Background: an optimization exercise with open tools, aiming at small area and a short achievable clock period. Do not read the settings as production practice. The RTL was checked by simulation tests, not by an equivalence proof against the original design. The series may have gaps, and a smaller design here may also do less where the tests do not look. Power and IR drop assume default switching activity.

==> run_1/clock_tree.png <==
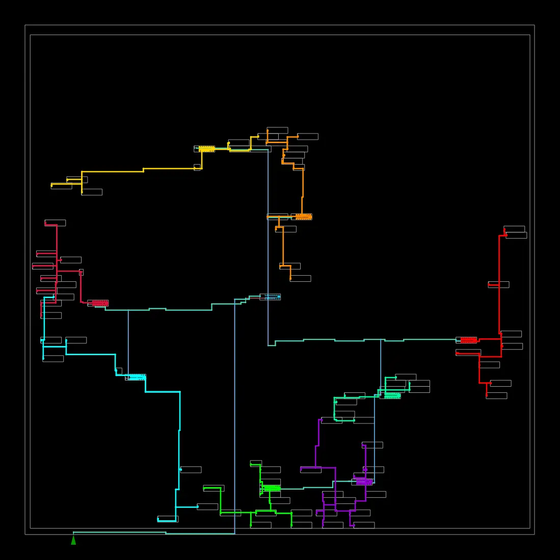
==> run_1/logic_types.png <==
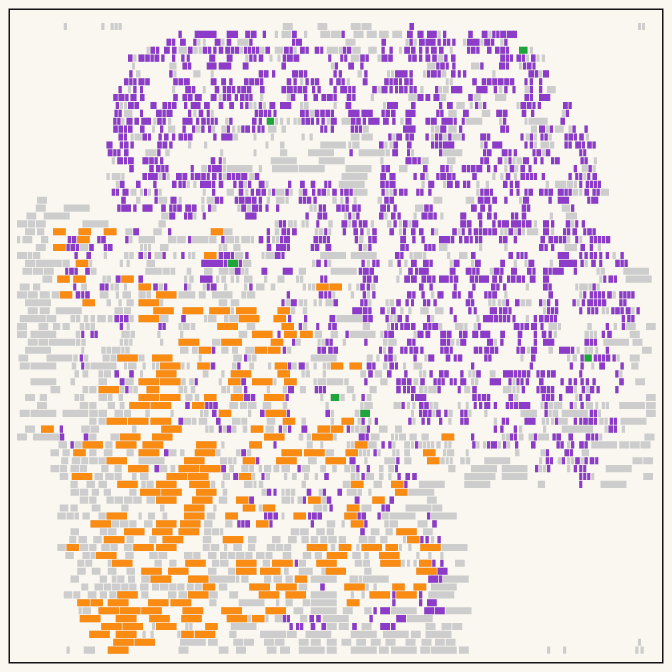
==> run_1/layer_met3.png <==
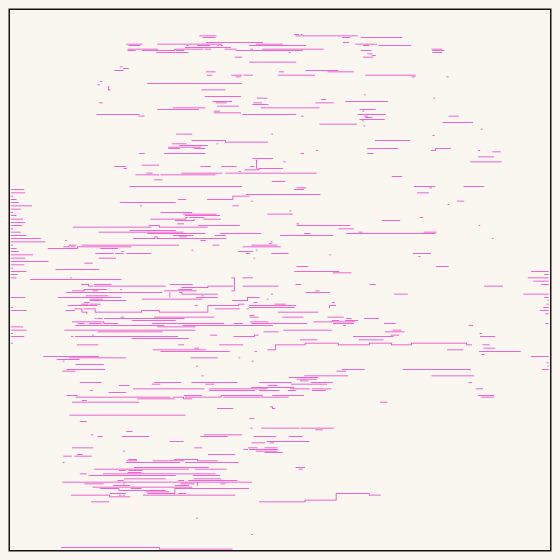
File: flow/design.v
module DECODER(
input  wire [3:2] ALU_FUN,
output wire Arith_Enable,
output wire Logic_Enable,
output wire CMP_Enable,
output wire Shift_Enable
);
assign Arith_Enable = ~ALU_FUN[3] & ~ALU_FUN[2];
assign Logic_Enable = ~ALU_FUN[3] &  ALU_FUN[2];
assign CMP_Enable   =  ALU_FUN[3] & ~ALU_FUN[2];
assign Shift_Enable =  ALU_FUN[3] &  ALU_FUN[2];
endmodule
module MUL_UNIT(
input  wire [15:0] A,
input  wire [15:0] B,
output wire [31:0] P
);
wire [17:0] bb = {B[15], B, 1'b0};
wire [16:0] ax = {A[15], A};
wire [17:0] ay = {A[15], A, 1'b0};
wire neg0 = bb[2];
wire one0 = bb[1] ^ bb[0];
wire two0 = (bb[2] & ~bb[1] & ~bb[0]) | (~bb[2] & bb[1] & bb[0]);
wire [16:0] x0 = A ^ {16{neg0}};
wire [16:0] pp0;
assign pp0[0] = (one0 & x0[0]) | (two0 & neg0);
assign pp0[15:1] = ({15{one0}} & x0[15:1]) | ({15{two0}} & x0[14:0]);
assign pp0[16] = (one0 | two0) & x0[15];
wire neg1 = bb[4];
wire one1 = bb[3] ^ bb[2];
wire two1 = (bb[4] & ~bb[3] & ~bb[2]) | (~bb[4] & bb[3] & bb[2]);
wire [16:0] x1 = A ^ {16{neg1}};
wire [16:0] pp1;
assign pp1[0] = (one1 & x1[0]) | (two1 & neg1);
assign pp1[15:1] = ({15{one1}} & x1[15:1]) | ({15{two1}} & x1[14:0]);
assign pp1[16] = (one1 | two1) & x1[15];
wire neg2 = bb[6];
wire one2 = bb[5] ^ bb[4];
wire two2 = (bb[6] & ~bb[5] & ~bb[4]) | (~bb[6] & bb[5] & bb[4]);
wire [16:0] x2 = A ^ {16{neg2}};
wire [16:0] pp2;
assign pp2[0] = (one2 & x2[0]) | (two2 & neg2);
assign pp2[15:1] = ({15{one2}} & x2[15:1]) | ({15{two2}} & x2[14:0]);
assign pp2[16] = (one2 | two2) & x2[15];
wire neg3 = bb[8];
wire one3 = bb[7] ^ bb[6];
wire two3 = (bb[8] & ~bb[7] & ~bb[6]) | (~bb[8] & bb[7] & bb[6]);
wire [16:0] x3 = A ^ {16{neg3}};
wire [16:0] pp3;
assign pp3[0] = (one3 & x3[0]) | (two3 & neg3);
assign pp3[15:1] = ({15{one3}} & x3[15:1]) | ({15{two3}} & x3[14:0]);
assign pp3[16] = (one3 | two3) & x3[15];
wire neg4 = bb[10];
wire one4 = bb[9] ^ bb[8];
wire two4 = (bb[10] & ~bb[9] & ~bb[8]) | (~bb[10] & bb[9] & bb[8]);
wire [16:0] x4 = A ^ {16{neg4}};
wire [16:0] pp4;
assign pp4[0] = (one4 & x4[0]) | (two4 & neg4);
assign pp4[15:1] = ({15{one4}} & x4[15:1]) | ({15{two4}} & x4[14:0]);
assign pp4[16] = (one4 | two4) & x4[15];
wire neg5 = bb[12];
wire one5 = bb[11] ^ bb[10];
wire two5 = (bb[12] & ~bb[11] & ~bb[10]) | (~bb[12] & bb[11] & bb[10]);
wire [16:0] x5 = A ^ {16{neg5}};
wire [16:0] pp5;
assign pp5[0] = (one5 & x5[0]) | (two5 & neg5);
assign pp5[15:1] = ({15{one5}} & x5[15:1]) | ({15{two5}} & x5[14:0]);
assign pp5[16] = (one5 | two5) & x5[15];
wire neg6 = bb[14];
wire one6 = bb[13] ^ bb[12];
wire two6 = (bb[14] & ~bb[13] & ~bb[12]) | (~bb[14] & bb[13] & bb[12]);
wire [16:0] x6 = A ^ {16{neg6}};
wire [16:0] pp6;
assign pp6[0] = (one6 & x6[0]) | (two6 & neg6);
assign pp6[15:1] = ({15{one6}} & x6[15:1]) | ({15{two6}} & x6[14:0]);
assign pp6[16] = (one6 | two6) & x6[15];
wire neg7 = bb[16];
wire one7 = bb[15] ^ bb[14];
wire two7 = (bb[16] & ~bb[15] & ~bb[14]) | (~bb[16] & bb[15] & bb[14]);
wire [16:0] x7 = A ^ {16{neg7}};
wire [16:0] pp7;
assign pp7[0] = (one7 & x7[0]) | (two7 & neg7);
assign pp7[15:1] = ({15{one7}} & x7[15:1]) | ({15{two7}} & x7[14:0]);
assign pp7[16] = (one7 | two7) & x7[15];
wire fs0 = (neg1 & (one1 | two1)) ^ pp0[2] ^ pp1[0];
wire fc0 = ((neg1 & (one1 | two1)) & pp0[2]) | (((neg1 & (one1 | two1)) ^ pp0[2]) & pp1[0]);
wire fs1 = pp0[3] ^ pp1[1] ^ fc0;
wire fc1 = (pp0[3] & pp1[1]) | ((pp0[3] ^ pp1[1]) & fc0);
wire fs2 = (neg2 & (one2 | two2)) ^ pp0[4] ^ pp1[2];
wire fc2 = ((neg2 & (one2 | two2)) & pp0[4]) | (((neg2 & (one2 | two2)) ^ pp0[4]) & pp1[2]);
wire fs3 = pp2[0] ^ fs2 ^ fc1;
wire fc3 = (pp2[0] & fs2) | ((pp2[0] ^ fs2) & fc1);
wire fs4 = pp0[5] ^ pp1[3] ^ pp2[1];
wire fc4 = (pp0[5] & pp1[3]) | ((pp0[5] ^ pp1[3]) & pp2[1]);
wire fs5 = fc2 ^ fs4 ^ fc3;
wire fc5 = (fc2 & fs4) | ((fc2 ^ fs4) & fc3);
wire fs6 = (neg3 & (one3 | two3)) ^ pp0[6] ^ pp1[4];
wire fc6 = ((neg3 & (one3 | two3)) & pp0[6]) | (((neg3 & (one3 | two3)) ^ pp0[6]) & pp1[4]);
wire fs7 = pp2[2] ^ pp3[0] ^ fc4;
wire fc7 = (pp2[2] & pp3[0]) | ((pp2[2] ^ pp3[0]) & fc4);
wire fs8 = fs6 ^ fs7 ^ fc5;
wire fc8 = (fs6 & fs7) | ((fs6 ^ fs7) & fc5);
wire fs9 = pp0[7] ^ pp1[5] ^ pp2[3];
wire fc9 = (pp0[7] & pp1[5]) | ((pp0[7] ^ pp1[5]) & pp2[3]);
wire fs10 = pp3[1] ^ fc6 ^ fs9;
wire fc10 = (pp3[1] & fc6) | ((pp3[1] ^ fc6) & fs9);
wire fs11 = fc7 ^ fs10 ^ fc8;
wire fc11 = (fc7 & fs10) | ((fc7 ^ fs10) & fc8);
wire fs12 = (neg4 & (one4 | two4)) ^ pp0[8] ^ pp1[6];
wire fc12 = ((neg4 & (one4 | two4)) & pp0[8]) | (((neg4 & (one4 | two4)) ^ pp0[8]) & pp1[6]);
wire fs13 = pp2[4] ^ pp3[2] ^ pp4[0];
wire fc13 = (pp2[4] & pp3[2]) | ((pp2[4] ^ pp3[2]) & pp4[0]);
wire fs14 = fc9 ^ fs12 ^ fs13;
wire fc14 = (fc9 & fs12) | ((fc9 ^ fs12) & fs13);
wire fs15 = fc10 ^ fs14 ^ fc11;
wire fc15 = (fc10 & fs14) | ((fc10 ^ fs14) & fc11);
wire fs16 = pp0[9] ^ pp1[7] ^ pp2[5];
wire fc16 = (pp0[9] & pp1[7]) | ((pp0[9] ^ pp1[7]) & pp2[5]);
wire fs17 = pp3[3] ^ pp4[1] ^ fc12;
wire fc17 = (pp3[3] & pp4[1]) | ((pp3[3] ^ pp4[1]) & fc12);
wire fs18 = fc13 ^ fs16 ^ fs17;
wire fc18 = (fc13 & fs16) | ((fc13 ^ fs16) & fs17);
wire fs19 = fc14 ^ fs18 ^ fc15;
wire fc19 = (fc14 & fs18) | ((fc14 ^ fs18) & fc15);
wire fs20 = (neg5 & (one5 | two5)) ^ pp0[10] ^ pp1[8];
wire fc20 = ((neg5 & (one5 | two5)) & pp0[10]) | (((neg5 & (one5 | two5)) ^ pp0[10]) & pp1[8]);
wire fs21 = pp2[6] ^ pp3[4] ^ pp4[2];
wire fc21 = (pp2[6] & pp3[4]) | ((pp2[6] ^ pp3[4]) & pp4[2]);
wire fs22 = pp5[0] ^ fc16 ^ fs20;
wire fc22 = (pp5[0] & fc16) | ((pp5[0] ^ fc16) & fs20);
wire fs23 = fs21 ^ fc17 ^ fs22;
wire fc23 = (fs21 & fc17) | ((fs21 ^ fc17) & fs22);
wire fs24 = fc18 ^ fs23 ^ fc19;
wire fc24 = (fc18 & fs23) | ((fc18 ^ fs23) & fc19);
wire fs25 = pp0[11] ^ pp1[9] ^ pp2[7];
wire fc25 = (pp0[11] & pp1[9]) | ((pp0[11] ^ pp1[9]) & pp2[7]);
wire fs26 = pp3[5] ^ pp4[3] ^ pp5[1];
wire fc26 = (pp3[5] & pp4[3]) | ((pp3[5] ^ pp4[3]) & pp5[1]);
wire fs27 = fc20 ^ fc21 ^ fs25;
wire fc27 = (fc20 & fc21) | ((fc20 ^ fc21) & fs25);
wire fs28 = fs26 ^ fc22 ^ fs27;
wire fc28 = (fs26 & fc22) | ((fs26 ^ fc22) & fs27);
wire fs29 = fc23 ^ fs28 ^ fc24;
wire fc29 = (fc23 & fs28) | ((fc23 ^ fs28) & fc24);
wire fs30 = (neg6 & (one6 | two6)) ^ pp0[12] ^ pp1[10];
wire fc30 = ((neg6 & (one6 | two6)) & pp0[12]) | (((neg6 & (one6 | two6)) ^ pp0[12]) & pp1[10]);
wire fs31 = pp2[8] ^ pp3[6] ^ pp4[4];
wire fc31 = (pp2[8] & pp3[6]) | ((pp2[8] ^ pp3[6]) & pp4[4]);
wire fs32 = pp5[2] ^ pp6[0] ^ fc25;
wire fc32 = (pp5[2] & pp6[0]) | ((pp5[2] ^ pp6[0]) & fc25);
wire fs33 = fc26 ^ fs30 ^ fs31;
wire fc33 = (fc26 & fs30) | ((fc26 ^ fs30) & fs31);
wire fs34 = fs32 ^ fc27 ^ fs33;
wire fc34 = (fs32 & fc27) | ((fs32 ^ fc27) & fs33);
wire fs35 = fc28 ^ fs34 ^ fc29;
wire fc35 = (fc28 & fs34) | ((fc28 ^ fs34) & fc29);
wire fs36 = pp0[13] ^ pp1[11] ^ pp2[9];
wire fc36 = (pp0[13] & pp1[11]) | ((pp0[13] ^ pp1[11]) & pp2[9]);
wire fs37 = pp3[7] ^ pp4[5] ^ pp5[3];
wire fc37 = (pp3[7] & pp4[5]) | ((pp3[7] ^ pp4[5]) & pp5[3]);
wire fs38 = pp6[1] ^ fc30 ^ fc31;
wire fc38 = (pp6[1] & fc30) | ((pp6[1] ^ fc30) & fc31);
wire fs39 = fs36 ^ fs37 ^ fc32;
wire fc39 = (fs36 & fs37) | ((fs36 ^ fs37) & fc32);
wire fs40 = fs38 ^ fc33 ^ fs39;
wire fc40 = (fs38 & fc33) | ((fs38 ^ fc33) & fs39);
wire fs41 = fc34 ^ fs40 ^ fc35;
wire fc41 = (fc34 & fs40) | ((fc34 ^ fs40) & fc35);
wire fs42 = (neg7 & (one7 | two7)) ^ pp0[14] ^ pp1[12];
wire fc42 = ((neg7 & (one7 | two7)) & pp0[14]) | (((neg7 & (one7 | two7)) ^ pp0[14]) & pp1[12]);
wire fs43 = pp2[10] ^ pp3[8] ^ pp4[6];
wire fc43 = (pp2[10] & pp3[8]) | ((pp2[10] ^ pp3[8]) & pp4[6]);
wire fs44 = pp5[4] ^ pp6[2] ^ pp7[0];
wire fc44 = (pp5[4] & pp6[2]) | ((pp5[4] ^ pp6[2]) & pp7[0]);
wire fs45 = fc36 ^ fc37 ^ fs42;
wire fc45 = (fc36 & fc37) | ((fc36 ^ fc37) & fs42);
wire fs46 = fs43 ^ fs44 ^ fc38;
wire fc46 = (fs43 & fs44) | ((fs43 ^ fs44) & fc38);
wire fs47 = fs45 ^ fc39 ^ fs46;
wire fc47 = (fs45 & fc39) | ((fs45 ^ fc39) & fs46);
wire fs48 = fc40 ^ fs47 ^ fc41;
wire fc48 = (fc40 & fs47) | ((fc40 ^ fs47) & fc41);
wire fs49 = pp0[15] ^ pp1[13] ^ pp2[11];
wire fc49 = (pp0[15] & pp1[13]) | ((pp0[15] ^ pp1[13]) & pp2[11]);
wire fs50 = pp3[9] ^ pp4[7] ^ pp5[5];
wire fc50 = (pp3[9] & pp4[7]) | ((pp3[9] ^ pp4[7]) & pp5[5]);
wire fs51 = pp6[3] ^ pp7[1] ^ fc42;
wire fc51 = (pp6[3] & pp7[1]) | ((pp6[3] ^ pp7[1]) & fc42);
wire fs52 = fc43 ^ fc44 ^ fs49;
wire fc52 = (fc43 & fc44) | ((fc43 ^ fc44) & fs49);
wire fs53 = fs50 ^ fs51 ^ fc45;
wire fc53 = (fs50 & fs51) | ((fs50 ^ fs51) & fc45);
wire fs54 = fs52 ^ fc46 ^ fs53;
wire fc54 = (fs52 & fc46) | ((fs52 ^ fc46) & fs53);
wire fs55 = fc47 ^ fs54 ^ fc48;
wire fc55 = (fc47 & fs54) | ((fc47 ^ fs54) & fc48);
wire fs56 = 1'b1 ^ pp1[14] ^ pp2[12];
wire fc56 = (1'b1 & pp1[14]) | ((1'b1 ^ pp1[14]) & pp2[12]);
wire fs57 = pp3[10] ^ pp4[8] ^ pp5[6];
wire fc57 = (pp3[10] & pp4[8]) | ((pp3[10] ^ pp4[8]) & pp5[6]);
wire fs58 = pp6[4] ^ pp7[2] ^ ~pp0[16];
wire fc58 = (pp6[4] & pp7[2]) | ((pp6[4] ^ pp7[2]) & ~pp0[16]);
wire fs59 = fc49 ^ fc50 ^ fs56;
wire fc59 = (fc49 & fc50) | ((fc49 ^ fc50) & fs56);
wire fs60 = fs57 ^ fs58 ^ fc51;
wire fc60 = (fs57 & fs58) | ((fs57 ^ fs58) & fc51);
wire fs61 = fc52 ^ fs59 ^ fs60;
wire fc61 = (fc52 & fs59) | ((fc52 ^ fs59) & fs60);
wire fs62 = fc53 ^ fs61 ^ fc54;
wire fc62 = (fc53 & fs61) | ((fc53 ^ fs61) & fc54);
wire fs63 = 1'b1 ^ pp1[15] ^ pp2[13];
wire fc63 = (1'b1 & pp1[15]) | ((1'b1 ^ pp1[15]) & pp2[13]);
wire fs64 = pp3[11] ^ pp4[9] ^ pp5[7];
wire fc64 = (pp3[11] & pp4[9]) | ((pp3[11] ^ pp4[9]) & pp5[7]);
wire fs65 = pp6[5] ^ pp7[3] ^ fc56;
wire fc65 = (pp6[5] & pp7[3]) | ((pp6[5] ^ pp7[3]) & fc56);
wire fs66 = fc57 ^ fc58 ^ fs63;
wire fc66 = (fc57 & fc58) | ((fc57 ^ fc58) & fs63);
wire fs67 = fs64 ^ fs65 ^ fc59;
wire fc67 = (fs64 & fs65) | ((fs64 ^ fs65) & fc59);
wire fs68 = fs66 ^ fc60 ^ fs67;
wire fc68 = (fs66 & fc60) | ((fs66 ^ fc60) & fs67);
wire fs69 = fc61 ^ fs68 ^ fc62;
wire fc69 = (fc61 & fs68) | ((fc61 ^ fs68) & fc62);
wire fs70 = pp2[14] ^ pp3[12] ^ pp4[10];
wire fc70 = (pp2[14] & pp3[12]) | ((pp2[14] ^ pp3[12]) & pp4[10]);
wire fs71 = pp5[8] ^ pp6[6] ^ pp7[4];
wire fc71 = (pp5[8] & pp6[6]) | ((pp5[8] ^ pp6[6]) & pp7[4]);
wire fs72 = ~pp1[16] ^ fc63 ^ fc64;
wire fc72 = (~pp1[16] & fc63) | ((~pp1[16] ^ fc63) & fc64);
wire fs73 = fs70 ^ fs71 ^ fc65;
wire fc73 = (fs70 & fs71) | ((fs70 ^ fs71) & fc65);
wire fs74 = fs72 ^ fc66 ^ fs73;
wire fc74 = (fs72 & fc66) | ((fs72 ^ fc66) & fs73);
wire fs75 = fc67 ^ fs74 ^ fc68;
wire fc75 = (fc67 & fs74) | ((fc67 ^ fs74) & fc68);
wire fs76 = 1'b1 ^ pp2[15] ^ pp3[13];
wire fc76 = (1'b1 & pp2[15]) | ((1'b1 ^ pp2[15]) & pp3[13]);
wire fs77 = pp4[11] ^ pp5[9] ^ pp6[7];
wire fc77 = (pp4[11] & pp5[9]) | ((pp4[11] ^ pp5[9]) & pp6[7]);
wire fs78 = pp7[5] ^ fc70 ^ fc71;
wire fc78 = (pp7[5] & fc70) | ((pp7[5] ^ fc70) & fc71);
wire fs79 = fs76 ^ fs77 ^ fc72;
wire fc79 = (fs76 & fs77) | ((fs76 ^ fs77) & fc72);
wire fs80 = fs78 ^ fc73 ^ fs79;
wire fc80 = (fs78 & fc73) | ((fs78 ^ fc73) & fs79);
wire fs81 = fc74 ^ fs80 ^ fc75;
wire fc81 = (fc74 & fs80) | ((fc74 ^ fs80) & fc75);
wire fs82 = pp3[14] ^ pp4[12] ^ pp5[10];
wire fc82 = (pp3[14] & pp4[12]) | ((pp3[14] ^ pp4[12]) & pp5[10]);
wire fs83 = pp6[8] ^ pp7[6] ^ ~pp2[16];
wire fc83 = (pp6[8] & pp7[6]) | ((pp6[8] ^ pp7[6]) & ~pp2[16]);
wire fs84 = fc76 ^ fc77 ^ fs82;
wire fc84 = (fc76 & fc77) | ((fc76 ^ fc77) & fs82);
wire fs85 = fs83 ^ fc78 ^ fs84;
wire fc85 = (fs83 & fc78) | ((fs83 ^ fc78) & fs84);
wire fs86 = fc79 ^ fs85 ^ fc80;
wire fc86 = (fc79 & fs85) | ((fc79 ^ fs85) & fc80);
wire fs87 = 1'b1 ^ pp3[15] ^ pp4[13];
wire fc87 = (1'b1 & pp3[15]) | ((1'b1 ^ pp3[15]) & pp4[13]);
wire fs88 = pp5[11] ^ pp6[9] ^ pp7[7];
wire fc88 = (pp5[11] & pp6[9]) | ((pp5[11] ^ pp6[9]) & pp7[7]);
wire fs89 = fc82 ^ fc83 ^ fs87;
wire fc89 = (fc82 & fc83) | ((fc82 ^ fc83) & fs87);
wire fs90 = fs88 ^ fc84 ^ fs89;
wire fc90 = (fs88 & fc84) | ((fs88 ^ fc84) & fs89);
wire fs91 = fc85 ^ fs90 ^ fc86;
wire fc91 = (fc85 & fs90) | ((fc85 ^ fs90) & fc86);
wire fs92 = pp4[14] ^ pp5[12] ^ pp6[10];
wire fc92 = (pp4[14] & pp5[12]) | ((pp4[14] ^ pp5[12]) & pp6[10]);
wire fs93 = pp7[8] ^ ~pp3[16] ^ fc87;
wire fc93 = (pp7[8] & ~pp3[16]) | ((pp7[8] ^ ~pp3[16]) & fc87);
wire fs94 = fc88 ^ fs92 ^ fs93;
wire fc94 = (fc88 & fs92) | ((fc88 ^ fs92) & fs93);
wire fs95 = fc89 ^ fc90 ^ fs94;
wire fc95 = (fc89 & fc90) | ((fc89 ^ fc90) & fs94);
wire fs96 = 1'b1 ^ pp4[15] ^ pp5[13];
wire fc96 = (1'b1 & pp4[15]) | ((1'b1 ^ pp4[15]) & pp5[13]);
wire fs97 = pp6[11] ^ pp7[9] ^ fc92;
wire fc97 = (pp6[11] & pp7[9]) | ((pp6[11] ^ pp7[9]) & fc92);
wire fs98 = fs96 ^ fc93 ^ fs97;
wire fc98 = (fs96 & fc93) | ((fs96 ^ fc93) & fs97);
wire fs99 = fc94 ^ fs98 ^ fc95;
wire fc99 = (fc94 & fs98) | ((fc94 ^ fs98) & fc95);
wire fs100 = pp5[14] ^ pp6[12] ^ pp7[10];
wire fc100 = (pp5[14] & pp6[12]) | ((pp5[14] ^ pp6[12]) & pp7[10]);
wire fs101 = ~pp4[16] ^ fc96 ^ fs100;
wire fc101 = (~pp4[16] & fc96) | ((~pp4[16] ^ fc96) & fs100);
wire fs102 = fc97 ^ fs101 ^ fc98;
wire fc102 = (fc97 & fs101) | ((fc97 ^ fs101) & fc98);
wire fs103 = 1'b1 ^ pp5[15] ^ pp6[13];
wire fc103 = (1'b1 & pp5[15]) | ((1'b1 ^ pp5[15]) & pp6[13]);
wire fs104 = pp7[11] ^ fc100 ^ fs103;
wire fc104 = (pp7[11] & fc100) | ((pp7[11] ^ fc100) & fs103);
wire fs105 = fc101 ^ fs104 ^ fc102;
wire fc105 = (fc101 & fs104) | ((fc101 ^ fs104) & fc102);
wire fs106 = pp6[14] ^ pp7[12] ^ ~pp5[16];
wire fc106 = (pp6[14] & pp7[12]) | ((pp6[14] ^ pp7[12]) & ~pp5[16]);
wire fs107 = fc103 ^ fs106 ^ fc104;
wire fc107 = (fc103 & fs106) | ((fc103 ^ fs106) & fc104);
wire fs108 = 1'b1 ^ pp6[15] ^ pp7[13];
wire fc108 = (1'b1 & pp6[15]) | ((1'b1 ^ pp6[15]) & pp7[13]);
wire fs109 = fc106 ^ fs108 ^ fc107;
wire fc109 = (fc106 & fs108) | ((fc106 ^ fs108) & fc107);
wire fs110 = pp7[14] ^ ~pp6[16] ^ fc108;
wire fc110 = (pp7[14] & ~pp6[16]) | ((pp7[14] ^ ~pp6[16]) & fc108);
wire fs111 = 1'b1 ^ pp7[15] ^ fc110;
wire fc111 = (1'b1 & pp7[15]) | ((1'b1 ^ pp7[15]) & fc110);
wire [31:0] ra = {1'b1, ~pp7[16], fs111, fs110, fs109, fs107, fs105, fs102, fs99, fs95, fs91, fs86, fs81, fs75, fs69, fs62, fs55, fs48, fs41, fs35, fs29, fs24, fs19, fs15, fs11, fs8, fs5, fs3, fs1, fs0, pp0[1], (neg0 & (one0 | two0))};
wire [31:0] rb = {1'b0, fc111, 1'b0, fc109, 1'b0, fc105, 1'b0, fc99, 1'b0, fc91, 1'b0, fc81, 1'b0, fc69, 1'b0, fc55, 1'b0, 1'b0, 1'b0, 1'b0, 1'b0, 1'b0, 1'b0, 1'b0, 1'b0, 1'b0, 1'b0, 1'b0, 1'b0, 1'b0, 1'b0, pp0[0]};
wire [32:0] cc;
assign cc[0] = 1'b0;
genvar gi;
generate for (gi = 0; gi < 32; gi = gi + 1) begin : fin
  assign P[gi] = ra[gi] ^ rb[gi] ^ cc[gi];
  assign cc[gi+1] = (ra[gi] & rb[gi]) | ((ra[gi] ^ rb[gi]) & cc[gi]);
end endgenerate
endmodule
module DIV_UNIT(
input  wire [15:0] A,
input  wire [15:0] B,
output wire [16:0] Q
);
wire [15:0] aor, bor;
assign aor[0] = 1'b0;
assign bor[0] = 1'b0;
genvar gk;
generate for (gk = 1; gk < 16; gk = gk + 1) begin : mag
  assign aor[gk] = aor[gk-1] | A[gk-1];
  assign bor[gk] = bor[gk-1] | B[gk-1];
end endgenerate
wire [15:0] a = A ^ (aor & {16{A[15]}});
wire [15:0] b = B ^ (bor & {16{B[15]}});
wire [15:0] nb = ~b;
wire [15:0] q;
wire [0:0] r0, g0_0, t0_0, x0;
assign r0 = a[15];
assign g0_0 = r0 & nb[0:0];
assign t0_0 = r0 | nb[0:0];
wire hz0 = B[15] ? ((&B[15:1]) & (|B[0:0])) : ~|B[15:1];
assign q[15] = hz0 & t0_0[0];
wire [0:0] c0 = {1'b1};
wire [0:0] m0 = r0 ^ ({1{q[15]}} & (b[0:0] ~^ c0));
wire [1:0] r1, g1_0, t1_0, x1;
assign r1 = {m0, a[14]};
assign g1_0 = r1 & nb[1:0];
assign t1_0 = r1 | nb[1:0];
wire G1_0 = g1_0[1] | (t1_0[1] & t1_0[0]);
wire hz1 = B[15] ? ((&B[15:2]) & (|B[1:0])) : ~|B[15:2];
assign q[14] = hz1 & G1_0;
wire [1:0] c1 = {t1_0[0], 1'b1};
wire [1:0] m1 = r1 ^ ({2{q[14]}} & (b[1:0] ~^ c1));
wire [2:0] r2, g2_0, t2_0, x2;
assign r2 = {m1, a[13]};
assign g2_0 = r2 & nb[2:0];
assign t2_0 = r2 | nb[2:0];
wire G2_0 = g2_0[1] | (t2_0[1] & t2_0[0]);
wire G2_1 = g2_0[2] | (t2_0[2] & G2_0);
wire hz2 = B[15] ? ((&B[15:3]) & (|B[2:0])) : ~|B[15:3];
assign q[13] = hz2 & G2_1;
wire [2:0] c2 = {G2_0, t2_0[0], 1'b1};
wire [2:0] m2 = r2 ^ ({3{q[13]}} & (b[2:0] ~^ c2));
wire [3:0] r3, g3_0, t3_0, x3;
assign r3 = {m2, a[12]};
assign g3_0 = r3 & nb[3:0];
assign t3_0 = r3 | nb[3:0];
wire G3_0 = g3_0[1] | (t3_0[1] & t3_0[0]);
wire G3_1 = g3_0[3] | (t3_0[3] & g3_0[2]);
wire T3_1 = t3_0[3] & t3_0[2];
wire G3_2 = g3_0[2] | (t3_0[2] & G3_0);
wire G3_3 = G3_1 | (T3_1 & G3_0);
wire hz3 = B[15] ? ((&B[15:4]) & (|B[3:0])) : ~|B[15:4];
assign q[12] = hz3 & G3_3;
wire [3:0] c3 = {G3_2, G3_0, t3_0[0], 1'b1};
wire [3:0] m3 = r3 ^ ({4{q[12]}} & (b[3:0] ~^ c3));
wire [4:0] r4, g4_0, t4_0, x4;
assign r4 = {m3, a[11]};
assign g4_0 = r4 & nb[4:0];
assign t4_0 = r4 | nb[4:0];
wire G4_0 = g4_0[1] | (t4_0[1] & t4_0[0]);
wire G4_1 = g4_0[3] | (t4_0[3] & g4_0[2]);
wire T4_1 = t4_0[3] & t4_0[2];
wire G4_2 = g4_0[2] | (t4_0[2] & G4_0);
wire G4_3 = G4_1 | (T4_1 & G4_0);
wire G4_4 = g4_0[4] | (t4_0[4] & G4_3);
wire hz4 = B[15] ? ((&B[15:5]) & (|B[4:0])) : ~|B[15:5];
assign q[11] = hz4 & G4_4;
wire [4:0] c4 = {G4_3, G4_2, G4_0, t4_0[0], 1'b1};
wire [4:0] m4 = r4 ^ ({5{q[11]}} & (b[4:0] ~^ c4));
wire [5:0] r5, g5_0, t5_0, x5;
assign r5 = {m4, a[10]};
assign g5_0 = r5 & nb[5:0];
assign t5_0 = r5 | nb[5:0];
wire G5_0 = g5_0[1] | (t5_0[1] & t5_0[0]);
wire G5_1 = g5_0[3] | (t5_0[3] & g5_0[2]);
wire T5_1 = t5_0[3] & t5_0[2];
wire G5_2 = g5_0[5] | (t5_0[5] & g5_0[4]);
wire T5_2 = t5_0[5] & t5_0[4];
wire G5_3 = g5_0[2] | (t5_0[2] & G5_0);
wire G5_4 = G5_1 | (T5_1 & G5_0);
wire G5_5 = g5_0[4] | (t5_0[4] & G5_4);
wire G5_6 = G5_2 | (T5_2 & G5_4);
wire hz5 = B[15] ? ((&B[15:6]) & (|B[5:0])) : ~|B[15:6];
assign q[10] = hz5 & G5_6;
wire [5:0] c5 = {G5_5, G5_4, G5_3, G5_0, t5_0[0], 1'b1};
wire [5:0] m5 = r5 ^ ({6{q[10]}} & (b[5:0] ~^ c5));
wire [6:0] r6, g6_0, t6_0, x6;
assign r6 = {m5, a[9]};
assign g6_0 = r6 & nb[6:0];
assign t6_0 = r6 | nb[6:0];
wire G6_0 = g6_0[1] | (t6_0[1] & t6_0[0]);
wire G6_1 = g6_0[3] | (t6_0[3] & g6_0[2]);
wire T6_1 = t6_0[3] & t6_0[2];
wire G6_2 = g6_0[5] | (t6_0[5] & g6_0[4]);
wire T6_2 = t6_0[5] & t6_0[4];
wire G6_3 = g6_0[2] | (t6_0[2] & G6_0);
wire G6_4 = G6_1 | (T6_1 & G6_0);
wire G6_5 = g6_0[6] | (t6_0[6] & G6_2);
wire T6_5 = t6_0[6] & T6_2;
wire G6_6 = g6_0[4] | (t6_0[4] & G6_4);
wire G6_7 = G6_2 | (T6_2 & G6_4);
wire G6_8 = G6_5 | (T6_5 & G6_4);
wire hz6 = B[15] ? ((&B[15:7]) & (|B[6:0])) : ~|B[15:7];
assign q[9] = hz6 & G6_8;
wire [6:0] c6 = {G6_7, G6_6, G6_4, G6_3, G6_0, t6_0[0], 1'b1};
wire [6:0] m6 = r6 ^ ({7{q[9]}} & (b[6:0] ~^ c6));
wire [7:0] r7, g7_0, t7_0, x7;
assign r7 = {m6, a[8]};
assign g7_0 = r7 & nb[7:0];
assign t7_0 = r7 | nb[7:0];
wire G7_0 = g7_0[1] | (t7_0[1] & t7_0[0]);
wire G7_1 = g7_0[3] | (t7_0[3] & g7_0[2]);
wire T7_1 = t7_0[3] & t7_0[2];
wire G7_2 = g7_0[5] | (t7_0[5] & g7_0[4]);
wire T7_2 = t7_0[5] & t7_0[4];
wire G7_3 = g7_0[7] | (t7_0[7] & g7_0[6]);
wire T7_3 = t7_0[7] & t7_0[6];
wire G7_4 = g7_0[2] | (t7_0[2] & G7_0);
wire G7_5 = G7_1 | (T7_1 & G7_0);
wire G7_6 = g7_0[6] | (t7_0[6] & G7_2);
wire T7_6 = t7_0[6] & T7_2;
wire G7_7 = G7_3 | (T7_3 & G7_2);
wire T7_7 = T7_3 & T7_2;
wire G7_8 = g7_0[4] | (t7_0[4] & G7_5);
wire G7_9 = G7_2 | (T7_2 & G7_5);
wire G7_10 = G7_6 | (T7_6 & G7_5);
wire G7_11 = G7_7 | (T7_7 & G7_5);
wire hz7 = B[15] ? ((&B[15:8]) & (|B[7:0])) : ~|B[15:8];
assign q[8] = hz7 & G7_11;
wire [7:0] c7 = {G7_10, G7_9, G7_8, G7_5, G7_4, G7_0, t7_0[0], 1'b1};
wire [7:0] m7 = r7 ^ ({8{q[8]}} & (b[7:0] ~^ c7));
wire [8:0] r8, g8_0, t8_0, x8;
assign r8 = {m7, a[7]};
assign g8_0 = r8 & nb[8:0];
assign t8_0 = r8 | nb[8:0];
wire G8_0 = g8_0[1] | (t8_0[1] & t8_0[0]);
wire G8_1 = g8_0[3] | (t8_0[3] & g8_0[2]);
wire T8_1 = t8_0[3] & t8_0[2];
wire G8_2 = g8_0[5] | (t8_0[5] & g8_0[4]);
wire T8_2 = t8_0[5] & t8_0[4];
wire G8_3 = g8_0[7] | (t8_0[7] & g8_0[6]);
wire T8_3 = t8_0[7] & t8_0[6];
wire G8_4 = g8_0[2] | (t8_0[2] & G8_0);
wire G8_5 = G8_1 | (T8_1 & G8_0);
wire G8_6 = g8_0[6] | (t8_0[6] & G8_2);
wire T8_6 = t8_0[6] & T8_2;
wire G8_7 = G8_3 | (T8_3 & G8_2);
wire T8_7 = T8_3 & T8_2;
wire G8_8 = g8_0[4] | (t8_0[4] & G8_5);
wire G8_9 = G8_2 | (T8_2 & G8_5);
wire G8_10 = G8_6 | (T8_6 & G8_5);
wire G8_11 = G8_7 | (T8_7 & G8_5);
wire G8_12 = g8_0[8] | (t8_0[8] & G8_11);
wire hz8 = B[15] ? ((&B[15:9]) & (|B[8:0])) : ~|B[15:9];
assign q[7] = hz8 & G8_12;
wire [8:0] c8 = {G8_11, G8_10, G8_9, G8_8, G8_5, G8_4, G8_0, t8_0[0], 1'b1};
wire [8:0] m8 = r8 ^ ({9{q[7]}} & (b[8:0] ~^ c8));
wire [9:0] r9, g9_0, t9_0, x9;
assign r9 = {m8, a[6]};
assign g9_0 = r9 & nb[9:0];
assign t9_0 = r9 | nb[9:0];
wire G9_0 = g9_0[1] | (t9_0[1] & t9_0[0]);
wire G9_1 = g9_0[3] | (t9_0[3] & g9_0[2]);
wire T9_1 = t9_0[3] & t9_0[2];
wire G9_2 = g9_0[5] | (t9_0[5] & g9_0[4]);
wire T9_2 = t9_0[5] & t9_0[4];
wire G9_3 = g9_0[7] | (t9_0[7] & g9_0[6]);
wire T9_3 = t9_0[7] & t9_0[6];
wire G9_4 = g9_0[9] | (t9_0[9] & g9_0[8]);
wire T9_4 = t9_0[9] & t9_0[8];
wire G9_5 = g9_0[2] | (t9_0[2] & G9_0);
wire G9_6 = G9_1 | (T9_1 & G9_0);
wire G9_7 = g9_0[6] | (t9_0[6] & G9_2);
wire T9_7 = t9_0[6] & T9_2;
wire G9_8 = G9_3 | (T9_3 & G9_2);
wire T9_8 = T9_3 & T9_2;
wire G9_9 = g9_0[4] | (t9_0[4] & G9_6);
wire G9_10 = G9_2 | (T9_2 & G9_6);
wire G9_11 = G9_7 | (T9_7 & G9_6);
wire G9_12 = G9_8 | (T9_8 & G9_6);
wire G9_13 = g9_0[8] | (t9_0[8] & G9_12);
wire G9_14 = G9_4 | (T9_4 & G9_12);
wire hz9 = B[15] ? ((&B[15:10]) & (|B[9:0])) : ~|B[15:10];
assign q[6] = hz9 & G9_14;
wire [9:0] c9 = {G9_13, G9_12, G9_11, G9_10, G9_9, G9_6, G9_5, G9_0, t9_0[0], 1'b1};
wire [9:0] m9 = r9 ^ ({10{q[6]}} & (b[9:0] ~^ c9));
wire [10:0] r10, g10_0, t10_0, x10;
assign r10 = {m9, a[5]};
assign g10_0 = r10 & nb[10:0];
assign t10_0 = r10 | nb[10:0];
wire G10_0 = g10_0[1] | (t10_0[1] & t10_0[0]);
wire G10_1 = g10_0[3] | (t10_0[3] & g10_0[2]);
wire T10_1 = t10_0[3] & t10_0[2];
wire G10_2 = g10_0[5] | (t10_0[5] & g10_0[4]);
wire T10_2 = t10_0[5] & t10_0[4];
wire G10_3 = g10_0[7] | (t10_0[7] & g10_0[6]);
wire T10_3 = t10_0[7] & t10_0[6];
wire G10_4 = g10_0[9] | (t10_0[9] & g10_0[8]);
wire T10_4 = t10_0[9] & t10_0[8];
wire G10_5 = g10_0[2] | (t10_0[2] & G10_0);
wire G10_6 = G10_1 | (T10_1 & G10_0);
wire G10_7 = g10_0[6] | (t10_0[6] & G10_2);
wire T10_7 = t10_0[6] & T10_2;
wire G10_8 = G10_3 | (T10_3 & G10_2);
wire T10_8 = T10_3 & T10_2;
wire G10_9 = g10_0[10] | (t10_0[10] & G10_4);
wire T10_9 = t10_0[10] & T10_4;
wire G10_10 = g10_0[4] | (t10_0[4] & G10_6);
wire G10_11 = G10_2 | (T10_2 & G10_6);
wire G10_12 = G10_7 | (T10_7 & G10_6);
wire G10_13 = G10_8 | (T10_8 & G10_6);
wire G10_14 = g10_0[8] | (t10_0[8] & G10_13);
wire G10_15 = G10_4 | (T10_4 & G10_13);
wire G10_16 = G10_9 | (T10_9 & G10_13);
wire hz10 = B[15] ? ((&B[15:11]) & (|B[10:0])) : ~|B[15:11];
assign q[5] = hz10 & G10_16;
wire [10:0] c10 = {G10_15, G10_14, G10_13, G10_12, G10_11, G10_10, G10_6, G10_5, G10_0, t10_0[0], 1'b1};
wire [10:0] m10 = r10 ^ ({11{q[5]}} & (b[10:0] ~^ c10));
wire [11:0] r11, g11_0, t11_0, x11;
assign r11 = {m10, a[4]};
assign g11_0 = r11 & nb[11:0];
assign t11_0 = r11 | nb[11:0];
wire G11_0 = g11_0[1] | (t11_0[1] & t11_0[0]);
wire G11_1 = g11_0[3] | (t11_0[3] & g11_0[2]);
wire T11_1 = t11_0[3] & t11_0[2];
wire G11_2 = g11_0[5] | (t11_0[5] & g11_0[4]);
wire T11_2 = t11_0[5] & t11_0[4];
wire G11_3 = g11_0[7] | (t11_0[7] & g11_0[6]);
wire T11_3 = t11_0[7] & t11_0[6];
wire G11_4 = g11_0[9] | (t11_0[9] & g11_0[8]);
wire T11_4 = t11_0[9] & t11_0[8];
wire G11_5 = g11_0[11] | (t11_0[11] & g11_0[10]);
wire T11_5 = t11_0[11] & t11_0[10];
wire G11_6 = g11_0[2] | (t11_0[2] & G11_0);
wire G11_7 = G11_1 | (T11_1 & G11_0);
wire G11_8 = g11_0[6] | (t11_0[6] & G11_2);
wire T11_8 = t11_0[6] & T11_2;
wire G11_9 = G11_3 | (T11_3 & G11_2);
wire T11_9 = T11_3 & T11_2;
wire G11_10 = g11_0[10] | (t11_0[10] & G11_4);
wire T11_10 = t11_0[10] & T11_4;
wire G11_11 = G11_5 | (T11_5 & G11_4);
wire T11_11 = T11_5 & T11_4;
wire G11_12 = g11_0[4] | (t11_0[4] & G11_7);
wire G11_13 = G11_2 | (T11_2 & G11_7);
wire G11_14 = G11_8 | (T11_8 & G11_7);
wire G11_15 = G11_9 | (T11_9 & G11_7);
wire G11_16 = g11_0[8] | (t11_0[8] & G11_15);
wire G11_17 = G11_4 | (T11_4 & G11_15);
wire G11_18 = G11_10 | (T11_10 & G11_15);
wire G11_19 = G11_11 | (T11_11 & G11_15);
wire hz11 = B[15] ? ((&B[15:12]) & (|B[11:0])) : ~|B[15:12];
assign q[4] = hz11 & G11_19;
wire [11:0] c11 = {G11_18, G11_17, G11_16, G11_15, G11_14, G11_13, G11_12, G11_7, G11_6, G11_0, t11_0[0], 1'b1};
wire [11:0] m11 = r11 ^ ({12{q[4]}} & (b[11:0] ~^ c11));
wire [12:0] r12, g12_0, t12_0, x12;
assign r12 = {m11, a[3]};
assign g12_0 = r12 & nb[12:0];
assign t12_0 = r12 | nb[12:0];
wire G12_0 = g12_0[1] | (t12_0[1] & t12_0[0]);
wire G12_1 = g12_0[3] | (t12_0[3] & g12_0[2]);
wire T12_1 = t12_0[3] & t12_0[2];
wire G12_2 = g12_0[5] | (t12_0[5] & g12_0[4]);
wire T12_2 = t12_0[5] & t12_0[4];
wire G12_3 = g12_0[7] | (t12_0[7] & g12_0[6]);
wire T12_3 = t12_0[7] & t12_0[6];
wire G12_4 = g12_0[9] | (t12_0[9] & g12_0[8]);
wire T12_4 = t12_0[9] & t12_0[8];
wire G12_5 = g12_0[11] | (t12_0[11] & g12_0[10]);
wire T12_5 = t12_0[11] & t12_0[10];
wire G12_6 = g12_0[2] | (t12_0[2] & G12_0);
wire G12_7 = G12_1 | (T12_1 & G12_0);
wire G12_8 = g12_0[6] | (t12_0[6] & G12_2);
wire T12_8 = t12_0[6] & T12_2;
wire G12_9 = G12_3 | (T12_3 & G12_2);
wire T12_9 = T12_3 & T12_2;
wire G12_10 = g12_0[10] | (t12_0[10] & G12_4);
wire T12_10 = t12_0[10] & T12_4;
wire G12_11 = G12_5 | (T12_5 & G12_4);
wire T12_11 = T12_5 & T12_4;
wire G12_12 = g12_0[4] | (t12_0[4] & G12_7);
wire G12_13 = G12_2 | (T12_2 & G12_7);
wire G12_14 = G12_8 | (T12_8 & G12_7);
wire G12_15 = G12_9 | (T12_9 & G12_7);
wire G12_16 = g12_0[12] | (t12_0[12] & G12_11);
wire T12_16 = t12_0[12] & T12_11;
wire G12_17 = g12_0[8] | (t12_0[8] & G12_15);
wire G12_18 = G12_4 | (T12_4 & G12_15);
wire G12_19 = G12_10 | (T12_10 & G12_15);
wire G12_20 = G12_11 | (T12_11 & G12_15);
wire G12_21 = G12_16 | (T12_16 & G12_15);
wire hz12 = B[15] ? ((&B[15:13]) & (|B[12:0])) : ~|B[15:13];
assign q[3] = hz12 & G12_21;
wire [12:0] c12 = {G12_20, G12_19, G12_18, G12_17, G12_15, G12_14, G12_13, G12_12, G12_7, G12_6, G12_0, t12_0[0], 1'b1};
wire [12:0] m12 = r12 ^ ({13{q[3]}} & (b[12:0] ~^ c12));
wire [13:0] r13, g13_0, t13_0, x13;
assign r13 = {m12, a[2]};
assign g13_0 = r13 & nb[13:0];
assign t13_0 = r13 | nb[13:0];
wire G13_0 = g13_0[1] | (t13_0[1] & t13_0[0]);
wire G13_1 = g13_0[3] | (t13_0[3] & g13_0[2]);
wire T13_1 = t13_0[3] & t13_0[2];
wire G13_2 = g13_0[5] | (t13_0[5] & g13_0[4]);
wire T13_2 = t13_0[5] & t13_0[4];
wire G13_3 = g13_0[7] | (t13_0[7] & g13_0[6]);
wire T13_3 = t13_0[7] & t13_0[6];
wire G13_4 = g13_0[9] | (t13_0[9] & g13_0[8]);
wire T13_4 = t13_0[9] & t13_0[8];
wire G13_5 = g13_0[11] | (t13_0[11] & g13_0[10]);
wire T13_5 = t13_0[11] & t13_0[10];
wire G13_6 = g13_0[13] | (t13_0[13] & g13_0[12]);
wire T13_6 = t13_0[13] & t13_0[12];
wire G13_7 = g13_0[2] | (t13_0[2] & G13_0);
wire G13_8 = G13_1 | (T13_1 & G13_0);
wire G13_9 = g13_0[6] | (t13_0[6] & G13_2);
wire T13_9 = t13_0[6] & T13_2;
wire G13_10 = G13_3 | (T13_3 & G13_2);
wire T13_10 = T13_3 & T13_2;
wire G13_11 = g13_0[10] | (t13_0[10] & G13_4);
wire T13_11 = t13_0[10] & T13_4;
wire G13_12 = G13_5 | (T13_5 & G13_4);
wire T13_12 = T13_5 & T13_4;
wire G13_13 = g13_0[4] | (t13_0[4] & G13_8);
wire G13_14 = G13_2 | (T13_2 & G13_8);
wire G13_15 = G13_9 | (T13_9 & G13_8);
wire G13_16 = G13_10 | (T13_10 & G13_8);
wire G13_17 = g13_0[12] | (t13_0[12] & G13_12);
wire T13_17 = t13_0[12] & T13_12;
wire G13_18 = G13_6 | (T13_6 & G13_12);
wire T13_18 = T13_6 & T13_12;
wire G13_19 = g13_0[8] | (t13_0[8] & G13_16);
wire G13_20 = G13_4 | (T13_4 & G13_16);
wire G13_21 = G13_11 | (T13_11 & G13_16);
wire G13_22 = G13_12 | (T13_12 & G13_16);
wire G13_23 = G13_17 | (T13_17 & G13_16);
wire G13_24 = G13_18 | (T13_18 & G13_16);
wire hz13 = B[15] ? ((&B[15:14]) & (|B[13:0])) : ~|B[15:14];
assign q[2] = hz13 & G13_24;
wire [13:0] c13 = {G13_23, G13_22, G13_21, G13_20, G13_19, G13_16, G13_15, G13_14, G13_13, G13_8, G13_7, G13_0, t13_0[0], 1'b1};
wire [13:0] m13 = r13 ^ ({14{q[2]}} & (b[13:0] ~^ c13));
wire [14:0] r14, g14_0, t14_0, x14;
assign r14 = {m13, a[1]};
assign g14_0 = r14 & nb[14:0];
assign t14_0 = r14 | nb[14:0];
wire G14_0 = g14_0[1] | (t14_0[1] & t14_0[0]);
wire G14_1 = g14_0[3] | (t14_0[3] & g14_0[2]);
wire T14_1 = t14_0[3] & t14_0[2];
wire G14_2 = g14_0[5] | (t14_0[5] & g14_0[4]);
wire T14_2 = t14_0[5] & t14_0[4];
wire G14_3 = g14_0[7] | (t14_0[7] & g14_0[6]);
wire T14_3 = t14_0[7] & t14_0[6];
wire G14_4 = g14_0[9] | (t14_0[9] & g14_0[8]);
wire T14_4 = t14_0[9] & t14_0[8];
wire G14_5 = g14_0[11] | (t14_0[11] & g14_0[10]);
wire T14_5 = t14_0[11] & t14_0[10];
wire G14_6 = g14_0[13] | (t14_0[13] & g14_0[12]);
wire T14_6 = t14_0[13] & t14_0[12];
wire G14_7 = g14_0[2] | (t14_0[2] & G14_0);
wire G14_8 = G14_1 | (T14_1 & G14_0);
wire G14_9 = g14_0[6] | (t14_0[6] & G14_2);
wire T14_9 = t14_0[6] & T14_2;
wire G14_10 = G14_3 | (T14_3 & G14_2);
wire T14_10 = T14_3 & T14_2;
wire G14_11 = g14_0[10] | (t14_0[10] & G14_4);
wire T14_11 = t14_0[10] & T14_4;
wire G14_12 = G14_5 | (T14_5 & G14_4);
wire T14_12 = T14_5 & T14_4;
wire G14_13 = g14_0[14] | (t14_0[14] & G14_6);
wire T14_13 = t14_0[14] & T14_6;
wire G14_14 = g14_0[4] | (t14_0[4] & G14_8);
wire G14_15 = G14_2 | (T14_2 & G14_8);
wire G14_16 = G14_9 | (T14_9 & G14_8);
wire G14_17 = G14_10 | (T14_10 & G14_8);
wire G14_18 = g14_0[12] | (t14_0[12] & G14_12);
wire T14_18 = t14_0[12] & T14_12;
wire G14_19 = G14_6 | (T14_6 & G14_12);
wire T14_19 = T14_6 & T14_12;
wire G14_20 = G14_13 | (T14_13 & G14_12);
wire T14_20 = T14_13 & T14_12;
wire G14_21 = g14_0[8] | (t14_0[8] & G14_17);
wire G14_22 = G14_4 | (T14_4 & G14_17);
wire G14_23 = G14_11 | (T14_11 & G14_17);
wire G14_24 = G14_12 | (T14_12 & G14_17);
wire G14_25 = G14_18 | (T14_18 & G14_17);
wire G14_26 = G14_19 | (T14_19 & G14_17);
wire G14_27 = G14_20 | (T14_20 & G14_17);
wire hz14 = B[15] ? ((&B[15:15]) & (|B[14:0])) : ~|B[15:15];
assign q[1] = hz14 & G14_27;
wire [14:0] c14 = {G14_26, G14_25, G14_24, G14_23, G14_22, G14_21, G14_17, G14_16, G14_15, G14_14, G14_8, G14_7, G14_0, t14_0[0], 1'b1};
wire [14:0] m14 = r14 ^ ({15{q[1]}} & (b[14:0] ~^ c14));
wire [15:0] r15, g15_0, t15_0, x15;
assign r15 = {m14, a[0]};
assign g15_0 = r15 & nb[15:0];
assign t15_0 = r15 | nb[15:0];
wire G15_0 = g15_0[1] | (t15_0[1] & t15_0[0]);
wire G15_1 = g15_0[3] | (t15_0[3] & g15_0[2]);
wire T15_1 = t15_0[3] & t15_0[2];
wire G15_2 = g15_0[5] | (t15_0[5] & g15_0[4]);
wire T15_2 = t15_0[5] & t15_0[4];
wire G15_3 = g15_0[7] | (t15_0[7] & g15_0[6]);
wire T15_3 = t15_0[7] & t15_0[6];
wire G15_4 = g15_0[9] | (t15_0[9] & g15_0[8]);
wire T15_4 = t15_0[9] & t15_0[8];
wire G15_5 = g15_0[11] | (t15_0[11] & g15_0[10]);
wire T15_5 = t15_0[11] & t15_0[10];
wire G15_6 = g15_0[13] | (t15_0[13] & g15_0[12]);
wire T15_6 = t15_0[13] & t15_0[12];
wire G15_7 = g15_0[15] | (t15_0[15] & g15_0[14]);
wire T15_7 = t15_0[15] & t15_0[14];
wire G15_8 = g15_0[2] | (t15_0[2] & G15_0);
wire G15_9 = G15_1 | (T15_1 & G15_0);
wire G15_10 = g15_0[6] | (t15_0[6] & G15_2);
wire T15_10 = t15_0[6] & T15_2;
wire G15_11 = G15_3 | (T15_3 & G15_2);
wire T15_11 = T15_3 & T15_2;
wire G15_12 = g15_0[10] | (t15_0[10] & G15_4);
wire T15_12 = t15_0[10] & T15_4;
wire G15_13 = G15_5 | (T15_5 & G15_4);
wire T15_13 = T15_5 & T15_4;
wire G15_14 = g15_0[14] | (t15_0[14] & G15_6);
wire T15_14 = t15_0[14] & T15_6;
wire G15_15 = G15_7 | (T15_7 & G15_6);
wire T15_15 = T15_7 & T15_6;
wire G15_16 = g15_0[4] | (t15_0[4] & G15_9);
wire G15_17 = G15_2 | (T15_2 & G15_9);
wire G15_18 = G15_10 | (T15_10 & G15_9);
wire G15_19 = G15_11 | (T15_11 & G15_9);
wire G15_20 = g15_0[12] | (t15_0[12] & G15_13);
wire T15_20 = t15_0[12] & T15_13;
wire G15_21 = G15_6 | (T15_6 & G15_13);
wire T15_21 = T15_6 & T15_13;
wire G15_22 = G15_14 | (T15_14 & G15_13);
wire T15_22 = T15_14 & T15_13;
wire G15_23 = G15_15 | (T15_15 & G15_13);
wire T15_23 = T15_15 & T15_13;
wire G15_24 = g15_0[8] | (t15_0[8] & G15_19);
wire G15_25 = G15_4 | (T15_4 & G15_19);
wire G15_26 = G15_12 | (T15_12 & G15_19);
wire G15_27 = G15_13 | (T15_13 & G15_19);
wire G15_28 = G15_20 | (T15_20 & G15_19);
wire G15_29 = G15_21 | (T15_21 & G15_19);
wire G15_30 = G15_22 | (T15_22 & G15_19);
wire G15_31 = G15_23 | (T15_23 & G15_19);
assign q[0] = 1'b1 & G15_31;
wire        bz  = ~|B;
wire        neg = A[15] ^ B[15];
wire [16:0] qq  = {1'b0, q & {16{~bz}}};
wire [16:0] qor;
assign qor[0] = 1'b0;
assign qor[1] = 1'b0;
generate for (gk = 2; gk < 17; gk = gk + 1) begin : qmag
  assign qor[gk] = qor[gk-1] | qq[gk-1];
end endgenerate
assign Q = qq ^ ({16'b0, 1'b0} | ({17{neg}} & (qor | {{16{qq[0]}}, 1'b0})));
endmodule
module LOGIC_UNIT(
input  wire [15:0] A,
input  wire [15:0] B,
input  wire [1:0]  ALU_FUN,
input  wire        En,
output wire [15:0] Y
);
wire v0 = En &  ALU_FUN[1];                 
wire v1 = En & (ALU_FUN[0] ^ ALU_FUN[1]);   
wire v2 = En & ~ALU_FUN[1];                 
wire [15:0] both = A & B;
wire [15:0] any  = A | B;
assign Y = (both & {16{v2}}) | (~both & any & {16{v1}}) | (~any & {16{v0}});
endmodule
module CMP_UNIT(
input  wire [1:0] ALU_FUN,
input  wire       eq,    
input  wire       ge,    
output wire [1:0] Y
);
wire hit = (ALU_FUN == 2'b01) ? eq :
           (ALU_FUN == 2'b10) ? (ge & ~eq) :
           (ALU_FUN == 2'b11) ? ~ge : 1'b0;
assign Y = ALU_FUN & {2{hit}};
endmodule
module SHIFT_UNIT(
input  wire [15:0] A,
input  wire [15:0] B,
input  wire [1:0]  ALU_FUN,
input  wire        En,
output wire [15:0] Y
);
wire sar = En & ~ALU_FUN[1] & ~ALU_FUN[0];
wire sal = En & ~ALU_FUN[1] &  ALU_FUN[0];
wire sbr = En &  ALU_FUN[1] & ~ALU_FUN[0];
wire sbl = En &  ALU_FUN[1] &  ALU_FUN[0];
assign Y = ({1'b0, A[15:1]} & {16{sar}}) | ({A[14:0], 1'b0} & {16{sal}}) |
           ({1'b0, B[15:1]} & {16{sbr}}) | ({B[14:0], 1'b0} & {16{sbl}});
endmodule
module ALU_Top #(parameter width = 16 ,
                   Arith_width = width + width ,
                   Logic_width = width,
                   CMP_width   = width,
                   Shift_width = width)(
input wire [width-1:0] A,
input wire [width-1:0] B,
input wire CLK,
input wire RST,
input wire [3:0] ALU_FUN,
output reg  [Arith_width-1:0]  Arith_OUT,
output reg                     Carry_OUT,
output reg                     Arith_Flag,
output reg  [Logic_width-1:0]  Logic_OUT,
output reg                     Logic_Flag,
output reg  [CMP_width-1:0]    CMP_OUT,
output reg                     CMP_Flag,
output reg  [Shift_width-1:0]  Shift_OUT,
output reg                     Shift_Flag
);
wire Arith_Enable, Logic_Enable, CMP_Enable, Shift_Enable;
DECODER u_decoder(
.ALU_FUN(ALU_FUN[3:2]),
.Arith_Enable(Arith_Enable),
.Logic_Enable(Logic_Enable),
.CMP_Enable(CMP_Enable),
.Shift_Enable(Shift_Enable)
);
wire        sub = ALU_FUN[0] | ALU_FUN[3];
wire [15:0] bx  = B ^ {16{sub}};
wire [15:0] s16;
wire [16:0] cy;
assign cy[0] = sub;
genvar gi;
generate for (gi = 0; gi < 16; gi = gi + 1) begin : add
  assign s16[gi]  = A[gi] ^ bx[gi] ^ cy[gi];
  assign cy[gi+1] = (A[gi] & bx[gi]) | ((A[gi] ^ bx[gi]) & cy[gi]);
end endgenerate
wire        c16 = cy[16];                    
wire        sgn = A[15] ^ bx[15] ^ c16;      
wire        eq  = ~|s16;                     
wire [31:0] prod;
wire [16:0] quot;
MUL_UNIT u_mul(.A(A), .B(B), .P(prod));
DIV_UNIT u_div(.A(A), .B(B), .Q(quot));
wire sel_s = Arith_Enable & ~ALU_FUN[1];
wire sel_m = Arith_Enable &  ALU_FUN[1] & ~ALU_FUN[0];
wire sel_d = Arith_Enable &  ALU_FUN[1] &  ALU_FUN[0];
wire [32:0] arith = ({33{sel_s}} & {{16{sgn}}, sgn, s16}) |
                    ({33{sel_m}} & {prod[31], prod}) |
                    ({33{sel_d}} & {{16{quot[16]}}, quot});
wire [15:0] logic_res;
LOGIC_UNIT u_logic(.A(A), .B(B), .ALU_FUN(ALU_FUN[1:0]), .En(Logic_Enable), .Y(logic_res));
wire [1:0] cmp_res;
CMP_UNIT u_cmp(.ALU_FUN(ALU_FUN[1:0]), .eq(eq), .ge(c16), .Y(cmp_res));
wire [15:0] shift_res;
SHIFT_UNIT u_shift(.A(A), .B(B), .ALU_FUN(ALU_FUN[1:0]), .En(Shift_Enable), .Y(shift_res));
always @(posedge CLK, negedge RST) begin
  if (!RST) begin
    Arith_OUT  <= 32'b0;
    Carry_OUT  <= 1'b0;
    Arith_Flag <= 1'b0;
    Logic_OUT  <= 16'b0;
    Logic_Flag <= 1'b0;
    CMP_OUT    <= 16'b0;
    CMP_Flag   <= 1'b0;
    Shift_OUT  <= 16'b0;
    Shift_Flag <= 1'b0;
  end else begin
    Arith_OUT  <= arith[31:0];
    if (Arith_Enable)
      Carry_OUT <= arith[32];
    Arith_Flag <= Arith_Enable;
    Logic_OUT  <= logic_res;
    Logic_Flag <= Logic_Enable;
    CMP_OUT    <= {14'b0, cmp_res & {2{CMP_Enable}}};
    CMP_Flag   <= CMP_Enable;
    Shift_OUT  <= shift_res;
    Shift_Flag <= Shift_Enable;
  end
end
endmodule
File: flow/run.sh
#!/bin/bash
# synth_recipe.tcl (not shown) runs the flow's synth.tcl, then flattens the netlist and writes it again
# the make line also repeats each setting of config.mk as NAME=value (left out here)
make -C /OpenROAD-flow-scripts/flow DESIGN_CONFIG=/design/flow/config.mk WORK_HOME=/design/flow/orfs CLKGATE_MAP_FILE= SYNTH_SCRIPT=/design/flow/synth_recipe.tcl finish
File: flow/config.mk
export PLATFORM = sky130hd
export DESIGN_NAME = ALU_Top
export DESIGN_NICKNAME = ALU_Top
export VERILOG_FILES = /design/flow/design.v
export SDC_FILE = /design/flow/constraint.sdc
export NUM_CORES = 4
export LEC_CHECK = 0
export ABC_AREA = 1
export CAP_MARGIN = 20
export CORE_MARGIN = 2
export CORE_UTILIZATION = 40
export SLEW_MARGIN = 20
File: flow/constraint.sdc
create_clock -name core_clock -period 95.0 [get_ports {CLK}]
set_input_delay 19.0000 -clock core_clock [delete_from_list [all_inputs] [get_ports {CLK}]]
set_output_delay 19.0000 -clock core_clock [all_outputs]
set_load 0.01 [all_outputs]
==> metrics.md, run 1 <==
| Metric | Value |
|---|---|
| Wirelength per Cell | 19.14 µm |
| Reg2Reg Setup Slack | 94,330 ps |
| Status | no timing/DRC/antenna violations |
| Post-Syn Area | 19,470 µm² |
| Register area share after synthesis | 9.123% |
| Smallest hold slack | 515.2 ps |
| Maximum capacitance violations | 0 |
| Remaining global-route overflow | 0 |
| Port Buffers | between 100 and 150 |
| Startpoint class of the critical path | input port |
| Vias in the first global route | 19,390 |
| Dpl cell area | 20,570 µm² |
| Crit-path max cell delay | 860 ps |
| Top cells by area, synth | nand2_1 (16%), fa_1 (13%), nand3_1 (11%), dfrtp_1 (9.1%), xor2_1 (8.0%) |
| Relative slew margins | 23.40% |
| Flop pwr share | 9.2% |
| Max Fclk | between 20 and 30 MHz |
| Post-synth top area share | between 15 and 20% |
| Inst Count DP | 3,612 |
| Area Overhead vs Synth | 7.369% |
| Finish-stage setup viols | 0 |
| Arr. time, crit path | 36,250 ps |
| Worst min path class | reg2reg |
| Die area | 50,470 µm² |
| Syn_area_per_cell | between 6 and 7 µm² |
| Starting Density | 40.62% |
| Switching share of power | between 50% and 60% |
| Antenna violations before repair | 0 |
| Width of the die | around 220 µm |
| DRT Pass-1 Iters | 6 |
| GRT Overall Usage | 27.44% |
| DP HPWL | between 50,000 and 60,000 µm |
| Clock-pin slew on the worst setup and hold paths | around 60 ps |
| Ys flop type | dfrtp_1 |
| Largest area contributor in the synthesized netlist | nand2_1 |
| Most frequent cell after synthesis | nand2_1 |
| CP dominant cell by count | nand2_1 |
| P_int | 0.1825 mW |
| Final min period | 36,030 ps |
| Number of diodes | 0 |
| Data required, critical path | 95,230 ps |
| Cell Rows | 80 |
| Slew Viols, Final | 0 |
| TritonCTS clock tree | yes |
| Kind of critical path | in2reg |
| Setup TNS Final | 0 ps |
| Commonest cells in the netlist | nand2_1 (824), nand3_1 (440), inv_1 (344) |
| Filler cell count | 5,005 |
| Core area | 47,950 µm² |
| Ports | ~120 |
| Leakage power | 10.75 nW |
| Skew final | 0 ps |
| Fin area | 20,910 µm² |
| Number of synthesized flops with an enable pin | 0 |
| Post-synth ARST share | 100.0% |
| Mapped Cells | 2,999 |
About clock_tree.png:
seq_cells: 71
H-tree depth: 3

About logic_types.png:
Green shows AND-OR and OR-AND gates, cells 6. Orange shows adder and majority cells, cells 209. Purple shows NAND gates, cells 1,484.
Final Non-Filler Cells: 3,628
multi-input gate share of total cell area: 72.25%
commonest non-fill, non-tap cell in the layout: nand2_1

About layer_met3.png:
304 nets have wire on it. The layer carries 5,060 µm of wire. The wires run mostly horizontal.
via count: 20,600
DRT Wirelength: 69,440 µm
GR Util met3: 4.246%

==> run 1: path summary, 6_finish.rpt <==
check	endpoint	depth (start not counted)
max	Arith_OUT[3]	136
min	Carry_OUT	2
max reg2reg	Carry_OUT	2
min reg2reg	Carry_OUT	2
max in group asynchronous	Logic_OUT[14]	1
min in group asynchronous	Shift_OUT[7]	1
==> run 1: layer usage <==
layer | global-route usage (%) | vias up | part of all wire (%) | wire length [µm]
met5 | 0 | - | 0 | 0
met4 | 10.72 | 0 | 4.1 | 2878
met3 | 4.246 | 162 | 7.3 | 5064
met2 | 43.61 | 910 | 44 | 30720
met1 | 37.38 | 9775 | 44 | 30780
li1 | - | 9757 | - | -
==> run 1: power groups by stage <==
stage               logic [mW]  registers (mW)  clock network, mW
floorplan                0.227          0.0389                  0
global placement         0.317          0.0378                  0
detailed placement       0.319          0.0377                  0
CTS                      0.322          0.0372             0.0416
global route             0.368          0.0374             0.0424
finish                   0.325          0.0371             0.0406
==> run 1: cell type report <==
cell class	instances	area [µm²]	area share (%)
clock inverters	5	80.08	0.3830
flip-flops and latches	71	1777	8.497
repair buffers	153	1410	6.744
multi-input cells	2379	15110	72.25
well taps	615	769.5	3.680
clock buffers	11	252.7	1.209
inverters	394	1514	7.240
==> run 1: worst reg2reg max path: stages, from the launching register on <==
cell and delay (ps):
dfrtp_1 380, nand2_1 70, nand3_1 70
==> run 1: cells by family after synthesis <==
| logic type | synth area share [%] |
|---|---|
| compound gates | 11.02 |
| other cells | 0.01926 |
| simple gates | 39.21 |
| fa+ha+maj | 18.36 |
| flops | 9.123 |
| xor+xnor | 8.493 |
| buf+inv | 13.77 |
==> run 1: metrics by stage <==
step | util, % | total power [mW]
after floorplan | - | 0.2662
after global placement | 42.88 | 0.3550
after detailed placement | 42.90 | 0.3567
after CTS | 43.60 | 0.4008
after global routing | 43.61 | 0.4481
final | 43.61 | 0.4025
==> run 1: registers in the layout, indices dropped and copies added, names as in the netlist, 2 cells and up <==
signal	cells
Arith_OUT	32
CMP_OUT	2
Shift_OUT	16
Logic_OUT	16
==> run_1/cell_density.png <==
Scale bar: 50 µm. The die is cut into 22 by 22 equal tiles; dark purple is low, yellow is high, 0 to 100% covered.
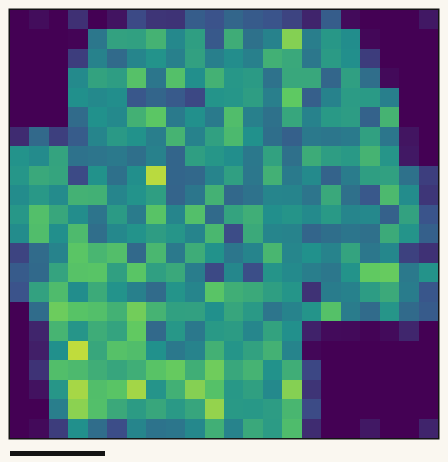

==> run 2: a larger rewrite; changed files in full <==
==> flow/design.v <==
module DECODER(
input  wire [3:2] ALU_FUN,
output wire Arith_Enable,
output wire Logic_Enable,
output wire CMP_Enable,
output wire Shift_Enable
);
assign Arith_Enable = ~ALU_FUN[3] & ~ALU_FUN[2];
assign Logic_Enable = ~ALU_FUN[3] &  ALU_FUN[2];
assign CMP_Enable   =  ALU_FUN[3] & ~ALU_FUN[2];
assign Shift_Enable =  ALU_FUN[3] &  ALU_FUN[2];
endmodule
module MUL_UNIT(
input  wire [15:0] A,
input  wire [15:0] B,
output wire [31:0] P
);
wire [17:0] bb = {B[15], B, 1'b0};
wire [16:0] ax = {A[15], A};
wire [17:0] ay = {A[15], A, 1'b0};
wire neg0 = bb[2];
wire one0 = bb[1] ^ bb[0];
wire two0 = (bb[2] & ~bb[1] & ~bb[0]) | (~bb[2] & bb[1] & bb[0]);
wire [16:0] x0 = A ^ {16{neg0}};
wire [16:0] pp0;
assign pp0[0] = (one0 & x0[0]) | (two0 & neg0);
assign pp0[15:1] = ({15{one0}} & x0[15:1]) | ({15{two0}} & x0[14:0]);
assign pp0[16] = (one0 | two0) & x0[15];
wire neg1 = bb[4];
wire one1 = bb[3] ^ bb[2];
wire two1 = (bb[4] & ~bb[3] & ~bb[2]) | (~bb[4] & bb[3] & bb[2]);
wire [16:0] x1 = A ^ {16{neg1}};
wire [16:0] pp1;
assign pp1[0] = (one1 & x1[0]) | (two1 & neg1);
assign pp1[15:1] = ({15{one1}} & x1[15:1]) | ({15{two1}} & x1[14:0]);
assign pp1[16] = (one1 | two1) & x1[15];
wire neg2 = bb[6];
wire one2 = bb[5] ^ bb[4];
wire two2 = (bb[6] & ~bb[5] & ~bb[4]) | (~bb[6] & bb[5] & bb[4]);
wire [16:0] x2 = A ^ {16{neg2}};
wire [16:0] pp2;
assign pp2[0] = (one2 & x2[0]) | (two2 & neg2);
assign pp2[15:1] = ({15{one2}} & x2[15:1]) | ({15{two2}} & x2[14:0]);
assign pp2[16] = (one2 | two2) & x2[15];
wire neg3 = bb[8];
wire one3 = bb[7] ^ bb[6];
wire two3 = (bb[8] & ~bb[7] & ~bb[6]) | (~bb[8] & bb[7] & bb[6]);
wire [16:0] x3 = A ^ {16{neg3}};
wire [16:0] pp3;
assign pp3[0] = (one3 & x3[0]) | (two3 & neg3);
assign pp3[15:1] = ({15{one3}} & x3[15:1]) | ({15{two3}} & x3[14:0]);
assign pp3[16] = (one3 | two3) & x3[15];
wire neg4 = bb[10];
wire one4 = bb[9] ^ bb[8];
wire two4 = (bb[10] & ~bb[9] & ~bb[8]) | (~bb[10] & bb[9] & bb[8]);
wire [16:0] x4 = A ^ {16{neg4}};
wire [16:0] pp4;
assign pp4[0] = (one4 & x4[0]) | (two4 & neg4);
assign pp4[15:1] = ({15{one4}} & x4[15:1]) | ({15{two4}} & x4[14:0]);
assign pp4[16] = (one4 | two4) & x4[15];
wire neg5 = bb[12];
wire one5 = bb[11] ^ bb[10];
wire two5 = (bb[12] & ~bb[11] & ~bb[10]) | (~bb[12] & bb[11] & bb[10]);
wire [16:0] x5 = A ^ {16{neg5}};
wire [16:0] pp5;
assign pp5[0] = (one5 & x5[0]) | (two5 & neg5);
assign pp5[15:1] = ({15{one5}} & x5[15:1]) | ({15{two5}} & x5[14:0]);
assign pp5[16] = (one5 | two5) & x5[15];
wire neg6 = bb[14];
wire one6 = bb[13] ^ bb[12];
wire two6 = (bb[14] & ~bb[13] & ~bb[12]) | (~bb[14] & bb[13] & bb[12]);
wire [16:0] x6 = A ^ {16{neg6}};
wire [16:0] pp6;
assign pp6[0] = (one6 & x6[0]) | (two6 & neg6);
assign pp6[15:1] = ({15{one6}} & x6[15:1]) | ({15{two6}} & x6[14:0]);
assign pp6[16] = (one6 | two6) & x6[15];
wire neg7 = bb[16];
wire one7 = bb[15] ^ bb[14];
wire two7 = (bb[16] & ~bb[15] & ~bb[14]) | (~bb[16] & bb[15] & bb[14]);
wire [16:0] x7 = A ^ {16{neg7}};
wire [16:0] pp7;
assign pp7[0] = (one7 & x7[0]) | (two7 & neg7);
assign pp7[15:1] = ({15{one7}} & x7[15:1]) | ({15{two7}} & x7[14:0]);
assign pp7[16] = (one7 | two7) & x7[15];
wire fs0 = (neg1 & (one1 | two1)) ^ pp0[2] ^ pp1[0];
wire fc0 = ((neg1 & (one1 | two1)) & pp0[2]) | (((neg1 & (one1 | two1)) ^ pp0[2]) & pp1[0]);
wire fs1 = pp0[3] ^ pp1[1] ^ fc0;
wire fc1 = (pp0[3] & pp1[1]) | ((pp0[3] ^ pp1[1]) & fc0);
wire fs2 = (neg2 & (one2 | two2)) ^ pp0[4] ^ pp1[2];
wire fc2 = ((neg2 & (one2 | two2)) & pp0[4]) | (((neg2 & (one2 | two2)) ^ pp0[4]) & pp1[2]);
wire fs3 = pp2[0] ^ fs2 ^ fc1;
wire fc3 = (pp2[0] & fs2) | ((pp2[0] ^ fs2) & fc1);
wire fs4 = pp0[5] ^ pp1[3] ^ pp2[1];
wire fc4 = (pp0[5] & pp1[3]) | ((pp0[5] ^ pp1[3]) & pp2[1]);
wire fs5 = fc2 ^ fs4 ^ fc3;
wire fc5 = (fc2 & fs4) | ((fc2 ^ fs4) & fc3);
wire fs6 = (neg3 & (one3 | two3)) ^ pp0[6] ^ pp1[4];
wire fc6 = ((neg3 & (one3 | two3)) & pp0[6]) | (((neg3 & (one3 | two3)) ^ pp0[6]) & pp1[4]);
wire fs7 = pp2[2] ^ pp3[0] ^ fc4;
wire fc7 = (pp2[2] & pp3[0]) | ((pp2[2] ^ pp3[0]) & fc4);
wire fs8 = fs6 ^ fs7 ^ fc5;
wire fc8 = (fs6 & fs7) | ((fs6 ^ fs7) & fc5);
wire fs9 = pp0[7] ^ pp1[5] ^ pp2[3];
wire fc9 = (pp0[7] & pp1[5]) | ((pp0[7] ^ pp1[5]) & pp2[3]);
wire fs10 = pp3[1] ^ fc6 ^ fs9;
wire fc10 = (pp3[1] & fc6) | ((pp3[1] ^ fc6) & fs9);
wire fs11 = fc7 ^ fs10 ^ fc8;
wire fc11 = (fc7 & fs10) | ((fc7 ^ fs10) & fc8);
wire fs12 = (neg4 & (one4 | two4)) ^ pp0[8] ^ pp1[6];
wire fc12 = ((neg4 & (one4 | two4)) & pp0[8]) | (((neg4 & (one4 | two4)) ^ pp0[8]) & pp1[6]);
wire fs13 = pp2[4] ^ pp3[2] ^ pp4[0];
wire fc13 = (pp2[4] & pp3[2]) | ((pp2[4] ^ pp3[2]) & pp4[0]);
wire fs14 = fc9 ^ fs12 ^ fs13;
wire fc14 = (fc9 & fs12) | ((fc9 ^ fs12) & fs13);
wire fs15 = fc10 ^ fs14 ^ fc11;
wire fc15 = (fc10 & fs14) | ((fc10 ^ fs14) & fc11);
wire fs16 = pp0[9] ^ pp1[7] ^ pp2[5];
wire fc16 = (pp0[9] & pp1[7]) | ((pp0[9] ^ pp1[7]) & pp2[5]);
wire fs17 = pp3[3] ^ pp4[1] ^ fc12;
wire fc17 = (pp3[3] & pp4[1]) | ((pp3[3] ^ pp4[1]) & fc12);
wire fs18 = fc13 ^ fs16 ^ fs17;
wire fc18 = (fc13 & fs16) | ((fc13 ^ fs16) & fs17);
wire fs19 = fc14 ^ fs18 ^ fc15;
wire fc19 = (fc14 & fs18) | ((fc14 ^ fs18) & fc15);
wire fs20 = (neg5 & (one5 | two5)) ^ pp0[10] ^ pp1[8];
wire fc20 = ((neg5 & (one5 | two5)) & pp0[10]) | (((neg5 & (one5 | two5)) ^ pp0[10]) & pp1[8]);
wire fs21 = pp2[6] ^ pp3[4] ^ pp4[2];
wire fc21 = (pp2[6] & pp3[4]) | ((pp2[6] ^ pp3[4]) & pp4[2]);
wire fs22 = pp5[0] ^ fc16 ^ fs20;
wire fc22 = (pp5[0] & fc16) | ((pp5[0] ^ fc16) & fs20);
wire fs23 = fs21 ^ fc17 ^ fs22;
wire fc23 = (fs21 & fc17) | ((fs21 ^ fc17) & fs22);
wire fs24 = fc18 ^ fs23 ^ fc19;
wire fc24 = (fc18 & fs23) | ((fc18 ^ fs23) & fc19);
wire fs25 = pp0[11] ^ pp1[9] ^ pp2[7];
wire fc25 = (pp0[11] & pp1[9]) | ((pp0[11] ^ pp1[9]) & pp2[7]);
wire fs26 = pp3[5] ^ pp4[3] ^ pp5[1];
wire fc26 = (pp3[5] & pp4[3]) | ((pp3[5] ^ pp4[3]) & pp5[1]);
wire fs27 = fc20 ^ fc21 ^ fs25;
wire fc27 = (fc20 & fc21) | ((fc20 ^ fc21) & fs25);
wire fs28 = fs26 ^ fc22 ^ fs27;
wire fc28 = (fs26 & fc22) | ((fs26 ^ fc22) & fs27);
wire fs29 = fc23 ^ fs28 ^ fc24;
wire fc29 = (fc23 & fs28) | ((fc23 ^ fs28) & fc24);
wire fs30 = (neg6 & (one6 | two6)) ^ pp0[12] ^ pp1[10];
wire fc30 = ((neg6 & (one6 | two6)) & pp0[12]) | (((neg6 & (one6 | two6)) ^ pp0[12]) & pp1[10]);
wire fs31 = pp2[8] ^ pp3[6] ^ pp4[4];
wire fc31 = (pp2[8] & pp3[6]) | ((pp2[8] ^ pp3[6]) & pp4[4]);
wire fs32 = pp5[2] ^ pp6[0] ^ fc25;
wire fc32 = (pp5[2] & pp6[0]) | ((pp5[2] ^ pp6[0]) & fc25);
wire fs33 = fc26 ^ fs30 ^ fs31;
wire fc33 = (fc26 & fs30) | ((fc26 ^ fs30) & fs31);
wire fs34 = fs32 ^ fc27 ^ fs33;
wire fc34 = (fs32 & fc27) | ((fs32 ^ fc27) & fs33);
wire fs35 = fc28 ^ fs34 ^ fc29;
wire fc35 = (fc28 & fs34) | ((fc28 ^ fs34) & fc29);
wire fs36 = pp0[13] ^ pp1[11] ^ pp2[9];
wire fc36 = (pp0[13] & pp1[11]) | ((pp0[13] ^ pp1[11]) & pp2[9]);
wire fs37 = pp3[7] ^ pp4[5] ^ pp5[3];
wire fc37 = (pp3[7] & pp4[5]) | ((pp3[7] ^ pp4[5]) & pp5[3]);
wire fs38 = pp6[1] ^ fc30 ^ fc31;
wire fc38 = (pp6[1] & fc30) | ((pp6[1] ^ fc30) & fc31);
wire fs39 = fs36 ^ fs37 ^ fc32;
wire fc39 = (fs36 & fs37) | ((fs36 ^ fs37) & fc32);
wire fs40 = fs38 ^ fc33 ^ fs39;
wire fc40 = (fs38 & fc33) | ((fs38 ^ fc33) & fs39);
wire fs41 = fc34 ^ fs40 ^ fc35;
wire fc41 = (fc34 & fs40) | ((fc34 ^ fs40) & fc35);
wire fs42 = (neg7 & (one7 | two7)) ^ pp0[14] ^ pp1[12];
wire fc42 = ((neg7 & (one7 | two7)) & pp0[14]) | (((neg7 & (one7 | two7)) ^ pp0[14]) & pp1[12]);
wire fs43 = pp2[10] ^ pp3[8] ^ pp4[6];
wire fc43 = (pp2[10] & pp3[8]) | ((pp2[10] ^ pp3[8]) & pp4[6]);
wire fs44 = pp5[4] ^ pp6[2] ^ pp7[0];
wire fc44 = (pp5[4] & pp6[2]) | ((pp5[4] ^ pp6[2]) & pp7[0]);
wire fs45 = fc36 ^ fc37 ^ fs42;
wire fc45 = (fc36 & fc37) | ((fc36 ^ fc37) & fs42);
wire fs46 = fs43 ^ fs44 ^ fc38;
wire fc46 = (fs43 & fs44) | ((fs43 ^ fs44) & fc38);
wire fs47 = fs45 ^ fc39 ^ fs46;
wire fc47 = (fs45 & fc39) | ((fs45 ^ fc39) & fs46);
wire fs48 = fc40 ^ fs47 ^ fc41;
wire fc48 = (fc40 & fs47) | ((fc40 ^ fs47) & fc41);
wire fs49 = pp0[15] ^ pp1[13] ^ pp2[11];
wire fc49 = (pp0[15] & pp1[13]) | ((pp0[15] ^ pp1[13]) & pp2[11]);
wire fs50 = pp3[9] ^ pp4[7] ^ pp5[5];
wire fc50 = (pp3[9] & pp4[7]) | ((pp3[9] ^ pp4[7]) & pp5[5]);
wire fs51 = pp6[3] ^ pp7[1] ^ fc42;
wire fc51 = (pp6[3] & pp7[1]) | ((pp6[3] ^ pp7[1]) & fc42);
wire fs52 = fc43 ^ fc44 ^ fs49;
wire fc52 = (fc43 & fc44) | ((fc43 ^ fc44) & fs49);
wire fs53 = fs50 ^ fs51 ^ fc45;
wire fc53 = (fs50 & fs51) | ((fs50 ^ fs51) & fc45);
wire fs54 = fs52 ^ fc46 ^ fs53;
wire fc54 = (fs52 & fc46) | ((fs52 ^ fc46) & fs53);
wire fs55 = fc47 ^ fs54 ^ fc48;
wire fc55 = (fc47 & fs54) | ((fc47 ^ fs54) & fc48);
wire fs56 = 1'b1 ^ pp1[14] ^ pp2[12];
wire fc56 = (1'b1 & pp1[14]) | ((1'b1 ^ pp1[14]) & pp2[12]);
wire fs57 = pp3[10] ^ pp4[8] ^ pp5[6];
wire fc57 = (pp3[10] & pp4[8]) | ((pp3[10] ^ pp4[8]) & pp5[6]);
wire fs58 = pp6[4] ^ pp7[2] ^ ~pp0[16];
wire fc58 = (pp6[4] & pp7[2]) | ((pp6[4] ^ pp7[2]) & ~pp0[16]);
wire fs59 = fc49 ^ fc50 ^ fs56;
wire fc59 = (fc49 & fc50) | ((fc49 ^ fc50) & fs56);
wire fs60 = fs57 ^ fs58 ^ fc51;
wire fc60 = (fs57 & fs58) | ((fs57 ^ fs58) & fc51);
wire fs61 = fc52 ^ fs59 ^ fs60;
wire fc61 = (fc52 & fs59) | ((fc52 ^ fs59) & fs60);
wire fs62 = fc53 ^ fs61 ^ fc54;
wire fc62 = (fc53 & fs61) | ((fc53 ^ fs61) & fc54);
wire fs63 = 1'b1 ^ pp1[15] ^ pp2[13];
wire fc63 = (1'b1 & pp1[15]) | ((1'b1 ^ pp1[15]) & pp2[13]);
wire fs64 = pp3[11] ^ pp4[9] ^ pp5[7];
wire fc64 = (pp3[11] & pp4[9]) | ((pp3[11] ^ pp4[9]) & pp5[7]);
wire fs65 = pp6[5] ^ pp7[3] ^ fc56;
wire fc65 = (pp6[5] & pp7[3]) | ((pp6[5] ^ pp7[3]) & fc56);
wire fs66 = fc57 ^ fc58 ^ fs63;
wire fc66 = (fc57 & fc58) | ((fc57 ^ fc58) & fs63);
wire fs67 = fs64 ^ fs65 ^ fc59;
wire fc67 = (fs64 & fs65) | ((fs64 ^ fs65) & fc59);
wire fs68 = fs66 ^ fc60 ^ fs67;
wire fc68 = (fs66 & fc60) | ((fs66 ^ fc60) & fs67);
wire fs69 = fc61 ^ fs68 ^ fc62;
wire fc69 = (fc61 & fs68) | ((fc61 ^ fs68) & fc62);
wire fs70 = pp2[14] ^ pp3[12] ^ pp4[10];
wire fc70 = (pp2[14] & pp3[12]) | ((pp2[14] ^ pp3[12]) & pp4[10]);
wire fs71 = pp5[8] ^ pp6[6] ^ pp7[4];
wire fc71 = (pp5[8] & pp6[6]) | ((pp5[8] ^ pp6[6]) & pp7[4]);
wire fs72 = ~pp1[16] ^ fc63 ^ fc64;
wire fc72 = (~pp1[16] & fc63) | ((~pp1[16] ^ fc63) & fc64);
wire fs73 = fs70 ^ fs71 ^ fc65;
wire fc73 = (fs70 & fs71) | ((fs70 ^ fs71) & fc65);
wire fs74 = fs72 ^ fc66 ^ fs73;
wire fc74 = (fs72 & fc66) | ((fs72 ^ fc66) & fs73);
wire fs75 = fc67 ^ fs74 ^ fc68;
wire fc75 = (fc67 & fs74) | ((fc67 ^ fs74) & fc68);
wire fs76 = 1'b1 ^ pp2[15] ^ pp3[13];
wire fc76 = (1'b1 & pp2[15]) | ((1'b1 ^ pp2[15]) & pp3[13]);
wire fs77 = pp4[11] ^ pp5[9] ^ pp6[7];
wire fc77 = (pp4[11] & pp5[9]) | ((pp4[11] ^ pp5[9]) & pp6[7]);
wire fs78 = pp7[5] ^ fc70 ^ fc71;
wire fc78 = (pp7[5] & fc70) | ((pp7[5] ^ fc70) & fc71);
wire fs79 = fs76 ^ fs77 ^ fc72;
wire fc79 = (fs76 & fs77) | ((fs76 ^ fs77) & fc72);
wire fs80 = fs78 ^ fc73 ^ fs79;
wire fc80 = (fs78 & fc73) | ((fs78 ^ fc73) & fs79);
wire fs81 = fc74 ^ fs80 ^ fc75;
wire fc81 = (fc74 & fs80) | ((fc74 ^ fs80) & fc75);
wire fs82 = pp3[14] ^ pp4[12] ^ pp5[10];
wire fc82 = (pp3[14] & pp4[12]) | ((pp3[14] ^ pp4[12]) & pp5[10]);
wire fs83 = pp6[8] ^ pp7[6] ^ ~pp2[16];
wire fc83 = (pp6[8] & pp7[6]) | ((pp6[8] ^ pp7[6]) & ~pp2[16]);
wire fs84 = fc76 ^ fc77 ^ fs82;
wire fc84 = (fc76 & fc77) | ((fc76 ^ fc77) & fs82);
wire fs85 = fs83 ^ fc78 ^ fs84;
wire fc85 = (fs83 & fc78) | ((fs83 ^ fc78) & fs84);
wire fs86 = fc79 ^ fs85 ^ fc80;
wire fc86 = (fc79 & fs85) | ((fc79 ^ fs85) & fc80);
wire fs87 = 1'b1 ^ pp3[15] ^ pp4[13];
wire fc87 = (1'b1 & pp3[15]) | ((1'b1 ^ pp3[15]) & pp4[13]);
wire fs88 = pp5[11] ^ pp6[9] ^ pp7[7];
wire fc88 = (pp5[11] & pp6[9]) | ((pp5[11] ^ pp6[9]) & pp7[7]);
wire fs89 = fc82 ^ fc83 ^ fs87;
wire fc89 = (fc82 & fc83) | ((fc82 ^ fc83) & fs87);
wire fs90 = fs88 ^ fc84 ^ fs89;
wire fc90 = (fs88 & fc84) | ((fs88 ^ fc84) & fs89);
wire fs91 = fc85 ^ fs90 ^ fc86;
wire fc91 = (fc85 & fs90) | ((fc85 ^ fs90) & fc86);
wire fs92 = pp4[14] ^ pp5[12] ^ pp6[10];
wire fc92 = (pp4[14] & pp5[12]) | ((pp4[14] ^ pp5[12]) & pp6[10]);
wire fs93 = pp7[8] ^ ~pp3[16] ^ fc87;
wire fc93 = (pp7[8] & ~pp3[16]) | ((pp7[8] ^ ~pp3[16]) & fc87);
wire fs94 = fc88 ^ fs92 ^ fs93;
wire fc94 = (fc88 & fs92) | ((fc88 ^ fs92) & fs93);
wire fs95 = fc89 ^ fc90 ^ fs94;
wire fc95 = (fc89 & fc90) | ((fc89 ^ fc90) & fs94);
wire fs96 = 1'b1 ^ pp4[15] ^ pp5[13];
wire fc96 = (1'b1 & pp4[15]) | ((1'b1 ^ pp4[15]) & pp5[13]);
wire fs97 = pp6[11] ^ pp7[9] ^ fc92;
wire fc97 = (pp6[11] & pp7[9]) | ((pp6[11] ^ pp7[9]) & fc92);
wire fs98 = fs96 ^ fc93 ^ fs97;
wire fc98 = (fs96 & fc93) | ((fs96 ^ fc93) & fs97);
wire fs99 = fc94 ^ fs98 ^ fc95;
wire fc99 = (fc94 & fs98) | ((fc94 ^ fs98) & fc95);
wire fs100 = pp5[14] ^ pp6[12] ^ pp7[10];
wire fc100 = (pp5[14] & pp6[12]) | ((pp5[14] ^ pp6[12]) & pp7[10]);
wire fs101 = ~pp4[16] ^ fc96 ^ fs100;
wire fc101 = (~pp4[16] & fc96) | ((~pp4[16] ^ fc96) & fs100);
wire fs102 = fc97 ^ fs101 ^ fc98;
wire fc102 = (fc97 & fs101) | ((fc97 ^ fs101) & fc98);
wire fs103 = 1'b1 ^ pp5[15] ^ pp6[13];
wire fc103 = (1'b1 & pp5[15]) | ((1'b1 ^ pp5[15]) & pp6[13]);
wire fs104 = pp7[11] ^ fc100 ^ fs103;
wire fc104 = (pp7[11] & fc100) | ((pp7[11] ^ fc100) & fs103);
wire fs105 = fc101 ^ fs104 ^ fc102;
wire fc105 = (fc101 & fs104) | ((fc101 ^ fs104) & fc102);
wire fs106 = pp6[14] ^ pp7[12] ^ ~pp5[16];
wire fc106 = (pp6[14] & pp7[12]) | ((pp6[14] ^ pp7[12]) & ~pp5[16]);
wire fs107 = fc103 ^ fs106 ^ fc104;
wire fc107 = (fc103 & fs106) | ((fc103 ^ fs106) & fc104);
wire fs108 = 1'b1 ^ pp6[15] ^ pp7[13];
wire fc108 = (1'b1 & pp6[15]) | ((1'b1 ^ pp6[15]) & pp7[13]);
wire fs109 = fc106 ^ fs108 ^ fc107;
wire fc109 = (fc106 & fs108) | ((fc106 ^ fs108) & fc107);
wire fs110 = pp7[14] ^ ~pp6[16] ^ fc108;
wire fc110 = (pp7[14] & ~pp6[16]) | ((pp7[14] ^ ~pp6[16]) & fc108);
wire fs111 = 1'b1 ^ pp7[15] ^ fc110;
wire fc111 = (1'b1 & pp7[15]) | ((1'b1 ^ pp7[15]) & fc110);
wire [31:0] ra = {1'b1, ~pp7[16], fs111, fs110, fs109, fs107, fs105, fs102, fs99, fs95, fs91, fs86, fs81, fs75, fs69, fs62, fs55, fs48, fs41, fs35, fs29, fs24, fs19, fs15, fs11, fs8, fs5, fs3, fs1, fs0, pp0[1], (neg0 & (one0 | two0))};
wire [31:0] rb = {1'b0, fc111, 1'b0, fc109, 1'b0, fc105, 1'b0, fc99, 1'b0, fc91, 1'b0, fc81, 1'b0, fc69, 1'b0, fc55, 1'b0, 1'b0, 1'b0, 1'b0, 1'b0, 1'b0, 1'b0, 1'b0, 1'b0, 1'b0, 1'b0, 1'b0, 1'b0, 1'b0, 1'b0, pp0[0]};
wire [32:0] cc;
assign cc[0] = 1'b0;
genvar gi;
generate for (gi = 0; gi < 32; gi = gi + 1) begin : fin
  assign P[gi] = ra[gi] ^ rb[gi] ^ cc[gi];
  assign cc[gi+1] = (ra[gi] & rb[gi]) | ((ra[gi] ^ rb[gi]) & cc[gi]);
end endgenerate
endmodule
module DIV_UNIT(
input  wire [15:0] A,
input  wire [15:0] B,
output wire [16:0] Q
);
wire [15:0] aor, bor;
assign aor[0] = 1'b0;
assign bor[0] = 1'b0;
genvar gk;
generate for (gk = 1; gk < 16; gk = gk + 1) begin : mag
  assign aor[gk] = aor[gk-1] | A[gk-1];
  assign bor[gk] = bor[gk-1] | B[gk-1];
end endgenerate
wire [15:0] a = A ^ (aor & {16{A[15]}});
wire [15:0] b = B ^ (bor & {16{B[15]}});
wire [15:0] nb = ~b;
wire [15:0] q;
wire [0:0] r0, g0_0, t0_0, x0;
assign r0 = a[15];
assign g0_0 = r0 & nb[0:0];
assign t0_0 = r0 | nb[0:0];
wire hz0 = B[15] ? ((&B[15:1]) & (|B[0:0])) : ~|B[15:1];
assign q[15] = hz0 & t0_0[0];
wire [0:0] c0 = {1'b1};
wire [0:0] m0 = r0 ^ ({1{q[15]}} & (b[0:0] ~^ c0));
wire [1:0] r1, g1_0, t1_0, x1;
assign r1 = {m0, a[14]};
assign g1_0 = r1 & nb[1:0];
assign t1_0 = r1 | nb[1:0];
wire G1_0 = g1_0[1] | (t1_0[1] & t1_0[0]);
wire hz1 = B[15] ? ((&B[15:2]) & (|B[1:0])) : ~|B[15:2];
assign q[14] = hz1 & G1_0;
wire [1:0] c1 = {t1_0[0], 1'b1};
wire [1:0] m1 = r1 ^ ({2{q[14]}} & (b[1:0] ~^ c1));
wire [2:0] r2, g2_0, t2_0, x2;
assign r2 = {m1, a[13]};
assign g2_0 = r2 & nb[2:0];
assign t2_0 = r2 | nb[2:0];
wire G2_0 = g2_0[1] | (t2_0[1] & t2_0[0]);
wire G2_1 = g2_0[2] | (t2_0[2] & G2_0);
wire hz2 = B[15] ? ((&B[15:3]) & (|B[2:0])) : ~|B[15:3];
assign q[13] = hz2 & G2_1;
wire [2:0] c2 = {G2_0, t2_0[0], 1'b1};
wire [2:0] m2 = r2 ^ ({3{q[13]}} & (b[2:0] ~^ c2));
wire [3:0] r3, g3_0, t3_0, x3;
assign r3 = {m2, a[12]};
assign g3_0 = r3 & nb[3:0];
assign t3_0 = r3 | nb[3:0];
wire G3_0 = g3_0[1] | (t3_0[1] & t3_0[0]);
wire G3_1 = g3_0[2] | (t3_0[2] & G3_0);
wire G3_2 = g3_0[3] | (t3_0[3] & G3_1);
wire hz3 = B[15] ? ((&B[15:4]) & (|B[3:0])) : ~|B[15:4];
assign q[12] = hz3 & G3_2;
wire [3:0] c3 = {G3_1, G3_0, t3_0[0], 1'b1};
wire [3:0] m3 = r3 ^ ({4{q[12]}} & (b[3:0] ~^ c3));
wire [4:0] r4, g4_0, t4_0, x4;
assign r4 = {m3, a[11]};
assign g4_0 = r4 & nb[4:0];
assign t4_0 = r4 | nb[4:0];
wire G4_0 = g4_0[1] | (t4_0[1] & t4_0[0]);
wire G4_1 = g4_0[2] | (t4_0[2] & G4_0);
wire G4_2 = g4_0[3] | (t4_0[3] & G4_1);
wire G4_3 = g4_0[4] | (t4_0[4] & G4_2);
wire hz4 = B[15] ? ((&B[15:5]) & (|B[4:0])) : ~|B[15:5];
assign q[11] = hz4 & G4_3;
wire [4:0] c4 = {G4_2, G4_1, G4_0, t4_0[0], 1'b1};
wire [4:0] m4 = r4 ^ ({5{q[11]}} & (b[4:0] ~^ c4));
wire [5:0] r5, g5_0, t5_0, x5;
assign r5 = {m4, a[10]};
assign g5_0 = r5 & nb[5:0];
assign t5_0 = r5 | nb[5:0];
wire G5_0 = g5_0[1] | (t5_0[1] & t5_0[0]);
wire G5_1 = g5_0[2] | (t5_0[2] & G5_0);
wire G5_2 = g5_0[3] | (t5_0[3] & G5_1);
wire G5_3 = g5_0[4] | (t5_0[4] & G5_2);
wire G5_4 = g5_0[5] | (t5_0[5] & G5_3);
wire hz5 = B[15] ? ((&B[15:6]) & (|B[5:0])) : ~|B[15:6];
assign q[10] = hz5 & G5_4;
wire [5:0] c5 = {G5_3, G5_2, G5_1, G5_0, t5_0[0], 1'b1};
wire [5:0] m5 = r5 ^ ({6{q[10]}} & (b[5:0] ~^ c5));
wire [6:0] r6, g6_0, t6_0, x6;
assign r6 = {m5, a[9]};
assign g6_0 = r6 & nb[6:0];
assign t6_0 = r6 | nb[6:0];
wire G6_0 = g6_0[1] | (t6_0[1] & t6_0[0]);
wire G6_1 = g6_0[2] | (t6_0[2] & G6_0);
wire G6_2 = g6_0[3] | (t6_0[3] & G6_1);
wire G6_3 = g6_0[4] | (t6_0[4] & G6_2);
wire G6_4 = g6_0[5] | (t6_0[5] & G6_3);
wire G6_5 = g6_0[6] | (t6_0[6] & G6_4);
wire hz6 = B[15] ? ((&B[15:7]) & (|B[6:0])) : ~|B[15:7];
assign q[9] = hz6 & G6_5;
wire [6:0] c6 = {G6_4, G6_3, G6_2, G6_1, G6_0, t6_0[0], 1'b1};
wire [6:0] m6 = r6 ^ ({7{q[9]}} & (b[6:0] ~^ c6));
wire [7:0] r7, g7_0, t7_0, x7;
assign r7 = {m6, a[8]};
assign g7_0 = r7 & nb[7:0];
assign t7_0 = r7 | nb[7:0];
wire G7_0 = g7_0[1] | (t7_0[1] & t7_0[0]);
wire G7_1 = g7_0[2] | (t7_0[2] & G7_0);
wire G7_2 = g7_0[3] | (t7_0[3] & G7_1);
wire G7_3 = g7_0[4] | (t7_0[4] & G7_2);
wire G7_4 = g7_0[5] | (t7_0[5] & G7_3);
wire G7_5 = g7_0[6] | (t7_0[6] & G7_4);
wire G7_6 = g7_0[7] | (t7_0[7] & G7_5);
wire hz7 = B[15] ? ((&B[15:8]) & (|B[7:0])) : ~|B[15:8];
assign q[8] = hz7 & G7_6;
wire [7:0] c7 = {G7_5, G7_4, G7_3, G7_2, G7_1, G7_0, t7_0[0], 1'b1};
wire [7:0] m7 = r7 ^ ({8{q[8]}} & (b[7:0] ~^ c7));
wire [8:0] r8, g8_0, t8_0, x8;
assign r8 = {m7, a[7]};
assign g8_0 = r8 & nb[8:0];
assign t8_0 = r8 | nb[8:0];
wire G8_0 = g8_0[1] | (t8_0[1] & t8_0[0]);
wire G8_1 = g8_0[2] | (t8_0[2] & G8_0);
wire G8_2 = g8_0[3] | (t8_0[3] & G8_1);
wire G8_3 = g8_0[4] | (t8_0[4] & G8_2);
wire G8_4 = g8_0[5] | (t8_0[5] & G8_3);
wire G8_5 = g8_0[6] | (t8_0[6] & G8_4);
wire G8_6 = g8_0[7] | (t8_0[7] & G8_5);
wire G8_7 = g8_0[8] | (t8_0[8] & G8_6);
wire hz8 = B[15] ? ((&B[15:9]) & (|B[8:0])) : ~|B[15:9];
assign q[7] = hz8 & G8_7;
wire [8:0] c8 = {G8_6, G8_5, G8_4, G8_3, G8_2, G8_1, G8_0, t8_0[0], 1'b1};
wire [8:0] m8 = r8 ^ ({9{q[7]}} & (b[8:0] ~^ c8));
wire [9:0] r9, g9_0, t9_0, x9;
assign r9 = {m8, a[6]};
assign g9_0 = r9 & nb[9:0];
assign t9_0 = r9 | nb[9:0];
wire G9_0 = g9_0[1] | (t9_0[1] & t9_0[0]);
wire G9_1 = g9_0[2] | (t9_0[2] & G9_0);
wire G9_2 = g9_0[3] | (t9_0[3] & G9_1);
wire G9_3 = g9_0[4] | (t9_0[4] & G9_2);
wire G9_4 = g9_0[5] | (t9_0[5] & G9_3);
wire G9_5 = g9_0[6] | (t9_0[6] & G9_4);
wire G9_6 = g9_0[7] | (t9_0[7] & G9_5);
wire G9_7 = g9_0[8] | (t9_0[8] & G9_6);
wire G9_8 = g9_0[9] | (t9_0[9] & G9_7);
wire hz9 = B[15] ? ((&B[15:10]) & (|B[9:0])) : ~|B[15:10];
assign q[6] = hz9 & G9_8;
wire [9:0] c9 = {G9_7, G9_6, G9_5, G9_4, G9_3, G9_2, G9_1, G9_0, t9_0[0], 1'b1};
wire [9:0] m9 = r9 ^ ({10{q[6]}} & (b[9:0] ~^ c9));
wire [10:0] r10, g10_0, t10_0, x10;
assign r10 = {m9, a[5]};
assign g10_0 = r10 & nb[10:0];
assign t10_0 = r10 | nb[10:0];
wire G10_0 = g10_0[1] | (t10_0[1] & t10_0[0]);
wire G10_1 = g10_0[2] | (t10_0[2] & G10_0);
wire G10_2 = g10_0[3] | (t10_0[3] & G10_1);
wire G10_3 = g10_0[4] | (t10_0[4] & G10_2);
wire G10_4 = g10_0[5] | (t10_0[5] & G10_3);
wire G10_5 = g10_0[6] | (t10_0[6] & G10_4);
wire G10_6 = g10_0[7] | (t10_0[7] & G10_5);
wire G10_7 = g10_0[8] | (t10_0[8] & G10_6);
wire G10_8 = g10_0[9] | (t10_0[9] & G10_7);
wire G10_9 = g10_0[10] | (t10_0[10] & G10_8);
wire hz10 = B[15] ? ((&B[15:11]) & (|B[10:0])) : ~|B[15:11];
assign q[5] = hz10 & G10_9;
wire [10:0] c10 = {G10_8, G10_7, G10_6, G10_5, G10_4, G10_3, G10_2, G10_1, G10_0, t10_0[0], 1'b1};
wire [10:0] m10 = r10 ^ ({11{q[5]}} & (b[10:0] ~^ c10));
wire [11:0] r11, g11_0, t11_0, x11;
assign r11 = {m10, a[4]};
assign g11_0 = r11 & nb[11:0];
assign t11_0 = r11 | nb[11:0];
wire G11_0 = g11_0[1] | (t11_0[1] & t11_0[0]);
wire G11_1 = g11_0[2] | (t11_0[2] & G11_0);
wire G11_2 = g11_0[3] | (t11_0[3] & G11_1);
wire G11_3 = g11_0[4] | (t11_0[4] & G11_2);
wire G11_4 = g11_0[5] | (t11_0[5] & G11_3);
wire G11_5 = g11_0[6] | (t11_0[6] & G11_4);
wire G11_6 = g11_0[7] | (t11_0[7] & G11_5);
wire G11_7 = g11_0[8] | (t11_0[8] & G11_6);
wire G11_8 = g11_0[9] | (t11_0[9] & G11_7);
wire G11_9 = g11_0[10] | (t11_0[10] & G11_8);
wire G11_10 = g11_0[11] | (t11_0[11] & G11_9);
wire hz11 = B[15] ? ((&B[15:12]) & (|B[11:0])) : ~|B[15:12];
assign q[4] = hz11 & G11_10;
wire [11:0] c11 = {G11_9, G11_8, G11_7, G11_6, G11_5, G11_4, G11_3, G11_2, G11_1, G11_0, t11_0[0], 1'b1};
wire [11:0] m11 = r11 ^ ({12{q[4]}} & (b[11:0] ~^ c11));
wire [12:0] r12, g12_0, t12_0, x12;
assign r12 = {m11, a[3]};
assign g12_0 = r12 & nb[12:0];
assign t12_0 = r12 | nb[12:0];
wire G12_0 = g12_0[1] | (t12_0[1] & t12_0[0]);
wire G12_1 = g12_0[2] | (t12_0[2] & G12_0);
wire G12_2 = g12_0[3] | (t12_0[3] & G12_1);
wire G12_3 = g12_0[4] | (t12_0[4] & G12_2);
wire G12_4 = g12_0[5] | (t12_0[5] & G12_3);
wire G12_5 = g12_0[6] | (t12_0[6] & G12_4);
wire G12_6 = g12_0[7] | (t12_0[7] & G12_5);
wire G12_7 = g12_0[8] | (t12_0[8] & G12_6);
wire G12_8 = g12_0[9] | (t12_0[9] & G12_7);
wire G12_9 = g12_0[10] | (t12_0[10] & G12_8);
wire G12_10 = g12_0[11] | (t12_0[11] & G12_9);
wire G12_11 = g12_0[12] | (t12_0[12] & G12_10);
wire hz12 = B[15] ? ((&B[15:13]) & (|B[12:0])) : ~|B[15:13];
assign q[3] = hz12 & G12_11;
wire [12:0] c12 = {G12_10, G12_9, G12_8, G12_7, G12_6, G12_5, G12_4, G12_3, G12_2, G12_1, G12_0, t12_0[0], 1'b1};
wire [12:0] m12 = r12 ^ ({13{q[3]}} & (b[12:0] ~^ c12));
wire [13:0] r13, g13_0, t13_0, x13;
assign r13 = {m12, a[2]};
assign g13_0 = r13 & nb[13:0];
assign t13_0 = r13 | nb[13:0];
wire G13_0 = g13_0[1] | (t13_0[1] & t13_0[0]);
wire G13_1 = g13_0[2] | (t13_0[2] & G13_0);
wire G13_2 = g13_0[3] | (t13_0[3] & G13_1);
wire G13_3 = g13_0[4] | (t13_0[4] & G13_2);
wire G13_4 = g13_0[5] | (t13_0[5] & G13_3);
wire G13_5 = g13_0[6] | (t13_0[6] & G13_4);
wire G13_6 = g13_0[7] | (t13_0[7] & G13_5);
wire G13_7 = g13_0[8] | (t13_0[8] & G13_6);
wire G13_8 = g13_0[9] | (t13_0[9] & G13_7);
wire G13_9 = g13_0[10] | (t13_0[10] & G13_8);
wire G13_10 = g13_0[11] | (t13_0[11] & G13_9);
wire G13_11 = g13_0[12] | (t13_0[12] & G13_10);
wire G13_12 = g13_0[13] | (t13_0[13] & G13_11);
wire hz13 = B[15] ? ((&B[15:14]) & (|B[13:0])) : ~|B[15:14];
assign q[2] = hz13 & G13_12;
wire [13:0] c13 = {G13_11, G13_10, G13_9, G13_8, G13_7, G13_6, G13_5, G13_4, G13_3, G13_2, G13_1, G13_0, t13_0[0], 1'b1};
wire [13:0] m13 = r13 ^ ({14{q[2]}} & (b[13:0] ~^ c13));
wire [14:0] r14, g14_0, t14_0, x14;
assign r14 = {m13, a[1]};
assign g14_0 = r14 & nb[14:0];
assign t14_0 = r14 | nb[14:0];
wire G14_0 = g14_0[1] | (t14_0[1] & t14_0[0]);
wire G14_1 = g14_0[2] | (t14_0[2] & G14_0);
wire G14_2 = g14_0[3] | (t14_0[3] & G14_1);
wire G14_3 = g14_0[4] | (t14_0[4] & G14_2);
wire G14_4 = g14_0[5] | (t14_0[5] & G14_3);
wire G14_5 = g14_0[6] | (t14_0[6] & G14_4);
wire G14_6 = g14_0[7] | (t14_0[7] & G14_5);
wire G14_7 = g14_0[8] | (t14_0[8] & G14_6);
wire G14_8 = g14_0[9] | (t14_0[9] & G14_7);
wire G14_9 = g14_0[10] | (t14_0[10] & G14_8);
wire G14_10 = g14_0[11] | (t14_0[11] & G14_9);
wire G14_11 = g14_0[12] | (t14_0[12] & G14_10);
wire G14_12 = g14_0[13] | (t14_0[13] & G14_11);
wire G14_13 = g14_0[14] | (t14_0[14] & G14_12);
wire hz14 = B[15] ? ((&B[15:15]) & (|B[14:0])) : ~|B[15:15];
assign q[1] = hz14 & G14_13;
wire [14:0] c14 = {G14_12, G14_11, G14_10, G14_9, G14_8, G14_7, G14_6, G14_5, G14_4, G14_3, G14_2, G14_1, G14_0, t14_0[0], 1'b1};
wire [14:0] m14 = r14 ^ ({15{q[1]}} & (b[14:0] ~^ c14));
wire [15:0] r15, g15_0, t15_0, x15;
assign r15 = {m14, a[0]};
assign g15_0 = r15 & nb[15:0];
assign t15_0 = r15 | nb[15:0];
wire G15_0 = g15_0[1] | (t15_0[1] & t15_0[0]);
wire G15_1 = g15_0[2] | (t15_0[2] & G15_0);
wire G15_2 = g15_0[3] | (t15_0[3] & G15_1);
wire G15_3 = g15_0[4] | (t15_0[4] & G15_2);
wire G15_4 = g15_0[5] | (t15_0[5] & G15_3);
wire G15_5 = g15_0[6] | (t15_0[6] & G15_4);
wire G15_6 = g15_0[7] | (t15_0[7] & G15_5);
wire G15_7 = g15_0[8] | (t15_0[8] & G15_6);
wire G15_8 = g15_0[9] | (t15_0[9] & G15_7);
wire G15_9 = g15_0[10] | (t15_0[10] & G15_8);
wire G15_10 = g15_0[11] | (t15_0[11] & G15_9);
wire G15_11 = g15_0[12] | (t15_0[12] & G15_10);
wire G15_12 = g15_0[13] | (t15_0[13] & G15_11);
wire G15_13 = g15_0[14] | (t15_0[14] & G15_12);
wire G15_14 = g15_0[15] | (t15_0[15] & G15_13);
assign q[0] = 1'b1 & G15_14;
wire        bz  = ~|B;
wire        neg = A[15] ^ B[15];
wire [16:0] qq  = {1'b0, q & {16{~bz}}};
wire [16:0] qor;
assign qor[0] = 1'b0;
assign qor[1] = 1'b0;
generate for (gk = 2; gk < 17; gk = gk + 1) begin : qmag
  assign qor[gk] = qor[gk-1] | qq[gk-1];
end endgenerate
assign Q = qq ^ ({16'b0, 1'b0} | ({17{neg}} & (qor | {{16{qq[0]}}, 1'b0})));
endmodule
module LOGIC_UNIT(
input  wire [15:0] A,
input  wire [15:0] B,
input  wire [1:0]  ALU_FUN,
input  wire        En,
output wire [15:0] Y
);
wire v0 = En &  ALU_FUN[1];                 
wire v1 = En & (ALU_FUN[0] ^ ALU_FUN[1]);   
wire v2 = En & ~ALU_FUN[1];                 
wire [15:0] both = A & B;
wire [15:0] any  = A | B;
assign Y = (both & {16{v2}}) | (~both & any & {16{v1}}) | (~any & {16{v0}});
endmodule
module CMP_UNIT(
input  wire [1:0] ALU_FUN,
input  wire       eq,    
input  wire       ge,    
output wire [1:0] Y
);
wire hit = (ALU_FUN == 2'b01) ? eq :
           (ALU_FUN == 2'b10) ? (ge & ~eq) :
           (ALU_FUN == 2'b11) ? ~ge : 1'b0;
assign Y = ALU_FUN & {2{hit}};
endmodule
module SHIFT_UNIT(
input  wire [15:0] A,
input  wire [15:0] B,
input  wire [1:0]  ALU_FUN,
input  wire        En,
output wire [15:0] Y
);
wire sar = En & ~ALU_FUN[1] & ~ALU_FUN[0];
wire sal = En & ~ALU_FUN[1] &  ALU_FUN[0];
wire sbr = En &  ALU_FUN[1] & ~ALU_FUN[0];
wire sbl = En &  ALU_FUN[1] &  ALU_FUN[0];
assign Y = ({1'b0, A[15:1]} & {16{sar}}) | ({A[14:0], 1'b0} & {16{sal}}) |
           ({1'b0, B[15:1]} & {16{sbr}}) | ({B[14:0], 1'b0} & {16{sbl}});
endmodule
module ALU_Top #(parameter width = 16 ,
                   Arith_width = width + width ,
                   Logic_width = width,
                   CMP_width   = width,
                   Shift_width = width)(
input wire [width-1:0] A,
input wire [width-1:0] B,
input wire CLK,
input wire RST,
input wire [3:0] ALU_FUN,
output reg  [Arith_width-1:0]  Arith_OUT,
output reg                     Carry_OUT,
output reg                     Arith_Flag,
output reg  [Logic_width-1:0]  Logic_OUT,
output reg                     Logic_Flag,
output reg  [CMP_width-1:0]    CMP_OUT,
output reg                     CMP_Flag,
output reg  [Shift_width-1:0]  Shift_OUT,
output reg                     Shift_Flag
);
wire Arith_Enable, Logic_Enable, CMP_Enable, Shift_Enable;
DECODER u_decoder(
.ALU_FUN(ALU_FUN[3:2]),
.Arith_Enable(Arith_Enable),
.Logic_Enable(Logic_Enable),
.CMP_Enable(CMP_Enable),
.Shift_Enable(Shift_Enable)
);
wire        sub = ALU_FUN[0] | ALU_FUN[3];
wire [15:0] bx  = B ^ {16{sub}};
wire [15:0] s16;
wire [16:0] cy;
assign cy[0] = sub;
genvar gi;
generate for (gi = 0; gi < 16; gi = gi + 1) begin : add
  assign s16[gi]  = A[gi] ^ bx[gi] ^ cy[gi];
  assign cy[gi+1] = (A[gi] & bx[gi]) | ((A[gi] ^ bx[gi]) & cy[gi]);
end endgenerate
wire        c16 = cy[16];                    
wire        sgn = A[15] ^ bx[15] ^ c16;      
wire        eq  = ~|s16;                     
wire [31:0] prod;
wire [16:0] quot;
MUL_UNIT u_mul(.A(A), .B(B), .P(prod));
DIV_UNIT u_div(.A(A), .B(B), .Q(quot));
wire sel_s = Arith_Enable & ~ALU_FUN[1];
wire sel_m = Arith_Enable &  ALU_FUN[1] & ~ALU_FUN[0];
wire sel_d = Arith_Enable &  ALU_FUN[1] &  ALU_FUN[0];
wire [32:0] arith = ({33{sel_s}} & {{16{sgn}}, sgn, s16}) |
                    ({33{sel_m}} & {prod[31], prod}) |
                    ({33{sel_d}} & {{16{quot[16]}}, quot});
wire [15:0] logic_res;
LOGIC_UNIT u_logic(.A(A), .B(B), .ALU_FUN(ALU_FUN[1:0]), .En(Logic_Enable), .Y(logic_res));
wire [1:0] cmp_res;
CMP_UNIT u_cmp(.ALU_FUN(ALU_FUN[1:0]), .eq(eq), .ge(c16), .Y(cmp_res));
wire [15:0] shift_res;
SHIFT_UNIT u_shift(.A(A), .B(B), .ALU_FUN(ALU_FUN[1:0]), .En(Shift_Enable), .Y(shift_res));
always @(posedge CLK, negedge RST) begin
  if (!RST) begin
    Arith_OUT  <= 32'b0;
    Carry_OUT  <= 1'b0;
    Arith_Flag <= 1'b0;
    Logic_OUT  <= 16'b0;
    Logic_Flag <= 1'b0;
    CMP_OUT    <= 16'b0;
    CMP_Flag   <= 1'b0;
    Shift_OUT  <= 16'b0;
    Shift_Flag <= 1'b0;
  end else begin
    Arith_OUT  <= arith[31:0];
    if (Arith_Enable)
      Carry_OUT <= arith[32];
    Arith_Flag <= Arith_Enable;
    Logic_OUT  <= logic_res;
    Logic_Flag <= Logic_Enable;
    CMP_OUT    <= {14'b0, cmp_res & {2{CMP_Enable}}};
    CMP_Flag   <= CMP_Enable;
    Shift_OUT  <= shift_res;
    Shift_Flag <= Shift_Enable;
  end
end
endmodule
==> run_2/cell_density.png <==
Scale bar: 50 µm. The die is cut into 21 by 21 equal tiles; dark purple is low, yellow is high, 0 to 100% covered.
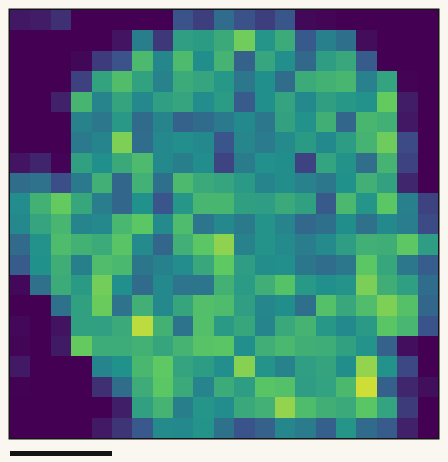
The densest ninth of the die: south. The fullest tile reaches 93%. The emptiest ninth of the die: north-west. 4.1% of the tiles are over 75% full. 16% of the tiles are nearly empty. The mean over all tiles is 41%.

==> run 2 against run 1 <==
Compared with the run above:
- sequential share of layout area is 0.93 points higher
- critical path type unchanged
- highest routed layer unchanged
- total power is 10% lower
- clock skew stayed put
- critical path depth is 34 higher
- still clean
- design area is 9.9% lower
- via count is 17% lower
- non-clock buffer count is 2 lower
- area after synthesis is 12% lower
- largest cell class unchanged
- utilization is 1.2 points higher
==> metrics.md, run 2 <==
| Metric | Value |
|---|---|
| DP HPWL | 46,370 µm (-14%) |
| Cell Rows | 75 (-6.3%) |
| Core area | 42,040 µm² (-12%) |
| Post-Syn Area | 17,040 µm² (-12%) |
| DRT Pass-1 Iters | 7 (+1) |
| Register with the highest flop count | Arith_OUT |
| Status | no timing/DRC/antenna violations |
| Main combinational cell family by area after synthesis | simple AND/OR/NAND/NOR gates |
| GRT Overall Usage | 27.31% (-0.12 points) |
| Final Non-Filler Cells | 3,086 (-15%) |
| Commonest cells in the netlist | nand2_1 (642), inv_1 (309), nand3_1 (265) |
| Port Buffers | 108 (unchanged) |
| Number of synthesized flops with an enable pin | 0 (unchanged) |
| Arr. time, crit path | 39,180 ps (+2930 ps) |
| Via count | 17,160 (-17%) |
| Area Overhead vs Synth | 10.58% |
| Multiplexer share of the synthesized area | 0% (unchanged) |
| Skew final | 0 ps (unchanged) |
| Mapped Cells | 2,509 (-16%) |
| Startpoint class of the critical path | input port |
| Maximum capacitance violations | 0 (unchanged) |
| Relative slew margins | 36.75% (+13 points) |
| Total chip power | 0.3621 mW (-10%) |
| Simple-Gate Fraction of Synth Area | 32.34% (-6.9 points) |
| Finish-stage setup viols | 0 (unchanged) |
| Final min period | 38,970 ps (+2946 ps) |
| Data required, critical path | 95,210 ps (-20 ps) |
| Wirelength per Cell | 19.59 µm (+2.4%) |
| Most frequent cell after synthesis | nand2_1 |
| Register area share after synthesis | 10.43% (+1.3 points) |
| Kind of critical path | in2reg |
| Starting Density | 40.54% (-0.083 points) |
==> run_2/wires.png <==
Only two layers are drawn.
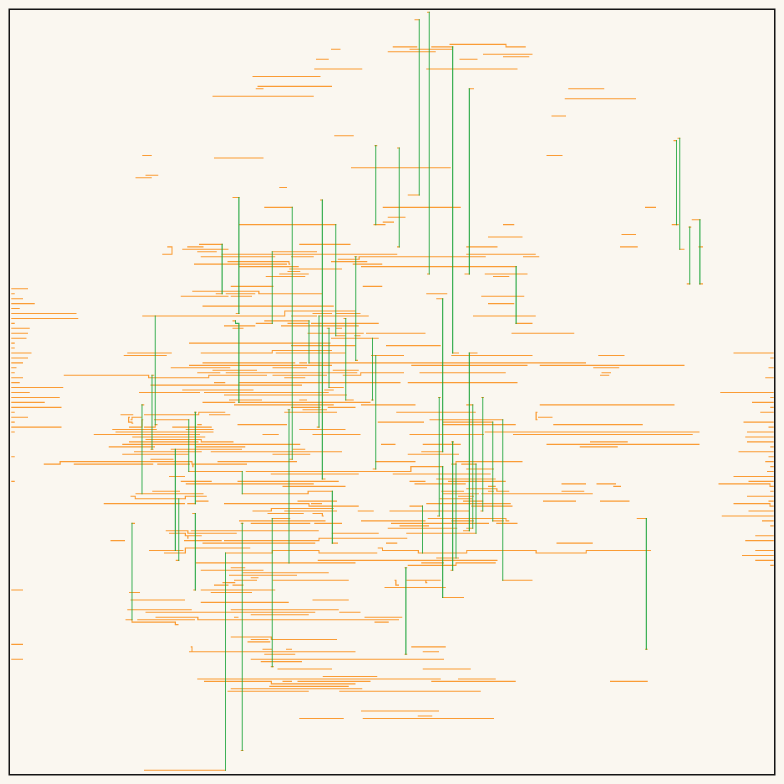
Green shows metal 4, wire length 1,710 µm. Orange shows metal 3, wire length 5,850 µm.

-- run 2: cell types whose count changed in the layout (fill, tap and decap cells not counted), sizes merged, moves of 4 or more --
cell    delta
a21boi     -4
inv       -33
o22ai      +5
nand2    -234
nand3b     -5
xor2      +50
nand3    -131
o21ai     -19
xnor2     +14
clkinv     -7
nand4     -68
nor2      -27
or2        +4
-- run 2: layout make-up --
cell class,count,area (µm²)
antenna,2,5.005
clock buffer,9,225.2
clock inverter,7,102.6
fill,4318,23200
inverter,350,1323
multi-input combinational,1957,13350
sequential,71,1777
tap,539,674.4
timing repair buffer,151,1386
-- run 2: through the flow --
stage / utilization [%] / instance area (µm²) / hold slack (ps)
after detailed placement: 44.04 / 18520 / 497.0
after CTS: 44.82 / 18840 / 510.8
after floorplan: - / 17090 / 530.1
after global routing: 44.82 / 18840 / 559.6
after global placement: 44.04 / 18520 / 490.1
final: 44.82 / 18840 / 513.6
-- run 2: tightest hold or removal path, stage by stage (launching register included) --
cell and delay [ps]:
dfrtp_1 350, nand2_1 60, nand3_1 70
-- run 2: path summary, 6_finish.rpt --
| check | startpoint | end | slack [ps] | cells past startpoint |
|---|---|---|---|---|
| worst min register to register | Carry_OUT | Carry_OUT | 510 | 2 |
| min in group asynchronous | RST | Shift_OUT[0] | 18500 | 1 |
| worst min-delay path | Carry_OUT | Carry_OUT | 510 | 2 |
| worst max register to register | Carry_OUT | Carry_OUT | 94360 | 2 |
| max in group asynchronous | RST | CMP_OUT[0] | 75520 | 2 |
| worst max-delay path | A[2] | Arith_OUT[17] | 56030 | 170 |
-- run 2: metal layers --
layer / vias to the layer above / part of all wire (%)
met5: - / 0
met3: 114 / 9.7
li1: 8085 / -
met2: 864 / 42
met4: 0 / 2.8
met1: 8100 / 46
-- run 2: logic make-up after synthesis --
group	count (synthesis)
adders and majority gates	209
and+or+nand+nor	1172
buffers and inverters	494
xor gates and xnor gates	252
AOI/OAI and AO/OA	310
DFF	71
other	1
-- run 2: power breakdown --
group          switching (mW)  leakage (nW)  internal (mW)
Combinational           0.175          8.05          0.112
Clock                  0.0153         0.157         0.0233
Sequential            0.00153         0.956         0.0346
Total                   0.192          9.17          0.170
==> run_2/layout.png <==
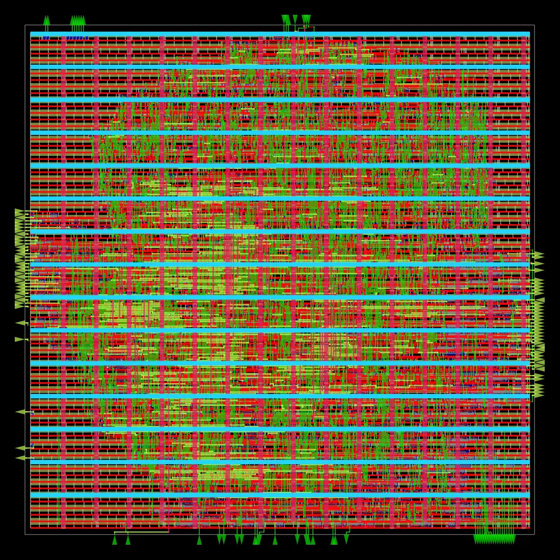

--- run 3 (diff from run 2) ---
--- a/flow/design.v
+++ b/flow/design.v
@@ -598,8 +598,6 @@
 );
-wire v0 = En &  ALU_FUN[1];                 
-wire v1 = En & (ALU_FUN[0] ^ ALU_FUN[1]);   
-wire v2 = En & ~ALU_FUN[1];                 
-wire [15:0] both = A & B;
-wire [15:0] any  = A | B;
-assign Y = (both & {16{v2}}) | (~both & any & {16{v1}}) | (~any & {16{v0}});
+wire en_t = En & ~ALU_FUN[1];    
+wire en_n = En &  ALU_FUN[1];    
+wire [15:0] t = (A & B) | (A & {16{ALU_FUN[0]}}) | (B & {16{ALU_FUN[0]}});
+assign Y = (t & {16{en_t}}) | (~t & {16{en_n}});
 endmodule
@@ -623,8 +621,6 @@
 );
-wire sar = En & ~ALU_FUN[1] & ~ALU_FUN[0];
-wire sal = En & ~ALU_FUN[1] &  ALU_FUN[0];
-wire sbr = En &  ALU_FUN[1] & ~ALU_FUN[0];
-wire sbl = En &  ALU_FUN[1] &  ALU_FUN[0];
-assign Y = ({1'b0, A[15:1]} & {16{sar}}) | ({A[14:0], 1'b0} & {16{sal}}) |
-           ({1'b0, B[15:1]} & {16{sbr}}) | ({B[14:0], 1'b0} & {16{sbl}});
+wire [15:0] x = ALU_FUN[1] ? B : A;
+wire en_r = En & ~ALU_FUN[0];
+wire en_l = En &  ALU_FUN[0];
+assign Y = ({1'b0, x[15:1]} & {16{en_r}}) | ({x[14:0], 1'b0} & {16{en_l}});
 endmodule
==> run_3/layout.png <==
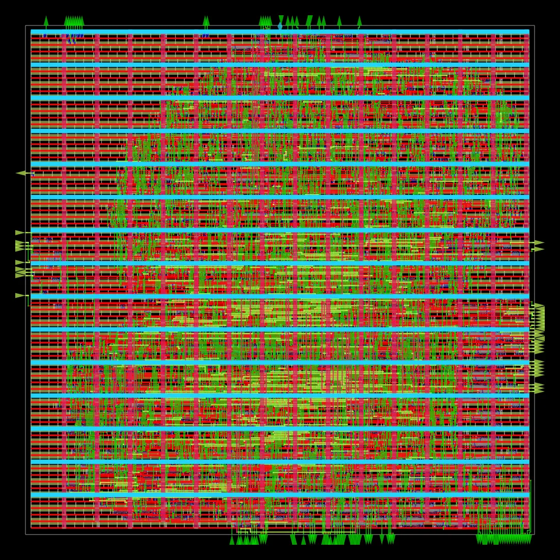
Final Non-Filler Cells: 3,047
fin area: 18,490 µm²

==> run 3 against run 2 <==
Compared with the run above:
- still clean on timing, DRC and antenna
- die area down 1.1%
- total power down 3.3%
- area after synthesis down 1.1%
==> metrics.md, run 3 <==
| Metric | Value |
|---|---|
| Post-synth ARST share | 100.0% |
| Mapped Cells | 2,473 (-1.4%) |
| Commonest cells in the netlist | nand2_1 (605), inv_1 (323), nand3_1 (243) |
| Register with the highest flop count | Arith_OUT |
| Maximum capacitance violations | 0 (unchanged) |
| Data required, critical path | 95,220 ps (about the same) |
| Setup TNS Final | 0 ps |
| Post-Syn Area | 16,850 µm² (-1.1%) |
| Syn_area_per_cell | 6.815 µm² |
| Via count | 16,760 (-2.4%) |
| GRT Overall Usage | 26.62% (-0.69 points) |
| Kind of critical path | in2reg |
| First DRT Iteration DRCs | 1,615 |
| Cell Rows | 75 (unchanged) |
| Most frequent cells in the layout | nand2_1 (605), inv_1 (323), nand3_1 (243) |
| Port Buffers | 108 (unchanged) |
| Status | no timing/DRC/antenna violations |
| Crit-path max FO | 17 |
| Area Overhead vs Synth | 9.689% |
| Die Span Y | 209.3 µm |
| Arr. time, crit path | 39,320 ps (+140 ps) |
| Antenna violations before repair | 0 |
| Worst path slowest cell | clkdlybuf4s50_1 |
| Final min period | 39,100 ps (+132.2 ps) |
| DP HPWL | 44,540 µm (-3.9%) |
| Reg2Reg Setup Slack | 94,340 ps (-20 ps) |
| Core area | 41,760 µm² (-0.67%) |
| Ports | between 100 and 150 |
| Commonest non-fill, non-tap cell in the layout | nand2_1 |
| Top cells by area, synth | fa_1 (15%), nand2_1 (13%), xor2_1 (12%), dfrtp_1 (11%), nand3_1 (7.2%) |
| Gpl congestion | 0.9485 |
| Post-synth top area share | 15.21% |
| Relative slew margins | 29.39% (-7.4 points) |
| Final Hold Vio Count | 0 |
| Starting Density | 40.36% (-0.18 points) |
| Vias in the first global route | about 16,000 |
| Number of diodes | 0 (-2) |
| Nets | 2,724 |
| Post_cts resized | 0 |
| Number of synthesized flops with an enable pin | 0 (unchanged) |
| Max Fclk | 25.57 MHz |
| First-pass GRT wire length | approximately 90,000 µm |
| Ys flop type | dfrtp_1 |
| DRT Pass-1 Iters | 7 (unchanged) |
| Wirelength per Cell | 19.00 µm (-3.0%) |
| Startpoint class of the critical path | input port |
| Post-route setup slack | 55,900 ps |
| Finish-stage setup viols | 0 (unchanged) |
| Skew final | 0 ps (unchanged) |
| Most frequent cell after synthesis | nand2_1 |
| Smallest hold slack | 517.8 ps (+4.187 ps) |
| Pre-CTS setup slack | between 50,000 and 60,000 ps |
| Share of layout cells above drive strength 1 | 8.413% |
| Remaining global-route overflow | 0 |
| Register area share after synthesis | 10.54% (+0.12 points) |
==> run_3/clock_tree.png <==
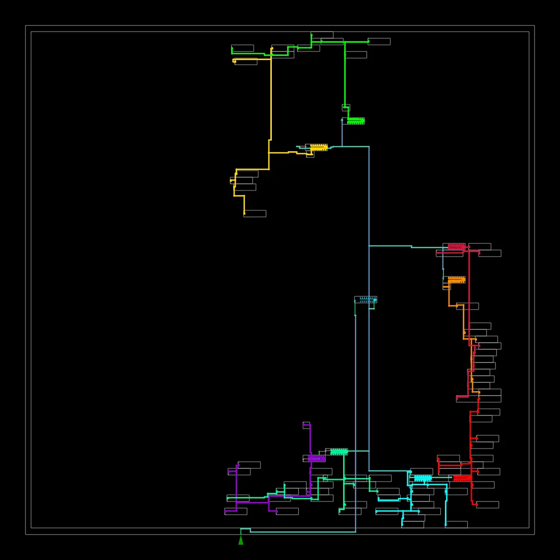
TritonCTS Buffers: 9
Root Driver: clkbuf_16
Sink Count: 71

## run 3: area by class of cell
cell class              instances  area (µm²)
clock buffers                  10       229.0
flip-flops and latches         71        1777
repair buffers                151        1391
well taps                     539       674.4
fillers                      4344       23270
clock inverters                 6       68.82
inverters                     345        1311
multi-input cells            1925       13030
## run 3: critical path: cells and delay by family
kind | cells | cell delay (ps)
and+or+nand+nor | 145 | 14590
buffers and inverters | 13 | 2300
xor gates and xnor gates | 7 | 1680
AOI/OAI and AO/OA | 6 | 1640
## run 3: where the power goes
group | total [mW] | internal (mW) | switching (mW)
clock network | 0.0349 | 0.0205 | 0.0144
logic | 0.279 | 0.111 | 0.168
registers | 0.0363 | 0.0346 | 0.00177
## run 3: layer usage
layer / routed length (µm) / GRT usage, % / up-vias
li1: - / - / 7989
met1: 25790 / 36.74 / 7986
met2: 25570 / 42.14 / 670
met3: 4506 / 4.250 / 111
met4: 2012 / 9.754 / 0
met5: 0 / 0 / -
## run 3: logic make-up after synthesis
family	Yosys count	synth area share [%]
fa+ha+maj	183	19.29
xor+xnor	252	13.14
buf+inv	490	12.60
compound gates	339	12.70
simple gates	1137	31.70
other cells	1	0.02225
flops	71	10.54
## run 3: metrics by stage
step	total power [mW]	utilization, %	std cells	area [µm²]
2_1_floorplan	0.2312	-	2486	16900
3_3_place_gp	0.3073	43.55	3031	18190
3_5_place_dp	0.3124	43.55	3031	18190
4_1_cts	0.3500	44.27	3047	18490
5_1_grt	0.3928	44.27	3047	18490
6_report	0.3502	44.27	3047	18490
## run 3: final timing paths
| check | startpoint | endpoint | depth (start not counted) |
|---|---|---|---|
| min in group asynchronous | RST | Arith_OUT[23] | 1 |
| hold / removal | Carry_OUT | Carry_OUT | 2 |
| max in group asynchronous | RST | Arith_OUT[0] | 1 |
| hold reg to reg | Carry_OUT | Carry_OUT | 2 |
| setup reg to reg | Carry_OUT | Carry_OUT | 2 |
| setup / recovery | A[4] | Arith_OUT[18] | 171 |
==> run_3/wires.png <==
Only two layers are drawn.
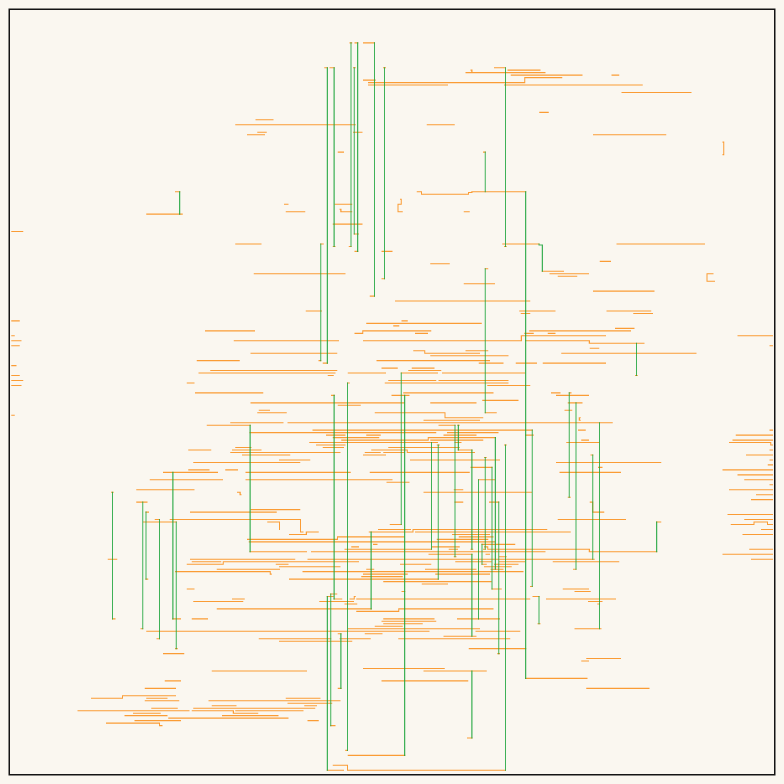

--- run 4 (diff from run 3) ---
--- a/flow/config.mk
+++ b/flow/config.mk
@@ -11,2 +11,3 @@
 export CORE_UTILIZATION = 40
+export PLACE_DENSITY = 0.75
 export SLEW_MARGIN = 20
==> run_4/wires.png <==
Only two layers are drawn.
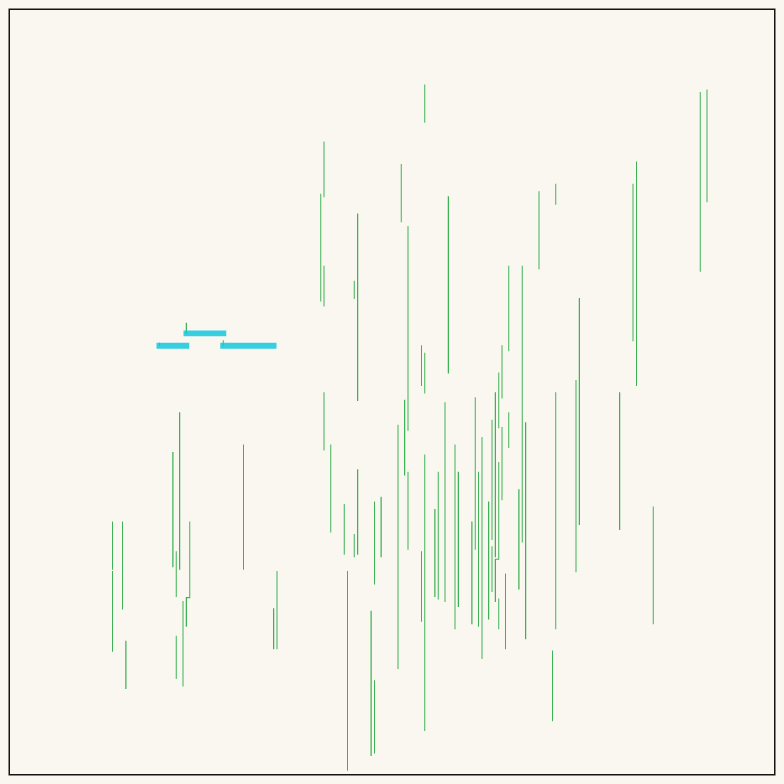
Cyan shows metal 5, wire length 31.3 µm. Green shows metal 4, wire length 2,270 µm.
DRT Wirelength: 57,210 µm
via count: 17,260
Wirelength per Cell: 18.81 µm

==> run 4 against run 3 <==
Compared with the run above:
- still clean
- setup slack got worse by 160 ps
- sequential share of layout area about the same
- register-to-register slack got worse by 20 ps
- largest power group unchanged
==> metrics.md, run 4 <==
| Metric | Value |
|---|---|
| Status | no timing/DRC/antenna violations |
| GRT Overall Usage | 25.72% (-0.90 points) |
| Root Driver | clkbuf_16 |
| Most frequent cell after synthesis | nand2_1 |
| Sink Count | 71 (unchanged) |
| Top cells by area, synth | fa_1 (15%), nand2_1 (13%), xor2_1 (12%), dfrtp_1 (11%), nand3_1 (7.2%) |
| Post-route setup slack | 55,730 ps (-161.3 ps) |
| Inst Count DP | 3,026 (-0.16%) |
| Simple-Gate Fraction of Synth Area | 31.70% (unchanged) |
| Number of synthesized flops with an enable pin | 0 (unchanged) |
| Max Used Layer | met5 |
| Crit-path max FO | 17 (unchanged) |
| Mapped Cells | 2,473 (unchanged) |
| Register area | 1777 µm² (unchanged) |
| Vias in the first global route | 16,630 (+1.9%) |
| Arr. time, crit path | 39,530 ps (+210 ps) |
| Routed length on met2 | 25,780 µm (+0.81%) |
| Skew final | 0 ps (unchanged) |
| Register area share after synthesis | 10.54% (unchanged) |
| DP HPWL | 43,640 µm (-2.0%) |
| Smallest hold slack | 541.2 ps (+23.44 ps) |
| Ys flop type | dfrtp_1 |
| Worst path slowest cell | clkdlybuf4s50_1 |
| Syn_area_per_cell | 6.815 µm² (unchanged) |
| Data required, critical path | 95,260 ps (+40 ps) |
| Startpoint class of the critical path | input port |
| Multiplexer share of the synthesized area | 0% (unchanged) |
| R2R depth | 2 (unchanged) |
| TritonCTS Buffers | 9 (unchanged) |
| Fin area | 18,440 µm² (-0.26%) |
| Crit path max-delay family | simple AND/OR/NAND/NOR gates |
| Commonest non-fill, non-tap cell in the layout | nand2_1 |
==> run_4/cell_density.png <==
Scale bar: 50 µm. The die is cut into 21 by 21 equal tiles; dark purple is low, yellow is high, 0 to 100% covered.
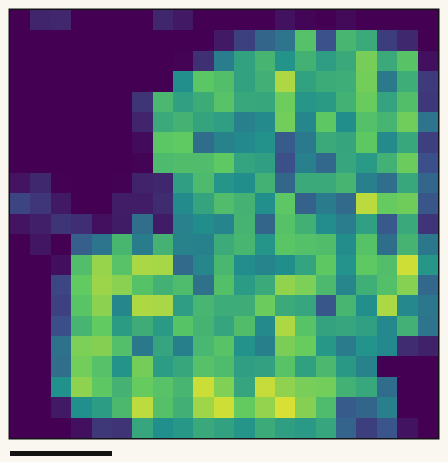
11% of the tiles are over 75% full. The densest ninth of the die: south. 23% of the tiles are nearly empty. The mean over all tiles is 41%. The emptiest ninth of the die: north-west.
core area: 41,760 µm²
fin util: 44.15%
Starting Density: 40.36%

[run 4: logic make-up after synthesis]
group | Yosys count
AOI/OAI and AO/OA | 339
xor gates and xnor gates | 252
adders and majority gates | 183
buffers and inverters | 490
DFF | 71
other | 1
and+or+nand+nor | 1137
[run 4: power breakdown]
group / switching (mW) / leakage (nW) / internal (mW)
sequential: 0.00140 / 0.955 / 0.0345
combinational: 0.172 / 7.82 / 0.112
clock: 0.0142 / 0.136 / 0.0182
total: 0.187 / 8.91 / 0.165
[run 4: final cells by class]
| type | count | share of cell area (%) |
|---|---|---|
| clock buffers | 9 | 1.222 |
| clock inverters | 7 | 0.3461 |
| inverters | 345 | 7.112 |
| multi-input cells | 1925 | 70.70 |
| flip-flops and latches | 71 | 9.637 |
| well taps | 539 | 3.658 |
| repair buffers | 146 | 7.330 |
[run 4: layer usage]
| layer | global-route usage, % | vias up |
|---|---|---|
| met5 | 0 | - |
| met4 | 10.05 | 6 |
| met3 | 4.010 | 170 |
| met2 | 41.69 | 841 |
| met1 | 34.53 | 8252 |
| li1 | - | 7990 |
[run 4: tightest hold or removal path, cell delays in order (launching register included)]
cell and delay (ps):
dfrtp_1 360, nand2_1 70, nand3_1 70
[run 4: worst max-delay path by stage]
stage	cells past startpoint	slack, ps	end	startpoint
after floorplan	168	60210	Arith_OUT[22]	B[13]
after global placement	169	56700	Arith_OUT[24]	A[4]
after detailed placement	170	55780	Arith_OUT[30]	A[4]
after CTS	170	56060	Arith_OUT[30]	A[4]
after global routing	178	53400	Arith_OUT[16]	A[4]
final	171	55730	Arith_OUT[30]	A[4]
==> run_4/logic_types.png <==
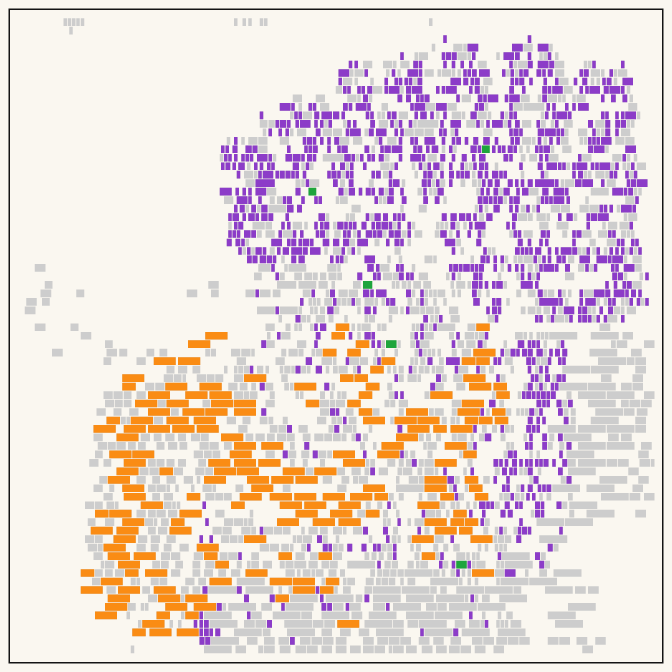

--- run 5 (diff from run 4) ---
--- a/flow/config.mk
+++ b/flow/config.mk
@@ -10,4 +10,3 @@
 export CORE_MARGIN = 2
-export CORE_UTILIZATION = 40
-export PLACE_DENSITY = 0.75
+export CORE_UTILIZATION = 55
 export SLEW_MARGIN = 20
==> run_5/logic_types.png <==
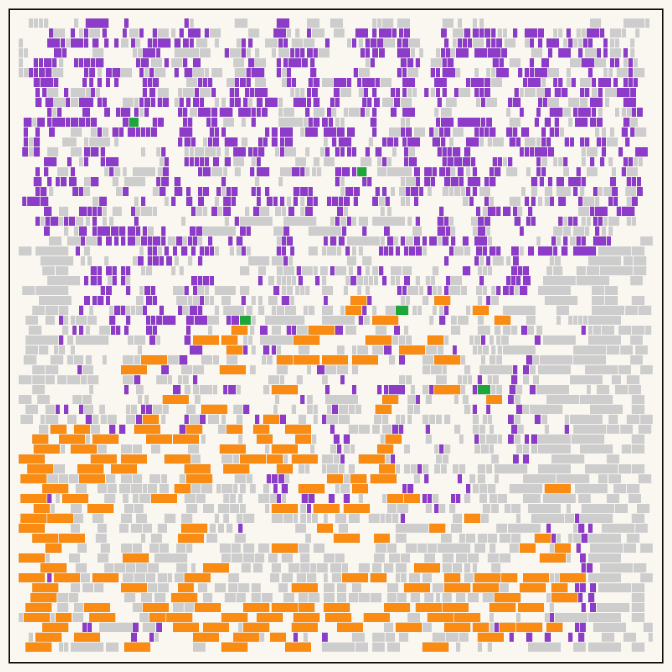
Green shows AND-OR and OR-AND gates, cells 5. Orange shows adder and majority cells, cells 183. Purple shows NAND gates, cells 1,000.

==> run_5/layer_met3.png <==
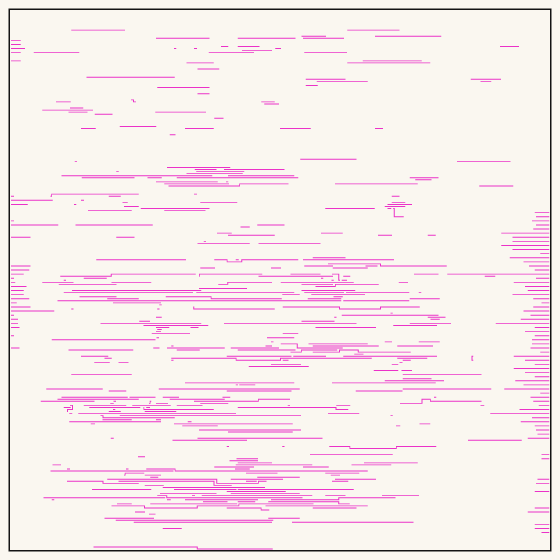
The longest straight run is 93.8 µm. 282 nets have wire on it. The layer holds 10% of the routed length. The layer carries 5,630 µm of wire. The wires run mostly horizontal.
DRT Wirelength: 54,950 µm
GR Util met3: 6.595%
via count: 16,700

==> run 5 against run 4 <==
Compared with the run above:
- non-clock buffer count up 5
- area after synthesis unchanged
- cell count down 4.5%
- utilization up 16 points
- global-route usage up 9.1 points
- die area down 27%
- first-iteration DRC count up 3.3%
- largest power group unchanged
- wire length down 3.9%
- setup slack better by 280 ps
- total power down 2.4%
- critical path depth up 3
==> metrics.md, run 5 <==
| Metric | Value |
|---|---|
| DP HPWL | 42,830 µm (-1.9%) |
| Switching share of power | 52.16% (-1.0 points) |
| Final Non-Filler Cells | 2,904 |
| Skew final | 0 ps (unchanged) |
| Clock-pin slew on the worst setup and hold paths | 80 ps |
| Number of synthesized flops with an enable pin | 0 (unchanged) |
| Wirelength per Cell | 18.92 µm (+0.62%) |
| Largest area contributor in the synthesized netlist | fa_1 |
| Inst Count DP | 2,888 (-4.6%) |
| Clock Power Share | 10.4% (+1.2 points) |
| Most frequent cell after synthesis | nand2_1 |
| P_int | 0.1645 mW (-0.36%) |
| DRT Pass-1 Iters | 6 |
| Syn_area_per_cell | 6.815 µm² (unchanged) |
| NetSw | 0.1793 mW (-4.3%) |
| TritonCTS clock tree | yes |
| Yosys warns | 1 |
| Register area share after synthesis | 10.54% (unchanged) |
| Logic pwr share | 79.1% (-1.5 points) |
| Share of layout cells above drive strength 1 | 8.373% |
| Commonest non-fill, non-tap cell in the layout | nand2_1 |
| Startpoint class of the critical path | input port |
| Top Registers | Arith_OUT (32), Logic_OUT (16), Shift_OUT (16) |
| Ys flop type | dfrtp_1 |
| Crit path max-delay family | simple AND/OR/NAND/NOR gates |
| Mapped Cells | 2,473 (unchanged) |
| Fin util | 60.33% (+16 points) |
| Flop pwr share | 10.5% (+0.3 points) |
| Sink Count | 71 (unchanged) |
| Worst path slowest cell | clkdlybuf4s50_1 |
| TritonCTS Buffers | 9 (unchanged) |
| Starting Density | 55.53% (+15 points) |
| Arr. time, crit path | 39,190 ps (-340 ps) |
| Fin area | 18,310 µm² (-0.69%) |
| Critical Path Stages | 174 (+1.8%) |
| Antenna violations before repair | 0 |
| Core area | 30,350 µm² (-27%) |
| Vias in the first global route | 15,620 (-6.1%) |
| Crit-path max FO | 17 (unchanged) |
| Max reg flops | 32 |
| Status | no timing/DRC/antenna violations |
| GRT Overall Usage | 34.87% (+9.1 points) |
| Top cells by area, synth | fa_1 (15%), nand2_1 (13%), xor2_1 (12%), dfrtp_1 (11%), nand3_1 (7.2%) |
| Root Driver | clkbuf_16 |
run 5: stage by stage:
step | power [mW] | worst slack [ps] | hold WS [ps]
finish | 0.3438 | 56020 | 503.8
global route | 0.3876 | 53460 | 531.7
CTS | 0.3437 | 56270 | 512.2
detailed placement | 0.3050 | 55980 | 499.0
global placement | 0.2997 | 56640 | 496.8
floorplan | 0.2312 | 60210 | 532.0
run 5: cell families (layout without fill, tap and decap cells):
| kind of cell | count (synthesis) | count (layout) | share of synthesized area [%] |
|---|---|---|---|
| AO/OA/AOI/OAI | 339 | 339 | 12.70 |
| XOR/XNOR | 252 | 252 | 13.14 |
| adder cells (fa/ha/maj) | 183 | 183 | 19.29 |
| buffers and inverters | 490 | 512 | 12.60 |
| flip-flops | 71 | 71 | 10.54 |
| other | 1 | 14 | 0.02225 |
| AND/OR/NAND/NOR | 1137 | 1137 | 31.70 |
run 5: final cells by class:
class                           instances  area [µm²]
Clock buffer                           11       242.7
Clock inverter                          5       57.56
Fill cell                            2899       12040
Inverter                              345        1311
Multi-Input combinational cell       1925       13030
Sequential cell                        71        1777
Tap cell                              396       495.5
Timing Repair Buffer                  151        1396
run 5: worst max-delay path by stage:
stage / start / to / slack (ps)
finish: B[12] / Arith_OUT[16] / 56020
global route: B[12] / Arith_OUT[27] / 53460
CTS: B[12] / Arith_OUT[18] / 56270
detailed placement: B[12] / Arith_OUT[18] / 55980
global placement: B[12] / Arith_OUT[16] / 56640
floorplan: B[13] / Arith_OUT[22] / 60210
run 5: power groups by stage:
stage / Combinational (mW) / Sequential (mW) / Clock [mW]
2_1_floorplan: 0.193 / 0.0386 / 0
3_3_place_gp: 0.263 / 0.0366 / 0
3_5_place_dp: 0.268 / 0.0366 / 0
4_1_cts: 0.272 / 0.0362 / 0.0358
5_1_grt: 0.314 / 0.0364 / 0.0371
6_report: 0.272 / 0.0361 / 0.0359
run 5: routing by layer:
metal / vias up / routed length, µm / global-route usage [%]
met5: - / 0 / 0
met4: 0 / 1055 / 7.961
met3: 88 / 5632 / 6.595
met2: 790 / 23320 / 52.72
met1: 7838 / 24940 / 51.34
li1: 7988 / - / -
run 5: worst register-to-register path, delay by kind of cell, from the launching register on:
family / cells / cell delay (ps)
flops: 1 / 380
simple gates: 2 / 140
==> run_5/clock_tree.png <==
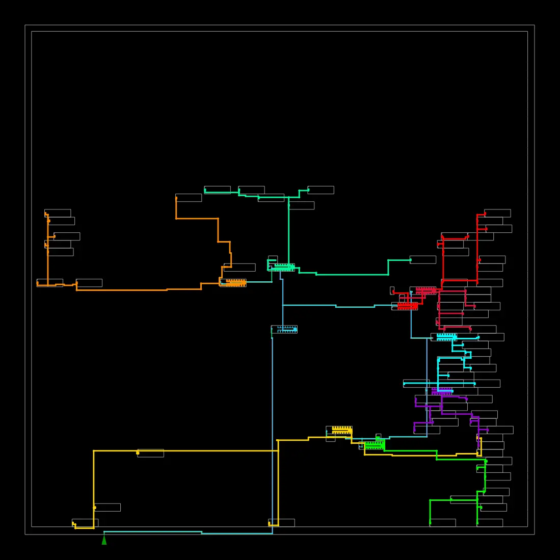

--- run 6 (diff from run 5) ---
--- a/flow/design.v
+++ b/flow/design.v
@@ -565,17 +565,51 @@
 wire G15_0 = g15_0[1] | (t15_0[1] & t15_0[0]);
-wire G15_1 = g15_0[2] | (t15_0[2] & G15_0);
-wire G15_2 = g15_0[3] | (t15_0[3] & G15_1);
-wire G15_3 = g15_0[4] | (t15_0[4] & G15_2);
-wire G15_4 = g15_0[5] | (t15_0[5] & G15_3);
-wire G15_5 = g15_0[6] | (t15_0[6] & G15_4);
-wire G15_6 = g15_0[7] | (t15_0[7] & G15_5);
-wire G15_7 = g15_0[8] | (t15_0[8] & G15_6);
-wire G15_8 = g15_0[9] | (t15_0[9] & G15_7);
-wire G15_9 = g15_0[10] | (t15_0[10] & G15_8);
-wire G15_10 = g15_0[11] | (t15_0[11] & G15_9);
-wire G15_11 = g15_0[12] | (t15_0[12] & G15_10);
-wire G15_12 = g15_0[13] | (t15_0[13] & G15_11);
-wire G15_13 = g15_0[14] | (t15_0[14] & G15_12);
-wire G15_14 = g15_0[15] | (t15_0[15] & G15_13);
-assign q[0] = 1'b1 & G15_14;
+wire G15_1 = g15_0[3] | (t15_0[3] & g15_0[2]);
+wire T15_1 = t15_0[3] & t15_0[2];
+wire G15_2 = g15_0[5] | (t15_0[5] & g15_0[4]);
+wire T15_2 = t15_0[5] & t15_0[4];
+wire G15_3 = g15_0[7] | (t15_0[7] & g15_0[6]);
+wire T15_3 = t15_0[7] & t15_0[6];
+wire G15_4 = g15_0[9] | (t15_0[9] & g15_0[8]);
+wire T15_4 = t15_0[9] & t15_0[8];
+wire G15_5 = g15_0[11] | (t15_0[11] & g15_0[10]);
+wire T15_5 = t15_0[11] & t15_0[10];
+wire G15_6 = g15_0[13] | (t15_0[13] & g15_0[12]);
+wire T15_6 = t15_0[13] & t15_0[12];
+wire G15_7 = g15_0[15] | (t15_0[15] & g15_0[14]);
+wire T15_7 = t15_0[15] & t15_0[14];
+wire G15_8 = g15_0[2] | (t15_0[2] & G15_0);
+wire G15_9 = G15_1 | (T15_1 & G15_0);
+wire G15_10 = g15_0[6] | (t15_0[6] & G15_2);
+wire T15_10 = t15_0[6] & T15_2;
+wire G15_11 = G15_3 | (T15_3 & G15_2);
+wire T15_11 = T15_3 & T15_2;
+wire G15_12 = g15_0[10] | (t15_0[10] & G15_4);
+wire T15_12 = t15_0[10] & T15_4;
+wire G15_13 = G15_5 | (T15_5 & G15_4);
+wire T15_13 = T15_5 & T15_4;
+wire G15_14 = g15_0[14] | (t15_0[14] & G15_6);
+wire T15_14 = t15_0[14] & T15_6;
+wire G15_15 = G15_7 | (T15_7 & G15_6);
+wire T15_15 = T15_7 & T15_6;
+wire G15_16 = g15_0[4] | (t15_0[4] & G15_9);
+wire G15_17 = G15_2 | (T15_2 & G15_9);
+wire G15_18 = G15_10 | (T15_10 & G15_9);
+wire G15_19 = G15_11 | (T15_11 & G15_9);
+wire G15_20 = g15_0[12] | (t15_0[12] & G15_13);
+wire T15_20 = t15_0[12] & T15_13;
+wire G15_21 = G15_6 | (T15_6 & G15_13);
+wire T15_21 = T15_6 & T15_13;
+wire G15_22 = G15_14 | (T15_14 & G15_13);
+wire T15_22 = T15_14 & T15_13;
+wire G15_23 = G15_15 | (T15_15 & G15_13);
+wire T15_23 = T15_15 & T15_13;
+wire G15_24 = g15_0[8] | (t15_0[8] & G15_19);
+wire G15_25 = G15_4 | (T15_4 & G15_19);
+wire G15_26 = G15_12 | (T15_12 & G15_19);
+wire G15_27 = G15_13 | (T15_13 & G15_19);
+wire G15_28 = G15_20 | (T15_20 & G15_19);
+wire G15_29 = G15_21 | (T15_21 & G15_19);
+wire G15_30 = G15_22 | (T15_22 & G15_19);
+wire G15_31 = G15_23 | (T15_23 & G15_19);
+assign q[0] = 1'b1 & G15_31;
 wire        bz  = ~|B;
--- a/flow/config.mk
+++ b/flow/config.mk
@@ -10,3 +10,3 @@
 export CORE_MARGIN = 2
-export CORE_UTILIZATION = 55
+export CORE_UTILIZATION = 40
 export SLEW_MARGIN = 20
==> run_6/clock_tree.png <==
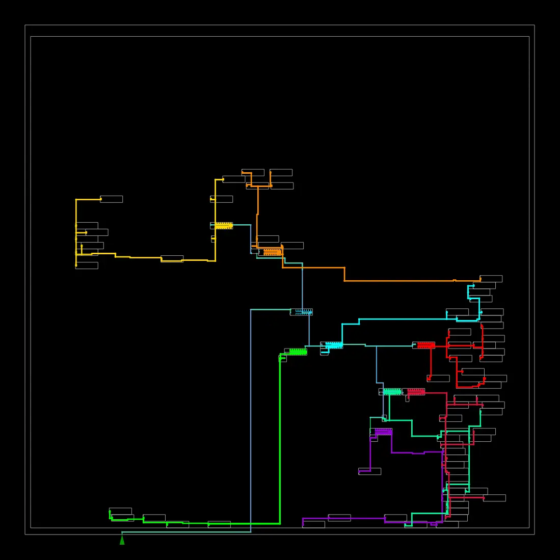

==> run_6/layer_met3.png <==
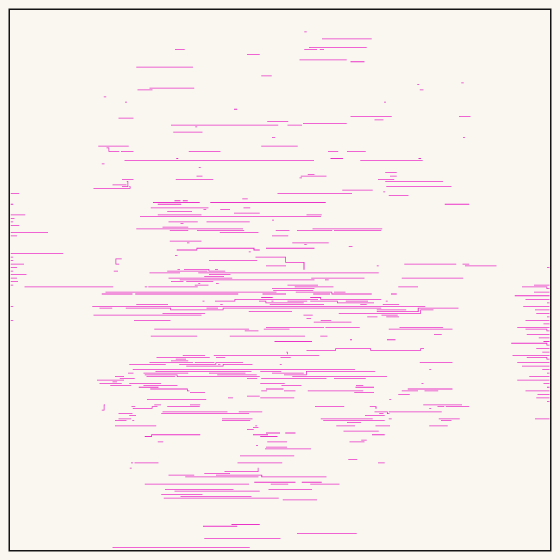
The wires run mostly horizontal. The layer holds 7.9% of the routed length.

==> run 6 against run 5 <==
Compared with the run above:
- synthesized cell count grew 0.73%
- first-iteration DRC count grew 1.7%
- critical path depth shrank 9
- design area grew 0.77%
- global-route usage shrank 7.9 points
- area after synthesis shrank 0.55%
- register-to-register slack lost 50 ps
- non-clock buffer count shrank 4
- clock skew is the same
- hold slack gained 35 ps
- utilization shrank 15 points
- cell count grew 5.1%
- critical path type unchanged
==> metrics.md, run 6 <==
| Metric | Value |
|---|---|
| Status | no timing/DRC/antenna violations |
| GRT Overall Usage | 26.93% (-7.9 points) |
| Final Non-Filler Cells | 3,051 (+5.1%) |
| Startpoint class of the critical path | input port |
| Root Driver | clkbuf_16 |
| Pre-CTS setup slack | 56,430 ps (+445.6 ps) |
| Smallest hold slack | 538.9 ps (+35.05 ps) |
| Via count | 16,960 (+1.5%) |
| Leakage power | 9.034 nW |
| Core area | 41,110 µm² (+35%) |
| Vias per cell | 5.559 |
| Clock-pin slew on the worst setup and hold paths | 70 ps (about the same) |
| Yosys warns | 1 (unchanged) |
| Relative slew margins | 28.67% |
| Reg2Reg Setup Slack | 94,300 ps |
| Wirelength per Cell | 19.14 µm (+1.2%) |
| DP HPWL | 44,670 µm (+4.3%) |
| Max Fclk | 26.01 MHz |
| Commonest non-fill, non-tap cell in the layout | nand2_1 |
| Worst path slowest cell | clkdlybuf4s50_1 |
| Clk buf depth | 2 |
| DRT Wirelength | 58,410 µm (+6.3%) |
| Starting Density | 40.77% (-15 points) |
| Arr. time, crit path | 38,620 ps (-570 ps) |
| Most Crowded Layer GR | met2 |
| GRT met1 Usage | 38.95% (-12 points) |
| Share of layout cells above drive strength 1 | 7.979% (-0.39 points) |
| Register area share after synthesis | 10.60% (+0.058 points) |
| Number of synthesized flops with an enable pin | 0 (unchanged) |
| Ports | 123 |
| Ys flop type | dfrtp_1 |
| Met2 Track Usage GR | 41.74% (-11 points) |
| DRT Pass-1 Iters | 6 (unchanged) |
| Mapped Cells | 2,491 (+0.73%) |
| TritonCTS Buffers | 9 (unchanged) |
| Nets | 2,735 |
| Inst Count DP | 3,035 (+5.1%) |
| Finish-stage setup viols | 0 |
| GR Util met3 | 3.937% (-2.7 points) |
| Data required, critical path | roughly 95,000 ps |
| Largest area contributor in the synthesized netlist | fa_1 |
| Crit-path max FO | 23 (+6) |
| Top cells by area, synth | fa_1 (15%), nand2_1 (14%), xor2_1 (12%), dfrtp_1 (11%), nand3_1 (7.7%) |
| Sink Count | 71 (unchanged) |
| Most frequent cell after synthesis | nand2_1 |
| Top Registers | Arith_OUT (32), Logic_OUT (16), Shift_OUT (16) |
| Remaining global-route overflow | 0 |
| Vias in the first global route | 16,270 (+4.1%) |
| Post-route setup slack | 56,560 ps (+538.5 ps) |
| Max reg flops | 32 (unchanged) |
| Skew final | 0 ps (unchanged) |
| Crit end category | register |
| Syn_area_per_cell | 6.728 µm² (-1.3%) |
| Filler cell count | 4,261 (+47%) |
| TritonCTS clock tree | yes |
| Antenna violations before repair | 1 (+1) |
[run 6: changes by cell type after synthesis, moves of 7 or more]
cell / previous run / this run
buf_6: 13 / 4
clkbuf_1: 58 / 72
inv_1: 323 / 316
inv_2: 14 / 23
nand2_1: 605 / 623
nand2_2: 33 / 21
nand3_1: 243 / 259
nand3_2: 71 / 64
nand4_1: 41 / 50
nor2_1: 109 / 102
or2_1: 8 / 1
[run 6: cells by family (layout without fill, tap and decap cells)]
kind of cell,Yosys count,after routing,synth area share (%)
flops,71,71,10.60
xor+xnor,251,251,13.12
compound gates,339,339,12.71
simple gates,1151,1151,32.15
buf+inv,495,510,12.00
fa+ha+maj,183,183,19.40
other cells,1,14,0.02237
[run 6: path summary, 6_finish.rpt]
kind | start | end
min in group asynchronous | RST | Arith_OUT[17]
hold reg to reg | Carry_OUT | Carry_OUT
max in group asynchronous | RST | Arith_Flag
setup / recovery | A[12] | Arith_OUT[28]
setup reg to reg | Carry_OUT | Carry_OUT
hold / removal | Carry_OUT | Carry_OUT
[run 6: worst max-delay path: cells and delay by family]
| kind | cells | cell delay, ps |
|---|---|---|
| xor gates and xnor gates | 7 | 1690 |
| AOI/OAI and AO/OA | 5 | 1510 |
| buffers and inverters | 15 | 2890 |
| and+or+nand+nor | 138 | 13510 |
[run 6: routing by layer]
metal	vias to the layer above	wire length [µm]
met1	8117	26970
met2	705	25290
met3	95	4605
met4	0	1535
met5	-	0
li1	8044	-
[run 6: area by class of cell]
cell class	count	area [µm²]	area share, %
Multi-Input combinational cell	1938	13070	70.83
Sequential cell	71	1777	9.630
Timing Repair Buffer	147	1361	7.378
Inverter	347	1305	7.073
Tap cell	532	665.6	3.608
Clock buffer	10	229.0	1.241
Clock inverter	6	45.04	0.2441
[run 6: report_power, final]
group | switching (mW) | internal, mW | leakage [nW]
logic | 0.161 | 0.107 | 7.94
clock network | 0.0156 | 0.0179 | 0.137
registers | 0.00196 | 0.0346 | 0.955
total | 0.179 | 0.159 | 9.03
[run 6: stage by stage]
| stage | total power [mW] | area, µm² | util, % |
|---|---|---|---|
| after floorplan | 0.2332 | 16810 | - |
| after global placement | 0.3025 | 18170 | 44.21 |
| after detailed placement | 0.3046 | 18170 | 44.21 |
| after CTS | 0.3406 | 18450 | 44.87 |
| after global routing | 0.3833 | 18450 | 44.88 |
| final | 0.3377 | 18450 | 44.88 |
==> run_6/wires.png <==
Only two layers are drawn.
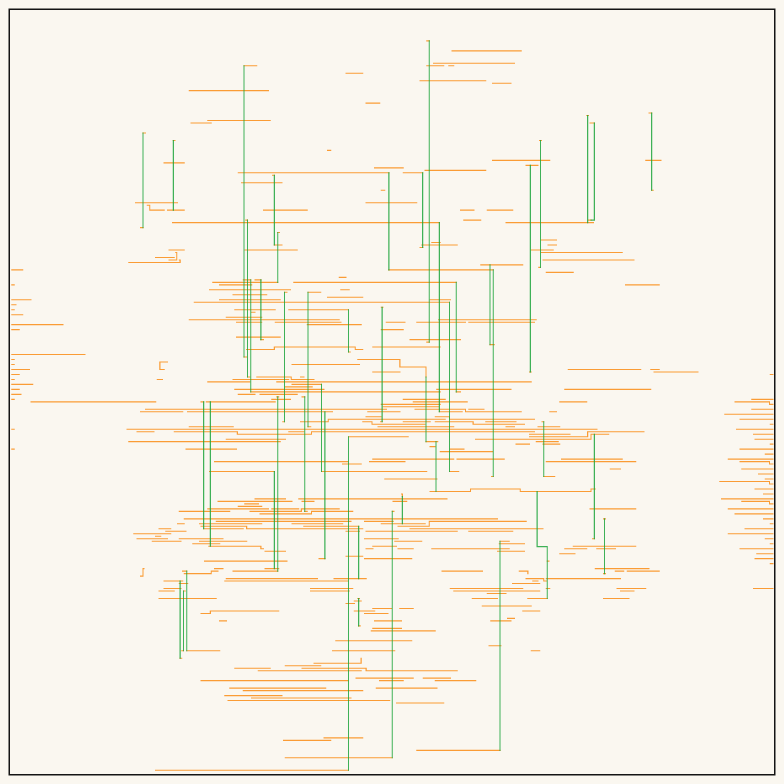

--- run 7 (diff from run 6) ---
--- a/flow/config.mk
+++ b/flow/config.mk
@@ -11,2 +11,2 @@
 export CORE_UTILIZATION = 40
-export SLEW_MARGIN = 20
+export SLEW_MARGIN = 70
==> run_7/wires.png <==
Only two layers are drawn.
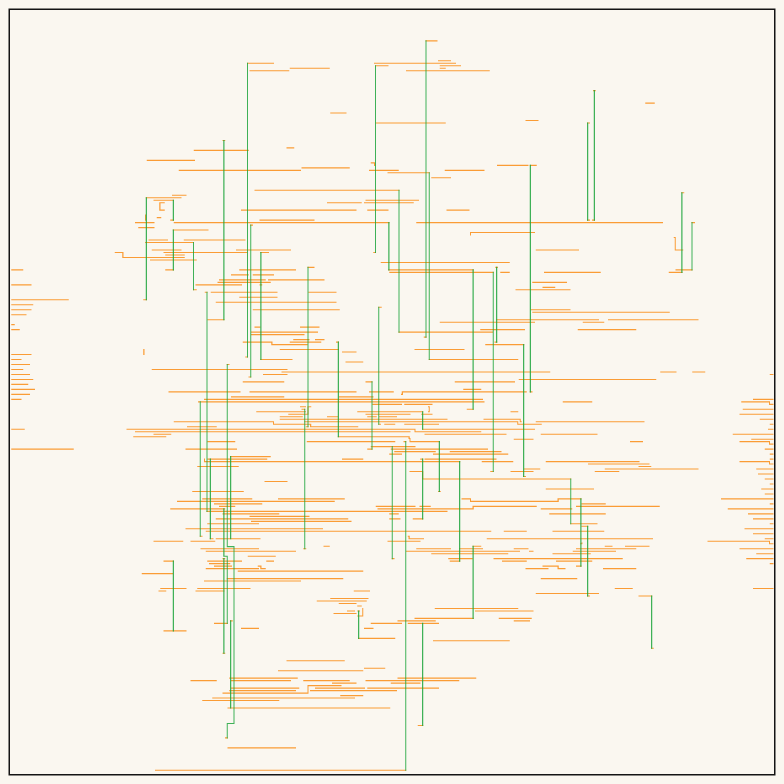
Green shows metal 4, wire length 1,610 µm. Orange shows metal 3, wire length 4,960 µm.

==> run 7 against run 6 <==
Compared with the run above:
- largest cell class unchanged
- maximum frequency increased by 0.85%
- critical endpoint unchanged
- cell count increased by 0.36%
- clock skew unchanged
- design area increased by 1.9%
- still clean on timing, DRC and antenna
- non-clock buffer count increased by 11
- critical path type unchanged
==> metrics.md, run 7 <==
| Metric | Value |
|---|---|
| Worst path slowest cell | clkdlybuf4s50_1 |
| Wirelength per Cell | 19.19 µm (+0.25%) |
| Max Fclk | 26.24 MHz (+0.85%) |
| R2r startpoint | Carry_OUT |
| Dpl cell area | 18,410 µm² (+1.3%) |
| DRT Wirelength | 58,760 µm (+0.61%) |
| Root Driver | clkbuf_16 |
| Startpoint class of the critical path | input port |
| Fin util | 45.71% (+0.83 points) |
| Skew final | 0 ps (unchanged) |
| Max reg flops | 32 (unchanged) |
| Critical path startpoint | B[12] |
| Smallest hold slack | 542.4 ps (+3.586 ps) |
| Largest area contributor in the synthesized netlist | fa_1 |
| Top Registers | Arith_OUT (32), Logic_OUT (16), Shift_OUT (16) |
| Arr. time, crit path | 38,330 ps (-290 ps) |
| Data required, critical path | 95,210 ps (+30 ps) |
| Relative slew margins | 67.07% (+38 points) |
| DRT Pass-1 Iters | 6 (unchanged) |
| Finish-stage setup viols | 0 (unchanged) |
| TritonCTS clock tree | yes |
| Inst Count DP | 3,044 (+0.30%) |
| Post-synthesis compound-gate area fraction | 12.71% (unchanged) |
| Syn_area_per_cell | 6.728 µm² (unchanged) |
| GRT Overall Usage | 26.97% (+0.036 points) |
| Status | no timing/DRC/antenna violations |
| TritonCTS Buffers | 9 (unchanged) |
| Core area | 41,110 µm² (unchanged) |
| Share of layout cells above drive strength 1 | 10.75% (+2.8 points) |
| Clk buf depth | 2 (unchanged) |
| Nets | 2,746 (+0.40%) |
| Fin area | 18,790 µm² (+1.9%) |
| Main combinational cell family by area after synthesis | simple AND/OR/NAND/NOR gates |
| Simple-Gate Fraction of Synth Area | 32.15% (unchanged) |
| Remaining global-route overflow | 0 (unchanged) |
| Number of synthesized flops with an enable pin | 0 (unchanged) |
| Adder-cell area share of the yosys netlist | 19.40% (unchanged) |
| Vias per cell | 5.571 (+0.20%) |
| Register area share after synthesis | 10.60% (unchanged) |
| Mapped Cells | 2,491 (unchanged) |
| DP HPWL | 45,110 µm (+1.0%) |
| Post-route setup slack | 56,880 ps (+325.7 ps) |
| Sink Count | 71 (unchanged) |
| XOR/XNOR share of the synthesized area | 13.12% (unchanged) |
| Most frequent cell after synthesis | nand2_1 |
| Leakage power | 9.140 nW (+1.2%) |
| Crit-path max FO | 23 (unchanged) |
| Via count | 17,060 (+0.57%) |
| Clock-pin slew on the worst setup and hold paths | 70 ps (about the same) |
==> run_7/logic_types.png <==
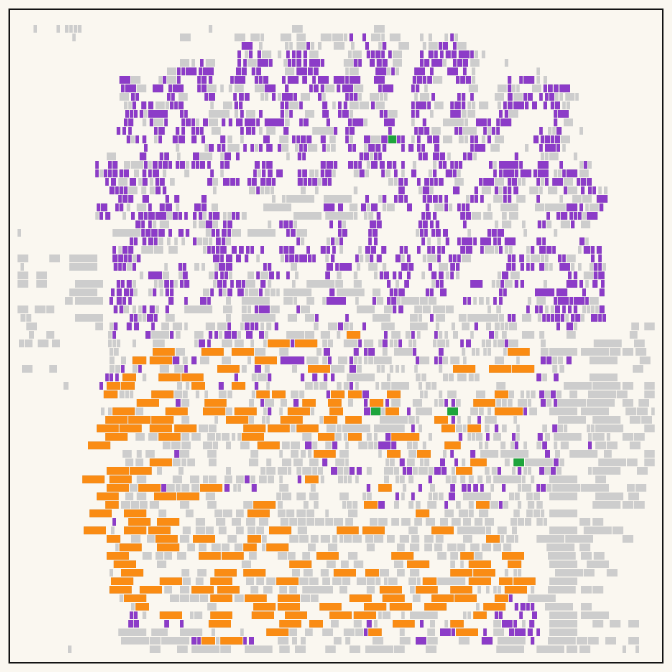
multi-input gate share of total cell area: 70.72%
Final Non-Filler Cells: 3,062

-- run 7: path summary, 6_finish.rpt --
kind | endpoint | slack [ps] | cells past startpoint
min reg2reg | Carry_OUT | 540 | 2
max reg2reg | Carry_OUT | 94330 | 2
min | Carry_OUT | 540 | 2
min in group asynchronous | Arith_OUT[16] | 18400 | 1
max in group asynchronous | CMP_OUT[0] | 75940 | 3
max | Arith_OUT[28] | 56880 | 169
-- run 7: per-layer routing --
metal	global-route usage (%)	vias up	wire, µm
met1	38.54	8149	26800
met5	0	-	0
met2	41.55	725	25400
met4	7.833	0	1605
met3	4.779	106	4961
li1	-	8077	-
-- run 7: cells by family (layout without fill, tap and decap cells) --
logic type      Yosys count  in the layout
compound gates          339            339
xor+xnor                251            251
fa+ha+maj               183            183
buf+inv                 495            521
flops                    71             71
other cells               1             14
simple gates           1151           1151
-- run 7: critical path, delay by kind of cell --
family | cells | cell delay, ps
buffers and inverters | 16 | 2520
AOI/OAI and AO/OA | 6 | 1300
xor gates and xnor gates | 7 | 1630
and+or+nand+nor | 139 | 13600
adders and majority gates | 1 | 270
-- run 7: layout make-up --
cell class | instances | area [µm²]
Tap cell | 532 | 665.6
Clock inverter | 6 | 70.07
Timing Repair Buffer | 158 | 1446
Fill cell | 4267 | 22320
Sequential cell | 71 | 1777
Inverter | 347 | 1314
Clock buffer | 10 | 229.0
Multi-Input combinational cell | 1938 | 13290
-- run 7: report_power, final --
group	internal, mW	total, mW	switching, mW
Combinational	0.107	0.270	0.162
Clock	0.0206	0.0362	0.0156
Sequential	0.0346	0.0366	0.00204
Total	0.163	0.343	0.180
==> run_7/layer_met3.png <==
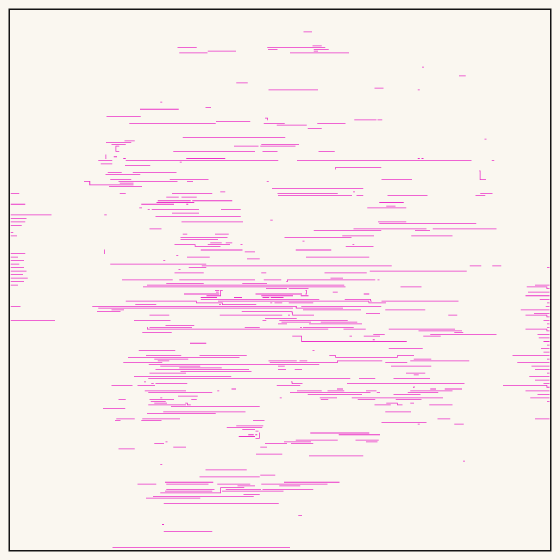

--- run 8 (diff from run 7) ---
--- a/flow/config.mk
+++ b/flow/config.mk
@@ -11,2 +11,3 @@
 export CORE_UTILIZATION = 40
-export SLEW_MARGIN = 70
+export GPL_TIMING_DRIVEN = 0
+export SLEW_MARGIN = 20
==> run_8/layer_met3.png <==
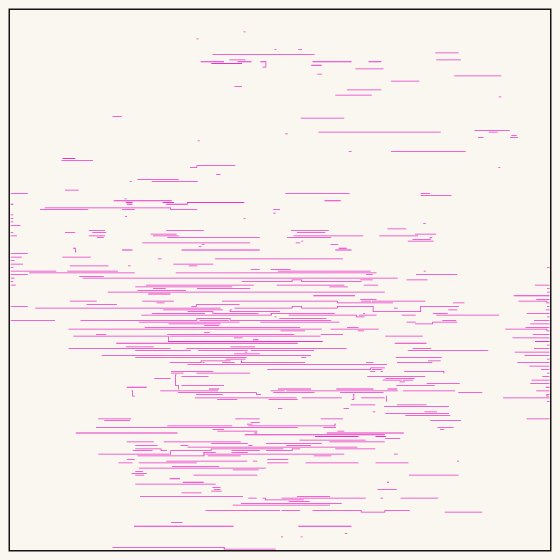
301 nets have wire on it. The layer carries 5,980 µm of wire. The layer holds 9.8% of the routed length.
via count: 17,310
GR Util met3: 7.199%

==> run 8 against run 7 <==
Compared with the run above:
- total power up 0.95%
- sequential power down 2%
- hold slack worse by 28 ps
- utilization up 0.16 points
- register-to-register slack about the same
- die area unchanged
- wire length up 3.6%
- first-iteration DRC count up 2.0%
- combinational power up 1%
- critical path type unchanged
- largest power group unchanged
==> metrics.md, run 8 <==
| Metric | Value |
|---|---|
| Status | no timing/DRC/antenna violations |
| Worst Hold Path EP | Carry_OUT |
| Clock-pin slew on the worst setup and hold paths | 60 ps (about the same) |
| Sink Count | 71 (unchanged) |
| R2R depth | 2 (unchanged) |
| Reg-to-reg critical path endpoint | Carry_OUT |
| Leakage power | 9.203 nW (+0.70%) |
| Remaining global-route overflow | 0 (unchanged) |
| DRT Wirelength | 60,880 µm (+3.6%) |
| Mapped Cells | 2,491 (unchanged) |
| Smallest hold slack | 514.4 ps (-28.09 ps) |
| GRT Overall Usage | 28.06% (+1.1 points) |
| Top Registers | Arith_OUT (32), Logic_OUT (16), Shift_OUT (16) |
| Syn_area_per_cell | 6.728 µm² (unchanged) |
| Most frequent cell after synthesis | nand2_1 |
| Vias per cell | 5.479 (-1.6%) |
| Reg2Reg Setup Slack | 94,340 ps (about the same) |
| Core area | 41,110 µm² (unchanged) |
| Data required, critical path | 95,240 ps (+30 ps) |
| Clk buf depth | 2 (unchanged) |
| Ys flop type | dfrtp_1 |
| Wirelength per Cell | 19.27 µm (+0.41%) |
| Register area share after synthesis | 10.60% (unchanged) |
| Max reg flops | 32 (unchanged) |
| Fin util | 45.87% (+0.16 points) |
| TritonCTS Buffers | 9 (unchanged) |
| Finish-stage setup viols | 0 (unchanged) |
| Fin area | 18,860 µm² (+0.35%) |
| Largest area contributor in the synthesized netlist | fa_1 |
| Worst path slowest cell | clkdlybuf4s50_1 |
| Skew final | 0 ps (unchanged) |
| Max Fclk | 25.80 MHz (-1.7%) |
| Share of layout cells above drive strength 1 | 7.804% (-2.9 points) |
| Nets | 2,843 (+3.5%) |
| R2r startpoint | Carry_OUT |
| Number of synthesized flops with an enable pin | 0 (unchanged) |
==> run_8/clock_tree.png <==
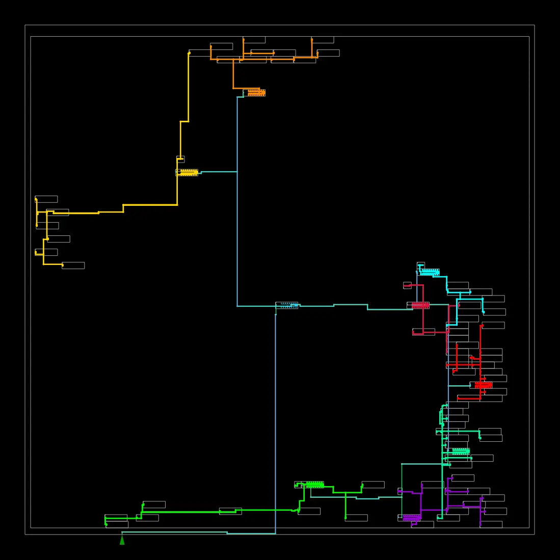

## run 8: area by class of cell
class / instances / area (µm²)
Inverter: 347 / 1305
Sequential cell: 71 / 1777
Clock buffer: 10 / 229.0
Multi-Input combinational cell: 1938 / 13020
Buffer: 148 / 706.9
Fill cell: 4313 / 22250
Tap cell: 532 / 665.6
Clock inverter: 6 / 68.82
Timing Repair Buffer: 107 / 1086
## run 8: metal layers
layer	vias to the layer above	share of wire (%)	GRT usage [%]
met5	-	0	0
met4	0	2.4	7.586
met3	75	9.8	7.199
met2	721	43	42.63
met1	8248	45	39.41
li1	8263	-	-
## run 8: how the worst max path moves through the flow
stage           from       endpoint  slack [ps]
2_1_floorplan  B[13]  Arith_OUT[27]       60770
3_3_place_gp    B[1]  Arith_OUT[28]       56320
3_5_place_dp    B[1]  Arith_OUT[28]       56040
4_1_cts         B[1]  Arith_OUT[28]       56400
5_1_grt         B[1]  Arith_OUT[28]       53850
6_report        B[1]  Arith_OUT[28]       56240
## run 8: worst max-delay path: cells and delay by family
kind,cells,cell delay (ps)
fa+ha+maj,1,290
compound gates,8,1980
simple gates,124,12100
buf+inv,19,3590
xor+xnor,9,1920
## run 8: per-stage QoR
stage / worst slack [ps] / std cells
final: 56240 / 3159
after floorplan: 60770 / 2504
after global routing: 53850 / 3159
after global placement: 56320 / 3142
after detailed placement: 56040 / 3143
after CTS: 56400 / 3159
## run 8: cells by family after synthesis
logic type	count (synthesis)	synth area share (%)
AO/OA/AOI/OAI	339	12.71
adder cells (fa/ha/maj)	183	19.40
other	1	0.02237
flip-flops	71	10.60
buffers and inverters	495	12.00
AND/OR/NAND/NOR	1151	32.15
XOR/XNOR	251	13.12
## run 8: power breakdown
| group | leakage [nW] | switching [mW] | internal, mW |
|---|---|---|---|
| Clock | 0.143 | 0.0151 | 0.0204 |
| Sequential | 0.955 | 0.00130 | 0.0346 |
| Combinational | 8.11 | 0.165 | 0.109 |
| Total | 9.20 | 0.182 | 0.164 |
==> run_8/layout.png <==
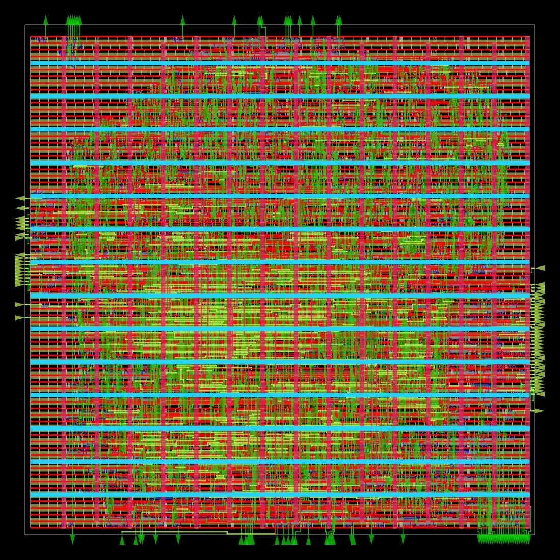

--- run 9 (diff from run 8) ---
==> flow/flow/run.sh (new file) <==
#!/bin/bash
# Own flow: the standard layout (standard.sh, unchanged synthesis, floorplan, placement, CTS
# and routing) with one setting changed: every input and output port still gets its buffer, but
# the port buffers are sky130_fd_sc_hd__buf_2 instead of the delay-buffer cell
# (clkdlybuf4s50_1) that buffer_ports otherwise picks, which is twice the area and slow.
# make's output goes to flow_make.log here; ORFS keeps each step's log under orfs/logs/.
set -euo pipefail
bash standard.sh "BUFFER_PORTS_ARGS=-buffer_cell sky130_fd_sc_hd__buf_2" finish > flow_make.log 2>&1
test -f out/final.def
==> flow/standard.sh (new file) <==
#!/bin/bash
# synth_recipe.tcl (not shown) runs the flow's synth.tcl, then flattens the netlist and writes it again
# the make line also repeats each setting of config.mk as NAME=value (left out here)
make -C /OpenROAD-flow-scripts/flow DESIGN_CONFIG=/design/flow/config.mk WORK_HOME=/design/flow/orfs CLKGATE_MAP_FILE= SYNTH_SCRIPT=/design/flow/synth_recipe.tcl "${@:-finish}"
--- a/flow/config.mk
+++ b/flow/config.mk
@@ -11,3 +11,2 @@
 export CORE_UTILIZATION = 40
-export GPL_TIMING_DRIVEN = 0
 export SLEW_MARGIN = 20
removed: flow/run.sh
==> run_9/layout.png <==
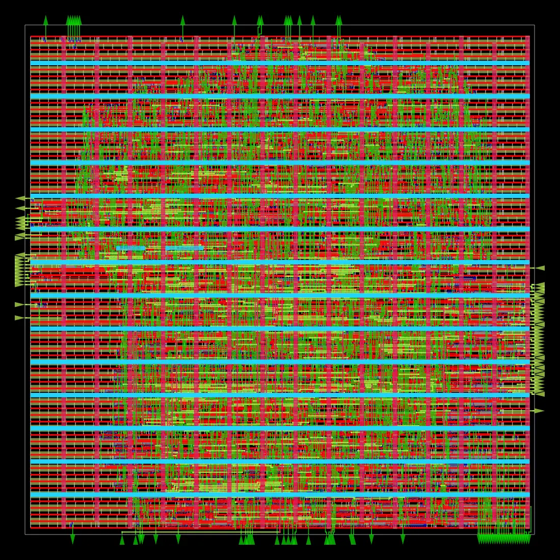
Cell Rows: 74
Die Span Y: 208.7 µm

==> run 9 against run 8 <==
Compared with the run above:
- utilization down 2.4 points
- first-iteration DRC count up 0.18%
- combinational power down 4%
- still clean on timing, DRC and antenna
- largest power group unchanged
- design area down 5.3%
- non-clock buffer count down 119
==> metrics.md, run 9 <==
| Metric | Value |
|---|---|
| Status | no timing/DRC/antenna violations |
| Ys flop type | dfrtp_1 |
| Crit path max-delay family | simple AND/OR/NAND/NOR gates |
| Post-CTS Setup Inserts | 0 |
| Leakage power | 9.106 nW (-1.1%) |
| Mapped Cells | 2,491 (unchanged) |
| Clk buf depth | 2 (unchanged) |
| Syn_area_per_cell | 6.728 µm² (unchanged) |
| Fin area | 17,860 µm² (-5.3%) |
| Kind of critical path | in2reg |
| Largest area contributor in the synthesized netlist | fa_1 |
| Flops & latches, synth | 71 |
| Vias per cell | 5.520 (+0.75%) |
| Top Registers | Arith_OUT (32), Logic_OUT (16), Shift_OUT (16) |
| Post-Syn Area | 16,760 µm² |
| Most frequent cell after synthesis | nand2_1 |
| Skew final | 0 ps (unchanged) |
| Register area share after synthesis | 10.60% (unchanged) |
| Vias in the first global route | 15,800 |
| TritonCTS Buffers | 9 (unchanged) |
| Number of synthesized flops with an enable pin | 0 (unchanged) |
| Setup TNS Final | 0 ps |
| Share of layout cells above drive strength 1 | 11.76% (+4.0 points) |
| Max Fclk | 26.12 MHz (+1.2%) |
| DRT Wirelength | 57,990 µm (-4.7%) |
| CP dominant cell by count | nand3_2 |
| Startpoint class of the critical path | input port |
| Slew Viols, Final | 0 |
| Sink Count | 71 (unchanged) |
| Max reg flops | 32 (unchanged) |
| Crit share post-route | a little over 40% |
| Die area | 43,550 µm² |
| DRC | 0 |
| DRT Pass-1 Iters | 5 |
| Total chip power | 0.3359 mW |
| Worst Path Buf+Inv | 14 (-5) |
| Wirelength per Cell | 19.08 µm (-1.0%) |
| Root Driver | clkbuf_16 |
| Finish-stage setup viols | 0 (unchanged) |
| Remaining global-route overflow | 0 (unchanged) |
| Core area | 41,110 µm² (unchanged) |
| Crit-path max FO | 26 |
| H-tree depth | 3 |
| First-pass GRT wire length | 90,010 µm |
| DP HPWL | 44,760 µm |
| Nets | 2,724 (-4.2%) |
| Dpl cell area | 17,560 µm² |
| Worst path slowest cell | buf_2 |
| TritonCTS clock tree | yes |
| Worst Tran Pin Value | slightly below 1000 ps |
| Filler cell count | 4,348 (+0.81%) |
| Data required, critical path | 95,200 ps (-40 ps) |
| Clock-pin slew on the worst setup and hold paths | 60 ps (about the same) |
| GRT Overall Usage | 26.54% (-1.5 points) |
| First DRT Iteration DRCs | 1,633 |
| Netlist cell types | 59 |
| Maximum capacitance violations | 0 |
==> run_9/layer_met3.png <==
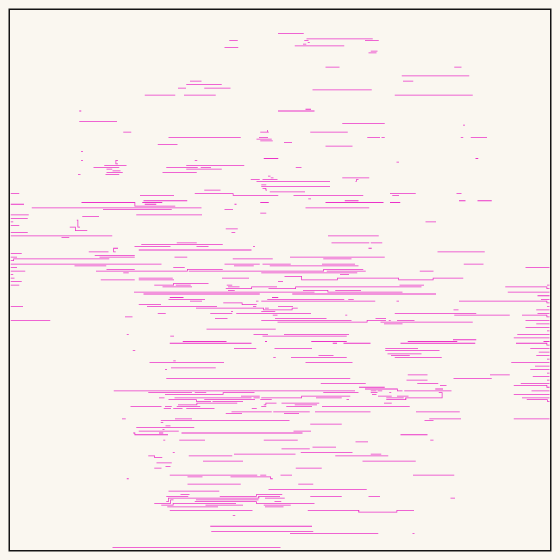
The layer holds 8.9% of the routed length. The layer carries 5,150 µm of wire. 254 nets have wire on it. The longest straight run is 92.9 µm. The wires run mostly horizontal.
via count: 16,780
GR Util met3: 4.824%

==> run 9: cell counts after synthesis <==
No cell type changed its count.
==> run 9: cells by family after synthesis <==
kind of cell / share of synthesized area, %
fa+ha+maj: 19.40
xor+xnor: 13.12
simple gates: 32.15
buf+inv: 12.00
flops: 10.60
other cells: 0.02237
compound gates: 12.71
==> run 9: where the power goes <==
part | total [mW] | switching [mW] | internal (mW)
combinational | 0.264 | 0.163 | 0.101
sequential | 0.0364 | 0.00176 | 0.0346
clock | 0.0352 | 0.0148 | 0.0205
==> run 9: worst min-delay path: cells and delay by family (launching register included) <==
family	cells	cell delay, ps
DFF	1	360
and+or+nand+nor	2	130
==> run 9: path summary, 6_finish.rpt <==
check / start / endpoint / slack, ps / cells after the start
hold / removal: Carry_OUT / Carry_OUT / 520 / 2
hold reg to reg: Carry_OUT / Carry_OUT / 520 / 2
setup / recovery: B[13] / Arith_OUT[28] / 56710 / 167
max in group asynchronous: RST / Logic_OUT[6] / 75420 / 2
min in group asynchronous: RST / Arith_OUT[10] / 18550 / 1
setup reg to reg: Carry_OUT / Carry_OUT / 94320 / 2
==> run 9: area by class of cell <==
| class | instances | area (µm²) | share of cell area [%] |
|---|---|---|---|
| tap | 532 | 665.6 | 3.727 |
| sequential | 71 | 1777 | 9.947 |
| multi-input combinational | 1938 | 13060 | 73.13 |
| inverter | 347 | 1305 | 7.306 |
| clock inverter | 6 | 68.82 | 0.3853 |
| clock buffer | 10 | 229.0 | 1.282 |
| timing repair buffer | 136 | 753.2 | 4.217 |
==> run 9: metrics by stage <==
stage	util (%)	setup slack, ps	hold WS (ps)	cells
floorplan	-	60770	528.7	2504
global placement	42.72	57070	507.7	3024
detailed placement	42.72	56560	507.3	3024
CTS	43.44	56900	521.5	3040
global route	43.45	54230	557.6	3040
finish	43.45	56710	520.8	3040
==> run 9: per-layer routing <==
metal / global-route usage, % / vias to the layer above / routed length (µm) / part of all wire [%]
met3: 4.824 / 99 / 5152 / 8.9
met5: 0 / - / 23 / 0.040
met1: 38.01 / 7919 / 26240 / 45
met2: 40.57 / 743 / 25040 / 43
met4: 7.956 / 4 / 1529 / 2.6
li1: - / 8015 / - / -
==> run_9/clock_tree.png <==
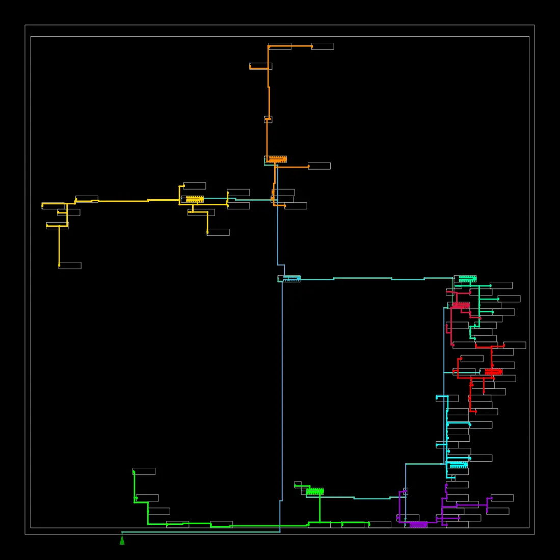

==> run 10: too many edits to list; what changed since run 9 <==
flow/design.v: 742 -> 855 lines; modules unchanged: 6
  DIV_UNIT: edited, 307 -> 420 lines
==> flow/run.sh (new file) <==
#!/bin/bash
# synth_recipe.tcl (not shown) runs the flow's synth.tcl, then flattens the netlist and writes it again
# the make line also repeats each setting of config.mk as NAME=value (left out here)
make -C /OpenROAD-flow-scripts/flow DESIGN_CONFIG=/design/flow/config.mk WORK_HOME=/design/flow/orfs CLKGATE_MAP_FILE= SYNTH_SCRIPT=/design/flow/synth_recipe.tcl finish
removed: flow/flow/run.sh
removed: flow/standard.sh
==> run_10/clock_tree.png <==
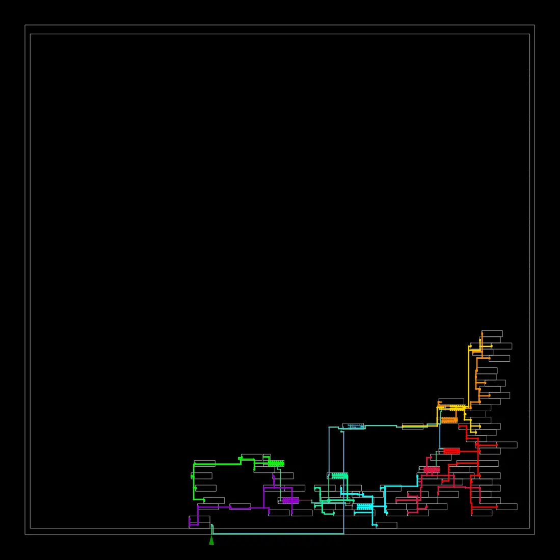

==> run_10/layer_met3.png <==
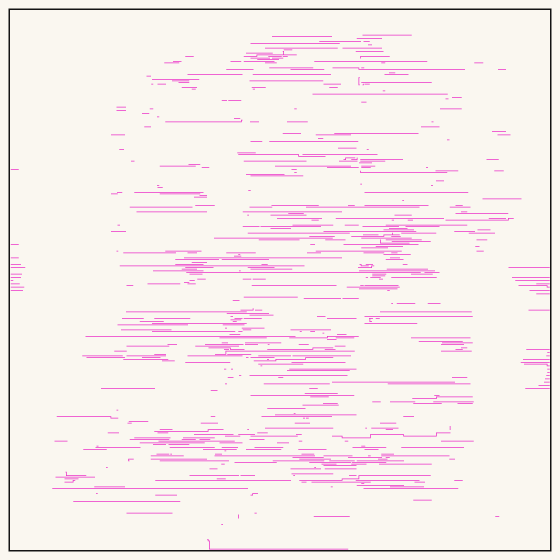
DRT Wirelength: 74,100 µm
via count: 20,450
GR Util met3: 4.233%

==> run 10 against run 9 <==
Compared with the run above:
- still clean on timing, DRC and antenna
- first-iteration DRC count grew 47%
- synthesized cell count is 19% higher
- area after synthesis up 16%
- setup slack improved by 3600 ps
- non-clock buffer count increased by 24
- total power grew 50%
- clock skew stayed put
- sequential cell count did not move
- critical path type unchanged
- largest cell class unchanged
==> metrics.md, run 10 <==
| Metric | Value |
|---|---|
| Met1 WL | 33,000 µm (+26%) |
| Setup TNS Final | 0 ps (unchanged) |
| Crit-path max FO | 42 (+62%) |
| Cell Rows | 80 (+8.1%) |
| Mapped Cells | 2,953 (+19%) |
| Simple-Gate Fraction of Synth Area | 34.85% (+2.7 points) |
| H-tree depth | 3 (unchanged) |
| Die area | 50,310 µm² (+16%) |
| Slew Viols, Final | 0 (unchanged) |
| Wirelength per Cell | 20.49 µm (+7.4%) |
| First-pass GRT wire length | 113,700 µm (+26%) |
| Data required, critical path | 95,170 ps (-30 ps) |
| Routed length on met2 | 32,730 µm (+31%) |
| Netlist cell types | 70 (+19%) |
| DRC | 0 (unchanged) |
| Largest area contributor in the synthesized netlist | nand2_1 |
| Most Crowded Layer GR | met2 |
| Status | no timing/DRC/antenna violations |
| Finish-stage setup viols | 0 (unchanged) |
| CP dominant cell by count | nand2_1 |
| Max reg flops | 32 (unchanged) |
| Remaining global-route overflow | 0 (unchanged) |
| Critical path startpoint | B[0] |
| Number of synthesized flops with an enable pin | 0 (unchanged) |
| Nets | 3,232 (+19%) |
| NetSw | 0.2916 mW (+63%) |
| Ys flop type | dfrtp_1 |
| Kind of critical path | in2reg |
| Met2 Track Usage GR | 45.86% (+5.3 points) |
| P_int | 0.2120 mW (+35%) |
| Post-Syn Area | 19,410 µm² (+16%) |
| TritonCTS Buffers | 9 (unchanged) |
| Sink Count | 71 (unchanged) |
| XOR/XNOR share of the synthesized area | 10.62% (-2.5 points) |
| GRT met1 Usage | 41.53% (+3.5 points) |
| First DRT Iteration DRCs | 2,397 (+47%) |
| GRT Overall Usage | 29.09% (+2.6 points) |
| Fin area | 21,160 µm² (+18%) |
==> run 10: changes by cell type in the layout (fill, tap and decap cells not counted), moves of 28 or more <==
cell	change
xor2_1	-133
o22ai_1	+114
clkdlybuf4s50_1	+105
buf_2	-104
nand2_1	+100
a22oi_1	-97
inv_1	+94
xnor2_1	+88
nor2_1	+67
a21oi_1	+28
==> run 10: power groups by stage <==
stage / clock [mW] / sequential (mW) / combinational, mW
final: 0.0369 / 0.0363 / 0.430
after global routing: 0.0388 / 0.0367 / 0.478
after CTS: 0.0374 / 0.0363 / 0.425
after detailed placement: 0 / 0.0369 / 0.421
after global placement: 0 / 0.0369 / 0.419
after floorplan: 0 / 0.0390 / 0.282
==> run 10: final timing paths <==
kind	depth (start not counted)	slack, ps	endpoint
setup / recovery	116	60320	Arith_OUT[18]
hold / removal	2	530	Carry_OUT
setup reg to reg	2	94310	Carry_OUT
hold reg to reg	2	530	Carry_OUT
max in group asynchronous	2	75570	Arith_OUT[0]
min in group asynchronous	2	18860	Arith_OUT[27]
==> run 10: logic make-up after synthesis <==
family | count (synthesis)
AOI/OAI and AO/OA | 429
xor gates and xnor gates | 222
adders and majority gates | 198
buffers and inverters | 612
DFF | 71
other | 1
and+or+nand+nor | 1420
==> run 10: area by class of cell <==
cell class / instances / area (µm²) / share of cell area, %
clock buffer: 9 / 225.2 / 1.064
clock inverter: 7 / 102.6 / 0.4848
inverter: 471 / 1792 / 8.466
multi-input combinational: 2283 / 15040 / 71.07
sequential: 71 / 1777 / 8.395
tap: 615 / 769.5 / 3.636
timing repair buffer: 160 / 1456 / 6.881
==> run 10: critical path: cells and delay by family <==
| kind | cells | cell delay (ps) |
|---|---|---|
| fa+ha+maj | 1 | 180 |
| simple gates | 93 | 10130 |
| buf+inv | 15 | 2970 |
| xor+xnor | 1 | 390 |
| compound gates | 6 | 1990 |
==> run 10: per-stage QoR <==
step / power, mW / utilization, % / worst slack, ps / hold slack [ps] / cells
after floorplan: 0.3206 / - / 64820 / 528.8 / 2966
after global placement: 0.4555 / 43.54 / 60380 / 517.4 / 3600
after detailed placement: 0.4583 / 43.54 / 60350 / 521.0 / 3600
after CTS: 0.4989 / 44.23 / 60640 / 536.4 / 3616
after global routing: 0.5532 / 44.23 / 58910 / 571.8 / 3616
final: 0.5036 / 44.23 / 60320 / 528.9 / 3616
==> run_10/logic_types.png <==
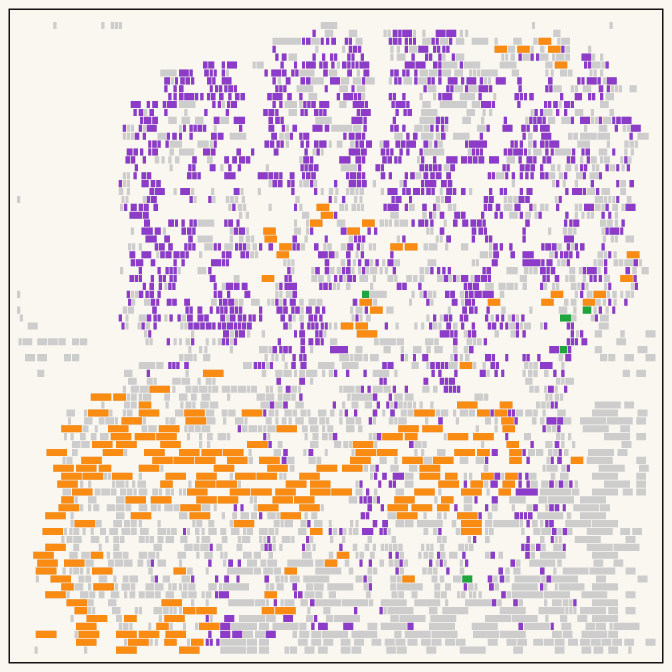

==> run 11: too many edits to list; what changed since run 10 <==
flow/design.v: 855 -> 1052 lines; modules unchanged: 2
  MUL_UNIT: edited, 306 -> 691 lines
  DIV_UNIT: edited, 420 -> 244 lines
  LOGIC_UNIT: edited, 12 -> 8 lines
  SHIFT_UNIT: edited, 12 -> 9 lines
  ALU_Top: edited, 82 -> 77 lines
==> module LOGIC_UNIT as of run 11 <==
module LOGIC_UNIT(
input  wire [15:0] A,
input  wire [15:0] B,
input  wire [1:0]  ALU_FUN,
output wire [15:0] Y
);
assign Y = (ALU_FUN[0] ? (A | B) : (A & B)) ^ {16{ALU_FUN[1]}};
endmodule
==> module ALU_Top as of run 11 <==
module ALU_Top #(parameter width = 16 ,
                   Arith_width = width + width ,
                   Logic_width = width,
                   CMP_width   = width,
                   Shift_width = width)(
input wire [width-1:0] A,
input wire [width-1:0] B,
input wire CLK,
input wire RST,
input wire [3:0] ALU_FUN,
output reg  [Arith_width-1:0]  Arith_OUT,
output reg                     Carry_OUT,
output reg                     Arith_Flag,
output reg  [Logic_width-1:0]  Logic_OUT,
output reg                     Logic_Flag,
output reg  [CMP_width-1:0]    CMP_OUT,
output reg                     CMP_Flag,
output reg  [Shift_width-1:0]  Shift_OUT,
output reg                     Shift_Flag
);
wire Arith_Enable, Logic_Enable, CMP_Enable, Shift_Enable;
DECODER u_decoder(
.ALU_FUN(ALU_FUN[3:2]),
.Arith_Enable(Arith_Enable),
.Logic_Enable(Logic_Enable),
.CMP_Enable(CMP_Enable),
.Shift_Enable(Shift_Enable)
);
wire        sub = ALU_FUN[0] | ALU_FUN[3];
wire [15:0] bx  = B ^ {16{sub}};
wire [16:0] s16 = {1'b0, A} + {1'b0, bx} + {16'b0, sub};
wire        c16 = s16[16];                   
wire        sgn = A[15] ^ bx[15] ^ c16;      
wire        eq  = &(A ~^ B);
wire [31:0] prod;
wire [16:0] quot;
MUL_UNIT u_mul(.A(A), .B(B), .P(prod));
DIV_UNIT u_div(.A(A), .B(B), .Q(quot));
reg [32:0] arith;
always @(*) begin
  case (ALU_FUN[1:0])
    2'b00, 2'b01: arith = {{16{sgn}}, sgn, s16[15:0]};
    2'b10:        arith = {prod[31], prod};
    default:      arith = {{16{quot[16]}}, quot};
  endcase
end
wire [15:0] logic_res;
LOGIC_UNIT u_logic(.A(A), .B(B), .ALU_FUN(ALU_FUN[1:0]), .Y(logic_res));
wire [1:0] cmp_res;
CMP_UNIT u_cmp(.ALU_FUN(ALU_FUN[1:0]), .eq(eq), .ge(c16), .Y(cmp_res));
wire [15:0] shift_res;
SHIFT_UNIT u_shift(.A(A), .B(B), .ALU_FUN(ALU_FUN[1:0]), .Y(shift_res));
always @(posedge CLK, negedge RST) begin
  if (!RST) begin
    Arith_OUT  <= 32'b0;
    Carry_OUT  <= 1'b0;
    Arith_Flag <= 1'b0;
    Logic_OUT  <= 16'b0;
    Logic_Flag <= 1'b0;
    CMP_OUT    <= 16'b0;
    CMP_Flag   <= 1'b0;
    Shift_OUT  <= 16'b0;
    Shift_Flag <= 1'b0;
  end else begin
    Arith_OUT  <= arith[31:0] & {32{Arith_Enable}};
    if (Arith_Enable)
      Carry_OUT <= arith[32];
    Arith_Flag <= Arith_Enable;
    Logic_OUT  <= logic_res & {16{Logic_Enable}};
    Logic_Flag <= Logic_Enable;
    CMP_OUT    <= {14'b0, cmp_res & {2{CMP_Enable}}};
    CMP_Flag   <= CMP_Enable;
    Shift_OUT  <= shift_res & {16{Shift_Enable}};
    Shift_Flag <= Shift_Enable;
  end
end
endmodule
==> module DIV_UNIT as of run 11 <==
module DIV_UNIT(
input  wire [15:0] A,
input  wire [15:0] B,
output wire [16:0] Q
);
wire [15:0] a = A[15] ? (~A + 16'd1) : A;
wire [15:0] b = B[15] ? (~B + 16'd1) : B;
wire [15:0] nb = ~b;
wire [15:0] q;
wire [0:0] r0, g0_0, t0_0, x0;
assign r0 = a[15];
assign g0_0 = r0 & nb[0:0];
assign t0_0 = r0 | nb[0:0];
assign q[15] = ~|b[15:1] & t0_0[0];
wire [0:0] c0 = {1'b1};
wire [0:0] m0 = r0 ^ ({1{q[15]}} & (b[0:0] ~^ c0));
wire [1:0] r1, g1_0, t1_0, x1;
assign r1 = {m0, a[14]};
assign g1_0 = r1 & nb[1:0];
assign t1_0 = r1 | nb[1:0];
wire G1_0 = g1_0[1] | (t1_0[1] & t1_0[0]);
assign q[14] = ~|b[15:2] & G1_0;
wire [1:0] c1 = {t1_0[0], 1'b1};
wire [1:0] m1 = r1 ^ ({2{q[14]}} & (b[1:0] ~^ c1));
wire [2:0] r2, g2_0, t2_0, x2;
assign r2 = {m1, a[13]};
assign g2_0 = r2 & nb[2:0];
assign t2_0 = r2 | nb[2:0];
wire G2_0 = g2_0[1] | (t2_0[1] & t2_0[0]);
wire G2_1 = g2_0[2] | (t2_0[2] & G2_0);
assign q[13] = ~|b[15:3] & G2_1;
wire [2:0] c2 = {G2_0, t2_0[0], 1'b1};
wire [2:0] m2 = r2 ^ ({3{q[13]}} & (b[2:0] ~^ c2));
wire [3:0] r3, g3_0, t3_0, x3;
assign r3 = {m2, a[12]};
assign g3_0 = r3 & nb[3:0];
assign t3_0 = r3 | nb[3:0];
wire G3_0 = g3_0[1] | (t3_0[1] & t3_0[0]);
wire G3_1 = g3_0[2] | (t3_0[2] & G3_0);
wire G3_2 = g3_0[3] | (t3_0[3] & G3_1);
assign q[12] = ~|b[15:4] & G3_2;
wire [3:0] c3 = {G3_1, G3_0, t3_0[0], 1'b1};
wire [3:0] m3 = r3 ^ ({4{q[12]}} & (b[3:0] ~^ c3));
wire [4:0] r4, g4_0, t4_0, x4;
assign r4 = {m3, a[11]};
assign g4_0 = r4 & nb[4:0];
assign t4_0 = r4 | nb[4:0];
wire G4_0 = g4_0[1] | (t4_0[1] & t4_0[0]);
wire G4_1 = g4_0[2] | (t4_0[2] & G4_0);
wire G4_2 = g4_0[3] | (t4_0[3] & G4_1);
wire G4_3 = g4_0[4] | (t4_0[4] & G4_2);
assign q[11] = ~|b[15:5] & G4_3;
wire [4:0] c4 = {G4_2, G4_1, G4_0, t4_0[0], 1'b1};
wire [4:0] m4 = r4 ^ ({5{q[11]}} & (b[4:0] ~^ c4));
wire [5:0] r5, g5_0, t5_0, x5;
assign r5 = {m4, a[10]};
assign g5_0 = r5 & nb[5:0];
assign t5_0 = r5 | nb[5:0];
wire G5_0 = g5_0[1] | (t5_0[1] & t5_0[0]);
wire G5_1 = g5_0[2] | (t5_0[2] & G5_0);
wire G5_2 = g5_0[3] | (t5_0[3] & G5_1);
wire G5_3 = g5_0[4] | (t5_0[4] & G5_2);
wire G5_4 = g5_0[5] | (t5_0[5] & G5_3);
assign q[10] = ~|b[15:6] & G5_4;
wire [5:0] c5 = {G5_3, G5_2, G5_1, G5_0, t5_0[0], 1'b1};
wire [5:0] m5 = r5 ^ ({6{q[10]}} & (b[5:0] ~^ c5));
wire [6:0] r6, g6_0, t6_0, x6;
assign r6 = {m5, a[9]};
assign g6_0 = r6 & nb[6:0];
assign t6_0 = r6 | nb[6:0];
wire G6_0 = g6_0[1] | (t6_0[1] & t6_0[0]);
wire G6_1 = g6_0[2] | (t6_0[2] & G6_0);
wire G6_2 = g6_0[3] | (t6_0[3] & G6_1);
wire G6_3 = g6_0[4] | (t6_0[4] & G6_2);
wire G6_4 = g6_0[5] | (t6_0[5] & G6_3);
wire G6_5 = g6_0[6] | (t6_0[6] & G6_4);
assign q[9] = ~|b[15:7] & G6_5;
wire [6:0] c6 = {G6_4, G6_3, G6_2, G6_1, G6_0, t6_0[0], 1'b1};
wire [6:0] m6 = r6 ^ ({7{q[9]}} & (b[6:0] ~^ c6));
wire [7:0] r7, g7_0, t7_0, x7;
assign r7 = {m6, a[8]};
assign g7_0 = r7 & nb[7:0];
assign t7_0 = r7 | nb[7:0];
wire G7_0 = g7_0[1] | (t7_0[1] & t7_0[0]);
wire G7_1 = g7_0[2] | (t7_0[2] & G7_0);
wire G7_2 = g7_0[3] | (t7_0[3] & G7_1);
wire G7_3 = g7_0[4] | (t7_0[4] & G7_2);
wire G7_4 = g7_0[5] | (t7_0[5] & G7_3);
wire G7_5 = g7_0[6] | (t7_0[6] & G7_4);
wire G7_6 = g7_0[7] | (t7_0[7] & G7_5);
assign q[8] = ~|b[15:8] & G7_6;
wire [7:0] c7 = {G7_5, G7_4, G7_3, G7_2, G7_1, G7_0, t7_0[0], 1'b1};
wire [7:0] m7 = r7 ^ ({8{q[8]}} & (b[7:0] ~^ c7));
wire [8:0] r8, g8_0, t8_0, x8;
assign r8 = {m7, a[7]};
assign g8_0 = r8 & nb[8:0];
assign t8_0 = r8 | nb[8:0];
wire G8_0 = g8_0[1] | (t8_0[1] & t8_0[0]);
wire G8_1 = g8_0[2] | (t8_0[2] & G8_0);
wire G8_2 = g8_0[3] | (t8_0[3] & G8_1);
wire G8_3 = g8_0[4] | (t8_0[4] & G8_2);
wire G8_4 = g8_0[5] | (t8_0[5] & G8_3);
wire G8_5 = g8_0[6] | (t8_0[6] & G8_4);
wire G8_6 = g8_0[7] | (t8_0[7] & G8_5);
wire G8_7 = g8_0[8] | (t8_0[8] & G8_6);
assign q[7] = ~|b[15:9] & G8_7;
wire [8:0] c8 = {G8_6, G8_5, G8_4, G8_3, G8_2, G8_1, G8_0, t8_0[0], 1'b1};
wire [8:0] m8 = r8 ^ ({9{q[7]}} & (b[8:0] ~^ c8));
wire [9:0] r9, g9_0, t9_0, x9;
assign r9 = {m8, a[6]};
assign g9_0 = r9 & nb[9:0];
assign t9_0 = r9 | nb[9:0];
wire G9_0 = g9_0[1] | (t9_0[1] & t9_0[0]);
wire G9_1 = g9_0[2] | (t9_0[2] & G9_0);
wire G9_2 = g9_0[3] | (t9_0[3] & G9_1);
wire G9_3 = g9_0[4] | (t9_0[4] & G9_2);
wire G9_4 = g9_0[5] | (t9_0[5] & G9_3);
wire G9_5 = g9_0[6] | (t9_0[6] & G9_4);
wire G9_6 = g9_0[7] | (t9_0[7] & G9_5);
wire G9_7 = g9_0[8] | (t9_0[8] & G9_6);
wire G9_8 = g9_0[9] | (t9_0[9] & G9_7);
assign q[6] = ~|b[15:10] & G9_8;
wire [9:0] c9 = {G9_7, G9_6, G9_5, G9_4, G9_3, G9_2, G9_1, G9_0, t9_0[0], 1'b1};
wire [9:0] m9 = r9 ^ ({10{q[6]}} & (b[9:0] ~^ c9));
wire [10:0] r10, g10_0, t10_0, x10;
assign r10 = {m9, a[5]};
assign g10_0 = r10 & nb[10:0];
assign t10_0 = r10 | nb[10:0];
wire G10_0 = g10_0[1] | (t10_0[1] & t10_0[0]);
wire G10_1 = g10_0[2] | (t10_0[2] & G10_0);
wire G10_2 = g10_0[3] | (t10_0[3] & G10_1);
wire G10_3 = g10_0[4] | (t10_0[4] & G10_2);
wire G10_4 = g10_0[5] | (t10_0[5] & G10_3);
wire G10_5 = g10_0[6] | (t10_0[6] & G10_4);
wire G10_6 = g10_0[7] | (t10_0[7] & G10_5);
wire G10_7 = g10_0[8] | (t10_0[8] & G10_6);
wire G10_8 = g10_0[9] | (t10_0[9] & G10_7);
wire G10_9 = g10_0[10] | (t10_0[10] & G10_8);
assign q[5] = ~|b[15:11] & G10_9;
wire [10:0] c10 = {G10_8, G10_7, G10_6, G10_5, G10_4, G10_3, G10_2, G10_1, G10_0, t10_0[0], 1'b1};
wire [10:0] m10 = r10 ^ ({11{q[5]}} & (b[10:0] ~^ c10));
wire [11:0] r11, g11_0, t11_0, x11;
assign r11 = {m10, a[4]};
assign g11_0 = r11 & nb[11:0];
assign t11_0 = r11 | nb[11:0];
wire G11_0 = g11_0[1] | (t11_0[1] & t11_0[0]);
wire G11_1 = g11_0[2] | (t11_0[2] & G11_0);
wire G11_2 = g11_0[3] | (t11_0[3] & G11_1);
wire G11_3 = g11_0[4] | (t11_0[4] & G11_2);
wire G11_4 = g11_0[5] | (t11_0[5] & G11_3);
wire G11_5 = g11_0[6] | (t11_0[6] & G11_4);
wire G11_6 = g11_0[7] | (t11_0[7] & G11_5);
wire G11_7 = g11_0[8] | (t11_0[8] & G11_6);
wire G11_8 = g11_0[9] | (t11_0[9] & G11_7);
wire G11_9 = g11_0[10] | (t11_0[10] & G11_8);
wire G11_10 = g11_0[11] | (t11_0[11] & G11_9);
assign q[4] = ~|b[15:12] & G11_10;
wire [11:0] c11 = {G11_9, G11_8, G11_7, G11_6, G11_5, G11_4, G11_3, G11_2, G11_1, G11_0, t11_0[0], 1'b1};
wire [11:0] m11 = r11 ^ ({12{q[4]}} & (b[11:0] ~^ c11));
wire [12:0] r12, g12_0, t12_0, x12;
assign r12 = {m11, a[3]};
assign g12_0 = r12 & nb[12:0];
assign t12_0 = r12 | nb[12:0];
wire G12_0 = g12_0[1] | (t12_0[1] & t12_0[0]);
wire G12_1 = g12_0[2] | (t12_0[2] & G12_0);
wire G12_2 = g12_0[3] | (t12_0[3] & G12_1);
wire G12_3 = g12_0[4] | (t12_0[4] & G12_2);
wire G12_4 = g12_0[5] | (t12_0[5] & G12_3);
wire G12_5 = g12_0[6] | (t12_0[6] & G12_4);
wire G12_6 = g12_0[7] | (t12_0[7] & G12_5);
wire G12_7 = g12_0[8] | (t12_0[8] & G12_6);
wire G12_8 = g12_0[9] | (t12_0[9] & G12_7);
wire G12_9 = g12_0[10] | (t12_0[10] & G12_8);
wire G12_10 = g12_0[11] | (t12_0[11] & G12_9);
wire G12_11 = g12_0[12] | (t12_0[12] & G12_10);
assign q[3] = ~|b[15:13] & G12_11;
wire [12:0] c12 = {G12_10, G12_9, G12_8, G12_7, G12_6, G12_5, G12_4, G12_3, G12_2, G12_1, G12_0, t12_0[0], 1'b1};
wire [12:0] m12 = r12 ^ ({13{q[3]}} & (b[12:0] ~^ c12));
wire [13:0] r13, g13_0, t13_0, x13;
assign r13 = {m12, a[2]};
assign g13_0 = r13 & nb[13:0];
assign t13_0 = r13 | nb[13:0];
wire G13_0 = g13_0[1] | (t13_0[1] & t13_0[0]);
wire G13_1 = g13_0[2] | (t13_0[2] & G13_0);
wire G13_2 = g13_0[3] | (t13_0[3] & G13_1);
wire G13_3 = g13_0[4] | (t13_0[4] & G13_2);
wire G13_4 = g13_0[5] | (t13_0[5] & G13_3);
wire G13_5 = g13_0[6] | (t13_0[6] & G13_4);
wire G13_6 = g13_0[7] | (t13_0[7] & G13_5);
wire G13_7 = g13_0[8] | (t13_0[8] & G13_6);
wire G13_8 = g13_0[9] | (t13_0[9] & G13_7);
wire G13_9 = g13_0[10] | (t13_0[10] & G13_8);
wire G13_10 = g13_0[11] | (t13_0[11] & G13_9);
wire G13_11 = g13_0[12] | (t13_0[12] & G13_10);
wire G13_12 = g13_0[13] | (t13_0[13] & G13_11);
assign q[2] = ~|b[15:14] & G13_12;
wire [13:0] c13 = {G13_11, G13_10, G13_9, G13_8, G13_7, G13_6, G13_5, G13_4, G13_3, G13_2, G13_1, G13_0, t13_0[0], 1'b1};
wire [13:0] m13 = r13 ^ ({14{q[2]}} & (b[13:0] ~^ c13));
wire [14:0] r14, g14_0, t14_0, x14;
assign r14 = {m13, a[1]};
assign g14_0 = r14 & nb[14:0];
assign t14_0 = r14 | nb[14:0];
wire G14_0 = g14_0[1] | (t14_0[1] & t14_0[0]);
wire G14_1 = g14_0[2] | (t14_0[2] & G14_0);
wire G14_2 = g14_0[3] | (t14_0[3] & G14_1);
wire G14_3 = g14_0[4] | (t14_0[4] & G14_2);
wire G14_4 = g14_0[5] | (t14_0[5] & G14_3);
wire G14_5 = g14_0[6] | (t14_0[6] & G14_4);
wire G14_6 = g14_0[7] | (t14_0[7] & G14_5);
wire G14_7 = g14_0[8] | (t14_0[8] & G14_6);
wire G14_8 = g14_0[9] | (t14_0[9] & G14_7);
wire G14_9 = g14_0[10] | (t14_0[10] & G14_8);
wire G14_10 = g14_0[11] | (t14_0[11] & G14_9);
wire G14_11 = g14_0[12] | (t14_0[12] & G14_10);
wire G14_12 = g14_0[13] | (t14_0[13] & G14_11);
wire G14_13 = g14_0[14] | (t14_0[14] & G14_12);
assign q[1] = ~|b[15:15] & G14_13;
wire [14:0] c14 = {G14_12, G14_11, G14_10, G14_9, G14_8, G14_7, G14_6, G14_5, G14_4, G14_3, G14_2, G14_1, G14_0, t14_0[0], 1'b1};
wire [14:0] m14 = r14 ^ ({15{q[1]}} & (b[14:0] ~^ c14));
wire [15:0] r15, g15_0, t15_0, x15;
assign r15 = {m14, a[0]};
assign g15_0 = r15 & nb[15:0];
assign t15_0 = r15 | nb[15:0];
wire G15_0 = g15_0[1] | (t15_0[1] & t15_0[0]);
wire G15_1 = g15_0[2] | (t15_0[2] & G15_0);
wire G15_2 = g15_0[3] | (t15_0[3] & G15_1);
wire G15_3 = g15_0[4] | (t15_0[4] & G15_2);
wire G15_4 = g15_0[5] | (t15_0[5] & G15_3);
wire G15_5 = g15_0[6] | (t15_0[6] & G15_4);
wire G15_6 = g15_0[7] | (t15_0[7] & G15_5);
wire G15_7 = g15_0[8] | (t15_0[8] & G15_6);
wire G15_8 = g15_0[9] | (t15_0[9] & G15_7);
wire G15_9 = g15_0[10] | (t15_0[10] & G15_8);
wire G15_10 = g15_0[11] | (t15_0[11] & G15_9);
wire G15_11 = g15_0[12] | (t15_0[12] & G15_10);
wire G15_12 = g15_0[13] | (t15_0[13] & G15_11);
wire G15_13 = g15_0[14] | (t15_0[14] & G15_12);
wire G15_14 = g15_0[15] | (t15_0[15] & G15_13);
assign q[0] = 1'b1 & G15_14;
wire        bz  = ~|B;
wire        neg = A[15] ^ B[15];
wire [16:0] qq  = {1'b0, q & {16{~bz}}};
assign Q = neg ? (~qq + 17'd1) : qq;
endmodule
==> module SHIFT_UNIT as of run 11 <==
module SHIFT_UNIT(
input  wire [15:0] A,
input  wire [15:0] B,
input  wire [1:0]  ALU_FUN,
output wire [15:0] Y
);
wire [15:0] x = ALU_FUN[1] ? B : A;
assign Y = ALU_FUN[0] ? {x[14:0], 1'b0} : {1'b0, x[15:1]};
endmodule
==> run_11/logic_types.png <==
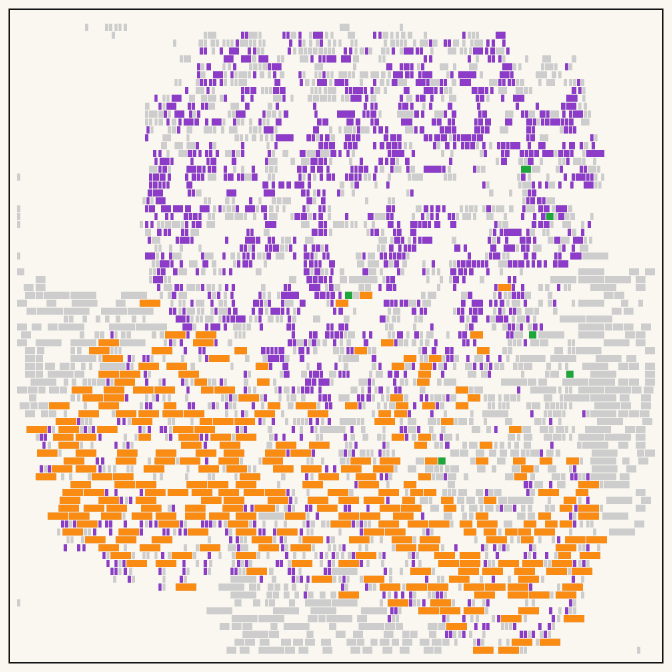
multi-input gate share of total cell area: 68.49%
Final Non-Filler Cells: 3,632

==> run 11 against run 10 <==
Compared with the run above:
- still clean
- cell count up 0.44%
- via count shrank 7.1%
- area after synthesis grew 0.61%
- global-route usage down 2.9 points
- non-clock buffer count decreased by 5
- largest power group unchanged
==> metrics.md, run 11 <==
| Metric | Value |
|---|---|
| WHS Path Cells | 1 (-1) |
| DRT Wirelength | 64,810 µm (-13%) |
| Crit-path max cell delay | 550 ps |
| Sink Count | 71 (unchanged) |
| Wirelength per Cell | 17.84 µm (-13%) |
| Clk buf depth | 2 |
| Die Span Y | 225.0 µm |
| Cell Rows | 80 (unchanged) |
| Slew Viols, Final | 0 (unchanged) |
| Data required, critical path | 95,180 ps (about the same) |
| TritonCTS Buffers | 9 (unchanged) |
| Status | no timing/DRC/antenna violations |
| DRC | 0 (unchanged) |
| Post-Syn Area | 19,530 µm² (+0.61%) |
| Netlist cell types | 58 (-17%) |
| Relative slew margins | 35.14% |
| Yosys warns | 1 |
| First-pass GRT wire length | 102,700 µm (-9.7%) |
| Worst Path Buf+Inv | 24 (+9) |
| Finish-stage setup viols | 0 (unchanged) |
| Most frequent cell after synthesis | nand2_1 |
| Register with the highest flop count | Arith_OUT |
| Port Buffers | 108 |
| Post_cts resized | 0 |
| GRT Overall Usage | 26.17% (-2.9 points) |
| Antenna violations before repair | 0 |
| Max reg flops | 32 (unchanged) |
| Clock Latency Late Sink | 360 ps |
| R2R depth | 1 (-1) |
| Skew final | 0 ps |
| Mapped Cells | 2,977 (+0.81%) |
| Flops & latches, synth | 71 |
| Syn_area_per_cell | 6.560 µm² |
| Largest area contributor in the synthesized netlist | fa_1 |
| Register area share after synthesis | 9.098% |
| Crit-path max FO | 52 (+24%) |
| Via count | 18,990 (-7.1%) |
| Remaining global-route overflow | 0 (unchanged) |
| First DRT Iteration DRCs | 1,615 (-33%) |
| Number of synthesized flops with an enable pin | 0 (unchanged) |
| Crit path max-delay family | simple AND/OR/NAND/NOR gates |
| Register area | 1777 µm² (unchanged) |
| Total chip power | 0.3765 mW (-25%) |
| Nets | 3,342 (+3.4%) |
| Setup TNS Final | 0 ps (unchanged) |
| Multi-input logic area | 14,640 µm² (-2.7%) |
| Critical Path Stages | 187 (+61%) |
| H-tree depth | 3 (unchanged) |
| Ys flop type | dfrtp_1 |
| Die area | 50,600 µm² (+0.59%) |
| CP dominant cell by count | nand3_2 |
| Inst Count DP | 3,616 (+0.44%) |
| Commonest cells in the netlist | nand2_1 (817), inv_1 (598), fa_1 (225) |
| Kind of critical path | in2reg |
==> run_11/cell_density.png <==
Scale bar: 50 µm. The die is cut into 22 by 22 equal tiles; dark purple is low, yellow is high, 0 to 100% covered.
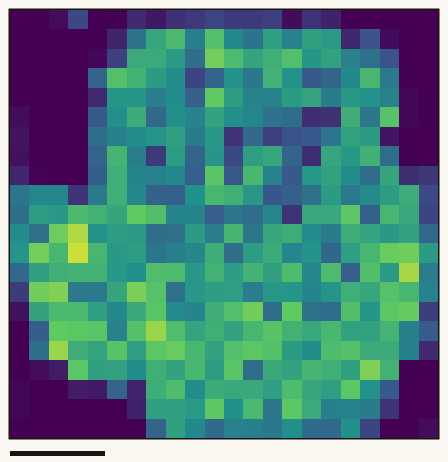
Starting Density: 40.73%
core area: 47,950 µm²

[run 11: cell count changes after synthesis, sizes merged, moves of 23 or more]
| cell | previous run | this run |
|---|---|---|
| fa | 129 | 225 |
| inv | 458 | 651 |
| nand2 | 782 | 864 |
| nand3 | 354 | 236 |
| o211ai | 31 | 8 |
| o21ai | 149 | 113 |
| o22ai | 129 | 15 |
| xnor2 | 112 | 7 |
[run 11: per-layer routing]
layer  vias to the layer above  wire length [µm]  GRT usage [%]
met2                       761             29370          42.47
met1                      9086             27950          35.36
li1                       9018                 -              -
met3                       127              5428          4.746
met4                         0              2065          8.310
met5                         -                 0              0
[run 11: worst paths after layout]
path                                 from       endpoint  slack (ps)
max in group asynchronous             RST   Arith_OUT[2]       75580
worst min register to register  Carry_OUT      Carry_OUT         530
worst max register to register  Carry_OUT      Carry_OUT       94330
worst max-delay path                 B[0]  Arith_OUT[18]       54630
min in group asynchronous             RST  Arith_OUT[24]       18780
worst min-delay path            Carry_OUT      Carry_OUT         530
[run 11: per-stage QoR]
step	cell area (µm²)	util, %	worst slack (ps)	hold WS, ps
after global routing	21370	44.58	52090	552.7
after floorplan	19580	-	59010	518.1
after CTS	21370	44.57	54750	520.8
after detailed placement	21070	43.95	54420	508.3
final	21370	44.58	54630	526.7
after global placement	21070	43.95	55130	486.9
[run 11: layout make-up]
class / count / share of cell area [%]
clock buffers: 10 / 1.071
clock inverters: 6 / 0.3220
inverters: 654 / 11.53
multi-input cells: 2121 / 68.49
flip-flops and latches: 71 / 8.312
well taps: 615 / 3.600
repair buffers: 155 / 6.673
[run 11: report_power, final]
group	leakage (nW)	internal [mW]	switching, mW
Clock	0.143	0.0205	0.0155
Sequential	0.952	0.0340	0.00156
Combinational	10.7	0.123	0.182
[run 11: kinds of logic (layout without fill, tap and decap cells)]
logic type | Yosys count | count (layout) | share of synthesized area, %
xor gates and xnor gates | 136 | 136 | 6.234
and+or+nand+nor | 1424 | 1424 | 33.65
adders and majority gates | 292 | 292 | 27.36
buffers and inverters | 798 | 825 | 16.31
other | 1 | 14 | 0.01920
DFF | 71 | 71 | 9.098
AOI/OAI and AO/OA | 255 | 255 | 7.330

port drivers added, routing unchanged:
The results above use ideal ports. As a check the final layouts listed here were re-extracted and re-timed, cells and wires unchanged.
Step 1, drivers: a clkbuf_16 drives CLK and a buf_2 each remaining input, both assumed.
Step 2 also shifts input and output timing later by t, the mid clock arrival at the registers, as if the neighbouring blocks saw the same clock.
Three values: no drivers, after step 1, after step 2; two values: the first two.
run | t, ns | slack for setup (ns) | pins driven straight from the clock port
run 1 | 0.437 | 58.975 / 59.003 / 58.566 | 1
run 2 | 0.399 | 56.028 / 56.048 / 55.648 | 1
run 3 | 0.402 | 55.896 / 55.910 / 55.507 | 1
run 4 | 0.382 | 55.735 / 55.747 / 55.365 | 1
run 5 | 0.393 | 56.020 / 56.027 / 55.635 | 1
run 6 | 0.393 | 56.558 / 56.584 / 56.191 | 1
run 7 | 0.394 | 56.884 / 56.905 / 56.511 | 1
run 8 | 0.417 | 56.241 / 56.264 / 55.847 | 1
run 9 | 0.414 | 56.710 / 56.689 / 56.275 | 1
run 10 | 0.370 | 60.321 / 60.326 / 59.956 | 1
run 11 | 0.421 | 54.629 / 54.657 / 54.235 | 1
After both steps every run listed still meets setup and hold. For run 9, which loses most, drivers alone change the setup slack by -0.021 ns; drivers and shift together by -0.435 ns.
